Background: an optimization exercise with open tools, aiming at small area and a short achievable clock period. Do not read the settings as production practice. Function was checked by simulation only, so behaviour that the tests miss may differ from the original. The series may have gaps, and a smaller design here may also do less where the tests do not look.

[flow/config.mk]
export PLATFORM = sky130hd
export DESIGN_NAME = RNN_Node
export DESIGN_NICKNAME = RNN_Node
export VERILOG_FILES = /design/flow/design.v
export SDC_FILE = /design/flow/constraint.sdc
export NUM_CORES = 4
export LEC_CHECK = 0
export ABC_AREA = 1
export CAP_MARGIN = 20
export CORE_MARGIN = 2
export CORE_UTILIZATION = 40
export SLEW_MARGIN = 20
[flow/constraint.sdc]
create_clock -name core_clock -period 360.0 [get_ports {clk}]
set_input_delay 72.0000 -clock core_clock [delete_from_list [all_inputs] [get_ports {clk}]]
set_output_delay 72.0000 -clock core_clock [all_outputs]
set_load 0.01 [all_outputs]
[flow/design.v]
`timescale 1 ns / 1 ns
module nfp_add_single
          (nfp_in1,
           nfp_in2,
           nfp_out);
  input   [31:0] nfp_in1;   
  input   [31:0] nfp_in2;   
  output  [31:0] nfp_out;   
  wire AS;   
  wire [7:0] AE;   
  wire [22:0] AM;   
  wire BS;   
  wire [7:0] BE;   
  wire [22:0] BM;   
  wire Relational_Operator1_relop1;
  wire Relational_Operator_relop1;
  wire bitconcat_aExponent_aMantissa_relop1;
  wire Logical_Operator_out1;   
  wire Logical_Operator1_out1;   
  wire [7:0] if_bitconcat_aExponent_aMantiss_out1;   
  wire aExponent_cfType_Exponent_I_out1;   
  wire Exponent_0_out1;   
  wire [7:0] C_out1;   
  wire [7:0] if_Exponent_0_out1;   
  wire exp_norm_cfType_Exponent_In_out1;   
  wire alphaExponent_0_cfType_Exp_out1;   
  wire [2:0] alpha1_out1;   
  wire [2:0] alpha0_out1;   
  wire [2:0] if_Exponent_0_cfType_Exp_out1;   
  wire [22:0] if_bitconcat_aExponent_aMantiss_1_out1;   
  wire [25:0] Bit_Concat_out1;   
  wire [1:0] alpha0_1_out1;   
  wire [27:0] Bit_Concat1_out1;   
  wire signed [27:0] Data_Type_Conversion_out1;   
  wire if_bitconcat_aExponent_aMantiss_2_out1;   
  wire if_bitconcat_aExponent_aMantiss_5_out1;   
  wire bitxor_out1;   
  wire [7:0] if_bitconcat_aExponent_aMantiss_3_out1;   
  wire exp_b_cfType_Exponent_Inf_o_out1;   
  wire Exponent_0_out1_1;   
  wire alphaExponent_0_cfType_Exp_out1_1;   
  wire [2:0] alpha1_out1_1;   
  wire [2:0] alpha0_out1_1;   
  wire [2:0] if_Exponent_0_cfType_Exp_out1_1;   
  wire [22:0] if_bitconcat_aExponent_aMantiss_4_out1;   
  wire [25:0] Bit_Concat_out1_1;   
  wire [1:0] alpha0_1_out1_1;   
  wire [27:0] Bit_Concat1_out1_1;   
  wire signed [27:0] Data_Type_Conversion_out1_1;   
  wire signed [28:0] alphamant_b_ext_in0;   
  wire signed [28:0] alphamant_b_ext_1;   
  wire signed [27:0] alphamant_b_ext_out1;   
  wire signed [27:0] if_opp_Sign_out1;   
  wire [7:0] C_out1_1;   
  wire [7:0] if_Exponent_0_out1_1;   
  wire signed [31:0] storedInteger_exp_a_cor_sto_1;   
  wire signed [31:0] storedInteger_exp_a_cor_sto_2;   
  wire signed [31:0] storedInteger_exp_a_cor_sto_out1;   
  wire [2:0] Bit_Slice2_out1;   
  wire Compare_To_Zero_out1;   
  wire [4:0] Constant_out1;   
  wire [4:0] Bit_Slice_out1;   
  wire [4:0] if_opp_Sign_1_out1;   
  wire [7:0] dynamic_shift_1;   
  wire signed [27:0] bitsra_mant_b_ext_shift_lengt_out1;   
  wire signed [31:0] mant_a_ext_mant_b_shifted_add_temp;   
  wire signed [31:0] mant_a_ext_mant_b_shifted_1;   
  wire signed [31:0] mant_a_ext_mant_b_shifted_2;   
  wire [26:0] mant_a_ext_mant_b_shifted_out1;   
  wire BitSlice_out1;   
  wire Logical_Operator_out1_1;   
  wire [25:0] BitSlice3_out1;   
  wire Bit_Slice5_out1;   
  wire Bit_Slice3_out1;   
  wire Logical_Operator1_out1_1;   
  wire [7:0] Bit_Slice2_out1_1;   
  wire Bit_Slice16_out1;   
  wire Bit_Slice15_out1;   
  wire Logical_Operator5_out1;   
  wire Bit_Slice14_out1;   
  wire Bit_Slice13_out1;   
  wire Logical_Operator7_out1;   
  wire Logical_Operator6_out1;   
  wire Bit_Slice12_out1;   
  wire Bit_Slice11_out1;   
  wire Logical_Operator4_out1;   
  wire Bit_Slice10_out1;   
  wire Bit_Slice9_out1;   
  wire Logical_Operator14_out1;   
  wire Logical_Operator13_out1;   
  wire Logical_Operator12_out1;   
  wire [7:0] Bit_Slice1_out1;   
  wire Bit_Slice16_out1_1;   
  wire Bit_Slice15_out1_1;   
  wire Logical_Operator5_out1_1;   
  wire Bit_Slice14_out1_1;   
  wire Bit_Slice13_out1_1;   
  wire Logical_Operator7_out1_1;   
  wire Logical_Operator6_out1_1;   
  wire Bit_Slice12_out1_1;   
  wire Bit_Slice11_out1_1;   
  wire Logical_Operator4_out1_1;   
  wire Bit_Slice10_out1_1;   
  wire Bit_Slice9_out1_1;   
  wire Logical_Operator14_out1_1;   
  wire Logical_Operator13_out1_1;   
  wire [7:0] Bit_Slice4_out1;   
  wire Bit_Slice8_out1;   
  wire Bit_Slice7_out1;   
  wire Logical_Operator1_out1_2;   
  wire Bit_Slice6_out1;   
  wire Bit_Slice5_out1_1;   
  wire Logical_Operator3_out1;   
  wire Bit_Slice3_out1_1;   
  wire Bit_Slice2_out1_2;   
  wire Bit_Slice1_out1_1;   
  wire Bit_Slice_out1_1;   
  wire [4:0] Constant_out1_1;   
  wire [4:0] Constant1_out1;   
  wire [4:0] Switch_out1;   
  wire Logical_Operator_out1_2;   
  wire [4:0] Constant2_out1;   
  wire [4:0] Switch1_out1;   
  wire [4:0] Constant3_out1;   
  wire [4:0] Switch2_out1;   
  wire [4:0] Constant4_out1;   
  wire Logical_Operator2_out1;   
  wire [4:0] Switch3_out1;   
  wire [4:0] Switch4_out1;   
  wire [4:0] Constant5_out1;   
  wire [4:0] Switch5_out1;   
  wire [4:0] Constant6_out1;   
  wire [4:0] Switch6_out1;   
  wire [4:0] Constant7_out1;   
  wire [4:0] Switch7_out1;   
  wire [4:0] Constant8_out1;   
  wire [4:0] Switch8_out1;   
  wire Logical_Operator12_out1_1;   
  wire [4:0] Switch9_out1;   
  wire [4:0] Switch10_out1;   
  wire [4:0] Constant9_out1;   
  wire [4:0] Switch11_out1;   
  wire [4:0] Constant10_out1;   
  wire [4:0] Switch12_out1;   
  wire [4:0] Constant11_out1;   
  wire [4:0] Switch14_out1;   
  wire [4:0] Constant12_out1;   
  wire [4:0] Switch15_out1;   
  wire [4:0] Switch16_out1;   
  wire [4:0] Constant13_out1;   
  wire [4:0] Switch17_out1;   
  wire [4:0] Constant14_out1;   
  wire [4:0] Switch18_out1;   
  wire [4:0] Constant15_out1;   
  wire [4:0] Switch19_out1;   
  wire [4:0] Constant16_out1;   
  wire [4:0] Switch20_out1;   
  wire [4:0] Switch21_out1;   
  wire Logical_Operator_out1_3;   
  wire [4:0] Switch13_out1;   
  wire [4:0] Switch33_out1;   
  wire [4:0] Constant9_out1_1;   
  wire [4:0] Switch11_out1_1;   
  wire [4:0] Constant10_out1_1;   
  wire [4:0] Switch12_out1_1;   
  wire [4:0] Constant11_out1_1;   
  wire [4:0] Switch14_out1_1;   
  wire [4:0] Constant12_out1_1;   
  wire [4:0] Switch15_out1_1;   
  wire [4:0] Switch16_out1_1;   
  wire [4:0] Constant13_out1_1;   
  wire [4:0] Switch17_out1_1;   
  wire [4:0] Constant14_out1_1;   
  wire [4:0] Switch18_out1_1;   
  wire [4:0] Constant15_out1_1;   
  wire [4:0] Switch19_out1_1;   
  wire [4:0] Constant16_out1_1;   
  wire [4:0] Switch20_out1_1;   
  wire [4:0] Switch21_out1_1;   
  wire [4:0] Switch13_out1_1;   
  wire [4:0] Constant1_out1_1;   
  wire [4:0] Switch3_out1_1;   
  wire [4:0] Constant2_out1_1;   
  wire [4:0] Switch2_out1_1;   
  wire [4:0] Switch1_out1_1;   
  wire [4:0] Switch34_out1;   
  wire [4:0] Bit_Slice_out1_2;   
  wire shift_length_exp_a_cor_relop1;
  wire [2:0] Bit_Slice1_out1_2;   
  wire Compare_To_Zero_out1_1;   
  wire Logical_Operator1_out1_3;   
  wire [7:0] C1_out1;   
  wire [4:0] exp_a_cor_1_sub_cast;   
  wire [4:0] exp_a_cor_1_out1;   
  wire [4:0] if_shift_length_exp_a_cor_1_out1;   
  wire [7:0] dynamic_shift_3;   
  wire [26:0] bitsll_Sum_shift_length_out1;   
  wire [26:0] bitsrl_Sum_1_out1;   
  wire [26:0] if_bitget_Sum_Sum_WordLength_out1;   
  wire [26:0] C5_out1;   
  wire [26:0] if_exp_norm_cfType_Exponent_I_out1;   
  wire [23:0] BitSlice6_out1;   
  wire BitSlice5_out1;   
  wire Bit_Slice13_out1_2;   
  wire Bit_Slice12_out1_2;   
  wire Bit_Slice10_out1_2;   
  wire Bit_Slice11_out1_2;   
  wire Bit_Slice14_out1_2;   
  wire [2:0] Bit_Slice7_out1_1;   
  wire Constant1_out1_2;   
  wire [3:0] Bit_Concat_out1_2;   
  wire Bit_Slice_out1_3;   
  wire Data_Type_Conversion_out1_2;   
  wire Bit_Slice1_out1_3;   
  wire Logical_Operator_out1_4;   
  wire Switch6_out1_1;   
  wire Bit_Slice2_out1_3;   
  wire Logical_Operator1_out1_4;   
  wire Bit_Slice3_out1_2;   
  wire Logical_Operator2_out1_1;   
  wire Switch7_out1_1;   
  wire Switch3_out1_2;   
  wire [3:0] Bit_Slice8_out1_1;   
  wire Bit_Slice_out1_4;   
  wire Logical_Operator3_out1_1;   
  wire Bit_Slice1_out1_4;   
  wire Logical_Operator_out1_5;   
  wire Switch6_out1_2;   
  wire Bit_Slice2_out1_4;   
  wire Logical_Operator1_out1_5;   
  wire Bit_Slice3_out1_3;   
  wire Logical_Operator2_out1_2;   
  wire Switch7_out1_2;   
  wire Switch3_out1_3;   
  wire Switch6_out1_3;   
  wire [3:0] Bit_Slice9_out1_2;   
  wire Bit_Slice_out1_5;   
  wire Logical_Operator3_out1_2;   
  wire Bit_Slice1_out1_5;   
  wire Logical_Operator_out1_6;   
  wire Switch6_out1_4;   
  wire Bit_Slice2_out1_5;   
  wire Logical_Operator1_out1_6;   
  wire Bit_Slice3_out1_4;   
  wire Logical_Operator2_out1_3;   
  wire Switch7_out1_3;   
  wire Switch3_out1_4;   
  wire [3:0] Bit_Slice3_out1_5;   
  wire Bit_Slice_out1_6;   
  wire Logical_Operator3_out1_3;   
  wire Bit_Slice1_out1_6;   
  wire Logical_Operator_out1_7;   
  wire Switch6_out1_5;   
  wire Bit_Slice2_out1_6;   
  wire Logical_Operator1_out1_7;   
  wire Bit_Slice3_out1_6;   
  wire Logical_Operator2_out1_4;   
  wire Switch7_out1_4;   
  wire Switch3_out1_5;   
  wire Switch7_out1_5;   
  wire Switch3_out1_6;   
  wire [3:0] Bit_Slice4_out1_1;   
  wire Bit_Slice_out1_7;   
  wire Logical_Operator3_out1_4;   
  wire Bit_Slice1_out1_7;   
  wire Logical_Operator_out1_8;   
  wire Switch6_out1_6;   
  wire Bit_Slice2_out1_7;   
  wire Logical_Operator1_out1_8;   
  wire Bit_Slice3_out1_7;   
  wire Logical_Operator2_out1_5;   
  wire Switch7_out1_6;   
  wire Switch3_out1_7;   
  wire [3:0] Bit_Slice5_out1_2;   
  wire Bit_Slice_out1_8;   
  wire Logical_Operator3_out1_5;   
  wire Bit_Slice1_out1_8;   
  wire Logical_Operator_out1_9;   
  wire Switch6_out1_7;   
  wire Bit_Slice2_out1_8;   
  wire Logical_Operator1_out1_9;   
  wire Bit_Slice3_out1_8;   
  wire Logical_Operator2_out1_6;   
  wire Switch7_out1_7;   
  wire Switch3_out1_8;   
  wire Switch6_out1_8;   
  wire [3:0] Bit_Slice6_out1_1;   
  wire Bit_Slice_out1_9;   
  wire Logical_Operator3_out1_6;   
  wire Bit_Slice1_out1_9;   
  wire Logical_Operator_out1_10;   
  wire Switch6_out1_9;   
  wire Bit_Slice2_out1_9;   
  wire Logical_Operator1_out1_10;   
  wire Bit_Slice3_out1_9;   
  wire Logical_Operator2_out1_7;   
  wire Switch7_out1_8;   
  wire Switch3_out1_9;   
  wire Bit_Slice1_out1_10;   
  wire Logical_Operator_out1_11;   
  wire Logical_Operator1_out1_11;   
  wire Switch7_out1_9;   
  wire Switch3_out1_10;   
  wire Switch2_out1_2;   
  wire BitSlice1_out1;   
  wire sticky_bitget_Sum_1_out1;   
  wire BitSlice_out1_1;   
  wire BitSlice1_out1_1;   
  wire if_bitget_Sum_Sum_WordLength_2_out1;   
  wire sticky_bitget_Sum_1_out1_1;   
  wire alphabitget_Mant_tmp_2_0_out1;   
  wire alphabitget_Mant_tmp_1_0_out1;   
  wire alpha0_out1_2;   
  wire [22:0] BitSlice4_out1;   
  wire [23:0] Bit_Concat_out1_3;   
  wire [23:0] cast_2_like_Mant_tmp_out1;   
  wire [23:0] Mant_tmp_cast_2_like_Man_out1;   
  wire [23:0] if_bitget_Mant_tmp_1_0_out1;   
  wire BitSlice2_out1;   
  wire BitSlice4_out1_1;   
  wire [7:0] C4_out1;   
  wire Sum_0_out1;   
  wire [7:0] exp_a_cor_shift_length_1;   
  wire [7:0] exp_a_cor_shift_length_out1;   
  wire [7:0] C2_out1;   
  wire [7:0] if_shift_length_exp_a_cor_out1;   
  wire BitSlice2_out1_1;   
  wire [7:0] C3_out1;   
  wire [7:0] if_Sum_0_out1;   
  wire [7:0] if_bitget_Sum_Sum_WordLength_1_out1;   
  wire [7:0] C_out1_2;   
  wire [7:0] exp_a_cor_1_out1_1;   
  wire [7:0] if_bitget_Sum_Sum_WordLength_1_out1_1;   
  wire [7:0] if_bitget_Sum_Sum_WordLength_out1_1;   
  wire [7:0] cast_1_like_Exp_out1;   
  wire [7:0] Exp_cast_1_like_Exp_out1;   
  wire [7:0] if_bitget_Mant_tmp_Mant_tmp_Wor_out1;   
  wire Exponent_0_out1_2;   
  wire [22:0] BitSlice3_out1_1;   
  wire Mantissa_0_out1;   
  wire alphaExponent_0_Mantissa_out1;   
  wire Constant_out1_2;   
  wire Switch_out1_1;   
  wire alphaaSign_1_bSign_1_out1;   
  wire if_Exponent_0_Mantissa_out1;   
  wire [7:0] if_aExponent_cfType_Exponent_out1;   
  wire opp_signs_exp_b_cfType_out1;   
  wire mant_a_0_out1;   
  wire alphamant_a_0_opp_signs_out1;   
  wire [22:0] BitSet_out1;   
  wire [22:0] if_mant_a_0_opp_signs_out1;   
  wire [22:0] if_aExponent_cfType_Exponent_1_out1;   
  wire [31:0] nfp_out_pack;   
  assign AS = nfp_in1[31];
  assign AE = nfp_in1[30:23];
  assign AM = nfp_in1[22:0];
  assign BS = nfp_in2[31];
  assign BE = nfp_in2[30:23];
  assign BM = nfp_in2[22:0];
  assign Relational_Operator1_relop1 = AE == BE;
  assign Relational_Operator_relop1 = AE > BE;
  assign bitconcat_aExponent_aMantissa_relop1 = AM >= BM;
  assign Logical_Operator_out1 = Relational_Operator1_relop1 & bitconcat_aExponent_aMantissa_relop1;
  assign Logical_Operator1_out1 = Relational_Operator_relop1 | Logical_Operator_out1;
  assign if_bitconcat_aExponent_aMantiss_out1 = (Logical_Operator1_out1 == 1'b0 ? BE :
              AE);
  assign aExponent_cfType_Exponent_I_out1 = if_bitconcat_aExponent_aMantiss_out1 == 8'b11111111;
  assign Exponent_0_out1 = if_bitconcat_aExponent_aMantiss_out1 == 8'b00000000;
  assign C_out1 = 8'b00000001;
  assign if_Exponent_0_out1 = (Exponent_0_out1 == 1'b0 ? if_bitconcat_aExponent_aMantiss_out1 :
              C_out1);
  assign exp_norm_cfType_Exponent_In_out1 = if_Exponent_0_out1 == 8'b11111110;
  assign alphaExponent_0_cfType_Exp_out1 = aExponent_cfType_Exponent_I_out1 | Exponent_0_out1;
  assign alpha1_out1 = 3'b001;
  assign alpha0_out1 = 3'b000;
  assign if_Exponent_0_cfType_Exp_out1 = (alphaExponent_0_cfType_Exp_out1 == 1'b0 ? alpha1_out1 :
              alpha0_out1);
  assign if_bitconcat_aExponent_aMantiss_1_out1 = (Logical_Operator1_out1 == 1'b0 ? BM :
              AM);
  assign Bit_Concat_out1 = {if_Exponent_0_cfType_Exp_out1, if_bitconcat_aExponent_aMantiss_1_out1};
  assign alpha0_1_out1 = 2'b00;
  assign Bit_Concat1_out1 = {Bit_Concat_out1, alpha0_1_out1};
  assign Data_Type_Conversion_out1 = Bit_Concat1_out1;
  assign if_bitconcat_aExponent_aMantiss_2_out1 = (Logical_Operator1_out1 == 1'b0 ? BS :
              AS);
  assign if_bitconcat_aExponent_aMantiss_5_out1 = (Logical_Operator1_out1 == 1'b0 ? AS :
              BS);
  assign bitxor_out1 = if_bitconcat_aExponent_aMantiss_2_out1 ^ if_bitconcat_aExponent_aMantiss_5_out1;
  assign if_bitconcat_aExponent_aMantiss_3_out1 = (Logical_Operator1_out1 == 1'b0 ? AE :
              BE);
  assign exp_b_cfType_Exponent_Inf_o_out1 = if_bitconcat_aExponent_aMantiss_3_out1 == 8'b11111111;
  assign Exponent_0_out1_1 = if_bitconcat_aExponent_aMantiss_3_out1 == 8'b00000000;
  assign alphaExponent_0_cfType_Exp_out1_1 = exp_b_cfType_Exponent_Inf_o_out1 | Exponent_0_out1_1;
  assign alpha1_out1_1 = 3'b001;
  assign alpha0_out1_1 = 3'b000;
  assign if_Exponent_0_cfType_Exp_out1_1 = (alphaExponent_0_cfType_Exp_out1_1 == 1'b0 ? alpha1_out1_1 :
              alpha0_out1_1);
  assign if_bitconcat_aExponent_aMantiss_4_out1 = (Logical_Operator1_out1 == 1'b0 ? AM :
              BM);
  assign Bit_Concat_out1_1 = {if_Exponent_0_cfType_Exp_out1_1, if_bitconcat_aExponent_aMantiss_4_out1};
  assign alpha0_1_out1_1 = 2'b00;
  assign Bit_Concat1_out1_1 = {Bit_Concat_out1_1, alpha0_1_out1_1};
  assign Data_Type_Conversion_out1_1 = Bit_Concat1_out1_1;
  assign alphamant_b_ext_1 = {Data_Type_Conversion_out1_1[27], Data_Type_Conversion_out1_1};
  assign alphamant_b_ext_in0 =  - (alphamant_b_ext_1);
  assign alphamant_b_ext_out1 = alphamant_b_ext_in0[27:0];
  assign if_opp_Sign_out1 = (bitxor_out1 == 1'b0 ? Data_Type_Conversion_out1_1 :
              alphamant_b_ext_out1);
  assign C_out1_1 = 8'b00000001;
  assign if_Exponent_0_out1_1 = (Exponent_0_out1_1 == 1'b0 ? if_bitconcat_aExponent_aMantiss_3_out1 :
              C_out1_1);
  assign storedInteger_exp_a_cor_sto_1 = {24'b0, if_Exponent_0_out1};
  assign storedInteger_exp_a_cor_sto_2 = {24'b0, if_Exponent_0_out1_1};
  assign storedInteger_exp_a_cor_sto_out1 = storedInteger_exp_a_cor_sto_1 - storedInteger_exp_a_cor_sto_2;
  assign Bit_Slice2_out1 = storedInteger_exp_a_cor_sto_out1[7:5];
  assign Compare_To_Zero_out1 = Bit_Slice2_out1 == 3'b000;
  assign Constant_out1 = 5'b11111;
  assign Bit_Slice_out1 = storedInteger_exp_a_cor_sto_out1[4:0];
  assign if_opp_Sign_1_out1 = (Compare_To_Zero_out1 == 1'b0 ? Constant_out1 :
              Bit_Slice_out1);
  assign dynamic_shift_1 = {3'b0, if_opp_Sign_1_out1};
  assign bitsra_mant_b_ext_shift_lengt_out1 = if_opp_Sign_out1 >>> dynamic_shift_1;
  assign mant_a_ext_mant_b_shifted_1 = {{4{Data_Type_Conversion_out1[27]}}, Data_Type_Conversion_out1};
  assign mant_a_ext_mant_b_shifted_2 = {{4{bitsra_mant_b_ext_shift_lengt_out1[27]}}, bitsra_mant_b_ext_shift_lengt_out1};
  assign mant_a_ext_mant_b_shifted_add_temp = mant_a_ext_mant_b_shifted_1 + mant_a_ext_mant_b_shifted_2;
  assign mant_a_ext_mant_b_shifted_out1 = mant_a_ext_mant_b_shifted_add_temp[26:0];
  assign BitSlice_out1 = mant_a_ext_mant_b_shifted_out1[26];
  assign Logical_Operator_out1_1 = exp_norm_cfType_Exponent_In_out1 & BitSlice_out1;
  assign BitSlice3_out1 = mant_a_ext_mant_b_shifted_out1[25:0];
  assign Bit_Slice5_out1 = BitSlice3_out1[25];
  assign Bit_Slice3_out1 = BitSlice3_out1[24];
  assign Logical_Operator1_out1_1 = Bit_Slice5_out1 | Bit_Slice3_out1;
  assign Bit_Slice2_out1_1 = BitSlice3_out1[23:16];
  assign Bit_Slice16_out1 = Bit_Slice2_out1_1[7];
  assign Bit_Slice15_out1 = Bit_Slice2_out1_1[6];
  assign Logical_Operator5_out1 = Bit_Slice16_out1 | Bit_Slice15_out1;
  assign Bit_Slice14_out1 = Bit_Slice2_out1_1[5];
  assign Bit_Slice13_out1 = Bit_Slice2_out1_1[4];
  assign Logical_Operator7_out1 = Bit_Slice14_out1 | Bit_Slice13_out1;
  assign Logical_Operator6_out1 = Logical_Operator5_out1 | Logical_Operator7_out1;
  assign Bit_Slice12_out1 = Bit_Slice2_out1_1[3];
  assign Bit_Slice11_out1 = Bit_Slice2_out1_1[2];
  assign Logical_Operator4_out1 = Bit_Slice12_out1 | Bit_Slice11_out1;
  assign Bit_Slice10_out1 = Bit_Slice2_out1_1[1];
  assign Bit_Slice9_out1 = Bit_Slice2_out1_1[0];
  assign Logical_Operator14_out1 = Bit_Slice10_out1 | Bit_Slice9_out1;
  assign Logical_Operator13_out1 = Logical_Operator4_out1 | Logical_Operator14_out1;
  assign Logical_Operator12_out1 = Logical_Operator6_out1 | Logical_Operator13_out1;
  assign Bit_Slice1_out1 = BitSlice3_out1[15:8];
  assign Bit_Slice16_out1_1 = Bit_Slice1_out1[7];
  assign Bit_Slice15_out1_1 = Bit_Slice1_out1[6];
  assign Logical_Operator5_out1_1 = Bit_Slice16_out1_1 | Bit_Slice15_out1_1;
  assign Bit_Slice14_out1_1 = Bit_Slice1_out1[5];
  assign Bit_Slice13_out1_1 = Bit_Slice1_out1[4];
  assign Logical_Operator7_out1_1 = Bit_Slice14_out1_1 | Bit_Slice13_out1_1;
  assign Logical_Operator6_out1_1 = Logical_Operator5_out1_1 | Logical_Operator7_out1_1;
  assign Bit_Slice12_out1_1 = Bit_Slice1_out1[3];
  assign Bit_Slice11_out1_1 = Bit_Slice1_out1[2];
  assign Logical_Operator4_out1_1 = Bit_Slice12_out1_1 | Bit_Slice11_out1_1;
  assign Bit_Slice10_out1_1 = Bit_Slice1_out1[1];
  assign Bit_Slice9_out1_1 = Bit_Slice1_out1[0];
  assign Logical_Operator14_out1_1 = Bit_Slice10_out1_1 | Bit_Slice9_out1_1;
  assign Logical_Operator13_out1_1 = Logical_Operator4_out1_1 | Logical_Operator14_out1_1;
  assign Bit_Slice4_out1 = BitSlice3_out1[7:0];
  assign Bit_Slice8_out1 = Bit_Slice4_out1[7];
  assign Bit_Slice7_out1 = Bit_Slice4_out1[6];
  assign Logical_Operator1_out1_2 = Bit_Slice8_out1 | Bit_Slice7_out1;
  assign Bit_Slice6_out1 = Bit_Slice4_out1[5];
  assign Bit_Slice5_out1_1 = Bit_Slice4_out1[4];
  assign Logical_Operator3_out1 = Bit_Slice6_out1 | Bit_Slice5_out1_1;
  assign Bit_Slice3_out1_1 = Bit_Slice4_out1[3];
  assign Bit_Slice2_out1_2 = Bit_Slice4_out1[2];
  assign Bit_Slice1_out1_1 = Bit_Slice4_out1[1];
  assign Bit_Slice_out1_1 = Bit_Slice4_out1[0];
  assign Constant_out1_1 = 5'b11010;
  assign Constant1_out1 = 5'b11001;
  assign Switch_out1 = (Bit_Slice_out1_1 == 1'b0 ? Constant_out1_1 :
              Constant1_out1);
  assign Logical_Operator_out1_2 = Bit_Slice3_out1_1 | Bit_Slice2_out1_2;
  assign Constant2_out1 = 5'b11000;
  assign Switch1_out1 = (Bit_Slice1_out1_1 == 1'b0 ? Switch_out1 :
              Constant2_out1);
  assign Constant3_out1 = 5'b10111;
  assign Switch2_out1 = (Bit_Slice2_out1_2 == 1'b0 ? Constant_out1_1 :
              Constant3_out1);
  assign Constant4_out1 = 5'b10110;
  assign Logical_Operator2_out1 = Logical_Operator1_out1_2 | Logical_Operator3_out1;
  assign Switch3_out1 = (Bit_Slice3_out1_1 == 1'b0 ? Switch2_out1 :
              Constant4_out1);
  assign Switch4_out1 = (Logical_Operator_out1_2 == 1'b0 ? Switch1_out1 :
              Switch3_out1);
  assign Constant5_out1 = 5'b10101;
  assign Switch5_out1 = (Bit_Slice5_out1_1 == 1'b0 ? Constant_out1_1 :
              Constant5_out1);
  assign Constant6_out1 = 5'b10100;
  assign Switch6_out1 = (Bit_Slice6_out1 == 1'b0 ? Switch5_out1 :
              Constant6_out1);
  assign Constant7_out1 = 5'b10011;
  assign Switch7_out1 = (Bit_Slice7_out1 == 1'b0 ? Constant_out1_1 :
              Constant7_out1);
  assign Constant8_out1 = 5'b10010;
  assign Switch8_out1 = (Bit_Slice8_out1 == 1'b0 ? Switch7_out1 :
              Constant8_out1);
  assign Logical_Operator12_out1_1 = Logical_Operator6_out1_1 | Logical_Operator13_out1_1;
  assign Switch9_out1 = (Logical_Operator1_out1_2 == 1'b0 ? Switch6_out1 :
              Switch8_out1);
  assign Switch10_out1 = (Logical_Operator2_out1 == 1'b0 ? Switch4_out1 :
              Switch9_out1);
  assign Constant9_out1 = 5'b10001;
  assign Switch11_out1 = (Bit_Slice9_out1_1 == 1'b0 ? Constant_out1_1 :
              Constant9_out1);
  assign Constant10_out1 = 5'b10000;
  assign Switch12_out1 = (Bit_Slice10_out1_1 == 1'b0 ? Switch11_out1 :
              Constant10_out1);
  assign Constant11_out1 = 5'b01111;
  assign Switch14_out1 = (Bit_Slice11_out1_1 == 1'b0 ? Constant_out1_1 :
              Constant11_out1);
  assign Constant12_out1 = 5'b01110;
  assign Switch15_out1 = (Bit_Slice12_out1_1 == 1'b0 ? Switch14_out1 :
              Constant12_out1);
  assign Switch16_out1 = (Logical_Operator4_out1_1 == 1'b0 ? Switch12_out1 :
              Switch15_out1);
  assign Constant13_out1 = 5'b01101;
  assign Switch17_out1 = (Bit_Slice13_out1_1 == 1'b0 ? Constant_out1_1 :
              Constant13_out1);
  assign Constant14_out1 = 5'b01100;
  assign Switch18_out1 = (Bit_Slice14_out1_1 == 1'b0 ? Switch17_out1 :
              Constant14_out1);
  assign Constant15_out1 = 5'b01011;
  assign Switch19_out1 = (Bit_Slice15_out1_1 == 1'b0 ? Constant_out1_1 :
              Constant15_out1);
  assign Constant16_out1 = 5'b01010;
  assign Switch20_out1 = (Bit_Slice16_out1_1 == 1'b0 ? Switch19_out1 :
              Constant16_out1);
  assign Switch21_out1 = (Logical_Operator5_out1_1 == 1'b0 ? Switch18_out1 :
              Switch20_out1);
  assign Logical_Operator_out1_3 = Logical_Operator1_out1_1 | Logical_Operator12_out1;
  assign Switch13_out1 = (Logical_Operator6_out1_1 == 1'b0 ? Switch16_out1 :
              Switch21_out1);
  assign Switch33_out1 = (Logical_Operator12_out1_1 == 1'b0 ? Switch10_out1 :
              Switch13_out1);
  assign Constant9_out1_1 = 5'b01001;
  assign Switch11_out1_1 = (Bit_Slice9_out1 == 1'b0 ? Constant_out1_1 :
              Constant9_out1_1);
  assign Constant10_out1_1 = 5'b01000;
  assign Switch12_out1_1 = (Bit_Slice10_out1 == 1'b0 ? Switch11_out1_1 :
              Constant10_out1_1);
  assign Constant11_out1_1 = 5'b00111;
  assign Switch14_out1_1 = (Bit_Slice11_out1 == 1'b0 ? Constant_out1_1 :
              Constant11_out1_1);
  assign Constant12_out1_1 = 5'b00110;
  assign Switch15_out1_1 = (Bit_Slice12_out1 == 1'b0 ? Switch14_out1_1 :
              Constant12_out1_1);
  assign Switch16_out1_1 = (Logical_Operator4_out1 == 1'b0 ? Switch12_out1_1 :
              Switch15_out1_1);
  assign Constant13_out1_1 = 5'b00101;
  assign Switch17_out1_1 = (Bit_Slice13_out1 == 1'b0 ? Constant_out1_1 :
              Constant13_out1_1);
  assign Constant14_out1_1 = 5'b00100;
  assign Switch18_out1_1 = (Bit_Slice14_out1 == 1'b0 ? Switch17_out1_1 :
              Constant14_out1_1);
  assign Constant15_out1_1 = 5'b00011;
  assign Switch19_out1_1 = (Bit_Slice15_out1 == 1'b0 ? Constant_out1_1 :
              Constant15_out1_1);
  assign Constant16_out1_1 = 5'b00010;
  assign Switch20_out1_1 = (Bit_Slice16_out1 == 1'b0 ? Switch19_out1_1 :
              Constant16_out1_1);
  assign Switch21_out1_1 = (Logical_Operator5_out1 == 1'b0 ? Switch18_out1_1 :
              Switch20_out1_1);
  assign Switch13_out1_1 = (Logical_Operator6_out1 == 1'b0 ? Switch16_out1_1 :
              Switch21_out1_1);
  assign Constant1_out1_1 = 5'b00001;
  assign Switch3_out1_1 = (Bit_Slice3_out1 == 1'b0 ? Constant_out1_1 :
              Constant1_out1_1);
  assign Constant2_out1_1 = 5'b00000;
  assign Switch2_out1_1 = (Bit_Slice5_out1 == 1'b0 ? Switch3_out1_1 :
              Constant2_out1_1);
  assign Switch1_out1_1 = (Logical_Operator1_out1_1 == 1'b0 ? Switch13_out1_1 :
              Switch2_out1_1);
  assign Switch34_out1 = (Logical_Operator_out1_3 == 1'b0 ? Switch33_out1 :
              Switch1_out1_1);
  assign Bit_Slice_out1_2 = if_Exponent_0_out1[4:0];
  assign shift_length_exp_a_cor_relop1 = Switch34_out1 >= Bit_Slice_out1_2;
  assign Bit_Slice1_out1_2 = if_Exponent_0_out1[7:5];
  assign Compare_To_Zero_out1_1 = Bit_Slice1_out1_2 == 3'b000;
  assign Logical_Operator1_out1_3 = shift_length_exp_a_cor_relop1 & Compare_To_Zero_out1_1;
  assign C1_out1 = 8'b00000001;
  assign exp_a_cor_1_sub_cast = C1_out1[4:0];
  assign exp_a_cor_1_out1 = Bit_Slice_out1_2 - exp_a_cor_1_sub_cast;
  assign if_shift_length_exp_a_cor_1_out1 = (Logical_Operator1_out1_3 == 1'b0 ? Switch34_out1 :
              exp_a_cor_1_out1);
  assign dynamic_shift_3 = {3'b0, if_shift_length_exp_a_cor_1_out1};
  assign bitsll_Sum_shift_length_out1 = mant_a_ext_mant_b_shifted_out1 <<< dynamic_shift_3;
  assign bitsrl_Sum_1_out1 = mant_a_ext_mant_b_shifted_out1 >> 8'd1;
  assign if_bitget_Sum_Sum_WordLength_out1 = (BitSlice_out1 == 1'b0 ? bitsll_Sum_shift_length_out1 :
              bitsrl_Sum_1_out1);
  assign C5_out1 = 27'b000000000000000000000000000;
  assign if_exp_norm_cfType_Exponent_I_out1 = (Logical_Operator_out1_1 == 1'b0 ? if_bitget_Sum_Sum_WordLength_out1 :
              C5_out1);
  assign BitSlice6_out1 = if_exp_norm_cfType_Exponent_I_out1[24:1];
  assign BitSlice5_out1 = if_exp_norm_cfType_Exponent_I_out1[0];
  assign Bit_Slice13_out1_2 = if_opp_Sign_1_out1[4];
  assign Bit_Slice12_out1_2 = if_opp_Sign_1_out1[3];
  assign Bit_Slice10_out1_2 = if_opp_Sign_1_out1[2];
  assign Bit_Slice11_out1_2 = if_opp_Sign_1_out1[1];
  assign Bit_Slice14_out1_2 = if_opp_Sign_1_out1[0];
  assign Bit_Slice7_out1_1 = if_opp_Sign_out1[2:0];
  assign Constant1_out1_2 = 1'b0;
  assign Bit_Concat_out1_2 = {Bit_Slice7_out1_1, Constant1_out1_2};
  assign Bit_Slice_out1_3 = Bit_Concat_out1_2[0];
  assign Data_Type_Conversion_out1_2 = Bit_Slice_out1_3;
  assign Bit_Slice1_out1_3 = Bit_Concat_out1_2[1];
  assign Logical_Operator_out1_4 = Bit_Slice1_out1_3 | Data_Type_Conversion_out1_2;
  assign Switch6_out1_1 = (Bit_Slice14_out1_2 == 1'b0 ? Data_Type_Conversion_out1_2 :
              Logical_Operator_out1_4);
  assign Bit_Slice2_out1_3 = Bit_Concat_out1_2[2];
  assign Logical_Operator1_out1_4 = Bit_Slice2_out1_3 | Logical_Operator_out1_4;
  assign Bit_Slice3_out1_2 = Bit_Concat_out1_2[3];
  assign Logical_Operator2_out1_1 = Bit_Slice3_out1_2 | Logical_Operator1_out1_4;
  assign Switch7_out1_1 = (Bit_Slice14_out1_2 == 1'b0 ? Logical_Operator1_out1_4 :
              Logical_Operator2_out1_1);
  assign Switch3_out1_2 = (Bit_Slice11_out1_2 == 1'b0 ? Switch6_out1_1 :
              Switch7_out1_1);
  assign Bit_Slice8_out1_1 = if_opp_Sign_out1[6:3];
  assign Bit_Slice_out1_4 = Bit_Slice8_out1_1[0];
  assign Logical_Operator3_out1_1 = Bit_Slice_out1_4 | Logical_Operator2_out1_1;
  assign Bit_Slice1_out1_4 = Bit_Slice8_out1_1[1];
  assign Logical_Operator_out1_5 = Bit_Slice1_out1_4 | Logical_Operator3_out1_1;
  assign Switch6_out1_2 = (Bit_Slice14_out1_2 == 1'b0 ? Logical_Operator3_out1_1 :
              Logical_Operator_out1_5);
  assign Bit_Slice2_out1_4 = Bit_Slice8_out1_1[2];
  assign Logical_Operator1_out1_5 = Bit_Slice2_out1_4 | Logical_Operator_out1_5;
  assign Bit_Slice3_out1_3 = Bit_Slice8_out1_1[3];
  assign Logical_Operator2_out1_2 = Bit_Slice3_out1_3 | Logical_Operator1_out1_5;
  assign Switch7_out1_2 = (Bit_Slice14_out1_2 == 1'b0 ? Logical_Operator1_out1_5 :
              Logical_Operator2_out1_2);
  assign Switch3_out1_3 = (Bit_Slice11_out1_2 == 1'b0 ? Switch6_out1_2 :
              Switch7_out1_2);
  assign Switch6_out1_3 = (Bit_Slice10_out1_2 == 1'b0 ? Switch3_out1_2 :
              Switch3_out1_3);
  assign Bit_Slice9_out1_2 = if_opp_Sign_out1[10:7];
  assign Bit_Slice_out1_5 = Bit_Slice9_out1_2[0];
  assign Logical_Operator3_out1_2 = Bit_Slice_out1_5 | Logical_Operator2_out1_2;
  assign Bit_Slice1_out1_5 = Bit_Slice9_out1_2[1];
  assign Logical_Operator_out1_6 = Bit_Slice1_out1_5 | Logical_Operator3_out1_2;
  assign Switch6_out1_4 = (Bit_Slice14_out1_2 == 1'b0 ? Logical_Operator3_out1_2 :
              Logical_Operator_out1_6);
  assign Bit_Slice2_out1_5 = Bit_Slice9_out1_2[2];
  assign Logical_Operator1_out1_6 = Bit_Slice2_out1_5 | Logical_Operator_out1_6;
  assign Bit_Slice3_out1_4 = Bit_Slice9_out1_2[3];
  assign Logical_Operator2_out1_3 = Bit_Slice3_out1_4 | Logical_Operator1_out1_6;
  assign Switch7_out1_3 = (Bit_Slice14_out1_2 == 1'b0 ? Logical_Operator1_out1_6 :
              Logical_Operator2_out1_3);
  assign Switch3_out1_4 = (Bit_Slice11_out1_2 == 1'b0 ? Switch6_out1_4 :
              Switch7_out1_3);
  assign Bit_Slice3_out1_5 = if_opp_Sign_out1[14:11];
  assign Bit_Slice_out1_6 = Bit_Slice3_out1_5[0];
  assign Logical_Operator3_out1_3 = Bit_Slice_out1_6 | Logical_Operator2_out1_3;
  assign Bit_Slice1_out1_6 = Bit_Slice3_out1_5[1];
  assign Logical_Operator_out1_7 = Bit_Slice1_out1_6 | Logical_Operator3_out1_3;
  assign Switch6_out1_5 = (Bit_Slice14_out1_2 == 1'b0 ? Logical_Operator3_out1_3 :
              Logical_Operator_out1_7);
  assign Bit_Slice2_out1_6 = Bit_Slice3_out1_5[2];
  assign Logical_Operator1_out1_7 = Bit_Slice2_out1_6 | Logical_Operator_out1_7;
  assign Bit_Slice3_out1_6 = Bit_Slice3_out1_5[3];
  assign Logical_Operator2_out1_4 = Bit_Slice3_out1_6 | Logical_Operator1_out1_7;
  assign Switch7_out1_4 = (Bit_Slice14_out1_2 == 1'b0 ? Logical_Operator1_out1_7 :
              Logical_Operator2_out1_4);
  assign Switch3_out1_5 = (Bit_Slice11_out1_2 == 1'b0 ? Switch6_out1_5 :
              Switch7_out1_4);
  assign Switch7_out1_5 = (Bit_Slice10_out1_2 == 1'b0 ? Switch3_out1_4 :
              Switch3_out1_5);
  assign Switch3_out1_6 = (Bit_Slice12_out1_2 == 1'b0 ? Switch6_out1_3 :
              Switch7_out1_5);
  assign Bit_Slice4_out1_1 = if_opp_Sign_out1[18:15];
  assign Bit_Slice_out1_7 = Bit_Slice4_out1_1[0];
  assign Logical_Operator3_out1_4 = Bit_Slice_out1_7 | Logical_Operator2_out1_4;
  assign Bit_Slice1_out1_7 = Bit_Slice4_out1_1[1];
  assign Logical_Operator_out1_8 = Bit_Slice1_out1_7 | Logical_Operator3_out1_4;
  assign Switch6_out1_6 = (Bit_Slice14_out1_2 == 1'b0 ? Logical_Operator3_out1_4 :
              Logical_Operator_out1_8);
  assign Bit_Slice2_out1_7 = Bit_Slice4_out1_1[2];
  assign Logical_Operator1_out1_8 = Bit_Slice2_out1_7 | Logical_Operator_out1_8;
  assign Bit_Slice3_out1_7 = Bit_Slice4_out1_1[3];
  assign Logical_Operator2_out1_5 = Bit_Slice3_out1_7 | Logical_Operator1_out1_8;
  assign Switch7_out1_6 = (Bit_Slice14_out1_2 == 1'b0 ? Logical_Operator1_out1_8 :
              Logical_Operator2_out1_5);
  assign Switch3_out1_7 = (Bit_Slice11_out1_2 == 1'b0 ? Switch6_out1_6 :
              Switch7_out1_6);
  assign Bit_Slice5_out1_2 = if_opp_Sign_out1[22:19];
  assign Bit_Slice_out1_8 = Bit_Slice5_out1_2[0];
  assign Logical_Operator3_out1_5 = Bit_Slice_out1_8 | Logical_Operator2_out1_5;
  assign Bit_Slice1_out1_8 = Bit_Slice5_out1_2[1];
  assign Logical_Operator_out1_9 = Bit_Slice1_out1_8 | Logical_Operator3_out1_5;
  assign Switch6_out1_7 = (Bit_Slice14_out1_2 == 1'b0 ? Logical_Operator3_out1_5 :
              Logical_Operator_out1_9);
  assign Bit_Slice2_out1_8 = Bit_Slice5_out1_2[2];
  assign Logical_Operator1_out1_9 = Bit_Slice2_out1_8 | Logical_Operator_out1_9;
  assign Bit_Slice3_out1_8 = Bit_Slice5_out1_2[3];
  assign Logical_Operator2_out1_6 = Bit_Slice3_out1_8 | Logical_Operator1_out1_9;
  assign Switch7_out1_7 = (Bit_Slice14_out1_2 == 1'b0 ? Logical_Operator1_out1_9 :
              Logical_Operator2_out1_6);
  assign Switch3_out1_8 = (Bit_Slice11_out1_2 == 1'b0 ? Switch6_out1_7 :
              Switch7_out1_7);
  assign Switch6_out1_8 = (Bit_Slice10_out1_2 == 1'b0 ? Switch3_out1_7 :
              Switch3_out1_8);
  assign Bit_Slice6_out1_1 = if_opp_Sign_out1[26:23];
  assign Bit_Slice_out1_9 = Bit_Slice6_out1_1[0];
  assign Logical_Operator3_out1_6 = Bit_Slice_out1_9 | Logical_Operator2_out1_6;
  assign Bit_Slice1_out1_9 = Bit_Slice6_out1_1[1];
  assign Logical_Operator_out1_10 = Bit_Slice1_out1_9 | Logical_Operator3_out1_6;
  assign Switch6_out1_9 = (Bit_Slice14_out1_2 == 1'b0 ? Logical_Operator3_out1_6 :
              Logical_Operator_out1_10);
  assign Bit_Slice2_out1_9 = Bit_Slice6_out1_1[2];
  assign Logical_Operator1_out1_10 = Bit_Slice2_out1_9 | Logical_Operator_out1_10;
  assign Bit_Slice3_out1_9 = Bit_Slice6_out1_1[3];
  assign Logical_Operator2_out1_7 = Bit_Slice3_out1_9 | Logical_Operator1_out1_10;
  assign Switch7_out1_8 = (Bit_Slice14_out1_2 == 1'b0 ? Logical_Operator1_out1_10 :
              Logical_Operator2_out1_7);
  assign Switch3_out1_9 = (Bit_Slice11_out1_2 == 1'b0 ? Switch6_out1_9 :
              Switch7_out1_8);
  assign Bit_Slice1_out1_10 = if_opp_Sign_out1[27];
  assign Logical_Operator_out1_11 =  ~ Bit_Slice1_out1_10;
  assign Logical_Operator1_out1_11 = Logical_Operator_out1_11 & Logical_Operator2_out1_7;
  assign Switch7_out1_9 = (Bit_Slice10_out1_2 == 1'b0 ? Switch3_out1_9 :
              Logical_Operator1_out1_11);
  assign Switch3_out1_10 = (Bit_Slice12_out1_2 == 1'b0 ? Switch6_out1_8 :
              Switch7_out1_9);
  assign Switch2_out1_2 = (Bit_Slice13_out1_2 == 1'b0 ? Switch3_out1_6 :
              Switch3_out1_10);
  assign BitSlice1_out1 = mant_a_ext_mant_b_shifted_out1[0];
  assign sticky_bitget_Sum_1_out1 = BitSlice1_out1 | Switch2_out1_2;
  assign BitSlice_out1_1 = BitSlice6_out1[0];
  assign BitSlice1_out1_1 = BitSlice6_out1[1];
  assign if_bitget_Sum_Sum_WordLength_2_out1 = (BitSlice_out1 == 1'b0 ? Switch2_out1_2 :
              sticky_bitget_Sum_1_out1);
  assign sticky_bitget_Sum_1_out1_1 = BitSlice5_out1 | if_bitget_Sum_Sum_WordLength_2_out1;
  assign alphabitget_Mant_tmp_2_0_out1 = BitSlice1_out1_1 | sticky_bitget_Sum_1_out1_1;
  assign alphabitget_Mant_tmp_1_0_out1 = BitSlice_out1_1 & alphabitget_Mant_tmp_2_0_out1;
  assign alpha0_out1_2 = 1'b0;
  assign BitSlice4_out1 = BitSlice6_out1[23:1];
  assign Bit_Concat_out1_3 = {alpha0_out1_2, BitSlice4_out1};
  assign cast_2_like_Mant_tmp_out1 = 24'b000000000000000000000001;
  assign Mant_tmp_cast_2_like_Man_out1 = Bit_Concat_out1_3 + cast_2_like_Mant_tmp_out1;
  assign if_bitget_Mant_tmp_1_0_out1 = (alphabitget_Mant_tmp_1_0_out1 == 1'b0 ? Bit_Concat_out1_3 :
              Mant_tmp_cast_2_like_Man_out1);
  assign BitSlice2_out1 = if_bitget_Mant_tmp_1_0_out1[23];
  assign BitSlice4_out1_1 = if_bitget_Sum_Sum_WordLength_out1[25];
  assign C4_out1 = 8'b00000000;
  assign Sum_0_out1 = mant_a_ext_mant_b_shifted_out1 == 27'b000000000000000000000000000;
  assign exp_a_cor_shift_length_1 = {3'b0, Switch34_out1};
  assign exp_a_cor_shift_length_out1 = if_Exponent_0_out1 - exp_a_cor_shift_length_1;
  assign C2_out1 = 8'b00000001;
  assign if_shift_length_exp_a_cor_out1 = (Logical_Operator1_out1_3 == 1'b0 ? exp_a_cor_shift_length_out1 :
              C2_out1);
  assign BitSlice2_out1_1 = mant_a_ext_mant_b_shifted_out1[25];
  assign C3_out1 = 8'b00000000;
  assign if_Sum_0_out1 = (Sum_0_out1 == 1'b0 ? if_shift_length_exp_a_cor_out1 :
              C3_out1);
  assign if_bitget_Sum_Sum_WordLength_1_out1 = (BitSlice2_out1_1 == 1'b0 ? if_Sum_0_out1 :
              if_Exponent_0_out1);
  assign C_out1_2 = 8'b00000001;
  assign exp_a_cor_1_out1_1 = C_out1_2 + if_Exponent_0_out1;
  assign if_bitget_Sum_Sum_WordLength_1_out1_1 = (BitSlice_out1 == 1'b0 ? if_bitget_Sum_Sum_WordLength_1_out1 :
              exp_a_cor_1_out1_1);
  assign if_bitget_Sum_Sum_WordLength_out1_1 = (BitSlice4_out1_1 == 1'b0 ? C4_out1 :
              if_bitget_Sum_Sum_WordLength_1_out1_1);
  assign cast_1_like_Exp_out1 = 8'b00000001;
  assign Exp_cast_1_like_Exp_out1 = if_bitget_Sum_Sum_WordLength_out1_1 + cast_1_like_Exp_out1;
  assign if_bitget_Mant_tmp_Mant_tmp_Wor_out1 = (BitSlice2_out1 == 1'b0 ? if_bitget_Sum_Sum_WordLength_out1_1 :
              Exp_cast_1_like_Exp_out1);
  assign Exponent_0_out1_2 = if_bitget_Mant_tmp_Mant_tmp_Wor_out1 == 8'b00000000;
  assign BitSlice3_out1_1 = if_bitget_Mant_tmp_1_0_out1[22:0];
  assign Mantissa_0_out1 = BitSlice3_out1_1 == 23'b00000000000000000000000;
  assign alphaExponent_0_Mantissa_out1 = Exponent_0_out1_2 & Mantissa_0_out1;
  assign Constant_out1_2 = 1'b0;
  assign Switch_out1_1 = (aExponent_cfType_Exponent_I_out1 == 1'b0 ? alphaExponent_0_Mantissa_out1 :
              Constant_out1_2);
  assign alphaaSign_1_bSign_1_out1 = if_bitconcat_aExponent_aMantiss_2_out1 & if_bitconcat_aExponent_aMantiss_5_out1;
  assign if_Exponent_0_Mantissa_out1 = (Switch_out1_1 == 1'b0 ? if_bitconcat_aExponent_aMantiss_2_out1 :
              alphaaSign_1_bSign_1_out1);
  assign if_aExponent_cfType_Exponent_out1 = (aExponent_cfType_Exponent_I_out1 == 1'b0 ? if_bitget_Mant_tmp_Mant_tmp_Wor_out1 :
              if_bitconcat_aExponent_aMantiss_out1);
  assign opp_signs_exp_b_cfType_out1 = bitxor_out1 & exp_b_cfType_Exponent_Inf_o_out1;
  assign mant_a_0_out1 = if_bitconcat_aExponent_aMantiss_1_out1 != 23'b00000000000000000000000;
  assign alphamant_a_0_opp_signs_out1 = opp_signs_exp_b_cfType_out1 | mant_a_0_out1;
  assign BitSet_out1 = if_bitconcat_aExponent_aMantiss_1_out1 | 23'b10000000000000000000000;
  assign if_mant_a_0_opp_signs_out1 = (alphamant_a_0_opp_signs_out1 == 1'b0 ? if_bitconcat_aExponent_aMantiss_1_out1 :
              BitSet_out1);
  assign if_aExponent_cfType_Exponent_1_out1 = (aExponent_cfType_Exponent_I_out1 == 1'b0 ? BitSlice3_out1_1 :
              if_mant_a_0_opp_signs_out1);
  assign nfp_out_pack = {if_Exponent_0_Mantissa_out1, if_aExponent_cfType_Exponent_out1, if_aExponent_cfType_Exponent_1_out1};
  assign nfp_out = nfp_out_pack;
endmodule   
`timescale 1 ns / 1 ns
module nfp_mul_single
          (nfp_in1,
           nfp_in2,
           nfp_out);
  input   [31:0] nfp_in1;   
  input   [31:0] nfp_in2;   
  output  [31:0] nfp_out;   
  wire BS;   
  wire [7:0] BE;   
  wire [22:0] BM;   
  wire Compare_To_Constant1_out1;
  wire Compare_To_Zero3_out1;
  wire Logical_Operator1_out1;
  wire AS;   
  wire [7:0] AE;   
  wire [22:0] AM;   
  wire Compare_To_Constant_out1;
  wire Compare_To_Zero2_out1;
  wire Logical_Operator_out1;
  wire Logical_Operator_out1_1;
  wire Switch_out1;
  wire Constant8_out1;   
  wire [7:0] Constant6_out1;   
  wire Compare_To_Zero_out1;
  wire Constant1_out1;   
  wire Constant_out1;   
  wire Switch1_out1;   
  wire [23:0] Bit_Concat_out1;   
  wire [23:0] Constant5_out1;   
  wire Logical_Operator3_out1;
  wire Logical_Operator_out1_2;
  wire Compare_To_Zero1_out1;
  wire Constant3_out1;   
  wire Constant2_out1;   
  wire Switch2_out1;   
  wire [23:0] Bit_Concat1_out1;   
  wire [23:0] Switch_out1_1;   
  wire [23:0] Constant4_out1;   
  wire [23:0] Switch3_out1;   
  wire [47:0] Product_out1;   
  wire Constant1_out1_1;
  wire [48:0] Bit_Concat_out1_1;   
  wire Bit_Slice1_out1;   
  wire Logical_Operator1_out1_1;
  wire Logical_Operator3_out1_1;
  wire Logical_Operator_out1_3;
  wire Logical_Operator2_out1;
  wire [6:0] Constant2_out1_1;   
  wire Constant1_out1_2;
  wire Constant3_out1_1;
  wire Switch_out1_2;
  wire [7:0] Bit_Concat1_out1_1;   
  wire Switch1_out1_1;
  wire [31:0] Subtract_add_temp;   
  wire [31:0] Subtract_1;   
  wire [31:0] Subtract_2;   
  wire [8:0] Subtract_out1;   
  wire [7:0] Bit_Concat_out1_2;   
  wire [31:0] Add1_add_temp;   
  wire [31:0] Add1_1;   
  wire [31:0] Add1_2;   
  wire [8:0] Add1_out1;   
  wire signed [31:0] Subtract2_sub_temp;   
  wire signed [31:0] Subtract2_1;   
  wire signed [31:0] Subtract2_2;   
  wire signed [9:0] Subtract2_out1;   
  wire signed [9:0] Constant4_out1_1;   
  wire signed [9:0] Switch2_out1_1;   
  wire signed [9:0] Constant_out1_1;   
  wire signed [9:0] Switch1_out1_2;   
  wire signed [31:0] Add_add_temp;   
  wire signed [31:0] Add_1;   
  wire signed [31:0] Add_2;   
  wire signed [9:0] Add_out1;   
  wire Compare_To_Constant_out1_1;
  wire signed [9:0] Constant1_out1_3;   
  wire signed [9:0] Switch2_out1_2;   
  wire Compare_To_Constant1_out1_1;
  wire Logical_Operator1_out1_2;
  wire Logical_Operator4_out1;
  wire Logical_Operator7_out1;
  wire Logical_Operator5_out1;
  wire Logical_Operator6_out1;
  wire Logical_Operator8_out1;
  wire Inf_Zero_out1;
  wire Logical_Operator2_out1_1;
  wire Logical_Operator10_out1;
  wire Logical_Operator_out1_4;
  wire Compare_To_Constant_out1_2;
  wire [7:0] Constant1_out1_4;   
  wire [48:0] Bit_Shift_out1;   
  wire [48:0] Switch_out1_3;   
  wire [47:0] Bit_Slice_out1;   
  wire [1:0] Bit_Slice2_out1;   
  wire Bit_Slice4_out1;   
  wire [21:0] Bit_Slice1_out1_1;   
  wire Bit_Reduce_out1;   
  wire Bit_Slice5_out1;   
  wire Bit_Slice3_out1;   
  wire Logical_Operator1_out1_3;
  wire Logical_Operator_out1_5;
  wire [22:0] Bit_Slice1_out1_2;   
  wire [23:0] Delay2_out1_dtc;   
  wire Constant_out1_2;
  wire [31:0] Add_add_temp_1;   
  wire [31:0] Add_4;   
  wire [31:0] Add_5;   
  wire [23:0] Add_out1_1;   
  wire [23:0] Switch_out1_4;   
  wire Bit_Slice2_out1_1;   
  wire [31:0] Add1_add_temp_1;   
  wire [31:0] Add1_4;   
  wire [31:0] Add1_5;   
  wire [7:0] Add1_out1_1;   
  wire signed [31:0] Add_add_temp_2;   
  wire signed [31:0] Add_7;   
  wire signed [31:0] Add_8;   
  wire [7:0] Add_out1_2;   
  wire [7:0] Constant1_out1_5;   
  wire [7:0] Switch1_out1_3;   
  wire [7:0] Constant4_out1_2;   
  wire Switch1_out1_4;
  wire [7:0] Switch4_out1;   
  wire [7:0] Switch6_out1;   
  wire [22:0] Bit_Slice4_out1_1;   
  wire [22:0] Bit_Shift_out1_1;   
  wire [22:0] Switch1_out1_5;   
  wire [22:0] Constant2_out1_2;   
  wire [22:0] Switch2_out1_3;   
  wire [22:0] Constant5_out1_1;   
  wire [22:0] Bit_Set_out1;   
  wire [22:0] Switch7_out1;   
  wire [22:0] Switch5_out1;   
  wire [31:0] nfp_out_pack;   
  assign BS = nfp_in2[31];
  assign BE = nfp_in2[30:23];
  assign BM = nfp_in2[22:0];
  assign Compare_To_Constant1_out1 = BE == 8'b11111111;
  assign Compare_To_Zero3_out1 = BM != 23'b00000000000000000000000;
  assign Logical_Operator1_out1 = Compare_To_Constant1_out1 & Compare_To_Zero3_out1;
  assign AS = nfp_in1[31];
  assign AE = nfp_in1[30:23];
  assign AM = nfp_in1[22:0];
  assign Compare_To_Constant_out1 = AE == 8'b11111111;
  assign Compare_To_Zero2_out1 = AM != 23'b00000000000000000000000;
  assign Logical_Operator_out1 = Compare_To_Constant_out1 & Compare_To_Zero2_out1;
  assign Logical_Operator_out1_1 = AS ^ BS;
  assign Switch_out1 = (Logical_Operator_out1 == 1'b0 ? Logical_Operator_out1_1 :
              AS);
  assign Constant8_out1 = 1'b1;
  assign Constant6_out1 = 8'b00000000;
  assign Compare_To_Zero_out1 = AE == 8'b00000000;
  assign Constant1_out1 = 1'b1;
  assign Constant_out1 = 1'b0;
  assign Switch1_out1 = (Compare_To_Zero_out1 == 1'b0 ? Constant1_out1 :
              Constant_out1);
  assign Bit_Concat_out1 = {Switch1_out1, AM};
  assign Constant5_out1 = 24'b100000000000000000000000;
  assign Logical_Operator3_out1 =  ~ Logical_Operator1_out1;
  assign Logical_Operator_out1_2 = Logical_Operator_out1 & Logical_Operator3_out1;
  assign Compare_To_Zero1_out1 = BE == 8'b00000000;
  assign Constant3_out1 = 1'b1;
  assign Constant2_out1 = 1'b0;
  assign Switch2_out1 = (Compare_To_Zero1_out1 == 1'b0 ? Constant3_out1 :
              Constant2_out1);
  assign Bit_Concat1_out1 = {Switch2_out1, BM};
  assign Switch_out1_1 = (Logical_Operator1_out1 == 1'b0 ? Bit_Concat_out1 :
              Constant5_out1);
  assign Constant4_out1 = 24'b100000000000000000000000;
  assign Switch3_out1 = (Logical_Operator_out1_2 == 1'b0 ? Bit_Concat1_out1 :
              Constant4_out1);
  assign Product_out1 = Switch_out1_1 * Switch3_out1;
  assign Constant1_out1_1 = 1'b0;
  assign Bit_Concat_out1_1 = {Product_out1, Constant1_out1_1};
  assign Bit_Slice1_out1 = Bit_Concat_out1_1[48];
  assign Logical_Operator1_out1_1 = Compare_To_Constant_out1 | Compare_To_Constant1_out1;
  assign Logical_Operator3_out1_1 =  ~ Logical_Operator1_out1_1;
  assign Logical_Operator_out1_3 = Compare_To_Zero_out1 | Compare_To_Zero1_out1;
  assign Logical_Operator2_out1 = Logical_Operator3_out1_1 & Logical_Operator_out1_3;
  assign Constant2_out1_1 = 7'b0111111;
  assign Constant1_out1_2 = 1'b1;
  assign Constant3_out1_1 = 1'b0;
  assign Switch_out1_2 = (Compare_To_Zero_out1 == 1'b0 ? Constant1_out1_2 :
              Constant3_out1_1);
  assign Bit_Concat1_out1_1 = {Constant2_out1_1, Switch_out1_2};
  assign Switch1_out1_1 = (Compare_To_Zero1_out1 == 1'b0 ? Constant1_out1_2 :
              Constant3_out1_1);
  assign Subtract_1 = {24'b0, AE};
  assign Subtract_2 = {24'b0, BE};
  assign Subtract_add_temp = Subtract_1 + Subtract_2;
  assign Subtract_out1 = Subtract_add_temp[8:0];
  assign Bit_Concat_out1_2 = {Constant2_out1_1, Switch1_out1_1};
  assign Add1_1 = {24'b0, Bit_Concat1_out1_1};
  assign Add1_2 = {24'b0, Bit_Concat_out1_2};
  assign Add1_add_temp = Add1_1 + Add1_2;
  assign Add1_out1 = Add1_add_temp[8:0];
  assign Subtract2_1 = {23'b0, Subtract_out1};
  assign Subtract2_2 = {23'b0, Add1_out1};
  assign Subtract2_sub_temp = Subtract2_1 - Subtract2_2;
  assign Subtract2_out1 = Subtract2_sub_temp[9:0];
  assign Constant4_out1_1 = 10'sb0011111111;
  assign Switch2_out1_1 = (Logical_Operator1_out1_1 == 1'b0 ? Subtract2_out1 :
              Constant4_out1_1);
  assign Constant_out1_1 = 10'sb1000000001;
  assign Switch1_out1_2 = (Logical_Operator2_out1 == 1'b0 ? Switch2_out1_1 :
              Constant_out1_1);
  assign Add_1 = {31'b0, Bit_Slice1_out1};
  assign Add_2 = {{22{Switch1_out1_2[9]}}, Switch1_out1_2};
  assign Add_add_temp = Add_1 + Add_2;
  assign Add_out1 = Add_add_temp[9:0];
  assign Compare_To_Constant_out1_1 = Add_out1 > 10'sb1110000001;
  assign Constant1_out1_3 = 10'sb1110000000;
  assign Switch2_out1_2 = (Compare_To_Constant_out1_1 == 1'b0 ? Constant1_out1_3 :
              Add_out1);
  assign Compare_To_Constant1_out1_1 = Switch2_out1_2 > 10'sb0001111111;
  assign Logical_Operator1_out1_2 =  ~ Compare_To_Zero3_out1;
  assign Logical_Operator4_out1 = Logical_Operator1_out1_2 & Compare_To_Zero1_out1;
  assign Logical_Operator7_out1 = Logical_Operator4_out1 & Compare_To_Constant_out1;
  assign Logical_Operator5_out1 =  ~ Compare_To_Zero2_out1;
  assign Logical_Operator6_out1 = Logical_Operator5_out1 & Compare_To_Zero_out1;
  assign Logical_Operator8_out1 = Logical_Operator6_out1 & Compare_To_Constant1_out1;
  assign Inf_Zero_out1 = Logical_Operator7_out1 | Logical_Operator8_out1;
  assign Logical_Operator2_out1_1 = Logical_Operator_out1 | Logical_Operator1_out1;
  assign Logical_Operator10_out1 = Inf_Zero_out1 | Logical_Operator2_out1_1;
  assign Logical_Operator_out1_4 = Compare_To_Constant1_out1_1 | Logical_Operator10_out1;
  assign Compare_To_Constant_out1_2 = Switch2_out1_2 < 10'sb1110000001;
  assign Constant1_out1_4 = 8'b01111111;
  assign Bit_Shift_out1 = Bit_Concat_out1_1 >> 8'd1;
  assign Switch_out1_3 = (Bit_Slice1_out1 == 1'b0 ? Bit_Concat_out1_1 :
              Bit_Shift_out1);
  assign Bit_Slice_out1 = Switch_out1_3[47:0];
  assign Bit_Slice2_out1 = Bit_Slice_out1[23:22];
  assign Bit_Slice4_out1 = Bit_Slice2_out1[0];
  assign Bit_Slice1_out1_1 = Bit_Slice_out1[21:0];
  assign Bit_Reduce_out1 = (|Bit_Slice1_out1_1[21:0]);
  assign Bit_Slice5_out1 = Bit_Slice2_out1[1];
  assign Bit_Slice3_out1 = Bit_Slice_out1[24];
  assign Logical_Operator1_out1_3 = Bit_Slice3_out1 | (Bit_Slice4_out1 | Bit_Reduce_out1);
  assign Logical_Operator_out1_5 = Bit_Slice5_out1 & Logical_Operator1_out1_3;
  assign Bit_Slice1_out1_2 = Bit_Slice_out1[46:24];
  assign Delay2_out1_dtc = {1'b0, Bit_Slice1_out1_2};
  assign Constant_out1_2 = 1'b1;
  assign Add_4 = {9'b0, Bit_Slice1_out1_2};
  assign Add_5 = {31'b0, Constant_out1_2};
  assign Add_add_temp_1 = Add_4 + Add_5;
  assign Add_out1_1 = Add_add_temp_1[23:0];
  assign Switch_out1_4 = (Logical_Operator_out1_5 == 1'b0 ? Delay2_out1_dtc :
              Add_out1_1);
  assign Bit_Slice2_out1_1 = Switch_out1_4[23];
  assign Add1_4 = {24'b0, Constant1_out1_4};
  assign Add1_5 = {31'b0, Bit_Slice2_out1_1};
  assign Add1_add_temp_1 = Add1_4 + Add1_5;
  assign Add1_out1_1 = Add1_add_temp_1[7:0];
  assign Add_7 = {24'b0, Add1_out1_1};
  assign Add_8 = {{22{Switch2_out1_2[9]}}, Switch2_out1_2};
  assign Add_add_temp_2 = Add_7 + Add_8;
  assign Add_out1_2 = Add_add_temp_2[7:0];
  assign Constant1_out1_5 = 8'b00000000;
  assign Switch1_out1_3 = (Compare_To_Constant_out1_2 == 1'b0 ? Add_out1_2 :
              Constant1_out1_5);
  assign Constant4_out1_2 = 8'b11111111;
  assign Switch1_out1_4 = (Logical_Operator1_out1 == 1'b0 ? Switch_out1 :
              BS);
  assign Switch4_out1 = (Logical_Operator_out1_4 == 1'b0 ? Switch1_out1_3 :
              Constant4_out1_2);
  assign Switch6_out1 = (Constant8_out1 == 1'b0 ? Constant6_out1 :
              Switch4_out1);
  assign Bit_Slice4_out1_1 = Switch_out1_4[22:0];
  assign Bit_Shift_out1_1 = Bit_Slice4_out1_1 >> 8'd1;
  assign Switch1_out1_5 = (Bit_Slice2_out1_1 == 1'b0 ? Bit_Slice4_out1_1 :
              Bit_Shift_out1_1);
  assign Constant2_out1_2 = 23'b00000000000000000000000;
  assign Switch2_out1_3 = (Compare_To_Constant_out1_2 == 1'b0 ? Switch1_out1_5 :
              Constant2_out1_2);
  assign Constant5_out1_1 = 23'b00000000000000000000000;
  assign Bit_Set_out1 = Switch2_out1_3 | 23'b10000000000000000000000;
  assign Switch7_out1 = (Logical_Operator10_out1 == 1'b0 ? Constant5_out1_1 :
              Bit_Set_out1);
  assign Switch5_out1 = (Logical_Operator_out1_4 == 1'b0 ? Switch2_out1_3 :
              Switch7_out1);
  assign nfp_out_pack = {Switch1_out1_4, Switch6_out1, Switch5_out1};
  assign nfp_out = nfp_out_pack;
endmodule   
`timescale 1 ns / 1 ns
module tanh_p1 (c_in, c_out);
  input  [31:0] c_in;
  output [154:0] c_out;
  wire signed [35:0] Add1_out1;
  wire signed [36:0] Add1_out1_1;
  wire signed [36:0] Add1_out1_2;
  wire signed [36:0] Add1_out1_3;
  wire signed [36:0] Add1_out1_4;
  wire signed [36:0] Add1_out1_5;
  wire signed [36:0] Add1_out1_6;
  wire signed [36:0] Add2_out1;
  wire signed [36:0] Add2_out1_1;
  wire signed [36:0] Add2_out1_2;
  wire signed [36:0] Add2_out1_3;
  wire signed [36:0] Add2_out1_4;
  wire signed [36:0] Add2_out1_5;
  wire signed [35:0] Add_out1;
  wire signed [36:0] Add_out1_1;
  wire signed [36:0] Add_out1_2;
  wire signed [36:0] Add_out1_3;
  wire signed [36:0] Add_out1_4;
  wire signed [36:0] Add_out1_5;
  wire signed [36:0] Add_out1_6;
  wire signed [36:0] Add_out1_7;
  wire [33:0] BitSlice1_out1;
  wire BitSlice1_out1_1;
  wire BitSlice1_out1_10;
  wire BitSlice1_out1_11;
  wire BitSlice1_out1_12;
  wire BitSlice1_out1_13;
  wire BitSlice1_out1_14;
  wire BitSlice1_out1_2;
  wire BitSlice1_out1_3;
  wire BitSlice1_out1_4;
  wire BitSlice1_out1_5;
  wire BitSlice1_out1_6;
  wire BitSlice1_out1_7;
  wire BitSlice1_out1_8;
  wire BitSlice1_out1_9;
  wire [33:0] BitSlice2_out1;
  wire [5:0] BitSlice2_out1_1;
  wire BitSlice_out1;
  wire BitSlice_out1_1;
  wire BitSlice_out1_10;
  wire BitSlice_out1_11;
  wire BitSlice_out1_12;
  wire BitSlice_out1_13;
  wire BitSlice_out1_14;
  wire BitSlice_out1_15;
  wire BitSlice_out1_16;
  wire [32:0] BitSlice_out1_2;
  wire BitSlice_out1_3;
  wire BitSlice_out1_4;
  wire BitSlice_out1_5;
  wire BitSlice_out1_6;
  wire BitSlice_out1_7;
  wire BitSlice_out1_8;
  wire BitSlice_out1_9;
  wire [35:0] Bit_Concat1_out1;
  wire [35:0] Bit_Concat1_out1_1;
  wire [7:0] Bit_Concat1_out1_2;
  wire [36:0] Bit_Concat1_out1_3;
  wire [35:0] Bit_Concat2_out1;
  wire [41:0] Bit_Concat3_out1;
  wire [22:0] Bit_Concat3_out1_1;
  wire [23:0] Bit_Concat_out1;
  wire [33:0] Bit_Concat_out1_1;
  wire [35:0] Bit_Concat_out1_10;
  wire [35:0] Bit_Concat_out1_11;
  wire [36:0] Bit_Concat_out1_12;
  wire [2:0] Bit_Concat_out1_13;
  wire [4:0] Bit_Concat_out1_14;
  wire [6:0] Bit_Concat_out1_15;
  wire [8:0] Bit_Concat_out1_16;
  wire [10:0] Bit_Concat_out1_17;
  wire [12:0] Bit_Concat_out1_18;
  wire [10:0] Bit_Concat_out1_2;
  wire [34:0] Bit_Concat_out1_3;
  wire [5:0] Bit_Concat_out1_4;
  wire [8:0] Bit_Concat_out1_5;
  wire [12:0] Bit_Concat_out1_6;
  wire [17:0] Bit_Concat_out1_7;
  wire [23:0] Bit_Concat_out1_8;
  wire [30:0] Bit_Concat_out1_9;
  wire signed [36:0] Bit_Shift1_out1;
  wire signed [36:0] Bit_Shift1_out1_1;
  wire signed [36:0] Bit_Shift1_out1_2;
  wire signed [36:0] Bit_Shift1_out1_3;
  wire signed [36:0] Bit_Shift1_out1_4;
  wire signed [36:0] Bit_Shift1_out1_5;
  wire signed [36:0] Bit_Shift2_out1;
  wire signed [36:0] Bit_Shift2_out1_1;
  wire signed [36:0] Bit_Shift2_out1_2;
  wire signed [36:0] Bit_Shift2_out1_3;
  wire signed [36:0] Bit_Shift2_out1_4;
  wire signed [36:0] Bit_Shift2_out1_5;
  wire signed [36:0] Bit_Shift3_out1;
  wire signed [36:0] Bit_Shift3_out1_1;
  wire signed [36:0] Bit_Shift3_out1_2;
  wire signed [36:0] Bit_Shift3_out1_3;
  wire signed [36:0] Bit_Shift3_out1_4;
  wire signed [36:0] Bit_Shift3_out1_5;
  wire [34:0] Bit_Shift_out1;
  wire signed [35:0] Bit_Shift_out1_1;
  wire signed [36:0] Bit_Shift_out1_2;
  wire signed [36:0] Bit_Shift_out1_3;
  wire Bit_Slice1_out1;
  wire [6:0] Bit_Slice1_out1_1;
  wire Bit_Slice1_out1_2;
  wire Bit_Slice1_out1_3;
  wire Bit_Slice1_out1_4;
  wire Bit_Slice1_out1_5;
  wire Bit_Slice1_out1_6;
  wire Bit_Slice1_out1_7;
  wire Bit_Slice1_out1_8;
  wire Bit_Slice1_out1_9;
  wire [19:0] Bit_Slice2_out1;
  wire Bit_Slice2_out1_1;
  wire Bit_Slice2_out1_2;
  wire Bit_Slice2_out1_3;
  wire Bit_Slice2_out1_4;
  wire Bit_Slice2_out1_5;
  wire Bit_Slice2_out1_6;
  wire Bit_Slice2_out1_7;
  wire Bit_Slice2_out1_8;
  wire [21:0] Bit_Slice3_out1;
  wire Bit_Slice3_out1_1;
  wire Bit_Slice4_out1;
  wire Bit_Slice5_out1;
  wire Bit_Slice6_out1;
  wire Bit_Slice7_out1;
  wire [22:0] Bit_Slice_out1;
  wire Bit_Slice_out1_1;
  wire [23:0] Bit_Slice_out1_17;
  wire Bit_Slice_out1_2;
  wire Bit_Slice_out1_3;
  wire Bit_Slice_out1_4;
  wire Bit_Slice_out1_5;
  wire Bit_Slice_out1_6;
  wire Bit_Slice_out1_7;
  wire Bit_Slice_out1_8;
  wire Bit_Slice_out1_9;
  wire signed [3:0] C1_out1;
  wire signed [3:0] C_out1;
  wire signed [14:0] Constant1_out1;
  wire [13:0] Constant2_out1;
  wire signed [35:0] Constant2_out1_1;
  wire signed [35:0] Constant3_out1;
  wire [1:0] Constant3_out1_1;
  wire [9:0] Constant4_out1;
  wire Constant5_out1;
  wire Constant_out1;
  wire Constant_out1_1;
  wire [1:0] Constant_out1_2;
  wire [2:0] Constant_out1_3;
  wire [3:0] Constant_out1_4;
  wire [4:0] Constant_out1_5;
  wire [5:0] Constant_out1_6;
  wire [6:0] Constant_out1_7;
  wire [4:0] Constant_out1_8;
  wire signed [14:0] Constant_out1_9;
  wire [5:0] DTC1_out1;
  wire signed [35:0] DTC1_out1_8;
  wire [5:0] DTC2_out1;
  wire signed [35:0] DTC2_out1_1;
  wire [7:0] DTC_out1;
  wire signed [19:0] Data_Type_Conversion1_out1;
  wire signed [36:0] Data_Type_Conversion1_out1_1;
  wire signed [35:0] Data_Type_Conversion2_out1;
  wire signed [22:0] Data_Type_Conversion3_out1;
  wire [33:0] Data_Type_Conversion_out1;
  wire signed [34:0] Data_Type_Conversion_out1_1;
  wire signed [22:0] Data_Type_Conversion_out1_2;
  wire signed [36:0] Data_Type_Conversion_out1_3;
  wire signed [34:0] Log2MinusTable_int32_10_out1;
  wire signed [34:0] Log2MinusTable_int32_11_out1;
  wire signed [34:0] Log2MinusTable_int32_12_out1;
  wire signed [34:0] Log2MinusTable_int32_13_out1;
  wire signed [22:0] Log2MinusTable_int32_14_out1;
  wire signed [34:0] Log2MinusTable_int32_2_out1;
  wire signed [34:0] Log2MinusTable_int32_3_out1;
  wire signed [34:0] Log2MinusTable_int32_4_out1;
  wire signed [34:0] Log2MinusTable_int32_5_out1;
  wire signed [34:0] Log2MinusTable_int32_6_out1;
  wire signed [34:0] Log2MinusTable_int32_7_out1;
  wire signed [34:0] Log2MinusTable_int32_8_out1;
  wire signed [34:0] Log2MinusTable_int32_9_out1;
  wire signed [34:0] Log2Table_1_out1;
  wire signed [34:0] Log2Table_int32_10_out1;
  wire signed [34:0] Log2Table_int32_11_out1;
  wire signed [34:0] Log2Table_int32_12_out1;
  wire signed [34:0] Log2Table_int32_13_out1;
  wire signed [22:0] Log2Table_int32_14_out1;
  wire signed [34:0] Log2Table_int32_2_out1;
  wire signed [34:0] Log2Table_int32_3_out1;
  wire signed [34:0] Log2Table_int32_4_out1;
  wire signed [34:0] Log2Table_int32_5_out1;
  wire signed [34:0] Log2Table_int32_6_out1;
  wire signed [34:0] Log2Table_int32_7_out1;
  wire signed [34:0] Log2Table_int32_8_out1;
  wire signed [34:0] Log2Table_int32_9_out1;
  wire [33:0] Log2_E_out1;
  wire Logical_Operator1_out1;
  wire Logical_Operator1_out1_1;
  wire Logical_Operator1_out1_2;
  wire Logical_Operator1_out1_3;
  wire Logical_Operator1_out1_4;
  wire Logical_Operator1_out1_5;
  wire Logical_Operator1_out1_6;
  wire Logical_Operator2_out1;
  wire Logical_Operator2_out1_1;
  wire Logical_Operator2_out1_2;
  wire Logical_Operator2_out1_3;
  wire Logical_Operator2_out1_4;
  wire Logical_Operator2_out1_5;
  wire Logical_Operator3_out1;
  wire Logical_Operator3_out1_1;
  wire Logical_Operator3_out1_2;
  wire Logical_Operator3_out1_3;
  wire Logical_Operator3_out1_4;
  wire Logical_Operator3_out1_5;
  wire Logical_Operator3_out1_6;
  wire Logical_Operator4_out1;
  wire Logical_Operator4_out1_1;
  wire Logical_Operator4_out1_2;
  wire Logical_Operator4_out1_3;
  wire Logical_Operator4_out1_4;
  wire Logical_Operator4_out1_5;
  wire Logical_Operator4_out1_6;
  wire Logical_Operator_out1_1;
  wire Logical_Operator_out1_2;
  wire Logical_Operator_out1_3;
  wire Logical_Operator_out1_4;
  wire Logical_Operator_out1_5;
  wire Logical_Operator_out1_6;
  wire Logical_Operator_out1_7;
  wire Logical_Operator_out1_8;
  wire signed [36:0] R_mant_b_norm1_out1;
  wire signed [36:0] R_mant_b_norm_out1;
  wire signed [35:0] Shift_Arithmetic1_out1;
  wire [38:0] Shift_Arithmetic_out1;
  wire signed [35:0] Shift_Arithmetic_out1_1;
  wire signed [7:0] Start_1_out1;
  wire signed [7:0] Start_2_out1;
  wire signed [7:0] Start_3_out1;
  wire signed [7:0] Start_4_out1;
  wire signed [7:0] Start_5_out1;
  wire signed [7:0] Start_6_out1;
  wire signed [7:0] Start_7_out1;
  wire signed [7:0] Start_out1;
  wire signed [35:0] Switch1_out1;
  wire signed [7:0] Switch1_out1_1;
  wire signed [36:0] Switch1_out1_2;
  wire signed [36:0] Switch1_out1_3;
  wire signed [36:0] Switch1_out1_4;
  wire signed [36:0] Switch1_out1_5;
  wire signed [36:0] Switch1_out1_6;
  wire signed [36:0] Switch1_out1_7;
  wire signed [35:0] Switch2_out1;
  wire signed [7:0] Switch2_out1_1;
  wire signed [36:0] Switch2_out1_2;
  wire signed [36:0] Switch2_out1_3;
  wire signed [36:0] Switch2_out1_4;
  wire signed [36:0] Switch2_out1_5;
  wire signed [36:0] Switch2_out1_6;
  wire signed [36:0] Switch2_out1_7;
  wire signed [19:0] Switch3_out1;
  wire signed [35:0] Switch4_out1;
  wire signed [22:0] Switch4_out1_1;
  wire signed [7:0] Switch4_out1_2;
  wire signed [7:0] Switch5_out1;
  wire signed [7:0] Switch6_out1;
  wire signed [7:0] Switch7_out1;
  wire [33:0] Switch_out1;
  wire signed [14:0] Switch_out1_1;
  wire signed [36:0] Switch_out1_10;
  wire signed [7:0] Switch_out1_2;
  wire signed [35:0] Switch_out1_3;
  wire signed [36:0] Switch_out1_4;
  wire signed [36:0] Switch_out1_5;
  wire signed [36:0] Switch_out1_6;
  wire signed [36:0] Switch_out1_7;
  wire signed [36:0] Switch_out1_8;
  wire signed [36:0] Switch_out1_9;
  wire signed [36:0] Unary_Minus_cast;
  wire signed [36:0] Unary_Minus_cast_1;
  wire signed [35:0] Unary_Minus_out1;
  wire [7:0] aExponent;
  wire [22:0] aMantissa;
  wire signed [19:0] alpha0_33333_out1;
  wire signed [19:0] alpha0_693147182464600_out1;
  wire [1:0] alpha0_out1_1;
  wire [2:0] alpha0_out1_2;
  wire [7:0] alpha127_1_out1;
  wire alpha127_6_out1;
  wire [7:0] alpha127_exp_tmp_out1;
  wire [7:0] alpha1_out1;
  wire [1:0] alpha1_out1_1;
  wire [1:0] alpha1_out1_2;
  wire [9:0] alpha2_out1;
  wire [7:0] alpha3_out1;
  wire alphabitget_w_w_WordLength_1_out1;
  wire alphabitget_w_w_WordLength_1_out1_1;
  wire alphabitget_w_w_WordLength_1_out1_10;
  wire alphabitget_w_w_WordLength_1_out1_11;
  wire alphabitget_w_w_WordLength_1_out1_12;
  wire alphabitget_w_w_WordLength_1_out1_2;
  wire alphabitget_w_w_WordLength_1_out1_3;
  wire alphabitget_w_w_WordLength_1_out1_4;
  wire alphabitget_w_w_WordLength_1_out1_5;
  wire alphabitget_w_w_WordLength_1_out1_6;
  wire alphabitget_w_w_WordLength_1_out1_7;
  wire alphabitget_w_w_WordLength_1_out1_8;
  wire alphabitget_w_w_WordLength_1_out1_9;
  wire [38:0] bitsll_tmp1_shift_length_out1;
  wire signed [34:0] bitsll_w_1_out1;
  wire signed [34:0] bitsll_w_1_out1_1;
  wire signed [34:0] bitsll_w_1_out1_10;
  wire signed [34:0] bitsll_w_1_out1_11;
  wire signed [34:0] bitsll_w_1_out1_2;
  wire signed [34:0] bitsll_w_1_out1_3;
  wire signed [34:0] bitsll_w_1_out1_4;
  wire signed [34:0] bitsll_w_1_out1_5;
  wire signed [34:0] bitsll_w_1_out1_6;
  wire signed [34:0] bitsll_w_1_out1_7;
  wire signed [34:0] bitsll_w_1_out1_8;
  wire signed [34:0] bitsll_w_1_out1_9;
  wire signed [5:0] bitsrl_y_int32_2_out1;
  wire signed [8:0] bitsrl_y_int32_2_out1_1;
  wire signed [35:0] bitsrl_y_int32_2_out1_10;
  wire signed [35:0] bitsrl_y_int32_2_out1_11;
  wire signed [35:0] bitsrl_y_int32_2_out1_12;
  wire signed [12:0] bitsrl_y_int32_2_out1_2;
  wire signed [17:0] bitsrl_y_int32_2_out1_3;
  wire signed [23:0] bitsrl_y_int32_2_out1_4;
  wire signed [30:0] bitsrl_y_int32_2_out1_5;
  wire signed [35:0] bitsrl_y_int32_2_out1_6;
  wire signed [35:0] bitsrl_y_int32_2_out1_7;
  wire signed [35:0] bitsrl_y_int32_2_out1_8;
  wire signed [35:0] bitsrl_y_int32_2_out1_9;
  wire [34:0] cast_1_like_mant_frac_m_out1;
  wire [34:0] cast_1_like_mant_frac_out1;
  wire [7:0] cast_cfType_ExponentBias_lik_1_out1;
  wire [7:0] cast_cfType_ExponentBias_lik_1_out1_1;
  wire [7:0] cast_cfType_ExponentBias_lik_2_out1;
  wire signed [10:0] cast_cfType_ExponentBias_lik_out1;
  wire [7:0] cast_cfType_ExponentBias_lik_out1_1;
  wire [7:0] cast_cfType_ExponentBias_lik_out1_2;
  wire signed [5:0] dtc1_out1_1;
  wire signed [8:0] dtc1_out1_2;
  wire signed [12:0] dtc1_out1_3;
  wire signed [17:0] dtc1_out1_4;
  wire signed [23:0] dtc1_out1_5;
  wire signed [30:0] dtc1_out1_6;
  wire signed [35:0] dtc1_out1_7;
  wire [7:0] dynamic_shift_cast;
  wire [7:0] dynamic_shift_cast_1;
  wire [31:0] exp_cor_1_1;
  wire [31:0] exp_cor_1_2;
  wire [31:0] exp_cor_1_add_temp;
  wire [7:0] exp_cor_1_out1;
  wire signed [10:0] exp_tmp_cast_cfType_Exponent_out1;
  wire [33:0] if_bitget_tmp2_tmp2_WordLength_1_out1;
  wire [7:0] if_bitget_tmp2_tmp2_WordLength_out1;
  wire signed [5:0] if_bitget_w_w_WordLength_0_1_out1;
  wire signed [8:0] if_bitget_w_w_WordLength_0_1_out1_1;
  wire signed [35:0] if_bitget_w_w_WordLength_0_1_out1_10;
  wire signed [35:0] if_bitget_w_w_WordLength_0_1_out1_11;
  wire signed [35:0] if_bitget_w_w_WordLength_0_1_out1_12;
  wire signed [12:0] if_bitget_w_w_WordLength_0_1_out1_2;
  wire signed [17:0] if_bitget_w_w_WordLength_0_1_out1_3;
  wire signed [23:0] if_bitget_w_w_WordLength_0_1_out1_4;
  wire signed [30:0] if_bitget_w_w_WordLength_0_1_out1_5;
  wire signed [35:0] if_bitget_w_w_WordLength_0_1_out1_6;
  wire signed [35:0] if_bitget_w_w_WordLength_0_1_out1_7;
  wire signed [35:0] if_bitget_w_w_WordLength_0_1_out1_8;
  wire signed [35:0] if_bitget_w_w_WordLength_0_1_out1_9;
  wire signed [34:0] if_bitget_w_w_WordLength_0_out1;
  wire signed [34:0] if_bitget_w_w_WordLength_0_out1_1;
  wire signed [34:0] if_bitget_w_w_WordLength_0_out1_10;
  wire signed [34:0] if_bitget_w_w_WordLength_0_out1_11;
  wire signed [22:0] if_bitget_w_w_WordLength_0_out1_12;
  wire signed [34:0] if_bitget_w_w_WordLength_0_out1_2;
  wire signed [34:0] if_bitget_w_w_WordLength_0_out1_3;
  wire signed [34:0] if_bitget_w_w_WordLength_0_out1_4;
  wire signed [34:0] if_bitget_w_w_WordLength_0_out1_5;
  wire signed [34:0] if_bitget_w_w_WordLength_0_out1_6;
  wire signed [34:0] if_bitget_w_w_WordLength_0_out1_7;
  wire signed [34:0] if_bitget_w_w_WordLength_0_out1_8;
  wire signed [34:0] if_bitget_w_w_WordLength_0_out1_9;
  wire signed [3:0] if_bitget_w_w_WordLength_1_1_out1;
  wire signed [5:0] if_bitget_w_w_WordLength_1_1_out1_1;
  wire signed [35:0] if_bitget_w_w_WordLength_1_1_out1_10;
  wire signed [35:0] if_bitget_w_w_WordLength_1_1_out1_11;
  wire signed [35:0] if_bitget_w_w_WordLength_1_1_out1_12;
  wire signed [35:0] if_bitget_w_w_WordLength_1_1_out1_13;
  wire signed [8:0] if_bitget_w_w_WordLength_1_1_out1_2;
  wire signed [12:0] if_bitget_w_w_WordLength_1_1_out1_3;
  wire signed [17:0] if_bitget_w_w_WordLength_1_1_out1_4;
  wire signed [23:0] if_bitget_w_w_WordLength_1_1_out1_5;
  wire signed [30:0] if_bitget_w_w_WordLength_1_1_out1_6;
  wire signed [35:0] if_bitget_w_w_WordLength_1_1_out1_7;
  wire signed [35:0] if_bitget_w_w_WordLength_1_1_out1_8;
  wire signed [35:0] if_bitget_w_w_WordLength_1_1_out1_9;
  wire signed [34:0] if_bitget_w_w_WordLength_1_out1;
  wire signed [34:0] if_bitget_w_w_WordLength_1_out1_1;
  wire signed [34:0] if_bitget_w_w_WordLength_1_out1_10;
  wire signed [34:0] if_bitget_w_w_WordLength_1_out1_11;
  wire signed [34:0] if_bitget_w_w_WordLength_1_out1_12;
  wire signed [22:0] if_bitget_w_w_WordLength_1_out1_13;
  wire signed [34:0] if_bitget_w_w_WordLength_1_out1_2;
  wire signed [34:0] if_bitget_w_w_WordLength_1_out1_3;
  wire signed [34:0] if_bitget_w_w_WordLength_1_out1_4;
  wire signed [34:0] if_bitget_w_w_WordLength_1_out1_5;
  wire signed [34:0] if_bitget_w_w_WordLength_1_out1_6;
  wire signed [34:0] if_bitget_w_w_WordLength_1_out1_7;
  wire signed [34:0] if_bitget_w_w_WordLength_1_out1_8;
  wire signed [34:0] if_bitget_w_w_WordLength_1_out1_9;
  wire [38:0] if_shift_sign_out1;
  wire [34:0] if_sticky_1_out1;
  wire [7:0] if_sticky_2_out1;
  wire [7:0] if_sticky_4_out1;
  wire [31:0] nfp_in;
  wire signed [35:0] reinterpretcast_bitconcat_fi_0_1_out1;
  wire signed [10:0] reinterpretcast_bitconcat_fi_0_out1;
  wire [38:0] reinterpretcast_bitconcat_fi_0_out1_1;
  wire [34:0] reinterpretcast_bitconcat_fi_0_out1_2;
  wire [33:0] reinterpretcast_bitsliceget_t_out1;
  wire [33:0] reinterpretcast_bitsliceget_t_out1_1;
  wire [23:0] reinterpretcast_mant_cor_nume_out1;
  wire signed [42:0] tmp1_0_69314717873930931_mul_temp;
  wire signed [22:0] tmp1_0_69314717873930931_out1;
  wire [57:0] tmp1_1_66096404753625392914_mul_temp;
  wire [34:0] tmp1_1_66096404753625392914_out1;
  wire signed [42:0] tmp2_y_mul_temp;
  wire signed [20:0] tmp2_y_out1;
  wire signed [34:0] w_Log2MinusTable_int32_2_1_out1;
  wire signed [34:0] w_Log2MinusTable_int32_2_out1;
  wire signed [34:0] w_Log2MinusTable_int32_2_out1_1;
  wire signed [34:0] w_Log2MinusTable_int32_2_out1_10;
  wire signed [22:0] w_Log2MinusTable_int32_2_out1_11;
  wire signed [34:0] w_Log2MinusTable_int32_2_out1_2;
  wire signed [34:0] w_Log2MinusTable_int32_2_out1_3;
  wire signed [34:0] w_Log2MinusTable_int32_2_out1_4;
  wire signed [34:0] w_Log2MinusTable_int32_2_out1_5;
  wire signed [34:0] w_Log2MinusTable_int32_2_out1_6;
  wire signed [34:0] w_Log2MinusTable_int32_2_out1_7;
  wire signed [34:0] w_Log2MinusTable_int32_2_out1_8;
  wire signed [34:0] w_Log2MinusTable_int32_2_out1_9;
  wire signed [34:0] w_Log2Table_1_out1;
  wire signed [5:0] y_tmp1_out1;
  wire signed [5:0] y_tmp1_out1_1;
  wire signed [30:0] y_tmp1_out1_10;
  wire signed [30:0] y_tmp1_out1_11;
  wire signed [35:0] y_tmp1_out1_12;
  wire signed [35:0] y_tmp1_out1_13;
  wire signed [35:0] y_tmp1_out1_14;
  wire signed [35:0] y_tmp1_out1_15;
  wire signed [35:0] y_tmp1_out1_16;
  wire signed [35:0] y_tmp1_out1_17;
  wire signed [35:0] y_tmp1_out1_18;
  wire signed [35:0] y_tmp1_out1_19;
  wire signed [8:0] y_tmp1_out1_2;
  wire signed [35:0] y_tmp1_out1_20;
  wire signed [35:0] y_tmp1_out1_21;
  wire signed [35:0] y_tmp1_out1_22;
  wire signed [35:0] y_tmp1_out1_23;
  wire signed [35:0] y_tmp1_out1_24;
  wire signed [35:0] y_tmp1_out1_25;
  wire signed [8:0] y_tmp1_out1_3;
  wire signed [12:0] y_tmp1_out1_4;
  wire signed [12:0] y_tmp1_out1_5;
  wire signed [17:0] y_tmp1_out1_6;
  wire signed [17:0] y_tmp1_out1_7;
  wire signed [23:0] y_tmp1_out1_8;
  wire signed [23:0] y_tmp1_out1_9;
  wire signed [35:0] y_tmp3_out1;
  assign nfp_in = c_in[31:0];
  assign aExponent = nfp_in[30:23];
  assign aMantissa = nfp_in[22:0];
  assign alpha127_6_out1 = aExponent < 8'b01111001;
  assign Constant_out1 = 1'b1;
  assign Constant3_out1 = 36'sh200000000;
  assign Constant3_out1_1 = 2'b00;
  assign Constant_out1_1 = 1'b1;
  assign Bit_Concat_out1 = {Constant_out1_1, aMantissa};
  assign reinterpretcast_mant_cor_nume_out1 = Bit_Concat_out1;
  assign Constant4_out1 = 10'b0000000000;
  assign Bit_Concat2_out1 = {Constant3_out1_1, reinterpretcast_mant_cor_nume_out1, Constant4_out1};
  assign Data_Type_Conversion2_out1 = Bit_Concat2_out1;
  assign Switch4_out1 = (alpha127_6_out1 == 1'b0 ? Constant3_out1 :
              Data_Type_Conversion2_out1);
  assign cast_1_like_mant_frac_out1 = 35'h200000000;
  assign alpha0_out1_1 = 2'b00;
  assign alpha0_out1_2 = 3'b000;
  assign Log2_E_out1 = 34'h2E2A8ECA5;
  assign alpha2_out1 = 10'b0000000000;
  assign Bit_Concat_out1_1 = {reinterpretcast_mant_cor_nume_out1, alpha2_out1};
  assign Data_Type_Conversion_out1 = Bit_Concat_out1_1;
  assign Switch_out1 = (alpha127_6_out1 == 1'b0 ? Log2_E_out1 :
              Data_Type_Conversion_out1);
  assign tmp1_1_66096404753625392914_mul_temp = reinterpretcast_mant_cor_nume_out1 * Switch_out1;
  assign tmp1_1_66096404753625392914_out1 = tmp1_1_66096404753625392914_mul_temp[57:23];
  assign BitSlice_out1 = tmp1_1_66096404753625392914_out1[34];
  assign alpha1_out1 = 8'b00000001;
  assign exp_cor_1_1 = {24'b0, aExponent};
  assign exp_cor_1_2 = {24'b0, alpha1_out1};
  assign exp_cor_1_add_temp = exp_cor_1_1 + exp_cor_1_2;
  assign exp_cor_1_out1 = (exp_cor_1_add_temp[31:8] != 24'b000000000000000000000000 ? 8'b11111111 :
              exp_cor_1_add_temp[7:0]);
  assign if_bitget_tmp2_tmp2_WordLength_out1 = (BitSlice_out1 == 1'b0 ? aExponent :
              exp_cor_1_out1);
  assign Bit_Concat_out1_2 = {alpha0_out1_2, if_bitget_tmp2_tmp2_WordLength_out1};
  assign reinterpretcast_bitconcat_fi_0_out1 = Bit_Concat_out1_2;
  assign cast_cfType_ExponentBias_lik_out1 = 11'sb11110000010;
  assign exp_tmp_cast_cfType_Exponent_out1 = reinterpretcast_bitconcat_fi_0_out1 + cast_cfType_ExponentBias_lik_out1;
  assign BitSlice_out1_1 = exp_tmp_cast_cfType_Exponent_out1[10];
  assign alpha3_out1 = 8'b00000000;
  assign BitSlice2_out1 = tmp1_1_66096404753625392914_out1[33:0];
  assign reinterpretcast_bitsliceget_t_out1 = BitSlice2_out1;
  assign BitSlice1_out1 = tmp1_1_66096404753625392914_out1[34:1];
  assign reinterpretcast_bitsliceget_t_out1_1 = BitSlice1_out1;
  assign if_bitget_tmp2_tmp2_WordLength_1_out1 = (BitSlice_out1 == 1'b0 ? reinterpretcast_bitsliceget_t_out1 :
              reinterpretcast_bitsliceget_t_out1_1);
  assign Bit_Concat3_out1 = {alpha3_out1, if_bitget_tmp2_tmp2_WordLength_1_out1};
  assign reinterpretcast_bitconcat_fi_0_out1_1 = Bit_Concat3_out1[38:0];
  assign DTC2_out1 = ((exp_tmp_cast_cfType_Exponent_out1[10] == 1'b0) && (exp_tmp_cast_cfType_Exponent_out1[9:6] != 4'b0000) ? 6'b111111 :
              (exp_tmp_cast_cfType_Exponent_out1[10] == 1'b1 ? 6'b000000 :
              exp_tmp_cast_cfType_Exponent_out1[5:0]));
  assign dynamic_shift_cast = {2'b0, DTC2_out1};
  assign bitsll_tmp1_shift_length_out1 = reinterpretcast_bitconcat_fi_0_out1_1 <<< dynamic_shift_cast;
  assign cast_cfType_ExponentBias_lik_out1_1 = 8'b01111110;
  assign cast_cfType_ExponentBias_lik_out1_2 = cast_cfType_ExponentBias_lik_out1_1 - if_bitget_tmp2_tmp2_WordLength_out1;
  assign DTC1_out1 = (cast_cfType_ExponentBias_lik_out1_2[7:6] != 2'b00 ? 6'b111111 :
              cast_cfType_ExponentBias_lik_out1_2[5:0]);
  assign dynamic_shift_cast_1 = {2'b0, DTC1_out1};
  assign Shift_Arithmetic_out1 = reinterpretcast_bitconcat_fi_0_out1_1 >>> dynamic_shift_cast_1;
  assign if_shift_sign_out1 = (BitSlice_out1_1 == 1'b0 ? bitsll_tmp1_shift_length_out1 :
              Shift_Arithmetic_out1);
  assign BitSlice_out1_2 = if_shift_sign_out1[32:0];
  assign Bit_Concat_out1_3 = {alpha0_out1_1, BitSlice_out1_2};
  assign reinterpretcast_bitconcat_fi_0_out1_2 = Bit_Concat_out1_3;
  assign cast_1_like_mant_frac_m_out1 = cast_1_like_mant_frac_out1 - reinterpretcast_bitconcat_fi_0_out1_2;
  assign BitSlice1_out1_1 = cast_1_like_mant_frac_m_out1[33];
  assign Logical_Operator_out1_1 =  ~ BitSlice1_out1_1;
  assign if_sticky_1_out1 = (Logical_Operator_out1_1 == 1'b0 ? reinterpretcast_bitconcat_fi_0_out1_2 :
              cast_1_like_mant_frac_m_out1);
  assign Bit_Shift_out1 = if_sticky_1_out1 <<< 8'd1;
  assign Data_Type_Conversion_out1_1 = Bit_Shift_out1;
  assign BitSlice_out1_3 = Data_Type_Conversion_out1_1[33];
  assign Log2Table_1_out1 = 35'sh5A8FF9718;
  assign w_Log2Table_1_out1 = Data_Type_Conversion_out1_1 + Log2Table_1_out1;
  assign if_bitget_w_w_WordLength_1_out1 = (BitSlice_out1_3 == 1'b0 ? Data_Type_Conversion_out1_1 :
              w_Log2Table_1_out1);
  assign bitsll_w_1_out1 = if_bitget_w_w_WordLength_1_out1 <<< 8'd1;
  assign BitSlice1_out1_2 = bitsll_w_1_out1[33];
  assign BitSlice_out1_4 = bitsll_w_1_out1[34];
  assign alphabitget_w_w_WordLength_1_out1 = BitSlice1_out1_2 ^ BitSlice_out1_4;
  assign Log2Table_int32_2_out1 = 35'sh56CB0F687;
  assign Log2MinusTable_int32_2_out1 = 35'sh351FF2E30;
  assign if_bitget_w_w_WordLength_0_out1 = (BitSlice_out1_4 == 1'b0 ? Log2Table_int32_2_out1 :
              Log2MinusTable_int32_2_out1);
  assign w_Log2MinusTable_int32_2_1_out1 = bitsll_w_1_out1 + if_bitget_w_w_WordLength_0_out1;
  assign if_bitget_w_w_WordLength_1_out1_1 = (alphabitget_w_w_WordLength_1_out1 == 1'b0 ? bitsll_w_1_out1 :
              w_Log2MinusTable_int32_2_1_out1);
  assign bitsll_w_1_out1_1 = if_bitget_w_w_WordLength_1_out1_1 <<< 8'd1;
  assign BitSlice1_out1_3 = bitsll_w_1_out1_1[33];
  assign BitSlice_out1_5 = bitsll_w_1_out1_1[34];
  assign alphabitget_w_w_WordLength_1_out1_1 = BitSlice1_out1_3 ^ BitSlice_out1_5;
  assign Log2Table_int32_3_out1 = 35'sh547FCB8C1;
  assign Log2MinusTable_int32_3_out1 = 35'sh315130158;
  assign if_bitget_w_w_WordLength_0_out1_1 = (BitSlice_out1_5 == 1'b0 ? Log2Table_int32_3_out1 :
              Log2MinusTable_int32_3_out1);
  assign w_Log2MinusTable_int32_2_out1 = bitsll_w_1_out1_1 + if_bitget_w_w_WordLength_0_out1_1;
  assign if_bitget_w_w_WordLength_1_out1_2 = (alphabitget_w_w_WordLength_1_out1_1 == 1'b0 ? bitsll_w_1_out1_1 :
              w_Log2MinusTable_int32_2_out1);
  assign bitsll_w_1_out1_2 = if_bitget_w_w_WordLength_1_out1_2 <<< 8'd1;
  assign BitSlice1_out1_4 = bitsll_w_1_out1_2[33];
  assign BitSlice_out1_6 = bitsll_w_1_out1_2[34];
  assign alphabitget_w_w_WordLength_1_out1_2 = BitSlice1_out1_4 ^ BitSlice_out1_6;
  assign Log2Table_int32_4_out1 = 35'sh5338120A7;
  assign Log2MinusTable_int32_4_out1 = 35'sh2FAC092DA;
  assign if_bitget_w_w_WordLength_0_out1_2 = (BitSlice_out1_6 == 1'b0 ? Log2Table_int32_4_out1 :
              Log2MinusTable_int32_4_out1);
  assign w_Log2MinusTable_int32_2_out1_1 = bitsll_w_1_out1_2 + if_bitget_w_w_WordLength_0_out1_2;
  assign if_bitget_w_w_WordLength_1_out1_3 = (alphabitget_w_w_WordLength_1_out1_2 == 1'b0 ? bitsll_w_1_out1_2 :
              w_Log2MinusTable_int32_2_out1_1);
  assign bitsll_w_1_out1_3 = if_bitget_w_w_WordLength_1_out1_3 <<< 8'd1;
  assign BitSlice1_out1_5 = bitsll_w_1_out1_3[33];
  assign BitSlice_out1_7 = bitsll_w_1_out1_3[34];
  assign alphabitget_w_w_WordLength_1_out1_3 = BitSlice1_out1_5 ^ BitSlice_out1_7;
  assign Log2Table_int32_5_out1 = 35'sh528A5914E;
  assign Log2MinusTable_int32_5_out1 = 35'sh2EE72993B;
  assign if_bitget_w_w_WordLength_0_out1_3 = (BitSlice_out1_7 == 1'b0 ? Log2Table_int32_5_out1 :
              Log2MinusTable_int32_5_out1);
  assign w_Log2MinusTable_int32_2_out1_2 = bitsll_w_1_out1_3 + if_bitget_w_w_WordLength_0_out1_3;
  assign if_bitget_w_w_WordLength_1_out1_4 = (alphabitget_w_w_WordLength_1_out1_3 == 1'b0 ? bitsll_w_1_out1_3 :
              w_Log2MinusTable_int32_2_out1_2);
  assign bitsll_w_1_out1_4 = if_bitget_w_w_WordLength_1_out1_4 <<< 8'd1;
  assign BitSlice1_out1_6 = bitsll_w_1_out1_4[33];
  assign BitSlice_out1_8 = bitsll_w_1_out1_4[34];
  assign alphabitget_w_w_WordLength_1_out1_4 = BitSlice1_out1_6 ^ BitSlice_out1_8;
  assign Log2Table_int32_6_out1 = 35'sh5230D2F48;
  assign Log2MinusTable_int32_6_out1 = 35'sh2E87DD0C4;
  assign if_bitget_w_w_WordLength_0_out1_4 = (BitSlice_out1_8 == 1'b0 ? Log2Table_int32_6_out1 :
              Log2MinusTable_int32_6_out1);
  assign w_Log2MinusTable_int32_2_out1_3 = bitsll_w_1_out1_4 + if_bitget_w_w_WordLength_0_out1_4;
  assign if_bitget_w_w_WordLength_1_out1_5 = (alphabitget_w_w_WordLength_1_out1_4 == 1'b0 ? bitsll_w_1_out1_4 :
              w_Log2MinusTable_int32_2_out1_3);
  assign bitsll_w_1_out1_5 = if_bitget_w_w_WordLength_1_out1_5 <<< 8'd1;
  assign BitSlice1_out1_7 = bitsll_w_1_out1_5[33];
  assign BitSlice_out1_9 = bitsll_w_1_out1_5[34];
  assign alphabitget_w_w_WordLength_1_out1_5 = BitSlice1_out1_7 ^ BitSlice_out1_9;
  assign Log2Table_int32_7_out1 = 35'sh52035E922;
  assign Log2MinusTable_int32_7_out1 = 35'sh2E58F7442;
  assign if_bitget_w_w_WordLength_0_out1_5 = (BitSlice_out1_9 == 1'b0 ? Log2Table_int32_7_out1 :
              Log2MinusTable_int32_7_out1);
  assign w_Log2MinusTable_int32_2_out1_4 = bitsll_w_1_out1_5 + if_bitget_w_w_WordLength_0_out1_5;
  assign if_bitget_w_w_WordLength_1_out1_6 = (alphabitget_w_w_WordLength_1_out1_5 == 1'b0 ? bitsll_w_1_out1_5 :
              w_Log2MinusTable_int32_2_out1_4);
  assign bitsll_w_1_out1_6 = if_bitget_w_w_WordLength_1_out1_6 <<< 8'd1;
  assign BitSlice1_out1_8 = bitsll_w_1_out1_6[33];
  assign BitSlice_out1_10 = bitsll_w_1_out1_6[34];
  assign alphabitget_w_w_WordLength_1_out1_6 = BitSlice1_out1_8 ^ BitSlice_out1_10;
  assign Log2Table_int32_8_out1 = 35'sh51EC77251;
  assign Log2MinusTable_int32_8_out1 = 35'sh2E41B380E;
  assign if_bitget_w_w_WordLength_0_out1_6 = (BitSlice_out1_10 == 1'b0 ? Log2Table_int32_8_out1 :
              Log2MinusTable_int32_8_out1);
  assign w_Log2MinusTable_int32_2_out1_5 = bitsll_w_1_out1_6 + if_bitget_w_w_WordLength_0_out1_6;
  assign if_bitget_w_w_WordLength_1_out1_7 = (alphabitget_w_w_WordLength_1_out1_6 == 1'b0 ? bitsll_w_1_out1_6 :
              w_Log2MinusTable_int32_2_out1_5);
  assign bitsll_w_1_out1_7 = if_bitget_w_w_WordLength_1_out1_7 <<< 8'd1;
  assign BitSlice1_out1_9 = bitsll_w_1_out1_7[33];
  assign BitSlice_out1_11 = bitsll_w_1_out1_7[34];
  assign alphabitget_w_w_WordLength_1_out1_7 = BitSlice1_out1_9 ^ BitSlice_out1_11;
  assign Log2Table_int32_9_out1 = 35'sh51E0F801F;
  assign Log2MinusTable_int32_9_out1 = 35'sh2E361D486;
  assign if_bitget_w_w_WordLength_0_out1_7 = (BitSlice_out1_11 == 1'b0 ? Log2Table_int32_9_out1 :
              Log2MinusTable_int32_9_out1);
  assign w_Log2MinusTable_int32_2_out1_6 = bitsll_w_1_out1_7 + if_bitget_w_w_WordLength_0_out1_7;
  assign if_bitget_w_w_WordLength_1_out1_8 = (alphabitget_w_w_WordLength_1_out1_7 == 1'b0 ? bitsll_w_1_out1_7 :
              w_Log2MinusTable_int32_2_out1_6);
  assign bitsll_w_1_out1_8 = if_bitget_w_w_WordLength_1_out1_8 <<< 8'd1;
  assign BitSlice1_out1_10 = bitsll_w_1_out1_8[33];
  assign BitSlice_out1_12 = bitsll_w_1_out1_8[34];
  assign alphabitget_w_w_WordLength_1_out1_8 = BitSlice1_out1_10 ^ BitSlice_out1_12;
  assign Log2Table_int32_10_out1 = 35'sh51DB35918;
  assign Log2MinusTable_int32_10_out1 = 35'sh2E305512A;
  assign if_bitget_w_w_WordLength_0_out1_8 = (BitSlice_out1_12 == 1'b0 ? Log2Table_int32_10_out1 :
              Log2MinusTable_int32_10_out1);
  assign w_Log2MinusTable_int32_2_out1_7 = bitsll_w_1_out1_8 + if_bitget_w_w_WordLength_0_out1_8;
  assign if_bitget_w_w_WordLength_1_out1_9 = (alphabitget_w_w_WordLength_1_out1_8 == 1'b0 ? bitsll_w_1_out1_8 :
              w_Log2MinusTable_int32_2_out1_7);
  assign bitsll_w_1_out1_9 = if_bitget_w_w_WordLength_1_out1_9 <<< 8'd1;
  assign BitSlice1_out1_11 = bitsll_w_1_out1_9[33];
  assign BitSlice_out1_13 = bitsll_w_1_out1_9[34];
  assign alphabitget_w_w_WordLength_1_out1_9 = BitSlice1_out1_11 ^ BitSlice_out1_13;
  assign Log2Table_int32_11_out1 = 35'sh51D853A11;
  assign Log2MinusTable_int32_11_out1 = 35'sh2E2D71B0E;
  assign if_bitget_w_w_WordLength_0_out1_9 = (BitSlice_out1_13 == 1'b0 ? Log2Table_int32_11_out1 :
              Log2MinusTable_int32_11_out1);
  assign w_Log2MinusTable_int32_2_out1_8 = bitsll_w_1_out1_9 + if_bitget_w_w_WordLength_0_out1_9;
  assign if_bitget_w_w_WordLength_1_out1_10 = (alphabitget_w_w_WordLength_1_out1_9 == 1'b0 ? bitsll_w_1_out1_9 :
              w_Log2MinusTable_int32_2_out1_8);
  assign bitsll_w_1_out1_10 = if_bitget_w_w_WordLength_1_out1_10 <<< 8'd1;
  assign BitSlice1_out1_12 = bitsll_w_1_out1_10[33];
  assign BitSlice_out1_14 = bitsll_w_1_out1_10[34];
  assign alphabitget_w_w_WordLength_1_out1_10 = BitSlice1_out1_12 ^ BitSlice_out1_14;
  assign Log2Table_int32_12_out1 = 35'sh51D6E27AC;
  assign Log2MinusTable_int32_12_out1 = 35'sh2E2C002E3;
  assign if_bitget_w_w_WordLength_0_out1_10 = (BitSlice_out1_14 == 1'b0 ? Log2Table_int32_12_out1 :
              Log2MinusTable_int32_12_out1);
  assign w_Log2MinusTable_int32_2_out1_9 = bitsll_w_1_out1_10 + if_bitget_w_w_WordLength_0_out1_10;
  assign if_bitget_w_w_WordLength_1_out1_11 = (alphabitget_w_w_WordLength_1_out1_10 == 1'b0 ? bitsll_w_1_out1_10 :
              w_Log2MinusTable_int32_2_out1_9);
  assign bitsll_w_1_out1_11 = if_bitget_w_w_WordLength_1_out1_11 <<< 8'd1;
  assign BitSlice1_out1_13 = bitsll_w_1_out1_11[33];
  assign BitSlice_out1_15 = bitsll_w_1_out1_11[34];
  assign alphabitget_w_w_WordLength_1_out1_11 = BitSlice1_out1_13 ^ BitSlice_out1_15;
  assign Log2Table_int32_13_out1 = 35'sh51D629DC1;
  assign Log2MinusTable_int32_13_out1 = 35'sh2E2B47787;
  assign if_bitget_w_w_WordLength_0_out1_11 = (BitSlice_out1_15 == 1'b0 ? Log2Table_int32_13_out1 :
              Log2MinusTable_int32_13_out1);
  assign w_Log2MinusTable_int32_2_out1_10 = bitsll_w_1_out1_11 + if_bitget_w_w_WordLength_0_out1_11;
  assign if_bitget_w_w_WordLength_1_out1_12 = (alphabitget_w_w_WordLength_1_out1_11 == 1'b0 ? bitsll_w_1_out1_11 :
              w_Log2MinusTable_int32_2_out1_10);
  assign BitSlice1_out1_14 = if_bitget_w_w_WordLength_1_out1_12[32];
  assign BitSlice_out1_16 = if_bitget_w_w_WordLength_1_out1_12[33];
  assign alphabitget_w_w_WordLength_1_out1_12 = BitSlice1_out1_14 ^ BitSlice_out1_16;
  assign C1_out1 = 4'sb0010;
  assign C_out1 = 4'sb0011;
  assign if_bitget_w_w_WordLength_1_1_out1 = (BitSlice_out1_3 == 1'b0 ? C1_out1 :
              C_out1);
  assign Constant_out1_2 = 2'b00;
  assign Bit_Concat_out1_4 = {if_bitget_w_w_WordLength_1_1_out1, Constant_out1_2};
  assign dtc1_out1_1 = Bit_Concat_out1_4;
  assign bitsrl_y_int32_2_out1 = dtc1_out1_1 >> 8'd2;
  assign y_tmp1_out1 = dtc1_out1_1 - bitsrl_y_int32_2_out1;
  assign y_tmp1_out1_1 = dtc1_out1_1 + bitsrl_y_int32_2_out1;
  assign if_bitget_w_w_WordLength_0_1_out1 = (BitSlice1_out1_2 == 1'b0 ? y_tmp1_out1 :
              y_tmp1_out1_1);
  assign if_bitget_w_w_WordLength_1_1_out1_1 = (alphabitget_w_w_WordLength_1_out1 == 1'b0 ? dtc1_out1_1 :
              if_bitget_w_w_WordLength_0_1_out1);
  assign Constant_out1_3 = 3'b000;
  assign Bit_Concat_out1_5 = {if_bitget_w_w_WordLength_1_1_out1_1, Constant_out1_3};
  assign dtc1_out1_2 = Bit_Concat_out1_5;
  assign bitsrl_y_int32_2_out1_1 = dtc1_out1_2 >> 8'd3;
  assign y_tmp1_out1_2 = dtc1_out1_2 - bitsrl_y_int32_2_out1_1;
  assign y_tmp1_out1_3 = dtc1_out1_2 + bitsrl_y_int32_2_out1_1;
  assign if_bitget_w_w_WordLength_0_1_out1_1 = (BitSlice1_out1_3 == 1'b0 ? y_tmp1_out1_2 :
              y_tmp1_out1_3);
  assign if_bitget_w_w_WordLength_1_1_out1_2 = (alphabitget_w_w_WordLength_1_out1_1 == 1'b0 ? dtc1_out1_2 :
              if_bitget_w_w_WordLength_0_1_out1_1);
  assign Constant_out1_4 = 4'b0000;
  assign Bit_Concat_out1_6 = {if_bitget_w_w_WordLength_1_1_out1_2, Constant_out1_4};
  assign dtc1_out1_3 = Bit_Concat_out1_6;
  assign bitsrl_y_int32_2_out1_2 = dtc1_out1_3 >> 8'd4;
  assign y_tmp1_out1_4 = dtc1_out1_3 - bitsrl_y_int32_2_out1_2;
  assign y_tmp1_out1_5 = dtc1_out1_3 + bitsrl_y_int32_2_out1_2;
  assign if_bitget_w_w_WordLength_0_1_out1_2 = (BitSlice1_out1_4 == 1'b0 ? y_tmp1_out1_4 :
              y_tmp1_out1_5);
  assign if_bitget_w_w_WordLength_1_1_out1_3 = (alphabitget_w_w_WordLength_1_out1_2 == 1'b0 ? dtc1_out1_3 :
              if_bitget_w_w_WordLength_0_1_out1_2);
  assign Constant_out1_5 = 5'b00000;
  assign Bit_Concat_out1_7 = {if_bitget_w_w_WordLength_1_1_out1_3, Constant_out1_5};
  assign dtc1_out1_4 = Bit_Concat_out1_7;
  assign bitsrl_y_int32_2_out1_3 = dtc1_out1_4 >> 8'd5;
  assign y_tmp1_out1_6 = dtc1_out1_4 - bitsrl_y_int32_2_out1_3;
  assign y_tmp1_out1_7 = dtc1_out1_4 + bitsrl_y_int32_2_out1_3;
  assign if_bitget_w_w_WordLength_0_1_out1_3 = (BitSlice1_out1_5 == 1'b0 ? y_tmp1_out1_6 :
              y_tmp1_out1_7);
  assign if_bitget_w_w_WordLength_1_1_out1_4 = (alphabitget_w_w_WordLength_1_out1_3 == 1'b0 ? dtc1_out1_4 :
              if_bitget_w_w_WordLength_0_1_out1_3);
  assign Constant_out1_6 = 6'b000000;
  assign Bit_Concat_out1_8 = {if_bitget_w_w_WordLength_1_1_out1_4, Constant_out1_6};
  assign dtc1_out1_5 = Bit_Concat_out1_8;
  assign bitsrl_y_int32_2_out1_4 = dtc1_out1_5 >> 8'd6;
  assign y_tmp1_out1_8 = dtc1_out1_5 - bitsrl_y_int32_2_out1_4;
  assign y_tmp1_out1_9 = dtc1_out1_5 + bitsrl_y_int32_2_out1_4;
  assign if_bitget_w_w_WordLength_0_1_out1_4 = (BitSlice1_out1_6 == 1'b0 ? y_tmp1_out1_8 :
              y_tmp1_out1_9);
  assign if_bitget_w_w_WordLength_1_1_out1_5 = (alphabitget_w_w_WordLength_1_out1_4 == 1'b0 ? dtc1_out1_5 :
              if_bitget_w_w_WordLength_0_1_out1_4);
  assign Constant_out1_7 = 7'b0000000;
  assign Bit_Concat_out1_9 = {if_bitget_w_w_WordLength_1_1_out1_5, Constant_out1_7};
  assign dtc1_out1_6 = Bit_Concat_out1_9;
  assign bitsrl_y_int32_2_out1_5 = dtc1_out1_6 >> 8'd7;
  assign y_tmp1_out1_10 = dtc1_out1_6 - bitsrl_y_int32_2_out1_5;
  assign y_tmp1_out1_11 = dtc1_out1_6 + bitsrl_y_int32_2_out1_5;
  assign if_bitget_w_w_WordLength_0_1_out1_5 = (BitSlice1_out1_7 == 1'b0 ? y_tmp1_out1_10 :
              y_tmp1_out1_11);
  assign if_bitget_w_w_WordLength_1_1_out1_6 = (alphabitget_w_w_WordLength_1_out1_5 == 1'b0 ? dtc1_out1_6 :
              if_bitget_w_w_WordLength_0_1_out1_5);
  assign Constant_out1_8 = 5'b00000;
  assign Bit_Concat_out1_10 = {if_bitget_w_w_WordLength_1_1_out1_6, Constant_out1_8};
  assign dtc1_out1_7 = Bit_Concat_out1_10;
  assign bitsrl_y_int32_2_out1_6 = dtc1_out1_7 >> 8'd8;
  assign y_tmp1_out1_12 = dtc1_out1_7 - bitsrl_y_int32_2_out1_6;
  assign y_tmp1_out1_13 = dtc1_out1_7 + bitsrl_y_int32_2_out1_6;
  assign if_bitget_w_w_WordLength_0_1_out1_6 = (BitSlice1_out1_8 == 1'b0 ? y_tmp1_out1_12 :
              y_tmp1_out1_13);
  assign if_bitget_w_w_WordLength_1_1_out1_7 = (alphabitget_w_w_WordLength_1_out1_6 == 1'b0 ? dtc1_out1_7 :
              if_bitget_w_w_WordLength_0_1_out1_6);
  assign bitsrl_y_int32_2_out1_7 = if_bitget_w_w_WordLength_1_1_out1_7 >> 8'd9;
  assign y_tmp1_out1_14 = if_bitget_w_w_WordLength_1_1_out1_7 - bitsrl_y_int32_2_out1_7;
  assign y_tmp1_out1_15 = if_bitget_w_w_WordLength_1_1_out1_7 + bitsrl_y_int32_2_out1_7;
  assign if_bitget_w_w_WordLength_0_1_out1_7 = (BitSlice1_out1_9 == 1'b0 ? y_tmp1_out1_14 :
              y_tmp1_out1_15);
  assign if_bitget_w_w_WordLength_1_1_out1_8 = (alphabitget_w_w_WordLength_1_out1_7 == 1'b0 ? if_bitget_w_w_WordLength_1_1_out1_7 :
              if_bitget_w_w_WordLength_0_1_out1_7);
  assign bitsrl_y_int32_2_out1_8 = if_bitget_w_w_WordLength_1_1_out1_8 >> 8'd10;
  assign y_tmp1_out1_16 = if_bitget_w_w_WordLength_1_1_out1_8 - bitsrl_y_int32_2_out1_8;
  assign y_tmp1_out1_17 = if_bitget_w_w_WordLength_1_1_out1_8 + bitsrl_y_int32_2_out1_8;
  assign if_bitget_w_w_WordLength_0_1_out1_8 = (BitSlice1_out1_10 == 1'b0 ? y_tmp1_out1_16 :
              y_tmp1_out1_17);
  assign if_bitget_w_w_WordLength_1_1_out1_9 = (alphabitget_w_w_WordLength_1_out1_8 == 1'b0 ? if_bitget_w_w_WordLength_1_1_out1_8 :
              if_bitget_w_w_WordLength_0_1_out1_8);
  assign bitsrl_y_int32_2_out1_9 = if_bitget_w_w_WordLength_1_1_out1_9 >> 8'd11;
  assign y_tmp1_out1_18 = if_bitget_w_w_WordLength_1_1_out1_9 - bitsrl_y_int32_2_out1_9;
  assign y_tmp1_out1_19 = if_bitget_w_w_WordLength_1_1_out1_9 + bitsrl_y_int32_2_out1_9;
  assign if_bitget_w_w_WordLength_0_1_out1_9 = (BitSlice1_out1_11 == 1'b0 ? y_tmp1_out1_18 :
              y_tmp1_out1_19);
  assign if_bitget_w_w_WordLength_1_1_out1_10 = (alphabitget_w_w_WordLength_1_out1_9 == 1'b0 ? if_bitget_w_w_WordLength_1_1_out1_9 :
              if_bitget_w_w_WordLength_0_1_out1_9);
  assign bitsrl_y_int32_2_out1_10 = if_bitget_w_w_WordLength_1_1_out1_10 >> 8'd12;
  assign y_tmp1_out1_20 = if_bitget_w_w_WordLength_1_1_out1_10 - bitsrl_y_int32_2_out1_10;
  assign y_tmp1_out1_21 = if_bitget_w_w_WordLength_1_1_out1_10 + bitsrl_y_int32_2_out1_10;
  assign if_bitget_w_w_WordLength_0_1_out1_10 = (BitSlice1_out1_12 == 1'b0 ? y_tmp1_out1_20 :
              y_tmp1_out1_21);
  assign if_bitget_w_w_WordLength_1_1_out1_11 = (alphabitget_w_w_WordLength_1_out1_10 == 1'b0 ? if_bitget_w_w_WordLength_1_1_out1_10 :
              if_bitget_w_w_WordLength_0_1_out1_10);
  assign bitsrl_y_int32_2_out1_11 = if_bitget_w_w_WordLength_1_1_out1_11 >> 8'd13;
  assign y_tmp1_out1_22 = if_bitget_w_w_WordLength_1_1_out1_11 - bitsrl_y_int32_2_out1_11;
  assign y_tmp1_out1_23 = if_bitget_w_w_WordLength_1_1_out1_11 + bitsrl_y_int32_2_out1_11;
  assign if_bitget_w_w_WordLength_0_1_out1_11 = (BitSlice1_out1_13 == 1'b0 ? y_tmp1_out1_22 :
              y_tmp1_out1_23);
  assign if_bitget_w_w_WordLength_1_1_out1_12 = (alphabitget_w_w_WordLength_1_out1_11 == 1'b0 ? if_bitget_w_w_WordLength_1_1_out1_11 :
              if_bitget_w_w_WordLength_0_1_out1_11);
  assign bitsrl_y_int32_2_out1_12 = if_bitget_w_w_WordLength_1_1_out1_12 >> 8'd14;
  assign y_tmp1_out1_24 = if_bitget_w_w_WordLength_1_1_out1_12 - bitsrl_y_int32_2_out1_12;
  assign y_tmp1_out1_25 = if_bitget_w_w_WordLength_1_1_out1_12 + bitsrl_y_int32_2_out1_12;
  assign if_bitget_w_w_WordLength_0_1_out1_12 = (BitSlice1_out1_14 == 1'b0 ? y_tmp1_out1_24 :
              y_tmp1_out1_25);
  assign if_bitget_w_w_WordLength_1_1_out1_13 = (alphabitget_w_w_WordLength_1_out1_12 == 1'b0 ? if_bitget_w_w_WordLength_1_1_out1_12 :
              if_bitget_w_w_WordLength_0_1_out1_12);
  assign alpha1_out1_1 = 2'b00;
  assign Bit_Concat1_out1 = {alpha1_out1_1, if_bitget_tmp2_tmp2_WordLength_1_out1};
  assign reinterpretcast_bitconcat_fi_0_1_out1 = Bit_Concat1_out1;
  assign Switch1_out1 = (alpha127_6_out1 == 1'b0 ? if_bitget_w_w_WordLength_1_1_out1_13 :
              reinterpretcast_bitconcat_fi_0_1_out1);
  assign Bit_Slice_out1 = if_bitget_w_w_WordLength_1_out1_12[33:11];
  assign Data_Type_Conversion_out1_2 = Bit_Slice_out1;
  assign Log2Table_int32_14_out1 = 23'sb10100011101010111001110;
  assign Log2MinusTable_int32_14_out1 = 23'sb01011100010101011101011;
  assign if_bitget_w_w_WordLength_0_out1_12 = (BitSlice_out1_16 == 1'b0 ? Log2Table_int32_14_out1 :
              Log2MinusTable_int32_14_out1);
  assign w_Log2MinusTable_int32_2_out1_11 = Data_Type_Conversion_out1_2 + if_bitget_w_w_WordLength_0_out1_12;
  assign if_bitget_w_w_WordLength_1_out1_13 = (alphabitget_w_w_WordLength_1_out1_12 == 1'b0 ? Data_Type_Conversion_out1_2 :
              w_Log2MinusTable_int32_2_out1_11);
  assign Constant5_out1 = 1'b0;
  assign Bit_Slice3_out1 = reinterpretcast_mant_cor_nume_out1[23:2];
  assign Bit_Concat3_out1_1 = {Constant5_out1, Bit_Slice3_out1};
  assign Data_Type_Conversion3_out1 = Bit_Concat3_out1_1;
  assign Switch4_out1_1 = (alpha127_6_out1 == 1'b0 ? if_bitget_w_w_WordLength_1_out1_13 :
              Data_Type_Conversion3_out1);
  assign alpha0_693147182464600_out1 = 20'sb11010011101000111000;
  assign alpha0_33333_out1 = 20'sb11101010101010101011;
  assign Bit_Slice2_out1 = Switch1_out1[34:15];
  assign Data_Type_Conversion1_out1 = Bit_Slice2_out1;
  assign Switch3_out1 = (alpha127_6_out1 == 1'b0 ? alpha0_693147182464600_out1 :
              alpha0_33333_out1);
  assign tmp1_0_69314717873930931_mul_temp = Switch4_out1_1 * Switch3_out1;
  assign tmp1_0_69314717873930931_out1 = tmp1_0_69314717873930931_mul_temp[40:18];
  assign tmp2_y_mul_temp = Data_Type_Conversion1_out1 * tmp1_0_69314717873930931_out1;
  assign tmp2_y_out1 = tmp2_y_mul_temp[40:20];
  assign Bit_Slice1_out1 = tmp2_y_out1[20];
  assign Constant1_out1 = 15'sb000000000000000;
  assign Constant_out1_9 = 15'sb111111111111111;
  assign Switch_out1_1 = (Bit_Slice1_out1 == 1'b0 ? Constant1_out1 :
              Constant_out1_9);
  assign Unary_Minus_cast = {Switch1_out1[35], Switch1_out1};
  assign Unary_Minus_cast_1 =  - (Unary_Minus_cast);
  assign Unary_Minus_out1 = Unary_Minus_cast_1[35:0];
  assign Bit_Concat_out1_11 = {Switch_out1_1, tmp2_y_out1};
  assign DTC2_out1_1 = Bit_Concat_out1_11;
  assign y_tmp3_out1 = Unary_Minus_out1 + DTC2_out1_1;
  assign Bit_Slice4_out1 = tmp2_y_out1[20];
  assign Constant2_out1 = 14'b00000000000000;
  assign Bit_Concat1_out1_1 = {Bit_Slice4_out1, tmp2_y_out1, Constant2_out1};
  assign DTC1_out1_8 = Bit_Concat1_out1_1;
  assign Switch2_out1 = (alpha127_6_out1 == 1'b0 ? y_tmp3_out1 :
              DTC1_out1_8);
  assign alpha1_out1_2 = 2'b00;
  assign BitSlice2_out1_1 = if_shift_sign_out1[38:33];
  assign Bit_Concat1_out1_2 = {alpha1_out1_2, BitSlice2_out1_1};
  assign alpha127_1_out1 = 8'b00000001;
  assign alpha127_exp_tmp_out1 = Bit_Concat1_out1_2 + alpha127_1_out1;
  assign if_sticky_4_out1 = (Logical_Operator_out1_1 == 1'b0 ? Bit_Concat1_out1_2 :
              alpha127_exp_tmp_out1);
  assign cast_cfType_ExponentBias_lik_1_out1 = 8'b10000000;
  assign cast_cfType_ExponentBias_lik_1_out1_1 = cast_cfType_ExponentBias_lik_1_out1 - aExponent;
  assign cast_cfType_ExponentBias_lik_2_out1 = cast_cfType_ExponentBias_lik_out1_2 + cast_cfType_ExponentBias_lik_1_out1_1;
  assign if_sticky_2_out1 = (alpha127_6_out1 == 1'b0 ? if_sticky_4_out1 :
              cast_cfType_ExponentBias_lik_2_out1);
  assign Shift_Arithmetic_out1_1 = Switch2_out1 >>> if_sticky_2_out1;
  assign Add_out1 = Switch4_out1 + Shift_Arithmetic_out1_1;
  assign Bit_Slice_out1_1 = Add_out1[34];
  assign Bit_Slice1_out1_1 = Add_out1[33:27];
  assign Bit_Slice7_out1 = Bit_Slice1_out1_1[6];
  assign Bit_Slice6_out1 = Bit_Slice1_out1_1[5];
  assign Logical_Operator3_out1 = Bit_Slice7_out1 | Bit_Slice6_out1;
  assign Bit_Slice5_out1 = Bit_Slice1_out1_1[4];
  assign Bit_Slice3_out1_1 = Bit_Slice1_out1_1[3];
  assign Logical_Operator_out1_2 = Bit_Slice5_out1 | Bit_Slice3_out1_1;
  assign Bit_Slice2_out1_1 = Bit_Slice1_out1_1[2];
  assign Bit_Slice1_out1_2 = Bit_Slice1_out1_1[1];
  assign Bit_Slice_out1_2 = Bit_Slice1_out1_1[0];
  assign Start_out1 = 8'sb00000111;
  assign Logical_Operator4_out1 = Bit_Slice2_out1_1 | Bit_Slice1_out1_2;
  assign Start_1_out1 = 8'sb00000110;
  assign Switch_out1_2 = (Bit_Slice_out1_2 == 1'b0 ? Start_out1 :
              Start_1_out1);
  assign Start_2_out1 = 8'sb00000101;
  assign Start_3_out1 = 8'sb00000100;
  assign Logical_Operator1_out1 = Logical_Operator3_out1 | Logical_Operator_out1_2;
  assign Switch2_out1_1 = (Bit_Slice2_out1_1 == 1'b0 ? Start_2_out1 :
              Start_3_out1);
  assign Switch1_out1_1 = (Logical_Operator4_out1 == 1'b0 ? Switch_out1_2 :
              Switch2_out1_1);
  assign Start_4_out1 = 8'sb00000011;
  assign Start_5_out1 = 8'sb00000010;
  assign Switch5_out1 = (Bit_Slice5_out1 == 1'b0 ? Start_4_out1 :
              Start_5_out1);
  assign Start_6_out1 = 8'sb00000001;
  assign Start_7_out1 = 8'sb00000000;
  assign Switch7_out1 = (Bit_Slice7_out1 == 1'b0 ? Start_6_out1 :
              Start_7_out1);
  assign Switch6_out1 = (Logical_Operator3_out1 == 1'b0 ? Switch5_out1 :
              Switch7_out1);
  assign Switch4_out1_2 = (Logical_Operator1_out1 == 1'b0 ? Switch1_out1_1 :
              Switch6_out1);
  assign DTC_out1 = Switch4_out1_2;
  assign Shift_Arithmetic1_out1 = Add_out1 <<< DTC_out1;
  assign Bit_Shift_out1_1 = Add_out1 >>> 8'd1;
  assign Switch_out1_3 = (Bit_Slice_out1_1 == 1'b0 ? Shift_Arithmetic1_out1 :
              Bit_Shift_out1_1);
  assign Bit_Slice1_out1_3 = Switch_out1_3[35];
  assign Bit_Concat_out1_12 = {Bit_Slice1_out1_3, Switch_out1_3};
  assign Data_Type_Conversion_out1_3 = Bit_Concat_out1_12;
  assign Constant2_out1_1 = 36'shE00000000;
  assign Add1_out1 = Shift_Arithmetic_out1_1 + Constant2_out1_1;
  assign Bit_Slice2_out1_2 = Add1_out1[35];
  assign Bit_Concat1_out1_3 = {Bit_Slice2_out1_2, Add1_out1};
  assign Data_Type_Conversion1_out1_1 = Bit_Concat1_out1_3;
  assign R_mant_b_norm_out1 = Data_Type_Conversion_out1_3 + Data_Type_Conversion1_out1_1;
  assign Bit_Slice_out1_3 = R_mant_b_norm_out1[36];
  assign Bit_Shift_out1_2 = Data_Type_Conversion_out1_3 <<< 8'd1;
  assign R_mant_b_norm1_out1 = Bit_Shift_out1_2 + Data_Type_Conversion1_out1_1;
  assign Switch_out1_4 = (Bit_Slice_out1_3 == 1'b0 ? R_mant_b_norm_out1 :
              R_mant_b_norm1_out1);
  assign Bit_Shift2_out1 = Switch_out1_4 <<< 8'd1;
  assign Add1_out1_1 = Bit_Shift2_out1 + Data_Type_Conversion1_out1_1;
  assign Bit_Slice1_out1_4 = Add1_out1_1[36];
  assign Bit_Shift1_out1 = Switch_out1_4 <<< 8'd2;
  assign Add_out1_1 = Bit_Shift1_out1 + Data_Type_Conversion1_out1_1;
  assign Bit_Slice_out1_4 = Add_out1_1[36];
  assign Logical_Operator1_out1_1 =  ~ Bit_Slice_out1_4;
  assign Logical_Operator4_out1_1 = Logical_Operator1_out1_1 & Bit_Slice1_out1_4;
  assign Bit_Shift_out1_3 = Data_Type_Conversion1_out1_1 <<< 8'd1;
  assign Add_out1_2 = Bit_Shift_out1_3 + Data_Type_Conversion1_out1_1;
  assign Add2_out1 = Bit_Shift1_out1 + Add_out1_2;
  assign Bit_Slice2_out1_3 = Add2_out1[36];
  assign Logical_Operator_out1_3 =  ~ Bit_Slice1_out1_4;
  assign Logical_Operator2_out1 =  ~ Bit_Slice2_out1_3;
  assign Logical_Operator3_out1_1 = Logical_Operator4_out1_1 | Logical_Operator2_out1;
  assign Bit_Concat_out1_13 = {Constant_out1, Logical_Operator_out1_3, Logical_Operator3_out1_1};
  assign Bit_Shift3_out1 = Add1_out1_1 <<< 8'd1;
  assign Switch1_out1_2 = (Bit_Slice2_out1_3 == 1'b0 ? Add2_out1 :
              Bit_Shift3_out1);
  assign Switch_out1_5 = (Bit_Slice_out1_4 == 1'b0 ? Add_out1_1 :
              Bit_Shift1_out1);
  assign Switch2_out1_2 = (Bit_Slice1_out1_4 == 1'b0 ? Switch1_out1_2 :
              Switch_out1_5);
  assign Bit_Shift2_out1_1 = Switch2_out1_2 <<< 8'd1;
  assign Add1_out1_2 = Bit_Shift2_out1_1 + Data_Type_Conversion1_out1_1;
  assign Bit_Slice1_out1_5 = Add1_out1_2[36];
  assign Bit_Shift1_out1_1 = Switch2_out1_2 <<< 8'd2;
  assign Add_out1_3 = Bit_Shift1_out1_1 + Data_Type_Conversion1_out1_1;
  assign Bit_Slice_out1_5 = Add_out1_3[36];
  assign Logical_Operator1_out1_2 =  ~ Bit_Slice_out1_5;
  assign Logical_Operator4_out1_2 = Logical_Operator1_out1_2 & Bit_Slice1_out1_5;
  assign Add2_out1_1 = Bit_Shift1_out1_1 + Add_out1_2;
  assign Bit_Slice2_out1_4 = Add2_out1_1[36];
  assign Logical_Operator_out1_4 =  ~ Bit_Slice1_out1_5;
  assign Logical_Operator2_out1_1 =  ~ Bit_Slice2_out1_4;
  assign Logical_Operator3_out1_2 = Logical_Operator4_out1_2 | Logical_Operator2_out1_1;
  assign Bit_Concat_out1_14 = {Bit_Concat_out1_13, {Logical_Operator_out1_4, Logical_Operator3_out1_2}};
  assign Bit_Shift3_out1_1 = Add1_out1_2 <<< 8'd1;
  assign Switch1_out1_3 = (Bit_Slice2_out1_4 == 1'b0 ? Add2_out1_1 :
              Bit_Shift3_out1_1);
  assign Switch_out1_6 = (Bit_Slice_out1_5 == 1'b0 ? Add_out1_3 :
              Bit_Shift1_out1_1);
  assign Switch2_out1_3 = (Bit_Slice1_out1_5 == 1'b0 ? Switch1_out1_3 :
              Switch_out1_6);
  assign Bit_Shift2_out1_2 = Switch2_out1_3 <<< 8'd1;
  assign Add1_out1_3 = Bit_Shift2_out1_2 + Data_Type_Conversion1_out1_1;
  assign Bit_Slice1_out1_6 = Add1_out1_3[36];
  assign Bit_Shift1_out1_2 = Switch2_out1_3 <<< 8'd2;
  assign Add_out1_4 = Bit_Shift1_out1_2 + Data_Type_Conversion1_out1_1;
  assign Bit_Slice_out1_6 = Add_out1_4[36];
  assign Logical_Operator1_out1_3 =  ~ Bit_Slice_out1_6;
  assign Logical_Operator4_out1_3 = Logical_Operator1_out1_3 & Bit_Slice1_out1_6;
  assign Add2_out1_2 = Bit_Shift1_out1_2 + Add_out1_2;
  assign Bit_Slice2_out1_5 = Add2_out1_2[36];
  assign Logical_Operator_out1_5 =  ~ Bit_Slice1_out1_6;
  assign Logical_Operator2_out1_2 =  ~ Bit_Slice2_out1_5;
  assign Logical_Operator3_out1_3 = Logical_Operator4_out1_3 | Logical_Operator2_out1_2;
  assign Bit_Concat_out1_15 = {Bit_Concat_out1_14, {Logical_Operator_out1_5, Logical_Operator3_out1_3}};
  assign Bit_Shift3_out1_2 = Add1_out1_3 <<< 8'd1;
  assign Switch1_out1_4 = (Bit_Slice2_out1_5 == 1'b0 ? Add2_out1_2 :
              Bit_Shift3_out1_2);
  assign Switch_out1_7 = (Bit_Slice_out1_6 == 1'b0 ? Add_out1_4 :
              Bit_Shift1_out1_2);
  assign Switch2_out1_4 = (Bit_Slice1_out1_6 == 1'b0 ? Switch1_out1_4 :
              Switch_out1_7);
  assign Bit_Shift2_out1_3 = Switch2_out1_4 <<< 8'd1;
  assign Add1_out1_4 = Bit_Shift2_out1_3 + Data_Type_Conversion1_out1_1;
  assign Bit_Slice1_out1_7 = Add1_out1_4[36];
  assign Bit_Shift1_out1_3 = Switch2_out1_4 <<< 8'd2;
  assign Add_out1_5 = Bit_Shift1_out1_3 + Data_Type_Conversion1_out1_1;
  assign Bit_Slice_out1_7 = Add_out1_5[36];
  assign Logical_Operator1_out1_4 =  ~ Bit_Slice_out1_7;
  assign Logical_Operator4_out1_4 = Logical_Operator1_out1_4 & Bit_Slice1_out1_7;
  assign Add2_out1_3 = Bit_Shift1_out1_3 + Add_out1_2;
  assign Bit_Slice2_out1_6 = Add2_out1_3[36];
  assign Logical_Operator_out1_6 =  ~ Bit_Slice1_out1_7;
  assign Logical_Operator2_out1_3 =  ~ Bit_Slice2_out1_6;
  assign Logical_Operator3_out1_4 = Logical_Operator4_out1_4 | Logical_Operator2_out1_3;
  assign Bit_Concat_out1_16 = {Bit_Concat_out1_15, {Logical_Operator_out1_6, Logical_Operator3_out1_4}};
  assign Bit_Shift3_out1_3 = Add1_out1_4 <<< 8'd1;
  assign Switch1_out1_5 = (Bit_Slice2_out1_6 == 1'b0 ? Add2_out1_3 :
              Bit_Shift3_out1_3);
  assign Switch_out1_8 = (Bit_Slice_out1_7 == 1'b0 ? Add_out1_5 :
              Bit_Shift1_out1_3);
  assign Switch2_out1_5 = (Bit_Slice1_out1_7 == 1'b0 ? Switch1_out1_5 :
              Switch_out1_8);
  assign Bit_Shift2_out1_4 = Switch2_out1_5 <<< 8'd1;
  assign Add1_out1_5 = Bit_Shift2_out1_4 + Data_Type_Conversion1_out1_1;
  assign Bit_Slice1_out1_8 = Add1_out1_5[36];
  assign Bit_Shift1_out1_4 = Switch2_out1_5 <<< 8'd2;
  assign Add_out1_6 = Bit_Shift1_out1_4 + Data_Type_Conversion1_out1_1;
  assign Bit_Slice_out1_8 = Add_out1_6[36];
  assign Logical_Operator1_out1_5 =  ~ Bit_Slice_out1_8;
  assign Logical_Operator4_out1_5 = Logical_Operator1_out1_5 & Bit_Slice1_out1_8;
  assign Add2_out1_4 = Bit_Shift1_out1_4 + Add_out1_2;
  assign Bit_Slice2_out1_7 = Add2_out1_4[36];
  assign Logical_Operator_out1_7 =  ~ Bit_Slice1_out1_8;
  assign Logical_Operator2_out1_4 =  ~ Bit_Slice2_out1_7;
  assign Logical_Operator3_out1_5 = Logical_Operator4_out1_5 | Logical_Operator2_out1_4;
  assign Bit_Concat_out1_17 = {Bit_Concat_out1_16, {Logical_Operator_out1_7, Logical_Operator3_out1_5}};
  assign Bit_Shift3_out1_4 = Add1_out1_5 <<< 8'd1;
  assign Switch1_out1_6 = (Bit_Slice2_out1_7 == 1'b0 ? Add2_out1_4 :
              Bit_Shift3_out1_4);
  assign Switch_out1_9 = (Bit_Slice_out1_8 == 1'b0 ? Add_out1_6 :
              Bit_Shift1_out1_4);
  assign Switch2_out1_6 = (Bit_Slice1_out1_8 == 1'b0 ? Switch1_out1_6 :
              Switch_out1_9);
  assign Bit_Shift2_out1_5 = Switch2_out1_6 <<< 8'd1;
  assign Add1_out1_6 = Bit_Shift2_out1_5 + Data_Type_Conversion1_out1_1;
  assign Bit_Slice1_out1_9 = Add1_out1_6[36];
  assign Bit_Shift1_out1_5 = Switch2_out1_6 <<< 8'd2;
  assign Add_out1_7 = Bit_Shift1_out1_5 + Data_Type_Conversion1_out1_1;
  assign Bit_Slice_out1_9 = Add_out1_7[36];
  assign Logical_Operator1_out1_6 =  ~ Bit_Slice_out1_9;
  assign Logical_Operator4_out1_6 = Logical_Operator1_out1_6 & Bit_Slice1_out1_9;
  assign Add2_out1_5 = Bit_Shift1_out1_5 + Add_out1_2;
  assign Bit_Slice2_out1_8 = Add2_out1_5[36];
  assign Logical_Operator_out1_8 =  ~ Bit_Slice1_out1_9;
  assign Logical_Operator2_out1_5 =  ~ Bit_Slice2_out1_8;
  assign Logical_Operator3_out1_6 = Logical_Operator4_out1_6 | Logical_Operator2_out1_5;
  assign Bit_Concat_out1_18 = {Bit_Concat_out1_17, {Logical_Operator_out1_8, Logical_Operator3_out1_6}};
  assign Bit_Shift3_out1_5 = Add1_out1_6 <<< 8'd1;
  assign Switch1_out1_7 = (Bit_Slice2_out1_8 == 1'b0 ? Add2_out1_5 :
              Bit_Shift3_out1_5);
  assign Switch_out1_10 = (Bit_Slice_out1_9 == 1'b0 ? Add_out1_7 :
              Bit_Shift1_out1_5);
  assign Switch2_out1_7 = (Bit_Slice1_out1_9 == 1'b0 ? Switch1_out1_7 :
              Switch_out1_10);
  assign Bit_Slice_out1_17 = Switch_out1_3[32:9];
  assign c_out[31:0] = nfp_in;
  assign c_out[32:32] = alpha127_6_out1;
  assign c_out[69:33] = Switch2_out1_7;
  assign c_out[70:70] = Logical_Operator_out1_1;
  assign c_out[107:71] = Data_Type_Conversion1_out1_1;
  assign c_out[115:108] = DTC_out1;
  assign c_out[116:116] = Bit_Slice_out1_3;
  assign c_out[140:117] = Bit_Slice_out1_17;
  assign c_out[141:141] = Bit_Slice_out1_1;
  assign c_out[154:142] = Bit_Concat_out1_18;
endmodule
module tanh_p2 (c_in, c_out);
  input  [154:0] c_in;
  output [31:0] c_out;
  wire signed [36:0] Add1_out1_10;
  wire signed [36:0] Add1_out1_11;
  wire signed [36:0] Add1_out1_12;
  wire signed [36:0] Add1_out1_7;
  wire signed [36:0] Add1_out1_8;
  wire signed [36:0] Add1_out1_9;
  wire signed [36:0] Add2_out1_10;
  wire signed [36:0] Add2_out1_11;
  wire [7:0] Add2_out1_12;
  wire signed [36:0] Add2_out1_6;
  wire signed [36:0] Add2_out1_7;
  wire signed [36:0] Add2_out1_8;
  wire signed [36:0] Add2_out1_9;
  wire [7:0] Add3_out1;
  wire signed [36:0] Add_out1_10;
  wire signed [36:0] Add_out1_11;
  wire signed [36:0] Add_out1_12;
  wire signed [36:0] Add_out1_13;
  wire signed [36:0] Add_out1_2;
  wire signed [36:0] Add_out1_8;
  wire signed [36:0] Add_out1_9;
  wire BitSlice1_out1_15;
  wire BitSlice2_out1_2;
  wire [22:0] BitSlice3_out1;
  wire BitSlice_out1_17;
  wire [12:0] Bit_Concat_out1_18;
  wire [14:0] Bit_Concat_out1_19;
  wire [16:0] Bit_Concat_out1_20;
  wire [18:0] Bit_Concat_out1_21;
  wire [20:0] Bit_Concat_out1_22;
  wire [22:0] Bit_Concat_out1_23;
  wire [24:0] Bit_Concat_out1_24;
  wire [24:0] Bit_Concat_out1_25;
  wire signed [36:0] Bit_Shift1_out1_10;
  wire signed [36:0] Bit_Shift1_out1_11;
  wire signed [36:0] Bit_Shift1_out1_6;
  wire signed [36:0] Bit_Shift1_out1_7;
  wire signed [36:0] Bit_Shift1_out1_8;
  wire signed [36:0] Bit_Shift1_out1_9;
  wire signed [36:0] Bit_Shift2_out1_10;
  wire signed [36:0] Bit_Shift2_out1_11;
  wire signed [36:0] Bit_Shift2_out1_6;
  wire signed [36:0] Bit_Shift2_out1_7;
  wire signed [36:0] Bit_Shift2_out1_8;
  wire signed [36:0] Bit_Shift2_out1_9;
  wire signed [36:0] Bit_Shift3_out1_10;
  wire signed [36:0] Bit_Shift3_out1_6;
  wire signed [36:0] Bit_Shift3_out1_7;
  wire signed [36:0] Bit_Shift3_out1_8;
  wire signed [36:0] Bit_Shift3_out1_9;
  wire signed [36:0] Bit_Shift_out1_3;
  wire Bit_Slice1_out1_10;
  wire Bit_Slice1_out1_11;
  wire Bit_Slice1_out1_12;
  wire Bit_Slice1_out1_13;
  wire Bit_Slice1_out1_14;
  wire Bit_Slice1_out1_15;
  wire Bit_Slice2_out1_10;
  wire Bit_Slice2_out1_11;
  wire Bit_Slice2_out1_12;
  wire Bit_Slice2_out1_13;
  wire Bit_Slice2_out1_14;
  wire Bit_Slice2_out1_9;
  wire Bit_Slice_out1_1;
  wire Bit_Slice_out1_10;
  wire Bit_Slice_out1_11;
  wire Bit_Slice_out1_12;
  wire Bit_Slice_out1_13;
  wire Bit_Slice_out1_14;
  wire Bit_Slice_out1_15;
  wire [23:0] Bit_Slice_out1_16;
  wire [23:0] Bit_Slice_out1_17;
  wire Bit_Slice_out1_3;
  wire [22:0] C_out1_1;
  wire [7:0] Constant1_out1_1;
  wire [7:0] Constant1_out1_2;
  wire [22:0] Constant1_out1_3;
  wire [7:0] Constant_out1_10;
  wire [7:0] DTC_out1;
  wire signed [36:0] Data_Type_Conversion1_out1_1;
  wire [7:0] Exp_cast_1_like_Exp_out1;
  wire Logical_Operator1_out1_10;
  wire Logical_Operator1_out1_11;
  wire Logical_Operator1_out1_12;
  wire Logical_Operator1_out1_13;
  wire Logical_Operator1_out1_14;
  wire Logical_Operator1_out1_7;
  wire Logical_Operator1_out1_8;
  wire Logical_Operator1_out1_9;
  wire Logical_Operator2_out1_10;
  wire Logical_Operator2_out1_11;
  wire Logical_Operator2_out1_12;
  wire Logical_Operator2_out1_6;
  wire Logical_Operator2_out1_7;
  wire Logical_Operator2_out1_8;
  wire Logical_Operator2_out1_9;
  wire Logical_Operator3_out1_10;
  wire Logical_Operator3_out1_11;
  wire Logical_Operator3_out1_12;
  wire Logical_Operator3_out1_7;
  wire Logical_Operator3_out1_8;
  wire Logical_Operator3_out1_9;
  wire Logical_Operator4_out1_10;
  wire Logical_Operator4_out1_11;
  wire Logical_Operator4_out1_12;
  wire Logical_Operator4_out1_7;
  wire Logical_Operator4_out1_8;
  wire Logical_Operator4_out1_9;
  wire Logical_Operator_out1;
  wire Logical_Operator_out1_1;
  wire Logical_Operator_out1_10;
  wire Logical_Operator_out1_11;
  wire Logical_Operator_out1_12;
  wire Logical_Operator_out1_13;
  wire Logical_Operator_out1_14;
  wire Logical_Operator_out1_9;
  wire [31:0] Mant_tmp_cast_2_like_Man_1;
  wire [31:0] Mant_tmp_cast_2_like_Man_2;
  wire [31:0] Mant_tmp_cast_2_like_Man_add_temp;
  wire [24:0] Mant_tmp_cast_2_like_Man_out1;
  wire signed [36:0] Switch1_out1_10;
  wire signed [36:0] Switch1_out1_11;
  wire signed [36:0] Switch1_out1_12;
  wire [23:0] Switch1_out1_13;
  wire [7:0] Switch1_out1_14;
  wire [7:0] Switch1_out1_15;
  wire [22:0] Switch1_out1_16;
  wire signed [36:0] Switch1_out1_8;
  wire signed [36:0] Switch1_out1_9;
  wire signed [36:0] Switch2_out1_10;
  wire signed [36:0] Switch2_out1_11;
  wire signed [36:0] Switch2_out1_12;
  wire signed [36:0] Switch2_out1_7;
  wire signed [36:0] Switch2_out1_8;
  wire signed [36:0] Switch2_out1_9;
  wire signed [36:0] Switch_out1_11;
  wire signed [36:0] Switch_out1_12;
  wire signed [36:0] Switch_out1_13;
  wire signed [36:0] Switch_out1_14;
  wire signed [36:0] Switch_out1_15;
  wire [7:0] Switch_out1_16;
  wire [7:0] Switch_out1_17;
  wire [7:0] aExponent;
  wire aExponent_cfType_Exponent_I_1_out1;
  wire aExponent_cfType_Exponent_I_2_out1;
  wire aExponent_cfType_Exponent_I_out1;
  wire [22:0] aMantissa;
  wire aMantissa_0_out1;
  wire aSign;
  wire alpha0_out1;
  wire alpha127_6_out1;
  wire [7:0] alpha127_out1;
  wire alphabitget_Mant_tmp_1_0_out1;
  wire alphabitget_Mant_tmp_2_0_out1;
  wire [7:0] cast_1_like_Exp_out1;
  wire [24:0] cast_2_like_Mant_tmp_out1;
  wire [7:0] exp_1_out1;
  wire [22:0] if_aExponent_cfType_Exponent_1_out1;
  wire [7:0] if_aExponent_cfType_Exponent_out1;
  wire [24:0] if_bitget_Mant_tmp_1_0_out1;
  wire [22:0] if_bitget_Mant_tmp_Mant_tmp_Wor_1_out1;
  wire [7:0] if_bitget_Mant_tmp_Mant_tmp_Wor_out1;
  wire [7:0] if_sticky_3_out1;
  wire [31:0] nfp_in;
  wire [31:0] nfp_out;
  wire [31:0] nfp_out_pack;
  assign nfp_in = c_in[31:0];
  assign alpha127_6_out1 = c_in[32:32];
  assign Switch2_out1_7 = c_in[69:33];
  assign Logical_Operator_out1_1 = c_in[70:70];
  assign Data_Type_Conversion1_out1_1 = c_in[107:71];
  assign DTC_out1 = c_in[115:108];
  assign Bit_Slice_out1_3 = c_in[116:116];
  assign Bit_Slice_out1_17 = c_in[140:117];
  assign Bit_Slice_out1_1 = c_in[141:141];
  assign Bit_Concat_out1_18 = c_in[154:142];
  assign aSign = nfp_in[31];
  assign aExponent = nfp_in[30:23];
  assign aMantissa = nfp_in[22:0];
  assign aExponent_cfType_Exponent_I_1_out1 = aExponent < 8'b01110011;
  assign aExponent_cfType_Exponent_I_2_out1 = aExponent > 8'b10000010;
  assign Logical_Operator_out1 = aExponent_cfType_Exponent_I_1_out1 | aExponent_cfType_Exponent_I_2_out1;
  assign alpha0_out1 = 1'b0;
  assign Bit_Shift_out1_3 = Data_Type_Conversion1_out1_1 <<< 8'd1;
  assign Add_out1_2 = Bit_Shift_out1_3 + Data_Type_Conversion1_out1_1;
  assign Bit_Shift2_out1_6 = Switch2_out1_7 <<< 8'd1;
  assign Add1_out1_7 = Bit_Shift2_out1_6 + Data_Type_Conversion1_out1_1;
  assign Bit_Slice1_out1_10 = Add1_out1_7[36];
  assign Bit_Shift1_out1_6 = Switch2_out1_7 <<< 8'd2;
  assign Add_out1_8 = Bit_Shift1_out1_6 + Data_Type_Conversion1_out1_1;
  assign Bit_Slice_out1_10 = Add_out1_8[36];
  assign Logical_Operator1_out1_7 =  ~ Bit_Slice_out1_10;
  assign Logical_Operator4_out1_7 = Logical_Operator1_out1_7 & Bit_Slice1_out1_10;
  assign Add2_out1_6 = Bit_Shift1_out1_6 + Add_out1_2;
  assign Bit_Slice2_out1_9 = Add2_out1_6[36];
  assign Logical_Operator_out1_9 =  ~ Bit_Slice1_out1_10;
  assign Logical_Operator2_out1_6 =  ~ Bit_Slice2_out1_9;
  assign Logical_Operator3_out1_7 = Logical_Operator4_out1_7 | Logical_Operator2_out1_6;
  assign Bit_Concat_out1_19 = {Bit_Concat_out1_18, {Logical_Operator_out1_9, Logical_Operator3_out1_7}};
  assign Bit_Shift3_out1_6 = Add1_out1_7 <<< 8'd1;
  assign Switch1_out1_8 = (Bit_Slice2_out1_9 == 1'b0 ? Add2_out1_6 :
              Bit_Shift3_out1_6);
  assign Switch_out1_11 = (Bit_Slice_out1_10 == 1'b0 ? Add_out1_8 :
              Bit_Shift1_out1_6);
  assign Switch2_out1_8 = (Bit_Slice1_out1_10 == 1'b0 ? Switch1_out1_8 :
              Switch_out1_11);
  assign Bit_Shift2_out1_7 = Switch2_out1_8 <<< 8'd1;
  assign Add1_out1_8 = Bit_Shift2_out1_7 + Data_Type_Conversion1_out1_1;
  assign Bit_Slice1_out1_11 = Add1_out1_8[36];
  assign Bit_Shift1_out1_7 = Switch2_out1_8 <<< 8'd2;
  assign Add_out1_9 = Bit_Shift1_out1_7 + Data_Type_Conversion1_out1_1;
  assign Bit_Slice_out1_11 = Add_out1_9[36];
  assign Logical_Operator1_out1_8 =  ~ Bit_Slice_out1_11;
  assign Logical_Operator4_out1_8 = Logical_Operator1_out1_8 & Bit_Slice1_out1_11;
  assign Add2_out1_7 = Bit_Shift1_out1_7 + Add_out1_2;
  assign Bit_Slice2_out1_10 = Add2_out1_7[36];
  assign Logical_Operator_out1_10 =  ~ Bit_Slice1_out1_11;
  assign Logical_Operator2_out1_7 =  ~ Bit_Slice2_out1_10;
  assign Logical_Operator3_out1_8 = Logical_Operator4_out1_8 | Logical_Operator2_out1_7;
  assign Bit_Concat_out1_20 = {Bit_Concat_out1_19, {Logical_Operator_out1_10, Logical_Operator3_out1_8}};
  assign Bit_Shift3_out1_7 = Add1_out1_8 <<< 8'd1;
  assign Switch1_out1_9 = (Bit_Slice2_out1_10 == 1'b0 ? Add2_out1_7 :
              Bit_Shift3_out1_7);
  assign Switch_out1_12 = (Bit_Slice_out1_11 == 1'b0 ? Add_out1_9 :
              Bit_Shift1_out1_7);
  assign Switch2_out1_9 = (Bit_Slice1_out1_11 == 1'b0 ? Switch1_out1_9 :
              Switch_out1_12);
  assign Bit_Shift2_out1_8 = Switch2_out1_9 <<< 8'd1;
  assign Add1_out1_9 = Bit_Shift2_out1_8 + Data_Type_Conversion1_out1_1;
  assign Bit_Slice1_out1_12 = Add1_out1_9[36];
  assign Bit_Shift1_out1_8 = Switch2_out1_9 <<< 8'd2;
  assign Add_out1_10 = Bit_Shift1_out1_8 + Data_Type_Conversion1_out1_1;
  assign Bit_Slice_out1_12 = Add_out1_10[36];
  assign Logical_Operator1_out1_9 =  ~ Bit_Slice_out1_12;
  assign Logical_Operator4_out1_9 = Logical_Operator1_out1_9 & Bit_Slice1_out1_12;
  assign Add2_out1_8 = Bit_Shift1_out1_8 + Add_out1_2;
  assign Bit_Slice2_out1_11 = Add2_out1_8[36];
  assign Logical_Operator_out1_11 =  ~ Bit_Slice1_out1_12;
  assign Logical_Operator2_out1_8 =  ~ Bit_Slice2_out1_11;
  assign Logical_Operator3_out1_9 = Logical_Operator4_out1_9 | Logical_Operator2_out1_8;
  assign Bit_Concat_out1_21 = {Bit_Concat_out1_20, {Logical_Operator_out1_11, Logical_Operator3_out1_9}};
  assign Bit_Shift3_out1_8 = Add1_out1_9 <<< 8'd1;
  assign Switch1_out1_10 = (Bit_Slice2_out1_11 == 1'b0 ? Add2_out1_8 :
              Bit_Shift3_out1_8);
  assign Switch_out1_13 = (Bit_Slice_out1_12 == 1'b0 ? Add_out1_10 :
              Bit_Shift1_out1_8);
  assign Switch2_out1_10 = (Bit_Slice1_out1_12 == 1'b0 ? Switch1_out1_10 :
              Switch_out1_13);
  assign Bit_Shift2_out1_9 = Switch2_out1_10 <<< 8'd1;
  assign Add1_out1_10 = Bit_Shift2_out1_9 + Data_Type_Conversion1_out1_1;
  assign Bit_Slice1_out1_13 = Add1_out1_10[36];
  assign Bit_Shift1_out1_9 = Switch2_out1_10 <<< 8'd2;
  assign Add_out1_11 = Bit_Shift1_out1_9 + Data_Type_Conversion1_out1_1;
  assign Bit_Slice_out1_13 = Add_out1_11[36];
  assign Logical_Operator1_out1_10 =  ~ Bit_Slice_out1_13;
  assign Logical_Operator4_out1_10 = Logical_Operator1_out1_10 & Bit_Slice1_out1_13;
  assign Add2_out1_9 = Bit_Shift1_out1_9 + Add_out1_2;
  assign Bit_Slice2_out1_12 = Add2_out1_9[36];
  assign Logical_Operator_out1_12 =  ~ Bit_Slice1_out1_13;
  assign Logical_Operator2_out1_9 =  ~ Bit_Slice2_out1_12;
  assign Logical_Operator3_out1_10 = Logical_Operator4_out1_10 | Logical_Operator2_out1_9;
  assign Bit_Concat_out1_22 = {Bit_Concat_out1_21, {Logical_Operator_out1_12, Logical_Operator3_out1_10}};
  assign Bit_Shift3_out1_9 = Add1_out1_10 <<< 8'd1;
  assign Switch1_out1_11 = (Bit_Slice2_out1_12 == 1'b0 ? Add2_out1_9 :
              Bit_Shift3_out1_9);
  assign Switch_out1_14 = (Bit_Slice_out1_13 == 1'b0 ? Add_out1_11 :
              Bit_Shift1_out1_9);
  assign Switch2_out1_11 = (Bit_Slice1_out1_13 == 1'b0 ? Switch1_out1_11 :
              Switch_out1_14);
  assign Bit_Shift2_out1_10 = Switch2_out1_11 <<< 8'd1;
  assign Add1_out1_11 = Bit_Shift2_out1_10 + Data_Type_Conversion1_out1_1;
  assign Bit_Slice1_out1_14 = Add1_out1_11[36];
  assign Bit_Shift1_out1_10 = Switch2_out1_11 <<< 8'd2;
  assign Add_out1_12 = Bit_Shift1_out1_10 + Data_Type_Conversion1_out1_1;
  assign Bit_Slice_out1_14 = Add_out1_12[36];
  assign Logical_Operator1_out1_11 =  ~ Bit_Slice_out1_14;
  assign Logical_Operator4_out1_11 = Logical_Operator1_out1_11 & Bit_Slice1_out1_14;
  assign Add2_out1_10 = Bit_Shift1_out1_10 + Add_out1_2;
  assign Bit_Slice2_out1_13 = Add2_out1_10[36];
  assign Logical_Operator_out1_13 =  ~ Bit_Slice1_out1_14;
  assign Logical_Operator2_out1_10 =  ~ Bit_Slice2_out1_13;
  assign Logical_Operator3_out1_11 = Logical_Operator4_out1_11 | Logical_Operator2_out1_10;
  assign Bit_Concat_out1_23 = {Bit_Concat_out1_22, {Logical_Operator_out1_13, Logical_Operator3_out1_11}};
  assign Bit_Shift3_out1_10 = Add1_out1_11 <<< 8'd1;
  assign Switch1_out1_12 = (Bit_Slice2_out1_13 == 1'b0 ? Add2_out1_10 :
              Bit_Shift3_out1_10);
  assign Switch_out1_15 = (Bit_Slice_out1_14 == 1'b0 ? Add_out1_12 :
              Bit_Shift1_out1_10);
  assign Switch2_out1_12 = (Bit_Slice1_out1_14 == 1'b0 ? Switch1_out1_12 :
              Switch_out1_15);
  assign Bit_Shift2_out1_11 = Switch2_out1_12 <<< 8'd1;
  assign Add1_out1_12 = Bit_Shift2_out1_11 + Data_Type_Conversion1_out1_1;
  assign Bit_Slice1_out1_15 = Add1_out1_12[36];
  assign Bit_Shift1_out1_11 = Switch2_out1_12 <<< 8'd2;
  assign Add_out1_13 = Bit_Shift1_out1_11 + Data_Type_Conversion1_out1_1;
  assign Bit_Slice_out1_15 = Add_out1_13[36];
  assign Logical_Operator1_out1_12 =  ~ Bit_Slice_out1_15;
  assign Logical_Operator_out1_14 =  ~ Bit_Slice1_out1_15;
  assign Logical_Operator4_out1_12 = Logical_Operator1_out1_12 & Bit_Slice1_out1_15;
  assign Add2_out1_11 = Bit_Shift1_out1_11 + Add_out1_2;
  assign Bit_Slice2_out1_14 = Add2_out1_11[36];
  assign Logical_Operator2_out1_11 =  ~ Bit_Slice2_out1_14;
  assign Logical_Operator3_out1_12 = Logical_Operator4_out1_12 | Logical_Operator2_out1_11;
  assign Bit_Concat_out1_24 = {Bit_Concat_out1_23, {Logical_Operator_out1_14, Logical_Operator3_out1_12}};
  assign Bit_Slice_out1_16 = Bit_Concat_out1_24[23:0];
  assign Switch1_out1_13 = (alpha127_6_out1 == 1'b0 ? Bit_Slice_out1_16 :
              Bit_Slice_out1_17);
  assign Bit_Concat_out1_25 = {alpha0_out1, Switch1_out1_13};
  assign BitSlice1_out1_15 = Bit_Concat_out1_25[1];
  assign BitSlice_out1_17 = Bit_Concat_out1_25[0];
  assign Logical_Operator1_out1_13 = Logical_Operator_out1_1 | alpha127_6_out1;
  assign alphabitget_Mant_tmp_2_0_out1 = BitSlice1_out1_15 | Logical_Operator1_out1_13;
  assign alphabitget_Mant_tmp_1_0_out1 = BitSlice_out1_17 & alphabitget_Mant_tmp_2_0_out1;
  assign cast_2_like_Mant_tmp_out1 = 25'b0000000000000000000000010;
  assign Mant_tmp_cast_2_like_Man_1 = {7'b0, Bit_Concat_out1_25};
  assign Mant_tmp_cast_2_like_Man_2 = {7'b0, cast_2_like_Mant_tmp_out1};
  assign Mant_tmp_cast_2_like_Man_add_temp = Mant_tmp_cast_2_like_Man_1 + Mant_tmp_cast_2_like_Man_2;
  assign Mant_tmp_cast_2_like_Man_out1 = Mant_tmp_cast_2_like_Man_add_temp[24:0];
  assign if_bitget_Mant_tmp_1_0_out1 = (alphabitget_Mant_tmp_1_0_out1 == 1'b0 ? Bit_Concat_out1_25 :
              Mant_tmp_cast_2_like_Man_out1);
  assign BitSlice2_out1_2 = if_bitget_Mant_tmp_1_0_out1[24];
  assign alpha127_out1 = 8'b01111111;
  assign if_sticky_3_out1 = (alpha127_6_out1 == 1'b0 ? alpha127_out1 :
              aExponent);
  assign Add3_out1 = if_sticky_3_out1 - DTC_out1;
  assign Constant1_out1_1 = 8'b00000001;
  assign Add2_out1_12 = Constant1_out1_1 + if_sticky_3_out1;
  assign Switch1_out1_14 = (Bit_Slice_out1_1 == 1'b0 ? Add3_out1 :
              Add2_out1_12);
  assign Constant1_out1_2 = 8'b00000001;
  assign exp_1_out1 = Switch1_out1_14 - Constant1_out1_2;
  assign Switch1_out1_15 = (Bit_Slice_out1_3 == 1'b0 ? Switch1_out1_14 :
              exp_1_out1);
  assign Switch_out1_16 = (alpha127_6_out1 == 1'b0 ? Switch1_out1_15 :
              Switch1_out1_14);
  assign cast_1_like_Exp_out1 = 8'b00000001;
  assign Exp_cast_1_like_Exp_out1 = Switch_out1_16 + cast_1_like_Exp_out1;
  assign if_bitget_Mant_tmp_Mant_tmp_Wor_out1 = (BitSlice2_out1_2 == 1'b0 ? Switch_out1_16 :
              Exp_cast_1_like_Exp_out1);
  assign aExponent_cfType_Exponent_I_out1 = aExponent == 8'b11111111;
  assign aMantissa_0_out1 = aMantissa != 23'b00000000000000000000000;
  assign Logical_Operator2_out1_12 = aExponent_cfType_Exponent_I_out1 & aMantissa_0_out1;
  assign Logical_Operator1_out1_14 = Logical_Operator2_out1_12 | aExponent_cfType_Exponent_I_1_out1;
  assign Constant_out1_10 = 8'b01111111;
  assign Switch_out1_17 = (Logical_Operator1_out1_14 == 1'b0 ? Constant_out1_10 :
              aExponent);
  assign if_aExponent_cfType_Exponent_out1 = (Logical_Operator_out1 == 1'b0 ? if_bitget_Mant_tmp_Mant_tmp_Wor_out1 :
              Switch_out1_17);
  assign BitSlice3_out1 = if_bitget_Mant_tmp_1_0_out1[23:1];
  assign C_out1_1 = 23'b00000000000000000000000;
  assign if_bitget_Mant_tmp_Mant_tmp_Wor_1_out1 = (BitSlice2_out1_2 == 1'b0 ? BitSlice3_out1 :
              C_out1_1);
  assign Constant1_out1_3 = 23'b00000000000000000000000;
  assign Switch1_out1_16 = (Logical_Operator1_out1_14 == 1'b0 ? Constant1_out1_3 :
              aMantissa);
  assign if_aExponent_cfType_Exponent_1_out1 = (Logical_Operator_out1 == 1'b0 ? if_bitget_Mant_tmp_Mant_tmp_Wor_1_out1 :
              Switch1_out1_16);
  assign nfp_out_pack = {aSign, if_aExponent_cfType_Exponent_out1, if_aExponent_cfType_Exponent_1_out1};
  assign nfp_out = nfp_out_pack;
  assign c_out[31:0] = nfp_out;
endmodule
`timescale 1 ns / 1 ns
module RNN_MAC
          (clk,
           reset,
           clk_enable,
           W,
           h_t_1,
           U,
           x_t,
           t_in);
  input   clk;
  input   reset;
  input   clk_enable;
  input   [31:0] W;   
  input   [31:0] h_t_1;   
  input   [31:0] U;   
  input   [31:0] x_t;   
  output  reg [31:0] t_in;
  reg [31:0] accH;   
  reg [31:0] accX;   
  wire [31:0] mulH;   
  wire [31:0] mulX;   
  wire [31:0] sumH;   
  wire [31:0] sumX;   
  wire [31:0] sum;   
  wire [31:0] t_next;
  nfp_mul_single u_mul_H (.nfp_in1(W), .nfp_in2(h_t_1), .nfp_out(mulH));
  nfp_mul_single u_mul_X (.nfp_in1(U), .nfp_in2(x_t), .nfp_out(mulX));
  nfp_add_single u_add_H (.nfp_in1(accH), .nfp_in2(mulH), .nfp_out(sumH));
  nfp_add_single u_add_X (.nfp_in1(accX), .nfp_in2(mulX), .nfp_out(sumX));
  nfp_add_single u_add_S (.nfp_in1(sumH), .nfp_in2(sumX), .nfp_out(sum));
  assign t_next = sum;
  always @(posedge clk or posedge reset)
    begin : acc_process
      if (reset == 1'b1) begin
        accH <= 32'h00000000;
        accX <= 32'h00000000;
        t_in <= 32'h00000000;
      end
      else begin
        if (clk_enable) begin
          accH <= sumH;
          accX <= sumX;
          t_in <= t_next;
        end
      end
    end
endmodule   
`timescale 1 ns / 1 ns
module RNN_Activation
          (clk,
           reset,
           clk_enable,
           t_in,
           V,
           y_t,
           h_t);
  input   clk;
  input   reset;
  input   clk_enable;
  input   [31:0] t_in;
  input   [31:0] V;   
  output  [31:0] y_t;   
  output  [31:0] h_t;   
  reg [154:0] t_mid;
  reg [31:0] V_r;   
  wire [154:0] t_mid_next;
  tanh_p1 u_tanh_1 (.c_in(t_in), .c_out(t_mid_next));
  always @(posedge clk or posedge reset)
    begin : mid_process
      if (reset == 1'b1) begin
        t_mid <= 155'h7ffdfffffe01effffffff83ffff800300000000;
        V_r <= 32'h00000000;
      end
      else begin
        if (clk_enable) begin
          t_mid <= t_mid_next;
          V_r <= V;
        end
      end
    end
  tanh_p2 u_tanh_2 (.c_in(t_mid), .c_out(h_t));
  nfp_add_single u_add_V (.nfp_in1(h_t), .nfp_in2(V_r), .nfp_out(y_t));
endmodule   
`timescale 1 ns / 1 ns
module RNN_Node
          (clk,
           reset,
           clk_enable,
           W,
           h_t_1,
           U,
           x_t,
           V,
           ce_out,
           y_t,
           h_t);
  input   clk;
  input   reset;
  input   clk_enable;
  input   [31:0] W;   
  input   [31:0] h_t_1;   
  input   [31:0] U;   
  input   [31:0] x_t;   
  input   [31:0] V;   
  output  ce_out;
  output  [31:0] y_t;   
  output  [31:0] h_t;   
  wire [31:0] t_in;
  RNN_MAC u_RNN_MAC (.clk(clk),
                     .reset(reset),
                     .clk_enable(clk_enable),
                     .W(W),
                     .h_t_1(h_t_1),
                     .U(U),
                     .x_t(x_t),
                     .t_in(t_in));
  RNN_Activation u_RNN_Activation (.clk(clk),
                                   .reset(reset),
                                   .clk_enable(clk_enable),
                                   .t_in(t_in),
                                   .V(V),
                                   .y_t(y_t),
                                   .h_t(h_t));
  assign ce_out = clk_enable;
endmodule   
[flow/run.sh]
#!/bin/bash
# synth_recipe.tcl (not shown) runs the flow's synth.tcl, then flattens the netlist and writes it again
# the make line also repeats each setting of config.mk as NAME=value (left out here)
make -C /OpenROAD-flow-scripts/flow DESIGN_CONFIG=/design/flow/config.mk WORK_HOME=/design/flow/orfs CLKGATE_MAP_FILE= SYNTH_SCRIPT=/design/flow/synth_recipe.tcl finish
**Run 1: cell outlines without signal wires**

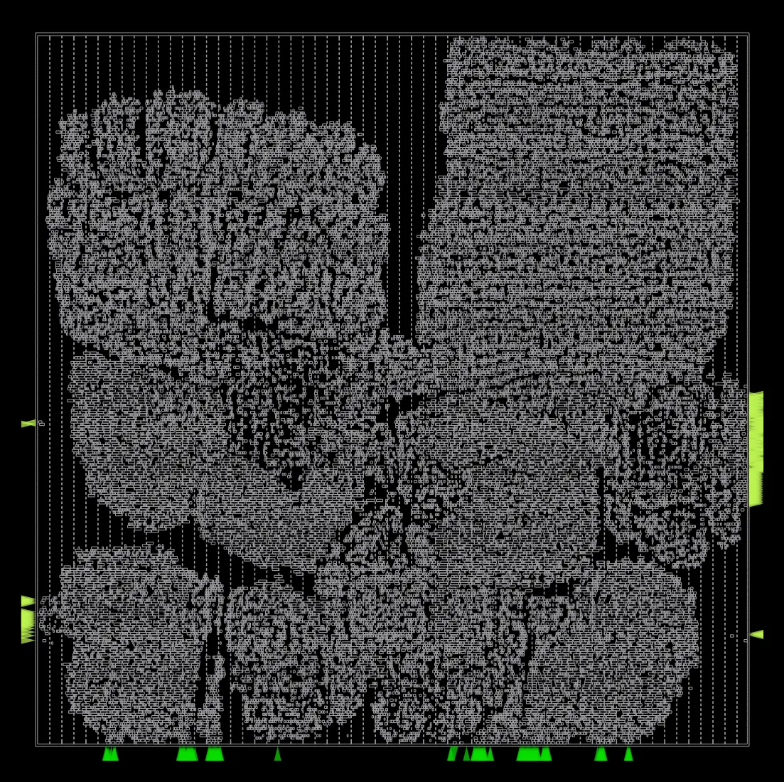
core area: 0.658 mm2
Final Util: 42.0%

**Run 1: clock tree branches**

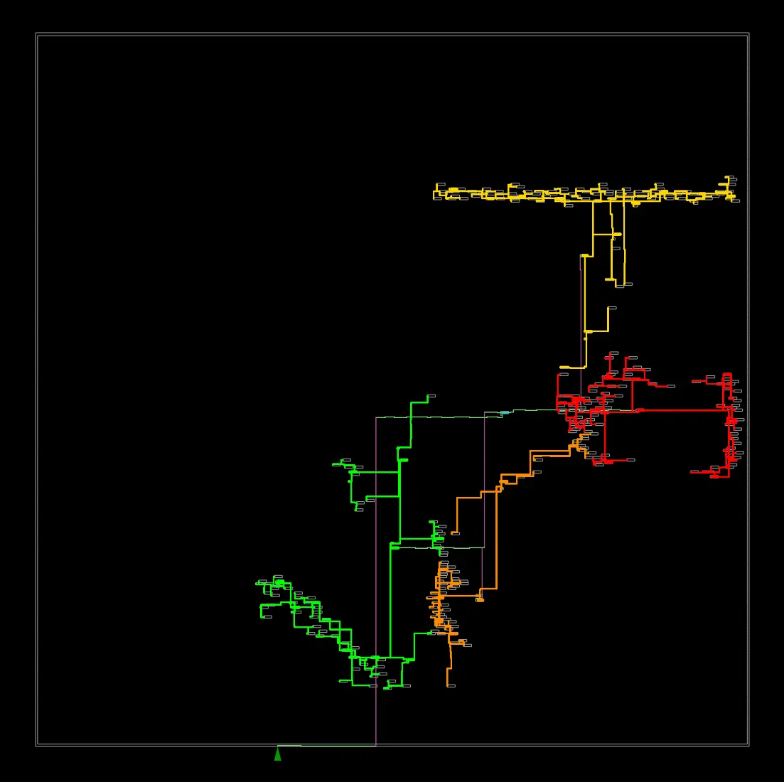
Sink Count: 275
number of H-tree levels: 2
seq_cells: 275

**Run 1: hierarchy map of the flops**

Drawn at 1 px/um. Other cells in gray.
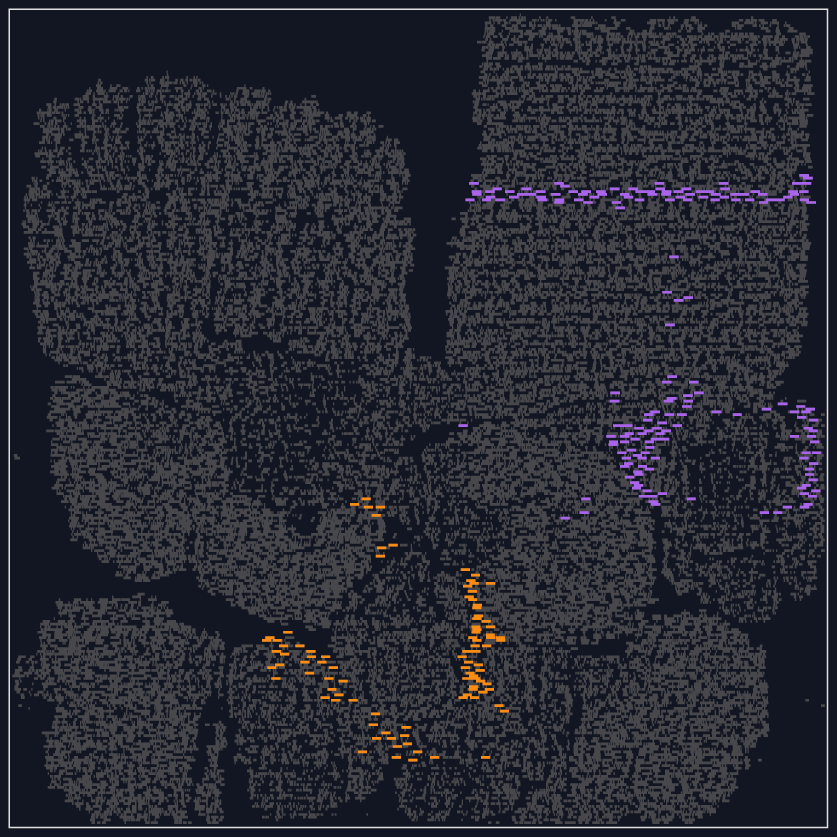
Purple stands for u_RNN_Activation, sequential cells 179, where middle right. Orange stands for u_RNN_MAC, sequential cells 96, where bottom center.
die area: 0.667 mm2
post-route non-filler standard cell count: 48962

==> run 1: kinds of logic after synthesis <==
kind of cell	Yosys count	synth area share (%)
flops	275	2.65
other cells	2	0.00284
xor+xnor	2193	7.29
compound gates	7479	16.0
fa+ha+maj	5640	33.4
mux	87	0.331
simple gates	16411	27.3
buf+inv	8597	13.1
==> run 1: synth_stat cells (66+ instances only) <==
master    instances  area (um2)
nand2_1        9395       35300
inv_1          7080       26600
ha_1           3292       41200
a21oi_1        2867       14300
o21ai_0        2644       13200
nor2_1         2512        9430
nand3_1        2350       11800
fa_1           2348       47000
xor2_1         1451       12700
clkbuf_1        907        3400
xnor2_1         734        6430
o211ai_1        401        3010
nand4_1         386        2410
nand2_2         378        2360
nor3_1          304        1520
or2_2           260        1630
o21bai_1        246        1850
a31oi_1         191        1190
nand3_2         191        1910
dfrtp_1         182        4550
nand2_4         163        1840
o21ai_1         160         801
inv_2           130         488
nor4_1          130         813
a21o_1          124         931
o22ai_1         124         776
o31ai_1         119         893
a211oi_1        104         781
buf_1            97         364
dfstp_2          93        2440
nor2_2           92         576
mux2i_1          83         831
clkinv_1         78         293
a21oi_2          71         622
clkbuf_8         66         908
==> run 1: through the flow <==
| stage | cell area (um2) | cells |
|---|---|---|
| after floorplan | 264000 | 40717 |
| after global placement | 275000 | 48868 |
| after detailed placement | 275000 | 48870 |
| after CTS | 276000 | 48948 |
| after global routing | 276000 | 48956 |
| final | 276000 | 48962 |
==> run 1: sequential cells by signal (all words and copies together), names as in the netlist <==
name	cells
u_RNN_MAC.accX	32
u_RNN_MAC.accH	32
u_RNN_MAC.t_in	32
u_RNN_Activation.V_r	32
u_RNN_Activation.t_mid	147
==> run 1: per-layer routing <==
metal / track usage, % / vias up / wire, um
met4: 6.92 / 10 / 26400
li1: - / 129879 / -
met3: 2.82 / 1112 / 62100
met5: 0 / - / 59
met1: 39.2 / 125024 / 441000
met2: 42.7 / 8269 / 401000
==> results.toml, run 1 <==
[run_status]
outcome = "no timing/DRC/antenna violations"

[timing]
worstMarginPinSlew_ns = 1.29
tns_ns = 0
setup_violations = 0
layout_setup_ws_ns = 215.18
drv_slew = 0
hold_slack_ns = 0.472
max_freq_mhz = 6.90
min_period_ns = 144.82

[cts]
cts_tree = "done"
cts_root_buf = "clkbuf_16"
clock_path_buffers = 3
cts_setup_buffers = 0
worstSkewPairLatency_ns = 0.70

[setup_path]
worstSetupPathType = "primary input to output port"
reg2reg_slack_ns = 233.75
path_cells = "buf_8 -> clkdlybuf4s50_1"
slowest_delay_ns = 0.61
cp_slowest_cell = "clkdlybuf4s50_1"
worst_ep_required_time_ns = 288.00
crit_fanout = 22
cp-startpoint = "clk_enable"

[logic_synthesis]
yosysSeqAreaShare_pct = 2.65
synth_seq_cells = 275
ys_async_sr_fraction_pct = 100
synth_flop_cell = "dfrtp_1"
ys_types = 113

[worst_hold_path]
min_from = "u_RNN_Activation.t_mid[118]"
holdPathStages = 2
worstHoldEndpoint = "u_RNN_Activation.t_mid[118]"

[cells_and_area]
regArea_mm2 = 0.00700
multi_input_area_share_pct = 80.8
clk_share_pct = 0.532
area_delta_synth_final_pct = 4.61
nClkBuffers = 54
finalNetCount = 46019

[drt]
wl_per_cell_um = 19.0
drt_iter0_markers = 22689
first_pass_iters = 9

[place]
pre_cts_slack_ns = 215.15
place.gp.congestion = 0.985
io_buffers = 227
dp_hpwl_mm = 770

[die]
io_pins = 228
die_height_um = 817
rows = 298

[global_routing]
grt_pass1_wl_mm = 1450
==> run 2: too many edits to list; what changed since run 1 <==
flow/design.v: 2629 -> 5591 lines; modules unchanged: 5
  nfp_mul_single: edited, 283 -> 283 lines
  bmul24x24: new, 986 lines
  bmul34x24: new, 1356 lines
  smul23x20: new, 724 lines
  tanh_p1: edited, 1060 -> 956 lines
==> module nfp_mul_single as of run 2 <==
module nfp_mul_single
          (nfp_in1,
           nfp_in2,
           nfp_out);
  input   [31:0] nfp_in1;   
  input   [31:0] nfp_in2;   
  output  [31:0] nfp_out;   
  wire BS;   
  wire [7:0] BE;   
  wire [22:0] BM;   
  wire Compare_To_Constant1_out1;
  wire Compare_To_Zero3_out1;
  wire Logical_Operator1_out1;
  wire AS;   
  wire [7:0] AE;   
  wire [22:0] AM;   
  wire Compare_To_Constant_out1;
  wire Compare_To_Zero2_out1;
  wire Logical_Operator_out1;
  wire Logical_Operator_out1_1;
  wire Switch_out1;
  wire Constant8_out1;   
  wire [7:0] Constant6_out1;   
  wire Compare_To_Zero_out1;
  wire Constant1_out1;   
  wire Constant_out1;   
  wire Switch1_out1;   
  wire [23:0] Bit_Concat_out1;   
  wire [23:0] Constant5_out1;   
  wire Logical_Operator3_out1;
  wire Logical_Operator_out1_2;
  wire Compare_To_Zero1_out1;
  wire Constant3_out1;   
  wire Constant2_out1;   
  wire Switch2_out1;   
  wire [23:0] Bit_Concat1_out1;   
  wire [23:0] Switch_out1_1;   
  wire [23:0] Constant4_out1;   
  wire [23:0] Switch3_out1;   
  wire [47:0] Product_out1;   
  wire Constant1_out1_1;
  wire [48:0] Bit_Concat_out1_1;   
  wire Bit_Slice1_out1;   
  wire Logical_Operator1_out1_1;
  wire Logical_Operator3_out1_1;
  wire Logical_Operator_out1_3;
  wire Logical_Operator2_out1;
  wire [6:0] Constant2_out1_1;   
  wire Constant1_out1_2;
  wire Constant3_out1_1;
  wire Switch_out1_2;
  wire [7:0] Bit_Concat1_out1_1;   
  wire Switch1_out1_1;
  wire [31:0] Subtract_add_temp;   
  wire [31:0] Subtract_1;   
  wire [31:0] Subtract_2;   
  wire [8:0] Subtract_out1;   
  wire [7:0] Bit_Concat_out1_2;   
  wire [31:0] Add1_add_temp;   
  wire [31:0] Add1_1;   
  wire [31:0] Add1_2;   
  wire [8:0] Add1_out1;   
  wire signed [31:0] Subtract2_sub_temp;   
  wire signed [31:0] Subtract2_1;   
  wire signed [31:0] Subtract2_2;   
  wire signed [9:0] Subtract2_out1;   
  wire signed [9:0] Constant4_out1_1;   
  wire signed [9:0] Switch2_out1_1;   
  wire signed [9:0] Constant_out1_1;   
  wire signed [9:0] Switch1_out1_2;   
  wire signed [31:0] Add_add_temp;   
  wire signed [31:0] Add_1;   
  wire signed [31:0] Add_2;   
  wire signed [9:0] Add_out1;   
  wire Compare_To_Constant_out1_1;
  wire signed [9:0] Constant1_out1_3;   
  wire signed [9:0] Switch2_out1_2;   
  wire Compare_To_Constant1_out1_1;
  wire Logical_Operator1_out1_2;
  wire Logical_Operator4_out1;
  wire Logical_Operator7_out1;
  wire Logical_Operator5_out1;
  wire Logical_Operator6_out1;
  wire Logical_Operator8_out1;
  wire Inf_Zero_out1;
  wire Logical_Operator2_out1_1;
  wire Logical_Operator10_out1;
  wire Logical_Operator_out1_4;
  wire Compare_To_Constant_out1_2;
  wire [7:0] Constant1_out1_4;   
  wire [48:0] Bit_Shift_out1;   
  wire [48:0] Switch_out1_3;   
  wire [47:0] Bit_Slice_out1;   
  wire [1:0] Bit_Slice2_out1;   
  wire Bit_Slice4_out1;   
  wire [21:0] Bit_Slice1_out1_1;   
  wire Bit_Reduce_out1;   
  wire Bit_Slice5_out1;   
  wire Bit_Slice3_out1;   
  wire Logical_Operator1_out1_3;
  wire Logical_Operator_out1_5;
  wire [22:0] Bit_Slice1_out1_2;   
  wire [23:0] Delay2_out1_dtc;   
  wire Constant_out1_2;
  wire [31:0] Add_add_temp_1;   
  wire [31:0] Add_4;   
  wire [31:0] Add_5;   
  wire [23:0] Add_out1_1;   
  wire [23:0] Switch_out1_4;   
  wire Bit_Slice2_out1_1;   
  wire [31:0] Add1_add_temp_1;   
  wire [31:0] Add1_4;   
  wire [31:0] Add1_5;   
  wire [7:0] Add1_out1_1;   
  wire signed [31:0] Add_add_temp_2;   
  wire signed [31:0] Add_7;   
  wire signed [31:0] Add_8;   
  wire [7:0] Add_out1_2;   
  wire [7:0] Constant1_out1_5;   
  wire [7:0] Switch1_out1_3;   
  wire [7:0] Constant4_out1_2;   
  wire Switch1_out1_4;
  wire [7:0] Switch4_out1;   
  wire [7:0] Switch6_out1;   
  wire [22:0] Bit_Slice4_out1_1;   
  wire [22:0] Bit_Shift_out1_1;   
  wire [22:0] Switch1_out1_5;   
  wire [22:0] Constant2_out1_2;   
  wire [22:0] Switch2_out1_3;   
  wire [22:0] Constant5_out1_1;   
  wire [22:0] Bit_Set_out1;   
  wire [22:0] Switch7_out1;   
  wire [22:0] Switch5_out1;   
  wire [31:0] nfp_out_pack;   
  assign BS = nfp_in2[31];
  assign BE = nfp_in2[30:23];
  assign BM = nfp_in2[22:0];
  assign Compare_To_Constant1_out1 = BE == 8'b11111111;
  assign Compare_To_Zero3_out1 = BM != 23'b00000000000000000000000;
  assign Logical_Operator1_out1 = Compare_To_Constant1_out1 & Compare_To_Zero3_out1;
  assign AS = nfp_in1[31];
  assign AE = nfp_in1[30:23];
  assign AM = nfp_in1[22:0];
  assign Compare_To_Constant_out1 = AE == 8'b11111111;
  assign Compare_To_Zero2_out1 = AM != 23'b00000000000000000000000;
  assign Logical_Operator_out1 = Compare_To_Constant_out1 & Compare_To_Zero2_out1;
  assign Logical_Operator_out1_1 = AS ^ BS;
  assign Switch_out1 = (Logical_Operator_out1 == 1'b0 ? Logical_Operator_out1_1 :
              AS);
  assign Constant8_out1 = 1'b1;
  assign Constant6_out1 = 8'b00000000;
  assign Compare_To_Zero_out1 = AE == 8'b00000000;
  assign Constant1_out1 = 1'b1;
  assign Constant_out1 = 1'b0;
  assign Switch1_out1 = (Compare_To_Zero_out1 == 1'b0 ? Constant1_out1 :
              Constant_out1);
  assign Bit_Concat_out1 = {Switch1_out1, AM};
  assign Constant5_out1 = 24'b100000000000000000000000;
  assign Logical_Operator3_out1 =  ~ Logical_Operator1_out1;
  assign Logical_Operator_out1_2 = Logical_Operator_out1 & Logical_Operator3_out1;
  assign Compare_To_Zero1_out1 = BE == 8'b00000000;
  assign Constant3_out1 = 1'b1;
  assign Constant2_out1 = 1'b0;
  assign Switch2_out1 = (Compare_To_Zero1_out1 == 1'b0 ? Constant3_out1 :
              Constant2_out1);
  assign Bit_Concat1_out1 = {Switch2_out1, BM};
  assign Switch_out1_1 = (Logical_Operator1_out1 == 1'b0 ? Bit_Concat_out1 :
              Constant5_out1);
  assign Constant4_out1 = 24'b100000000000000000000000;
  assign Switch3_out1 = (Logical_Operator_out1_2 == 1'b0 ? Bit_Concat1_out1 :
              Constant4_out1);
  bmul24x24 u_prod (.a(Switch_out1_1), .b(Switch3_out1), .p(Product_out1));
  assign Constant1_out1_1 = 1'b0;
  assign Bit_Concat_out1_1 = {Product_out1, Constant1_out1_1};
  assign Bit_Slice1_out1 = Bit_Concat_out1_1[48];
  assign Logical_Operator1_out1_1 = Compare_To_Constant_out1 | Compare_To_Constant1_out1;
  assign Logical_Operator3_out1_1 =  ~ Logical_Operator1_out1_1;
  assign Logical_Operator_out1_3 = Compare_To_Zero_out1 | Compare_To_Zero1_out1;
  assign Logical_Operator2_out1 = Logical_Operator3_out1_1 & Logical_Operator_out1_3;
  assign Constant2_out1_1 = 7'b0111111;
  assign Constant1_out1_2 = 1'b1;
  assign Constant3_out1_1 = 1'b0;
  assign Switch_out1_2 = (Compare_To_Zero_out1 == 1'b0 ? Constant1_out1_2 :
              Constant3_out1_1);
  assign Bit_Concat1_out1_1 = {Constant2_out1_1, Switch_out1_2};
  assign Switch1_out1_1 = (Compare_To_Zero1_out1 == 1'b0 ? Constant1_out1_2 :
              Constant3_out1_1);
  assign Subtract_1 = {24'b0, AE};
  assign Subtract_2 = {24'b0, BE};
  assign Subtract_add_temp = Subtract_1 + Subtract_2;
  assign Subtract_out1 = Subtract_add_temp[8:0];
  assign Bit_Concat_out1_2 = {Constant2_out1_1, Switch1_out1_1};
  assign Add1_1 = {24'b0, Bit_Concat1_out1_1};
  assign Add1_2 = {24'b0, Bit_Concat_out1_2};
  assign Add1_add_temp = Add1_1 + Add1_2;
  assign Add1_out1 = Add1_add_temp[8:0];
  assign Subtract2_1 = {23'b0, Subtract_out1};
  assign Subtract2_2 = {23'b0, Add1_out1};
  assign Subtract2_sub_temp = Subtract2_1 - Subtract2_2;
  assign Subtract2_out1 = Subtract2_sub_temp[9:0];
  assign Constant4_out1_1 = 10'sb0011111111;
  assign Switch2_out1_1 = (Logical_Operator1_out1_1 == 1'b0 ? Subtract2_out1 :
              Constant4_out1_1);
  assign Constant_out1_1 = 10'sb1000000001;
  assign Switch1_out1_2 = (Logical_Operator2_out1 == 1'b0 ? Switch2_out1_1 :
              Constant_out1_1);
  assign Add_1 = {31'b0, Bit_Slice1_out1};
  assign Add_2 = {{22{Switch1_out1_2[9]}}, Switch1_out1_2};
  assign Add_add_temp = Add_1 + Add_2;
  assign Add_out1 = Add_add_temp[9:0];
  assign Compare_To_Constant_out1_1 = Add_out1 > 10'sb1110000001;
  assign Constant1_out1_3 = 10'sb1110000000;
  assign Switch2_out1_2 = (Compare_To_Constant_out1_1 == 1'b0 ? Constant1_out1_3 :
              Add_out1);
  assign Compare_To_Constant1_out1_1 = Switch2_out1_2 > 10'sb0001111111;
  assign Logical_Operator1_out1_2 =  ~ Compare_To_Zero3_out1;
  assign Logical_Operator4_out1 = Logical_Operator1_out1_2 & Compare_To_Zero1_out1;
  assign Logical_Operator7_out1 = Logical_Operator4_out1 & Compare_To_Constant_out1;
  assign Logical_Operator5_out1 =  ~ Compare_To_Zero2_out1;
  assign Logical_Operator6_out1 = Logical_Operator5_out1 & Compare_To_Zero_out1;
  assign Logical_Operator8_out1 = Logical_Operator6_out1 & Compare_To_Constant1_out1;
  assign Inf_Zero_out1 = Logical_Operator7_out1 | Logical_Operator8_out1;
  assign Logical_Operator2_out1_1 = Logical_Operator_out1 | Logical_Operator1_out1;
  assign Logical_Operator10_out1 = Inf_Zero_out1 | Logical_Operator2_out1_1;
  assign Logical_Operator_out1_4 = Compare_To_Constant1_out1_1 | Logical_Operator10_out1;
  assign Compare_To_Constant_out1_2 = Switch2_out1_2 < 10'sb1110000001;
  assign Constant1_out1_4 = 8'b01111111;
  assign Bit_Shift_out1 = Bit_Concat_out1_1 >> 8'd1;
  assign Switch_out1_3 = (Bit_Slice1_out1 == 1'b0 ? Bit_Concat_out1_1 :
              Bit_Shift_out1);
  assign Bit_Slice_out1 = Switch_out1_3[47:0];
  assign Bit_Slice2_out1 = Bit_Slice_out1[23:22];
  assign Bit_Slice4_out1 = Bit_Slice2_out1[0];
  assign Bit_Slice1_out1_1 = Bit_Slice_out1[21:0];
  assign Bit_Reduce_out1 = (|Bit_Slice1_out1_1[21:0]);
  assign Bit_Slice5_out1 = Bit_Slice2_out1[1];
  assign Bit_Slice3_out1 = Bit_Slice_out1[24];
  assign Logical_Operator1_out1_3 = Bit_Slice3_out1 | (Bit_Slice4_out1 | Bit_Reduce_out1);
  assign Logical_Operator_out1_5 = Bit_Slice5_out1 & Logical_Operator1_out1_3;
  assign Bit_Slice1_out1_2 = Bit_Slice_out1[46:24];
  assign Delay2_out1_dtc = {1'b0, Bit_Slice1_out1_2};
  assign Constant_out1_2 = 1'b1;
  assign Add_4 = {9'b0, Bit_Slice1_out1_2};
  assign Add_5 = {31'b0, Constant_out1_2};
  assign Add_add_temp_1 = Add_4 + Add_5;
  assign Add_out1_1 = Add_add_temp_1[23:0];
  assign Switch_out1_4 = (Logical_Operator_out1_5 == 1'b0 ? Delay2_out1_dtc :
              Add_out1_1);
  assign Bit_Slice2_out1_1 = Switch_out1_4[23];
  assign Add1_4 = {24'b0, Constant1_out1_4};
  assign Add1_5 = {31'b0, Bit_Slice2_out1_1};
  assign Add1_add_temp_1 = Add1_4 + Add1_5;
  assign Add1_out1_1 = Add1_add_temp_1[7:0];
  assign Add_7 = {24'b0, Add1_out1_1};
  assign Add_8 = {{22{Switch2_out1_2[9]}}, Switch2_out1_2};
  assign Add_add_temp_2 = Add_7 + Add_8;
  assign Add_out1_2 = Add_add_temp_2[7:0];
  assign Constant1_out1_5 = 8'b00000000;
  assign Switch1_out1_3 = (Compare_To_Constant_out1_2 == 1'b0 ? Add_out1_2 :
              Constant1_out1_5);
  assign Constant4_out1_2 = 8'b11111111;
  assign Switch1_out1_4 = (Logical_Operator1_out1 == 1'b0 ? Switch_out1 :
              BS);
  assign Switch4_out1 = (Logical_Operator_out1_4 == 1'b0 ? Switch1_out1_3 :
              Constant4_out1_2);
  assign Switch6_out1 = (Constant8_out1 == 1'b0 ? Constant6_out1 :
              Switch4_out1);
  assign Bit_Slice4_out1_1 = Switch_out1_4[22:0];
  assign Bit_Shift_out1_1 = Bit_Slice4_out1_1 >> 8'd1;
  assign Switch1_out1_5 = (Bit_Slice2_out1_1 == 1'b0 ? Bit_Slice4_out1_1 :
              Bit_Shift_out1_1);
  assign Constant2_out1_2 = 23'b00000000000000000000000;
  assign Switch2_out1_3 = (Compare_To_Constant_out1_2 == 1'b0 ? Switch1_out1_5 :
              Constant2_out1_2);
  assign Constant5_out1_1 = 23'b00000000000000000000000;
  assign Bit_Set_out1 = Switch2_out1_3 | 23'b10000000000000000000000;
  assign Switch7_out1 = (Logical_Operator10_out1 == 1'b0 ? Constant5_out1_1 :
              Bit_Set_out1);
  assign Switch5_out1 = (Logical_Operator_out1_4 == 1'b0 ? Switch2_out1_3 :
              Switch7_out1);
  assign nfp_out_pack = {Switch1_out1_4, Switch6_out1, Switch5_out1};
  assign nfp_out = nfp_out_pack;
endmodule   
==> run 2 against run 1 <==
Against the previous run: setup slack worse by 0.086 ns; register-to-register slack got worse by 7.1 ns; global-route usage increased by 1.8 points; first-iteration DRC count shrank 7.8%; clock-buffer cell count rose by 4.
==> results.toml, run 2 <==
[place]
place.gp.congestion = 0.990
dp_hpwl_mm = 725

[global_routing]
busiest_layer = "met2"
grt_pass1_wl_mm = 1370
met1_usage_pct = 38.0

[cells_and_area]
area_delta_synth_final_pct = 4.54
largest-register = "u_RNN_Activation.t_mid"
finalNetCount = 40325

[die]
rows = 280
dieArea_mm2 = 0.591

[setup_path]
worst_ep_required_time_ns = 288.00
cp-startpoint = "clk_enable"

[timing]
drv_slew = 0
min_period_ns = 144.91
hold_slack_ns = 0.469
tns_ns = 0
worstMarginPinSlew_ns = 1.21

[run_status]
outcome = "no timing/DRC/antenna violations"

[cts]
cts_sinks = 275
h-tree-depth = 2

[logic_synthesis]
synth_common_cells = "nand2_1, inv_1, a21oi_1, ha_1, nand3_1"
synth_flop_cell = "dfrtp_1"
run 2: cell types whose count changed in the layout (fill, tap and decap cells not counted), moves of 118 or more:
cell,previous run,this run
nand2_1,9387,7330
inv_1,7072,5023
xor2_1,1444,2581
fa_1,2348,1263
o22ai_1,124,1098
ha_1,3290,2880
nor2_1,2450,2068
nand3_1,2350,2616
nand2_2,385,252
xnor2_1,732,856
o21ai_0,2623,2505
run 2: per-stage QoR:
step | util (%) | worst slack, ns | std cells
5_1_grt | 42.0 | 212.81 | 43835
4_1_cts | 42.0 | 215.08 | 43803
2_1_floorplan | - | 215.88 | 36594
3_5_place_dp | 41.7 | 215.08 | 43731
3_3_place_gp | 41.7 | 215.08 | 43729
6_report | 42.0 | 215.09 | 43843
run 2: layer usage:
layer | up-vias | routed length, um
li1 | 120871 | -
met1 | 113717 | 390000
met2 | 7915 | 395000
met3 | 1641 | 58000
met4 | 22 | 43000
met5 | - | 143
run 2: area by class of cell:
type | count | area (um2) | share of cell area [%]
inverter | 5226 | 19700 | 8.05
clock inverter | 14 | 221 | 0.0906
tap | 7755 | 9700 | 3.97
timing repair buffer | 751 | 6220 | 2.55
sequential | 275 | 7000 | 2.86
multi-input combinational | 29725 | 200000 | 82.0
clock buffer | 58 | 1150 | 0.471
antenna | 39 | 97.6 | 0.0399
run 2: cell families after synthesis:
logic type	after synthesis	synth area share, %
flops	275	2.99
compound gates	8339	20.2
xor+xnor	3452	13.0
fa+ha+maj	4143	26.2
mux	73	0.313
buf+inv	6594	11.6
simple gates	13716	25.7
other cells	1	0.00160
run 2: worst min-delay path by stage:
stage	cells after the start	from	to	slack [ns]
after floorplan	2	u_RNN_Activation.t_mid[118]	u_RNN_Activation.t_mid[118]	0.45
after global placement	2	u_RNN_Activation.t_mid[124]	u_RNN_Activation.t_mid[124]	0.46
after detailed placement	2	u_RNN_Activation.t_mid[126]	u_RNN_Activation.t_mid[126]	0.46
after CTS	2	u_RNN_Activation.t_mid[126]	u_RNN_Activation.t_mid[126]	0.47
final	2	u_RNN_Activation.t_mid[121]	u_RNN_Activation.t_mid[121]	0.47
**Run 2: clock network drawn from the DEF**

Drawn at 1 px/um.
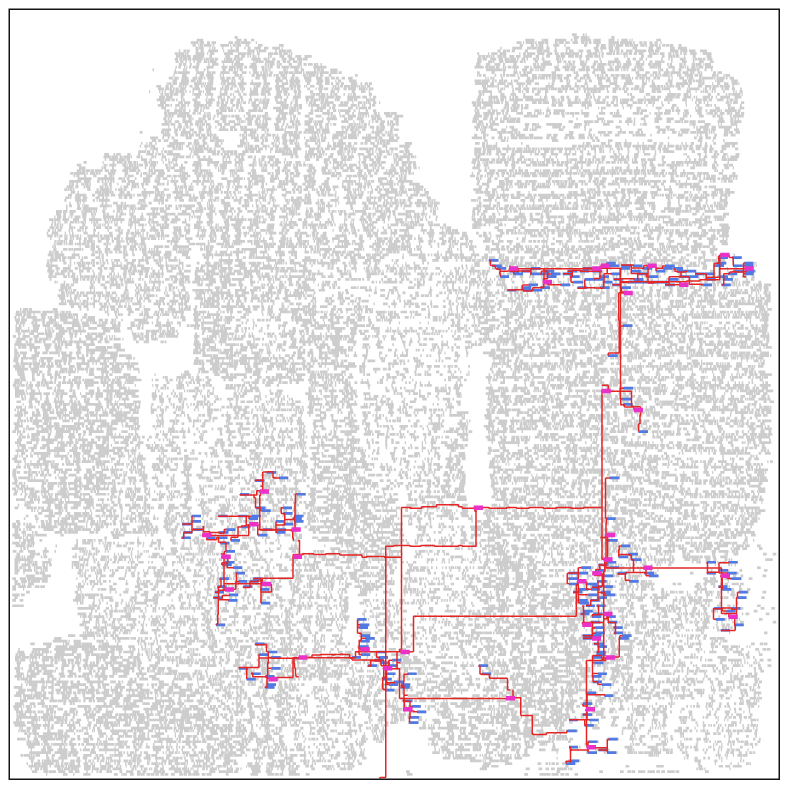
Blue stands for flip-flops, count 275. Magenta stands for clock-net drivers, count 40. Red stands for clock wires, length 6290 um.
There are 41 routed clock nets.
Final Skew: 0.0845 ns
clk latency of the worst-skew pair: 0.72 ns

**Run 2: cell outlines without signal wires**

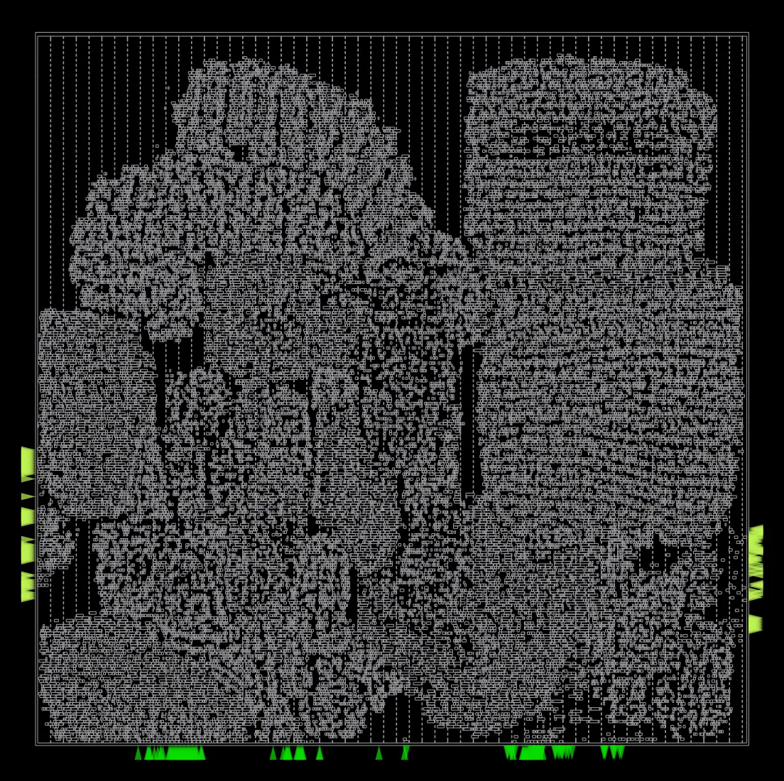
filler cell count in the final layout: 62303
Seq/total area: 2.86%

## port drivers added, routing unchanged
Ports are ideal in the flow. The routed layouts listed here were re-timed in OpenROAD.
Step 1 assumes that a clkbuf_16 drives the clock port and a buf_2 every other input.
Step 2 moves the port delays by t, midway between the first and last clock arrival at a register: inputs arrive t later, outputs are due t later. That takes back most of the time a late clock gives input paths.
Slacks: ideal / step 1 / step 2; pairs: ideal / step 1.
run | t (ns) | slack for setup (ns) | clock arrival spread, ns
run 1 | 0.800 | 215.176 / 215.125 / 215.125 | 0.044 / 0.044
run 2 | 0.762 | 215.090 / 215.041 / 215.041 | 0.084 / 0.085
After both steps setup and hold are still met in every run listed. For run 1, which loses most, drivers alone change the setup slack by -0.051 ns; drivers and shift together by -0.051 ns.
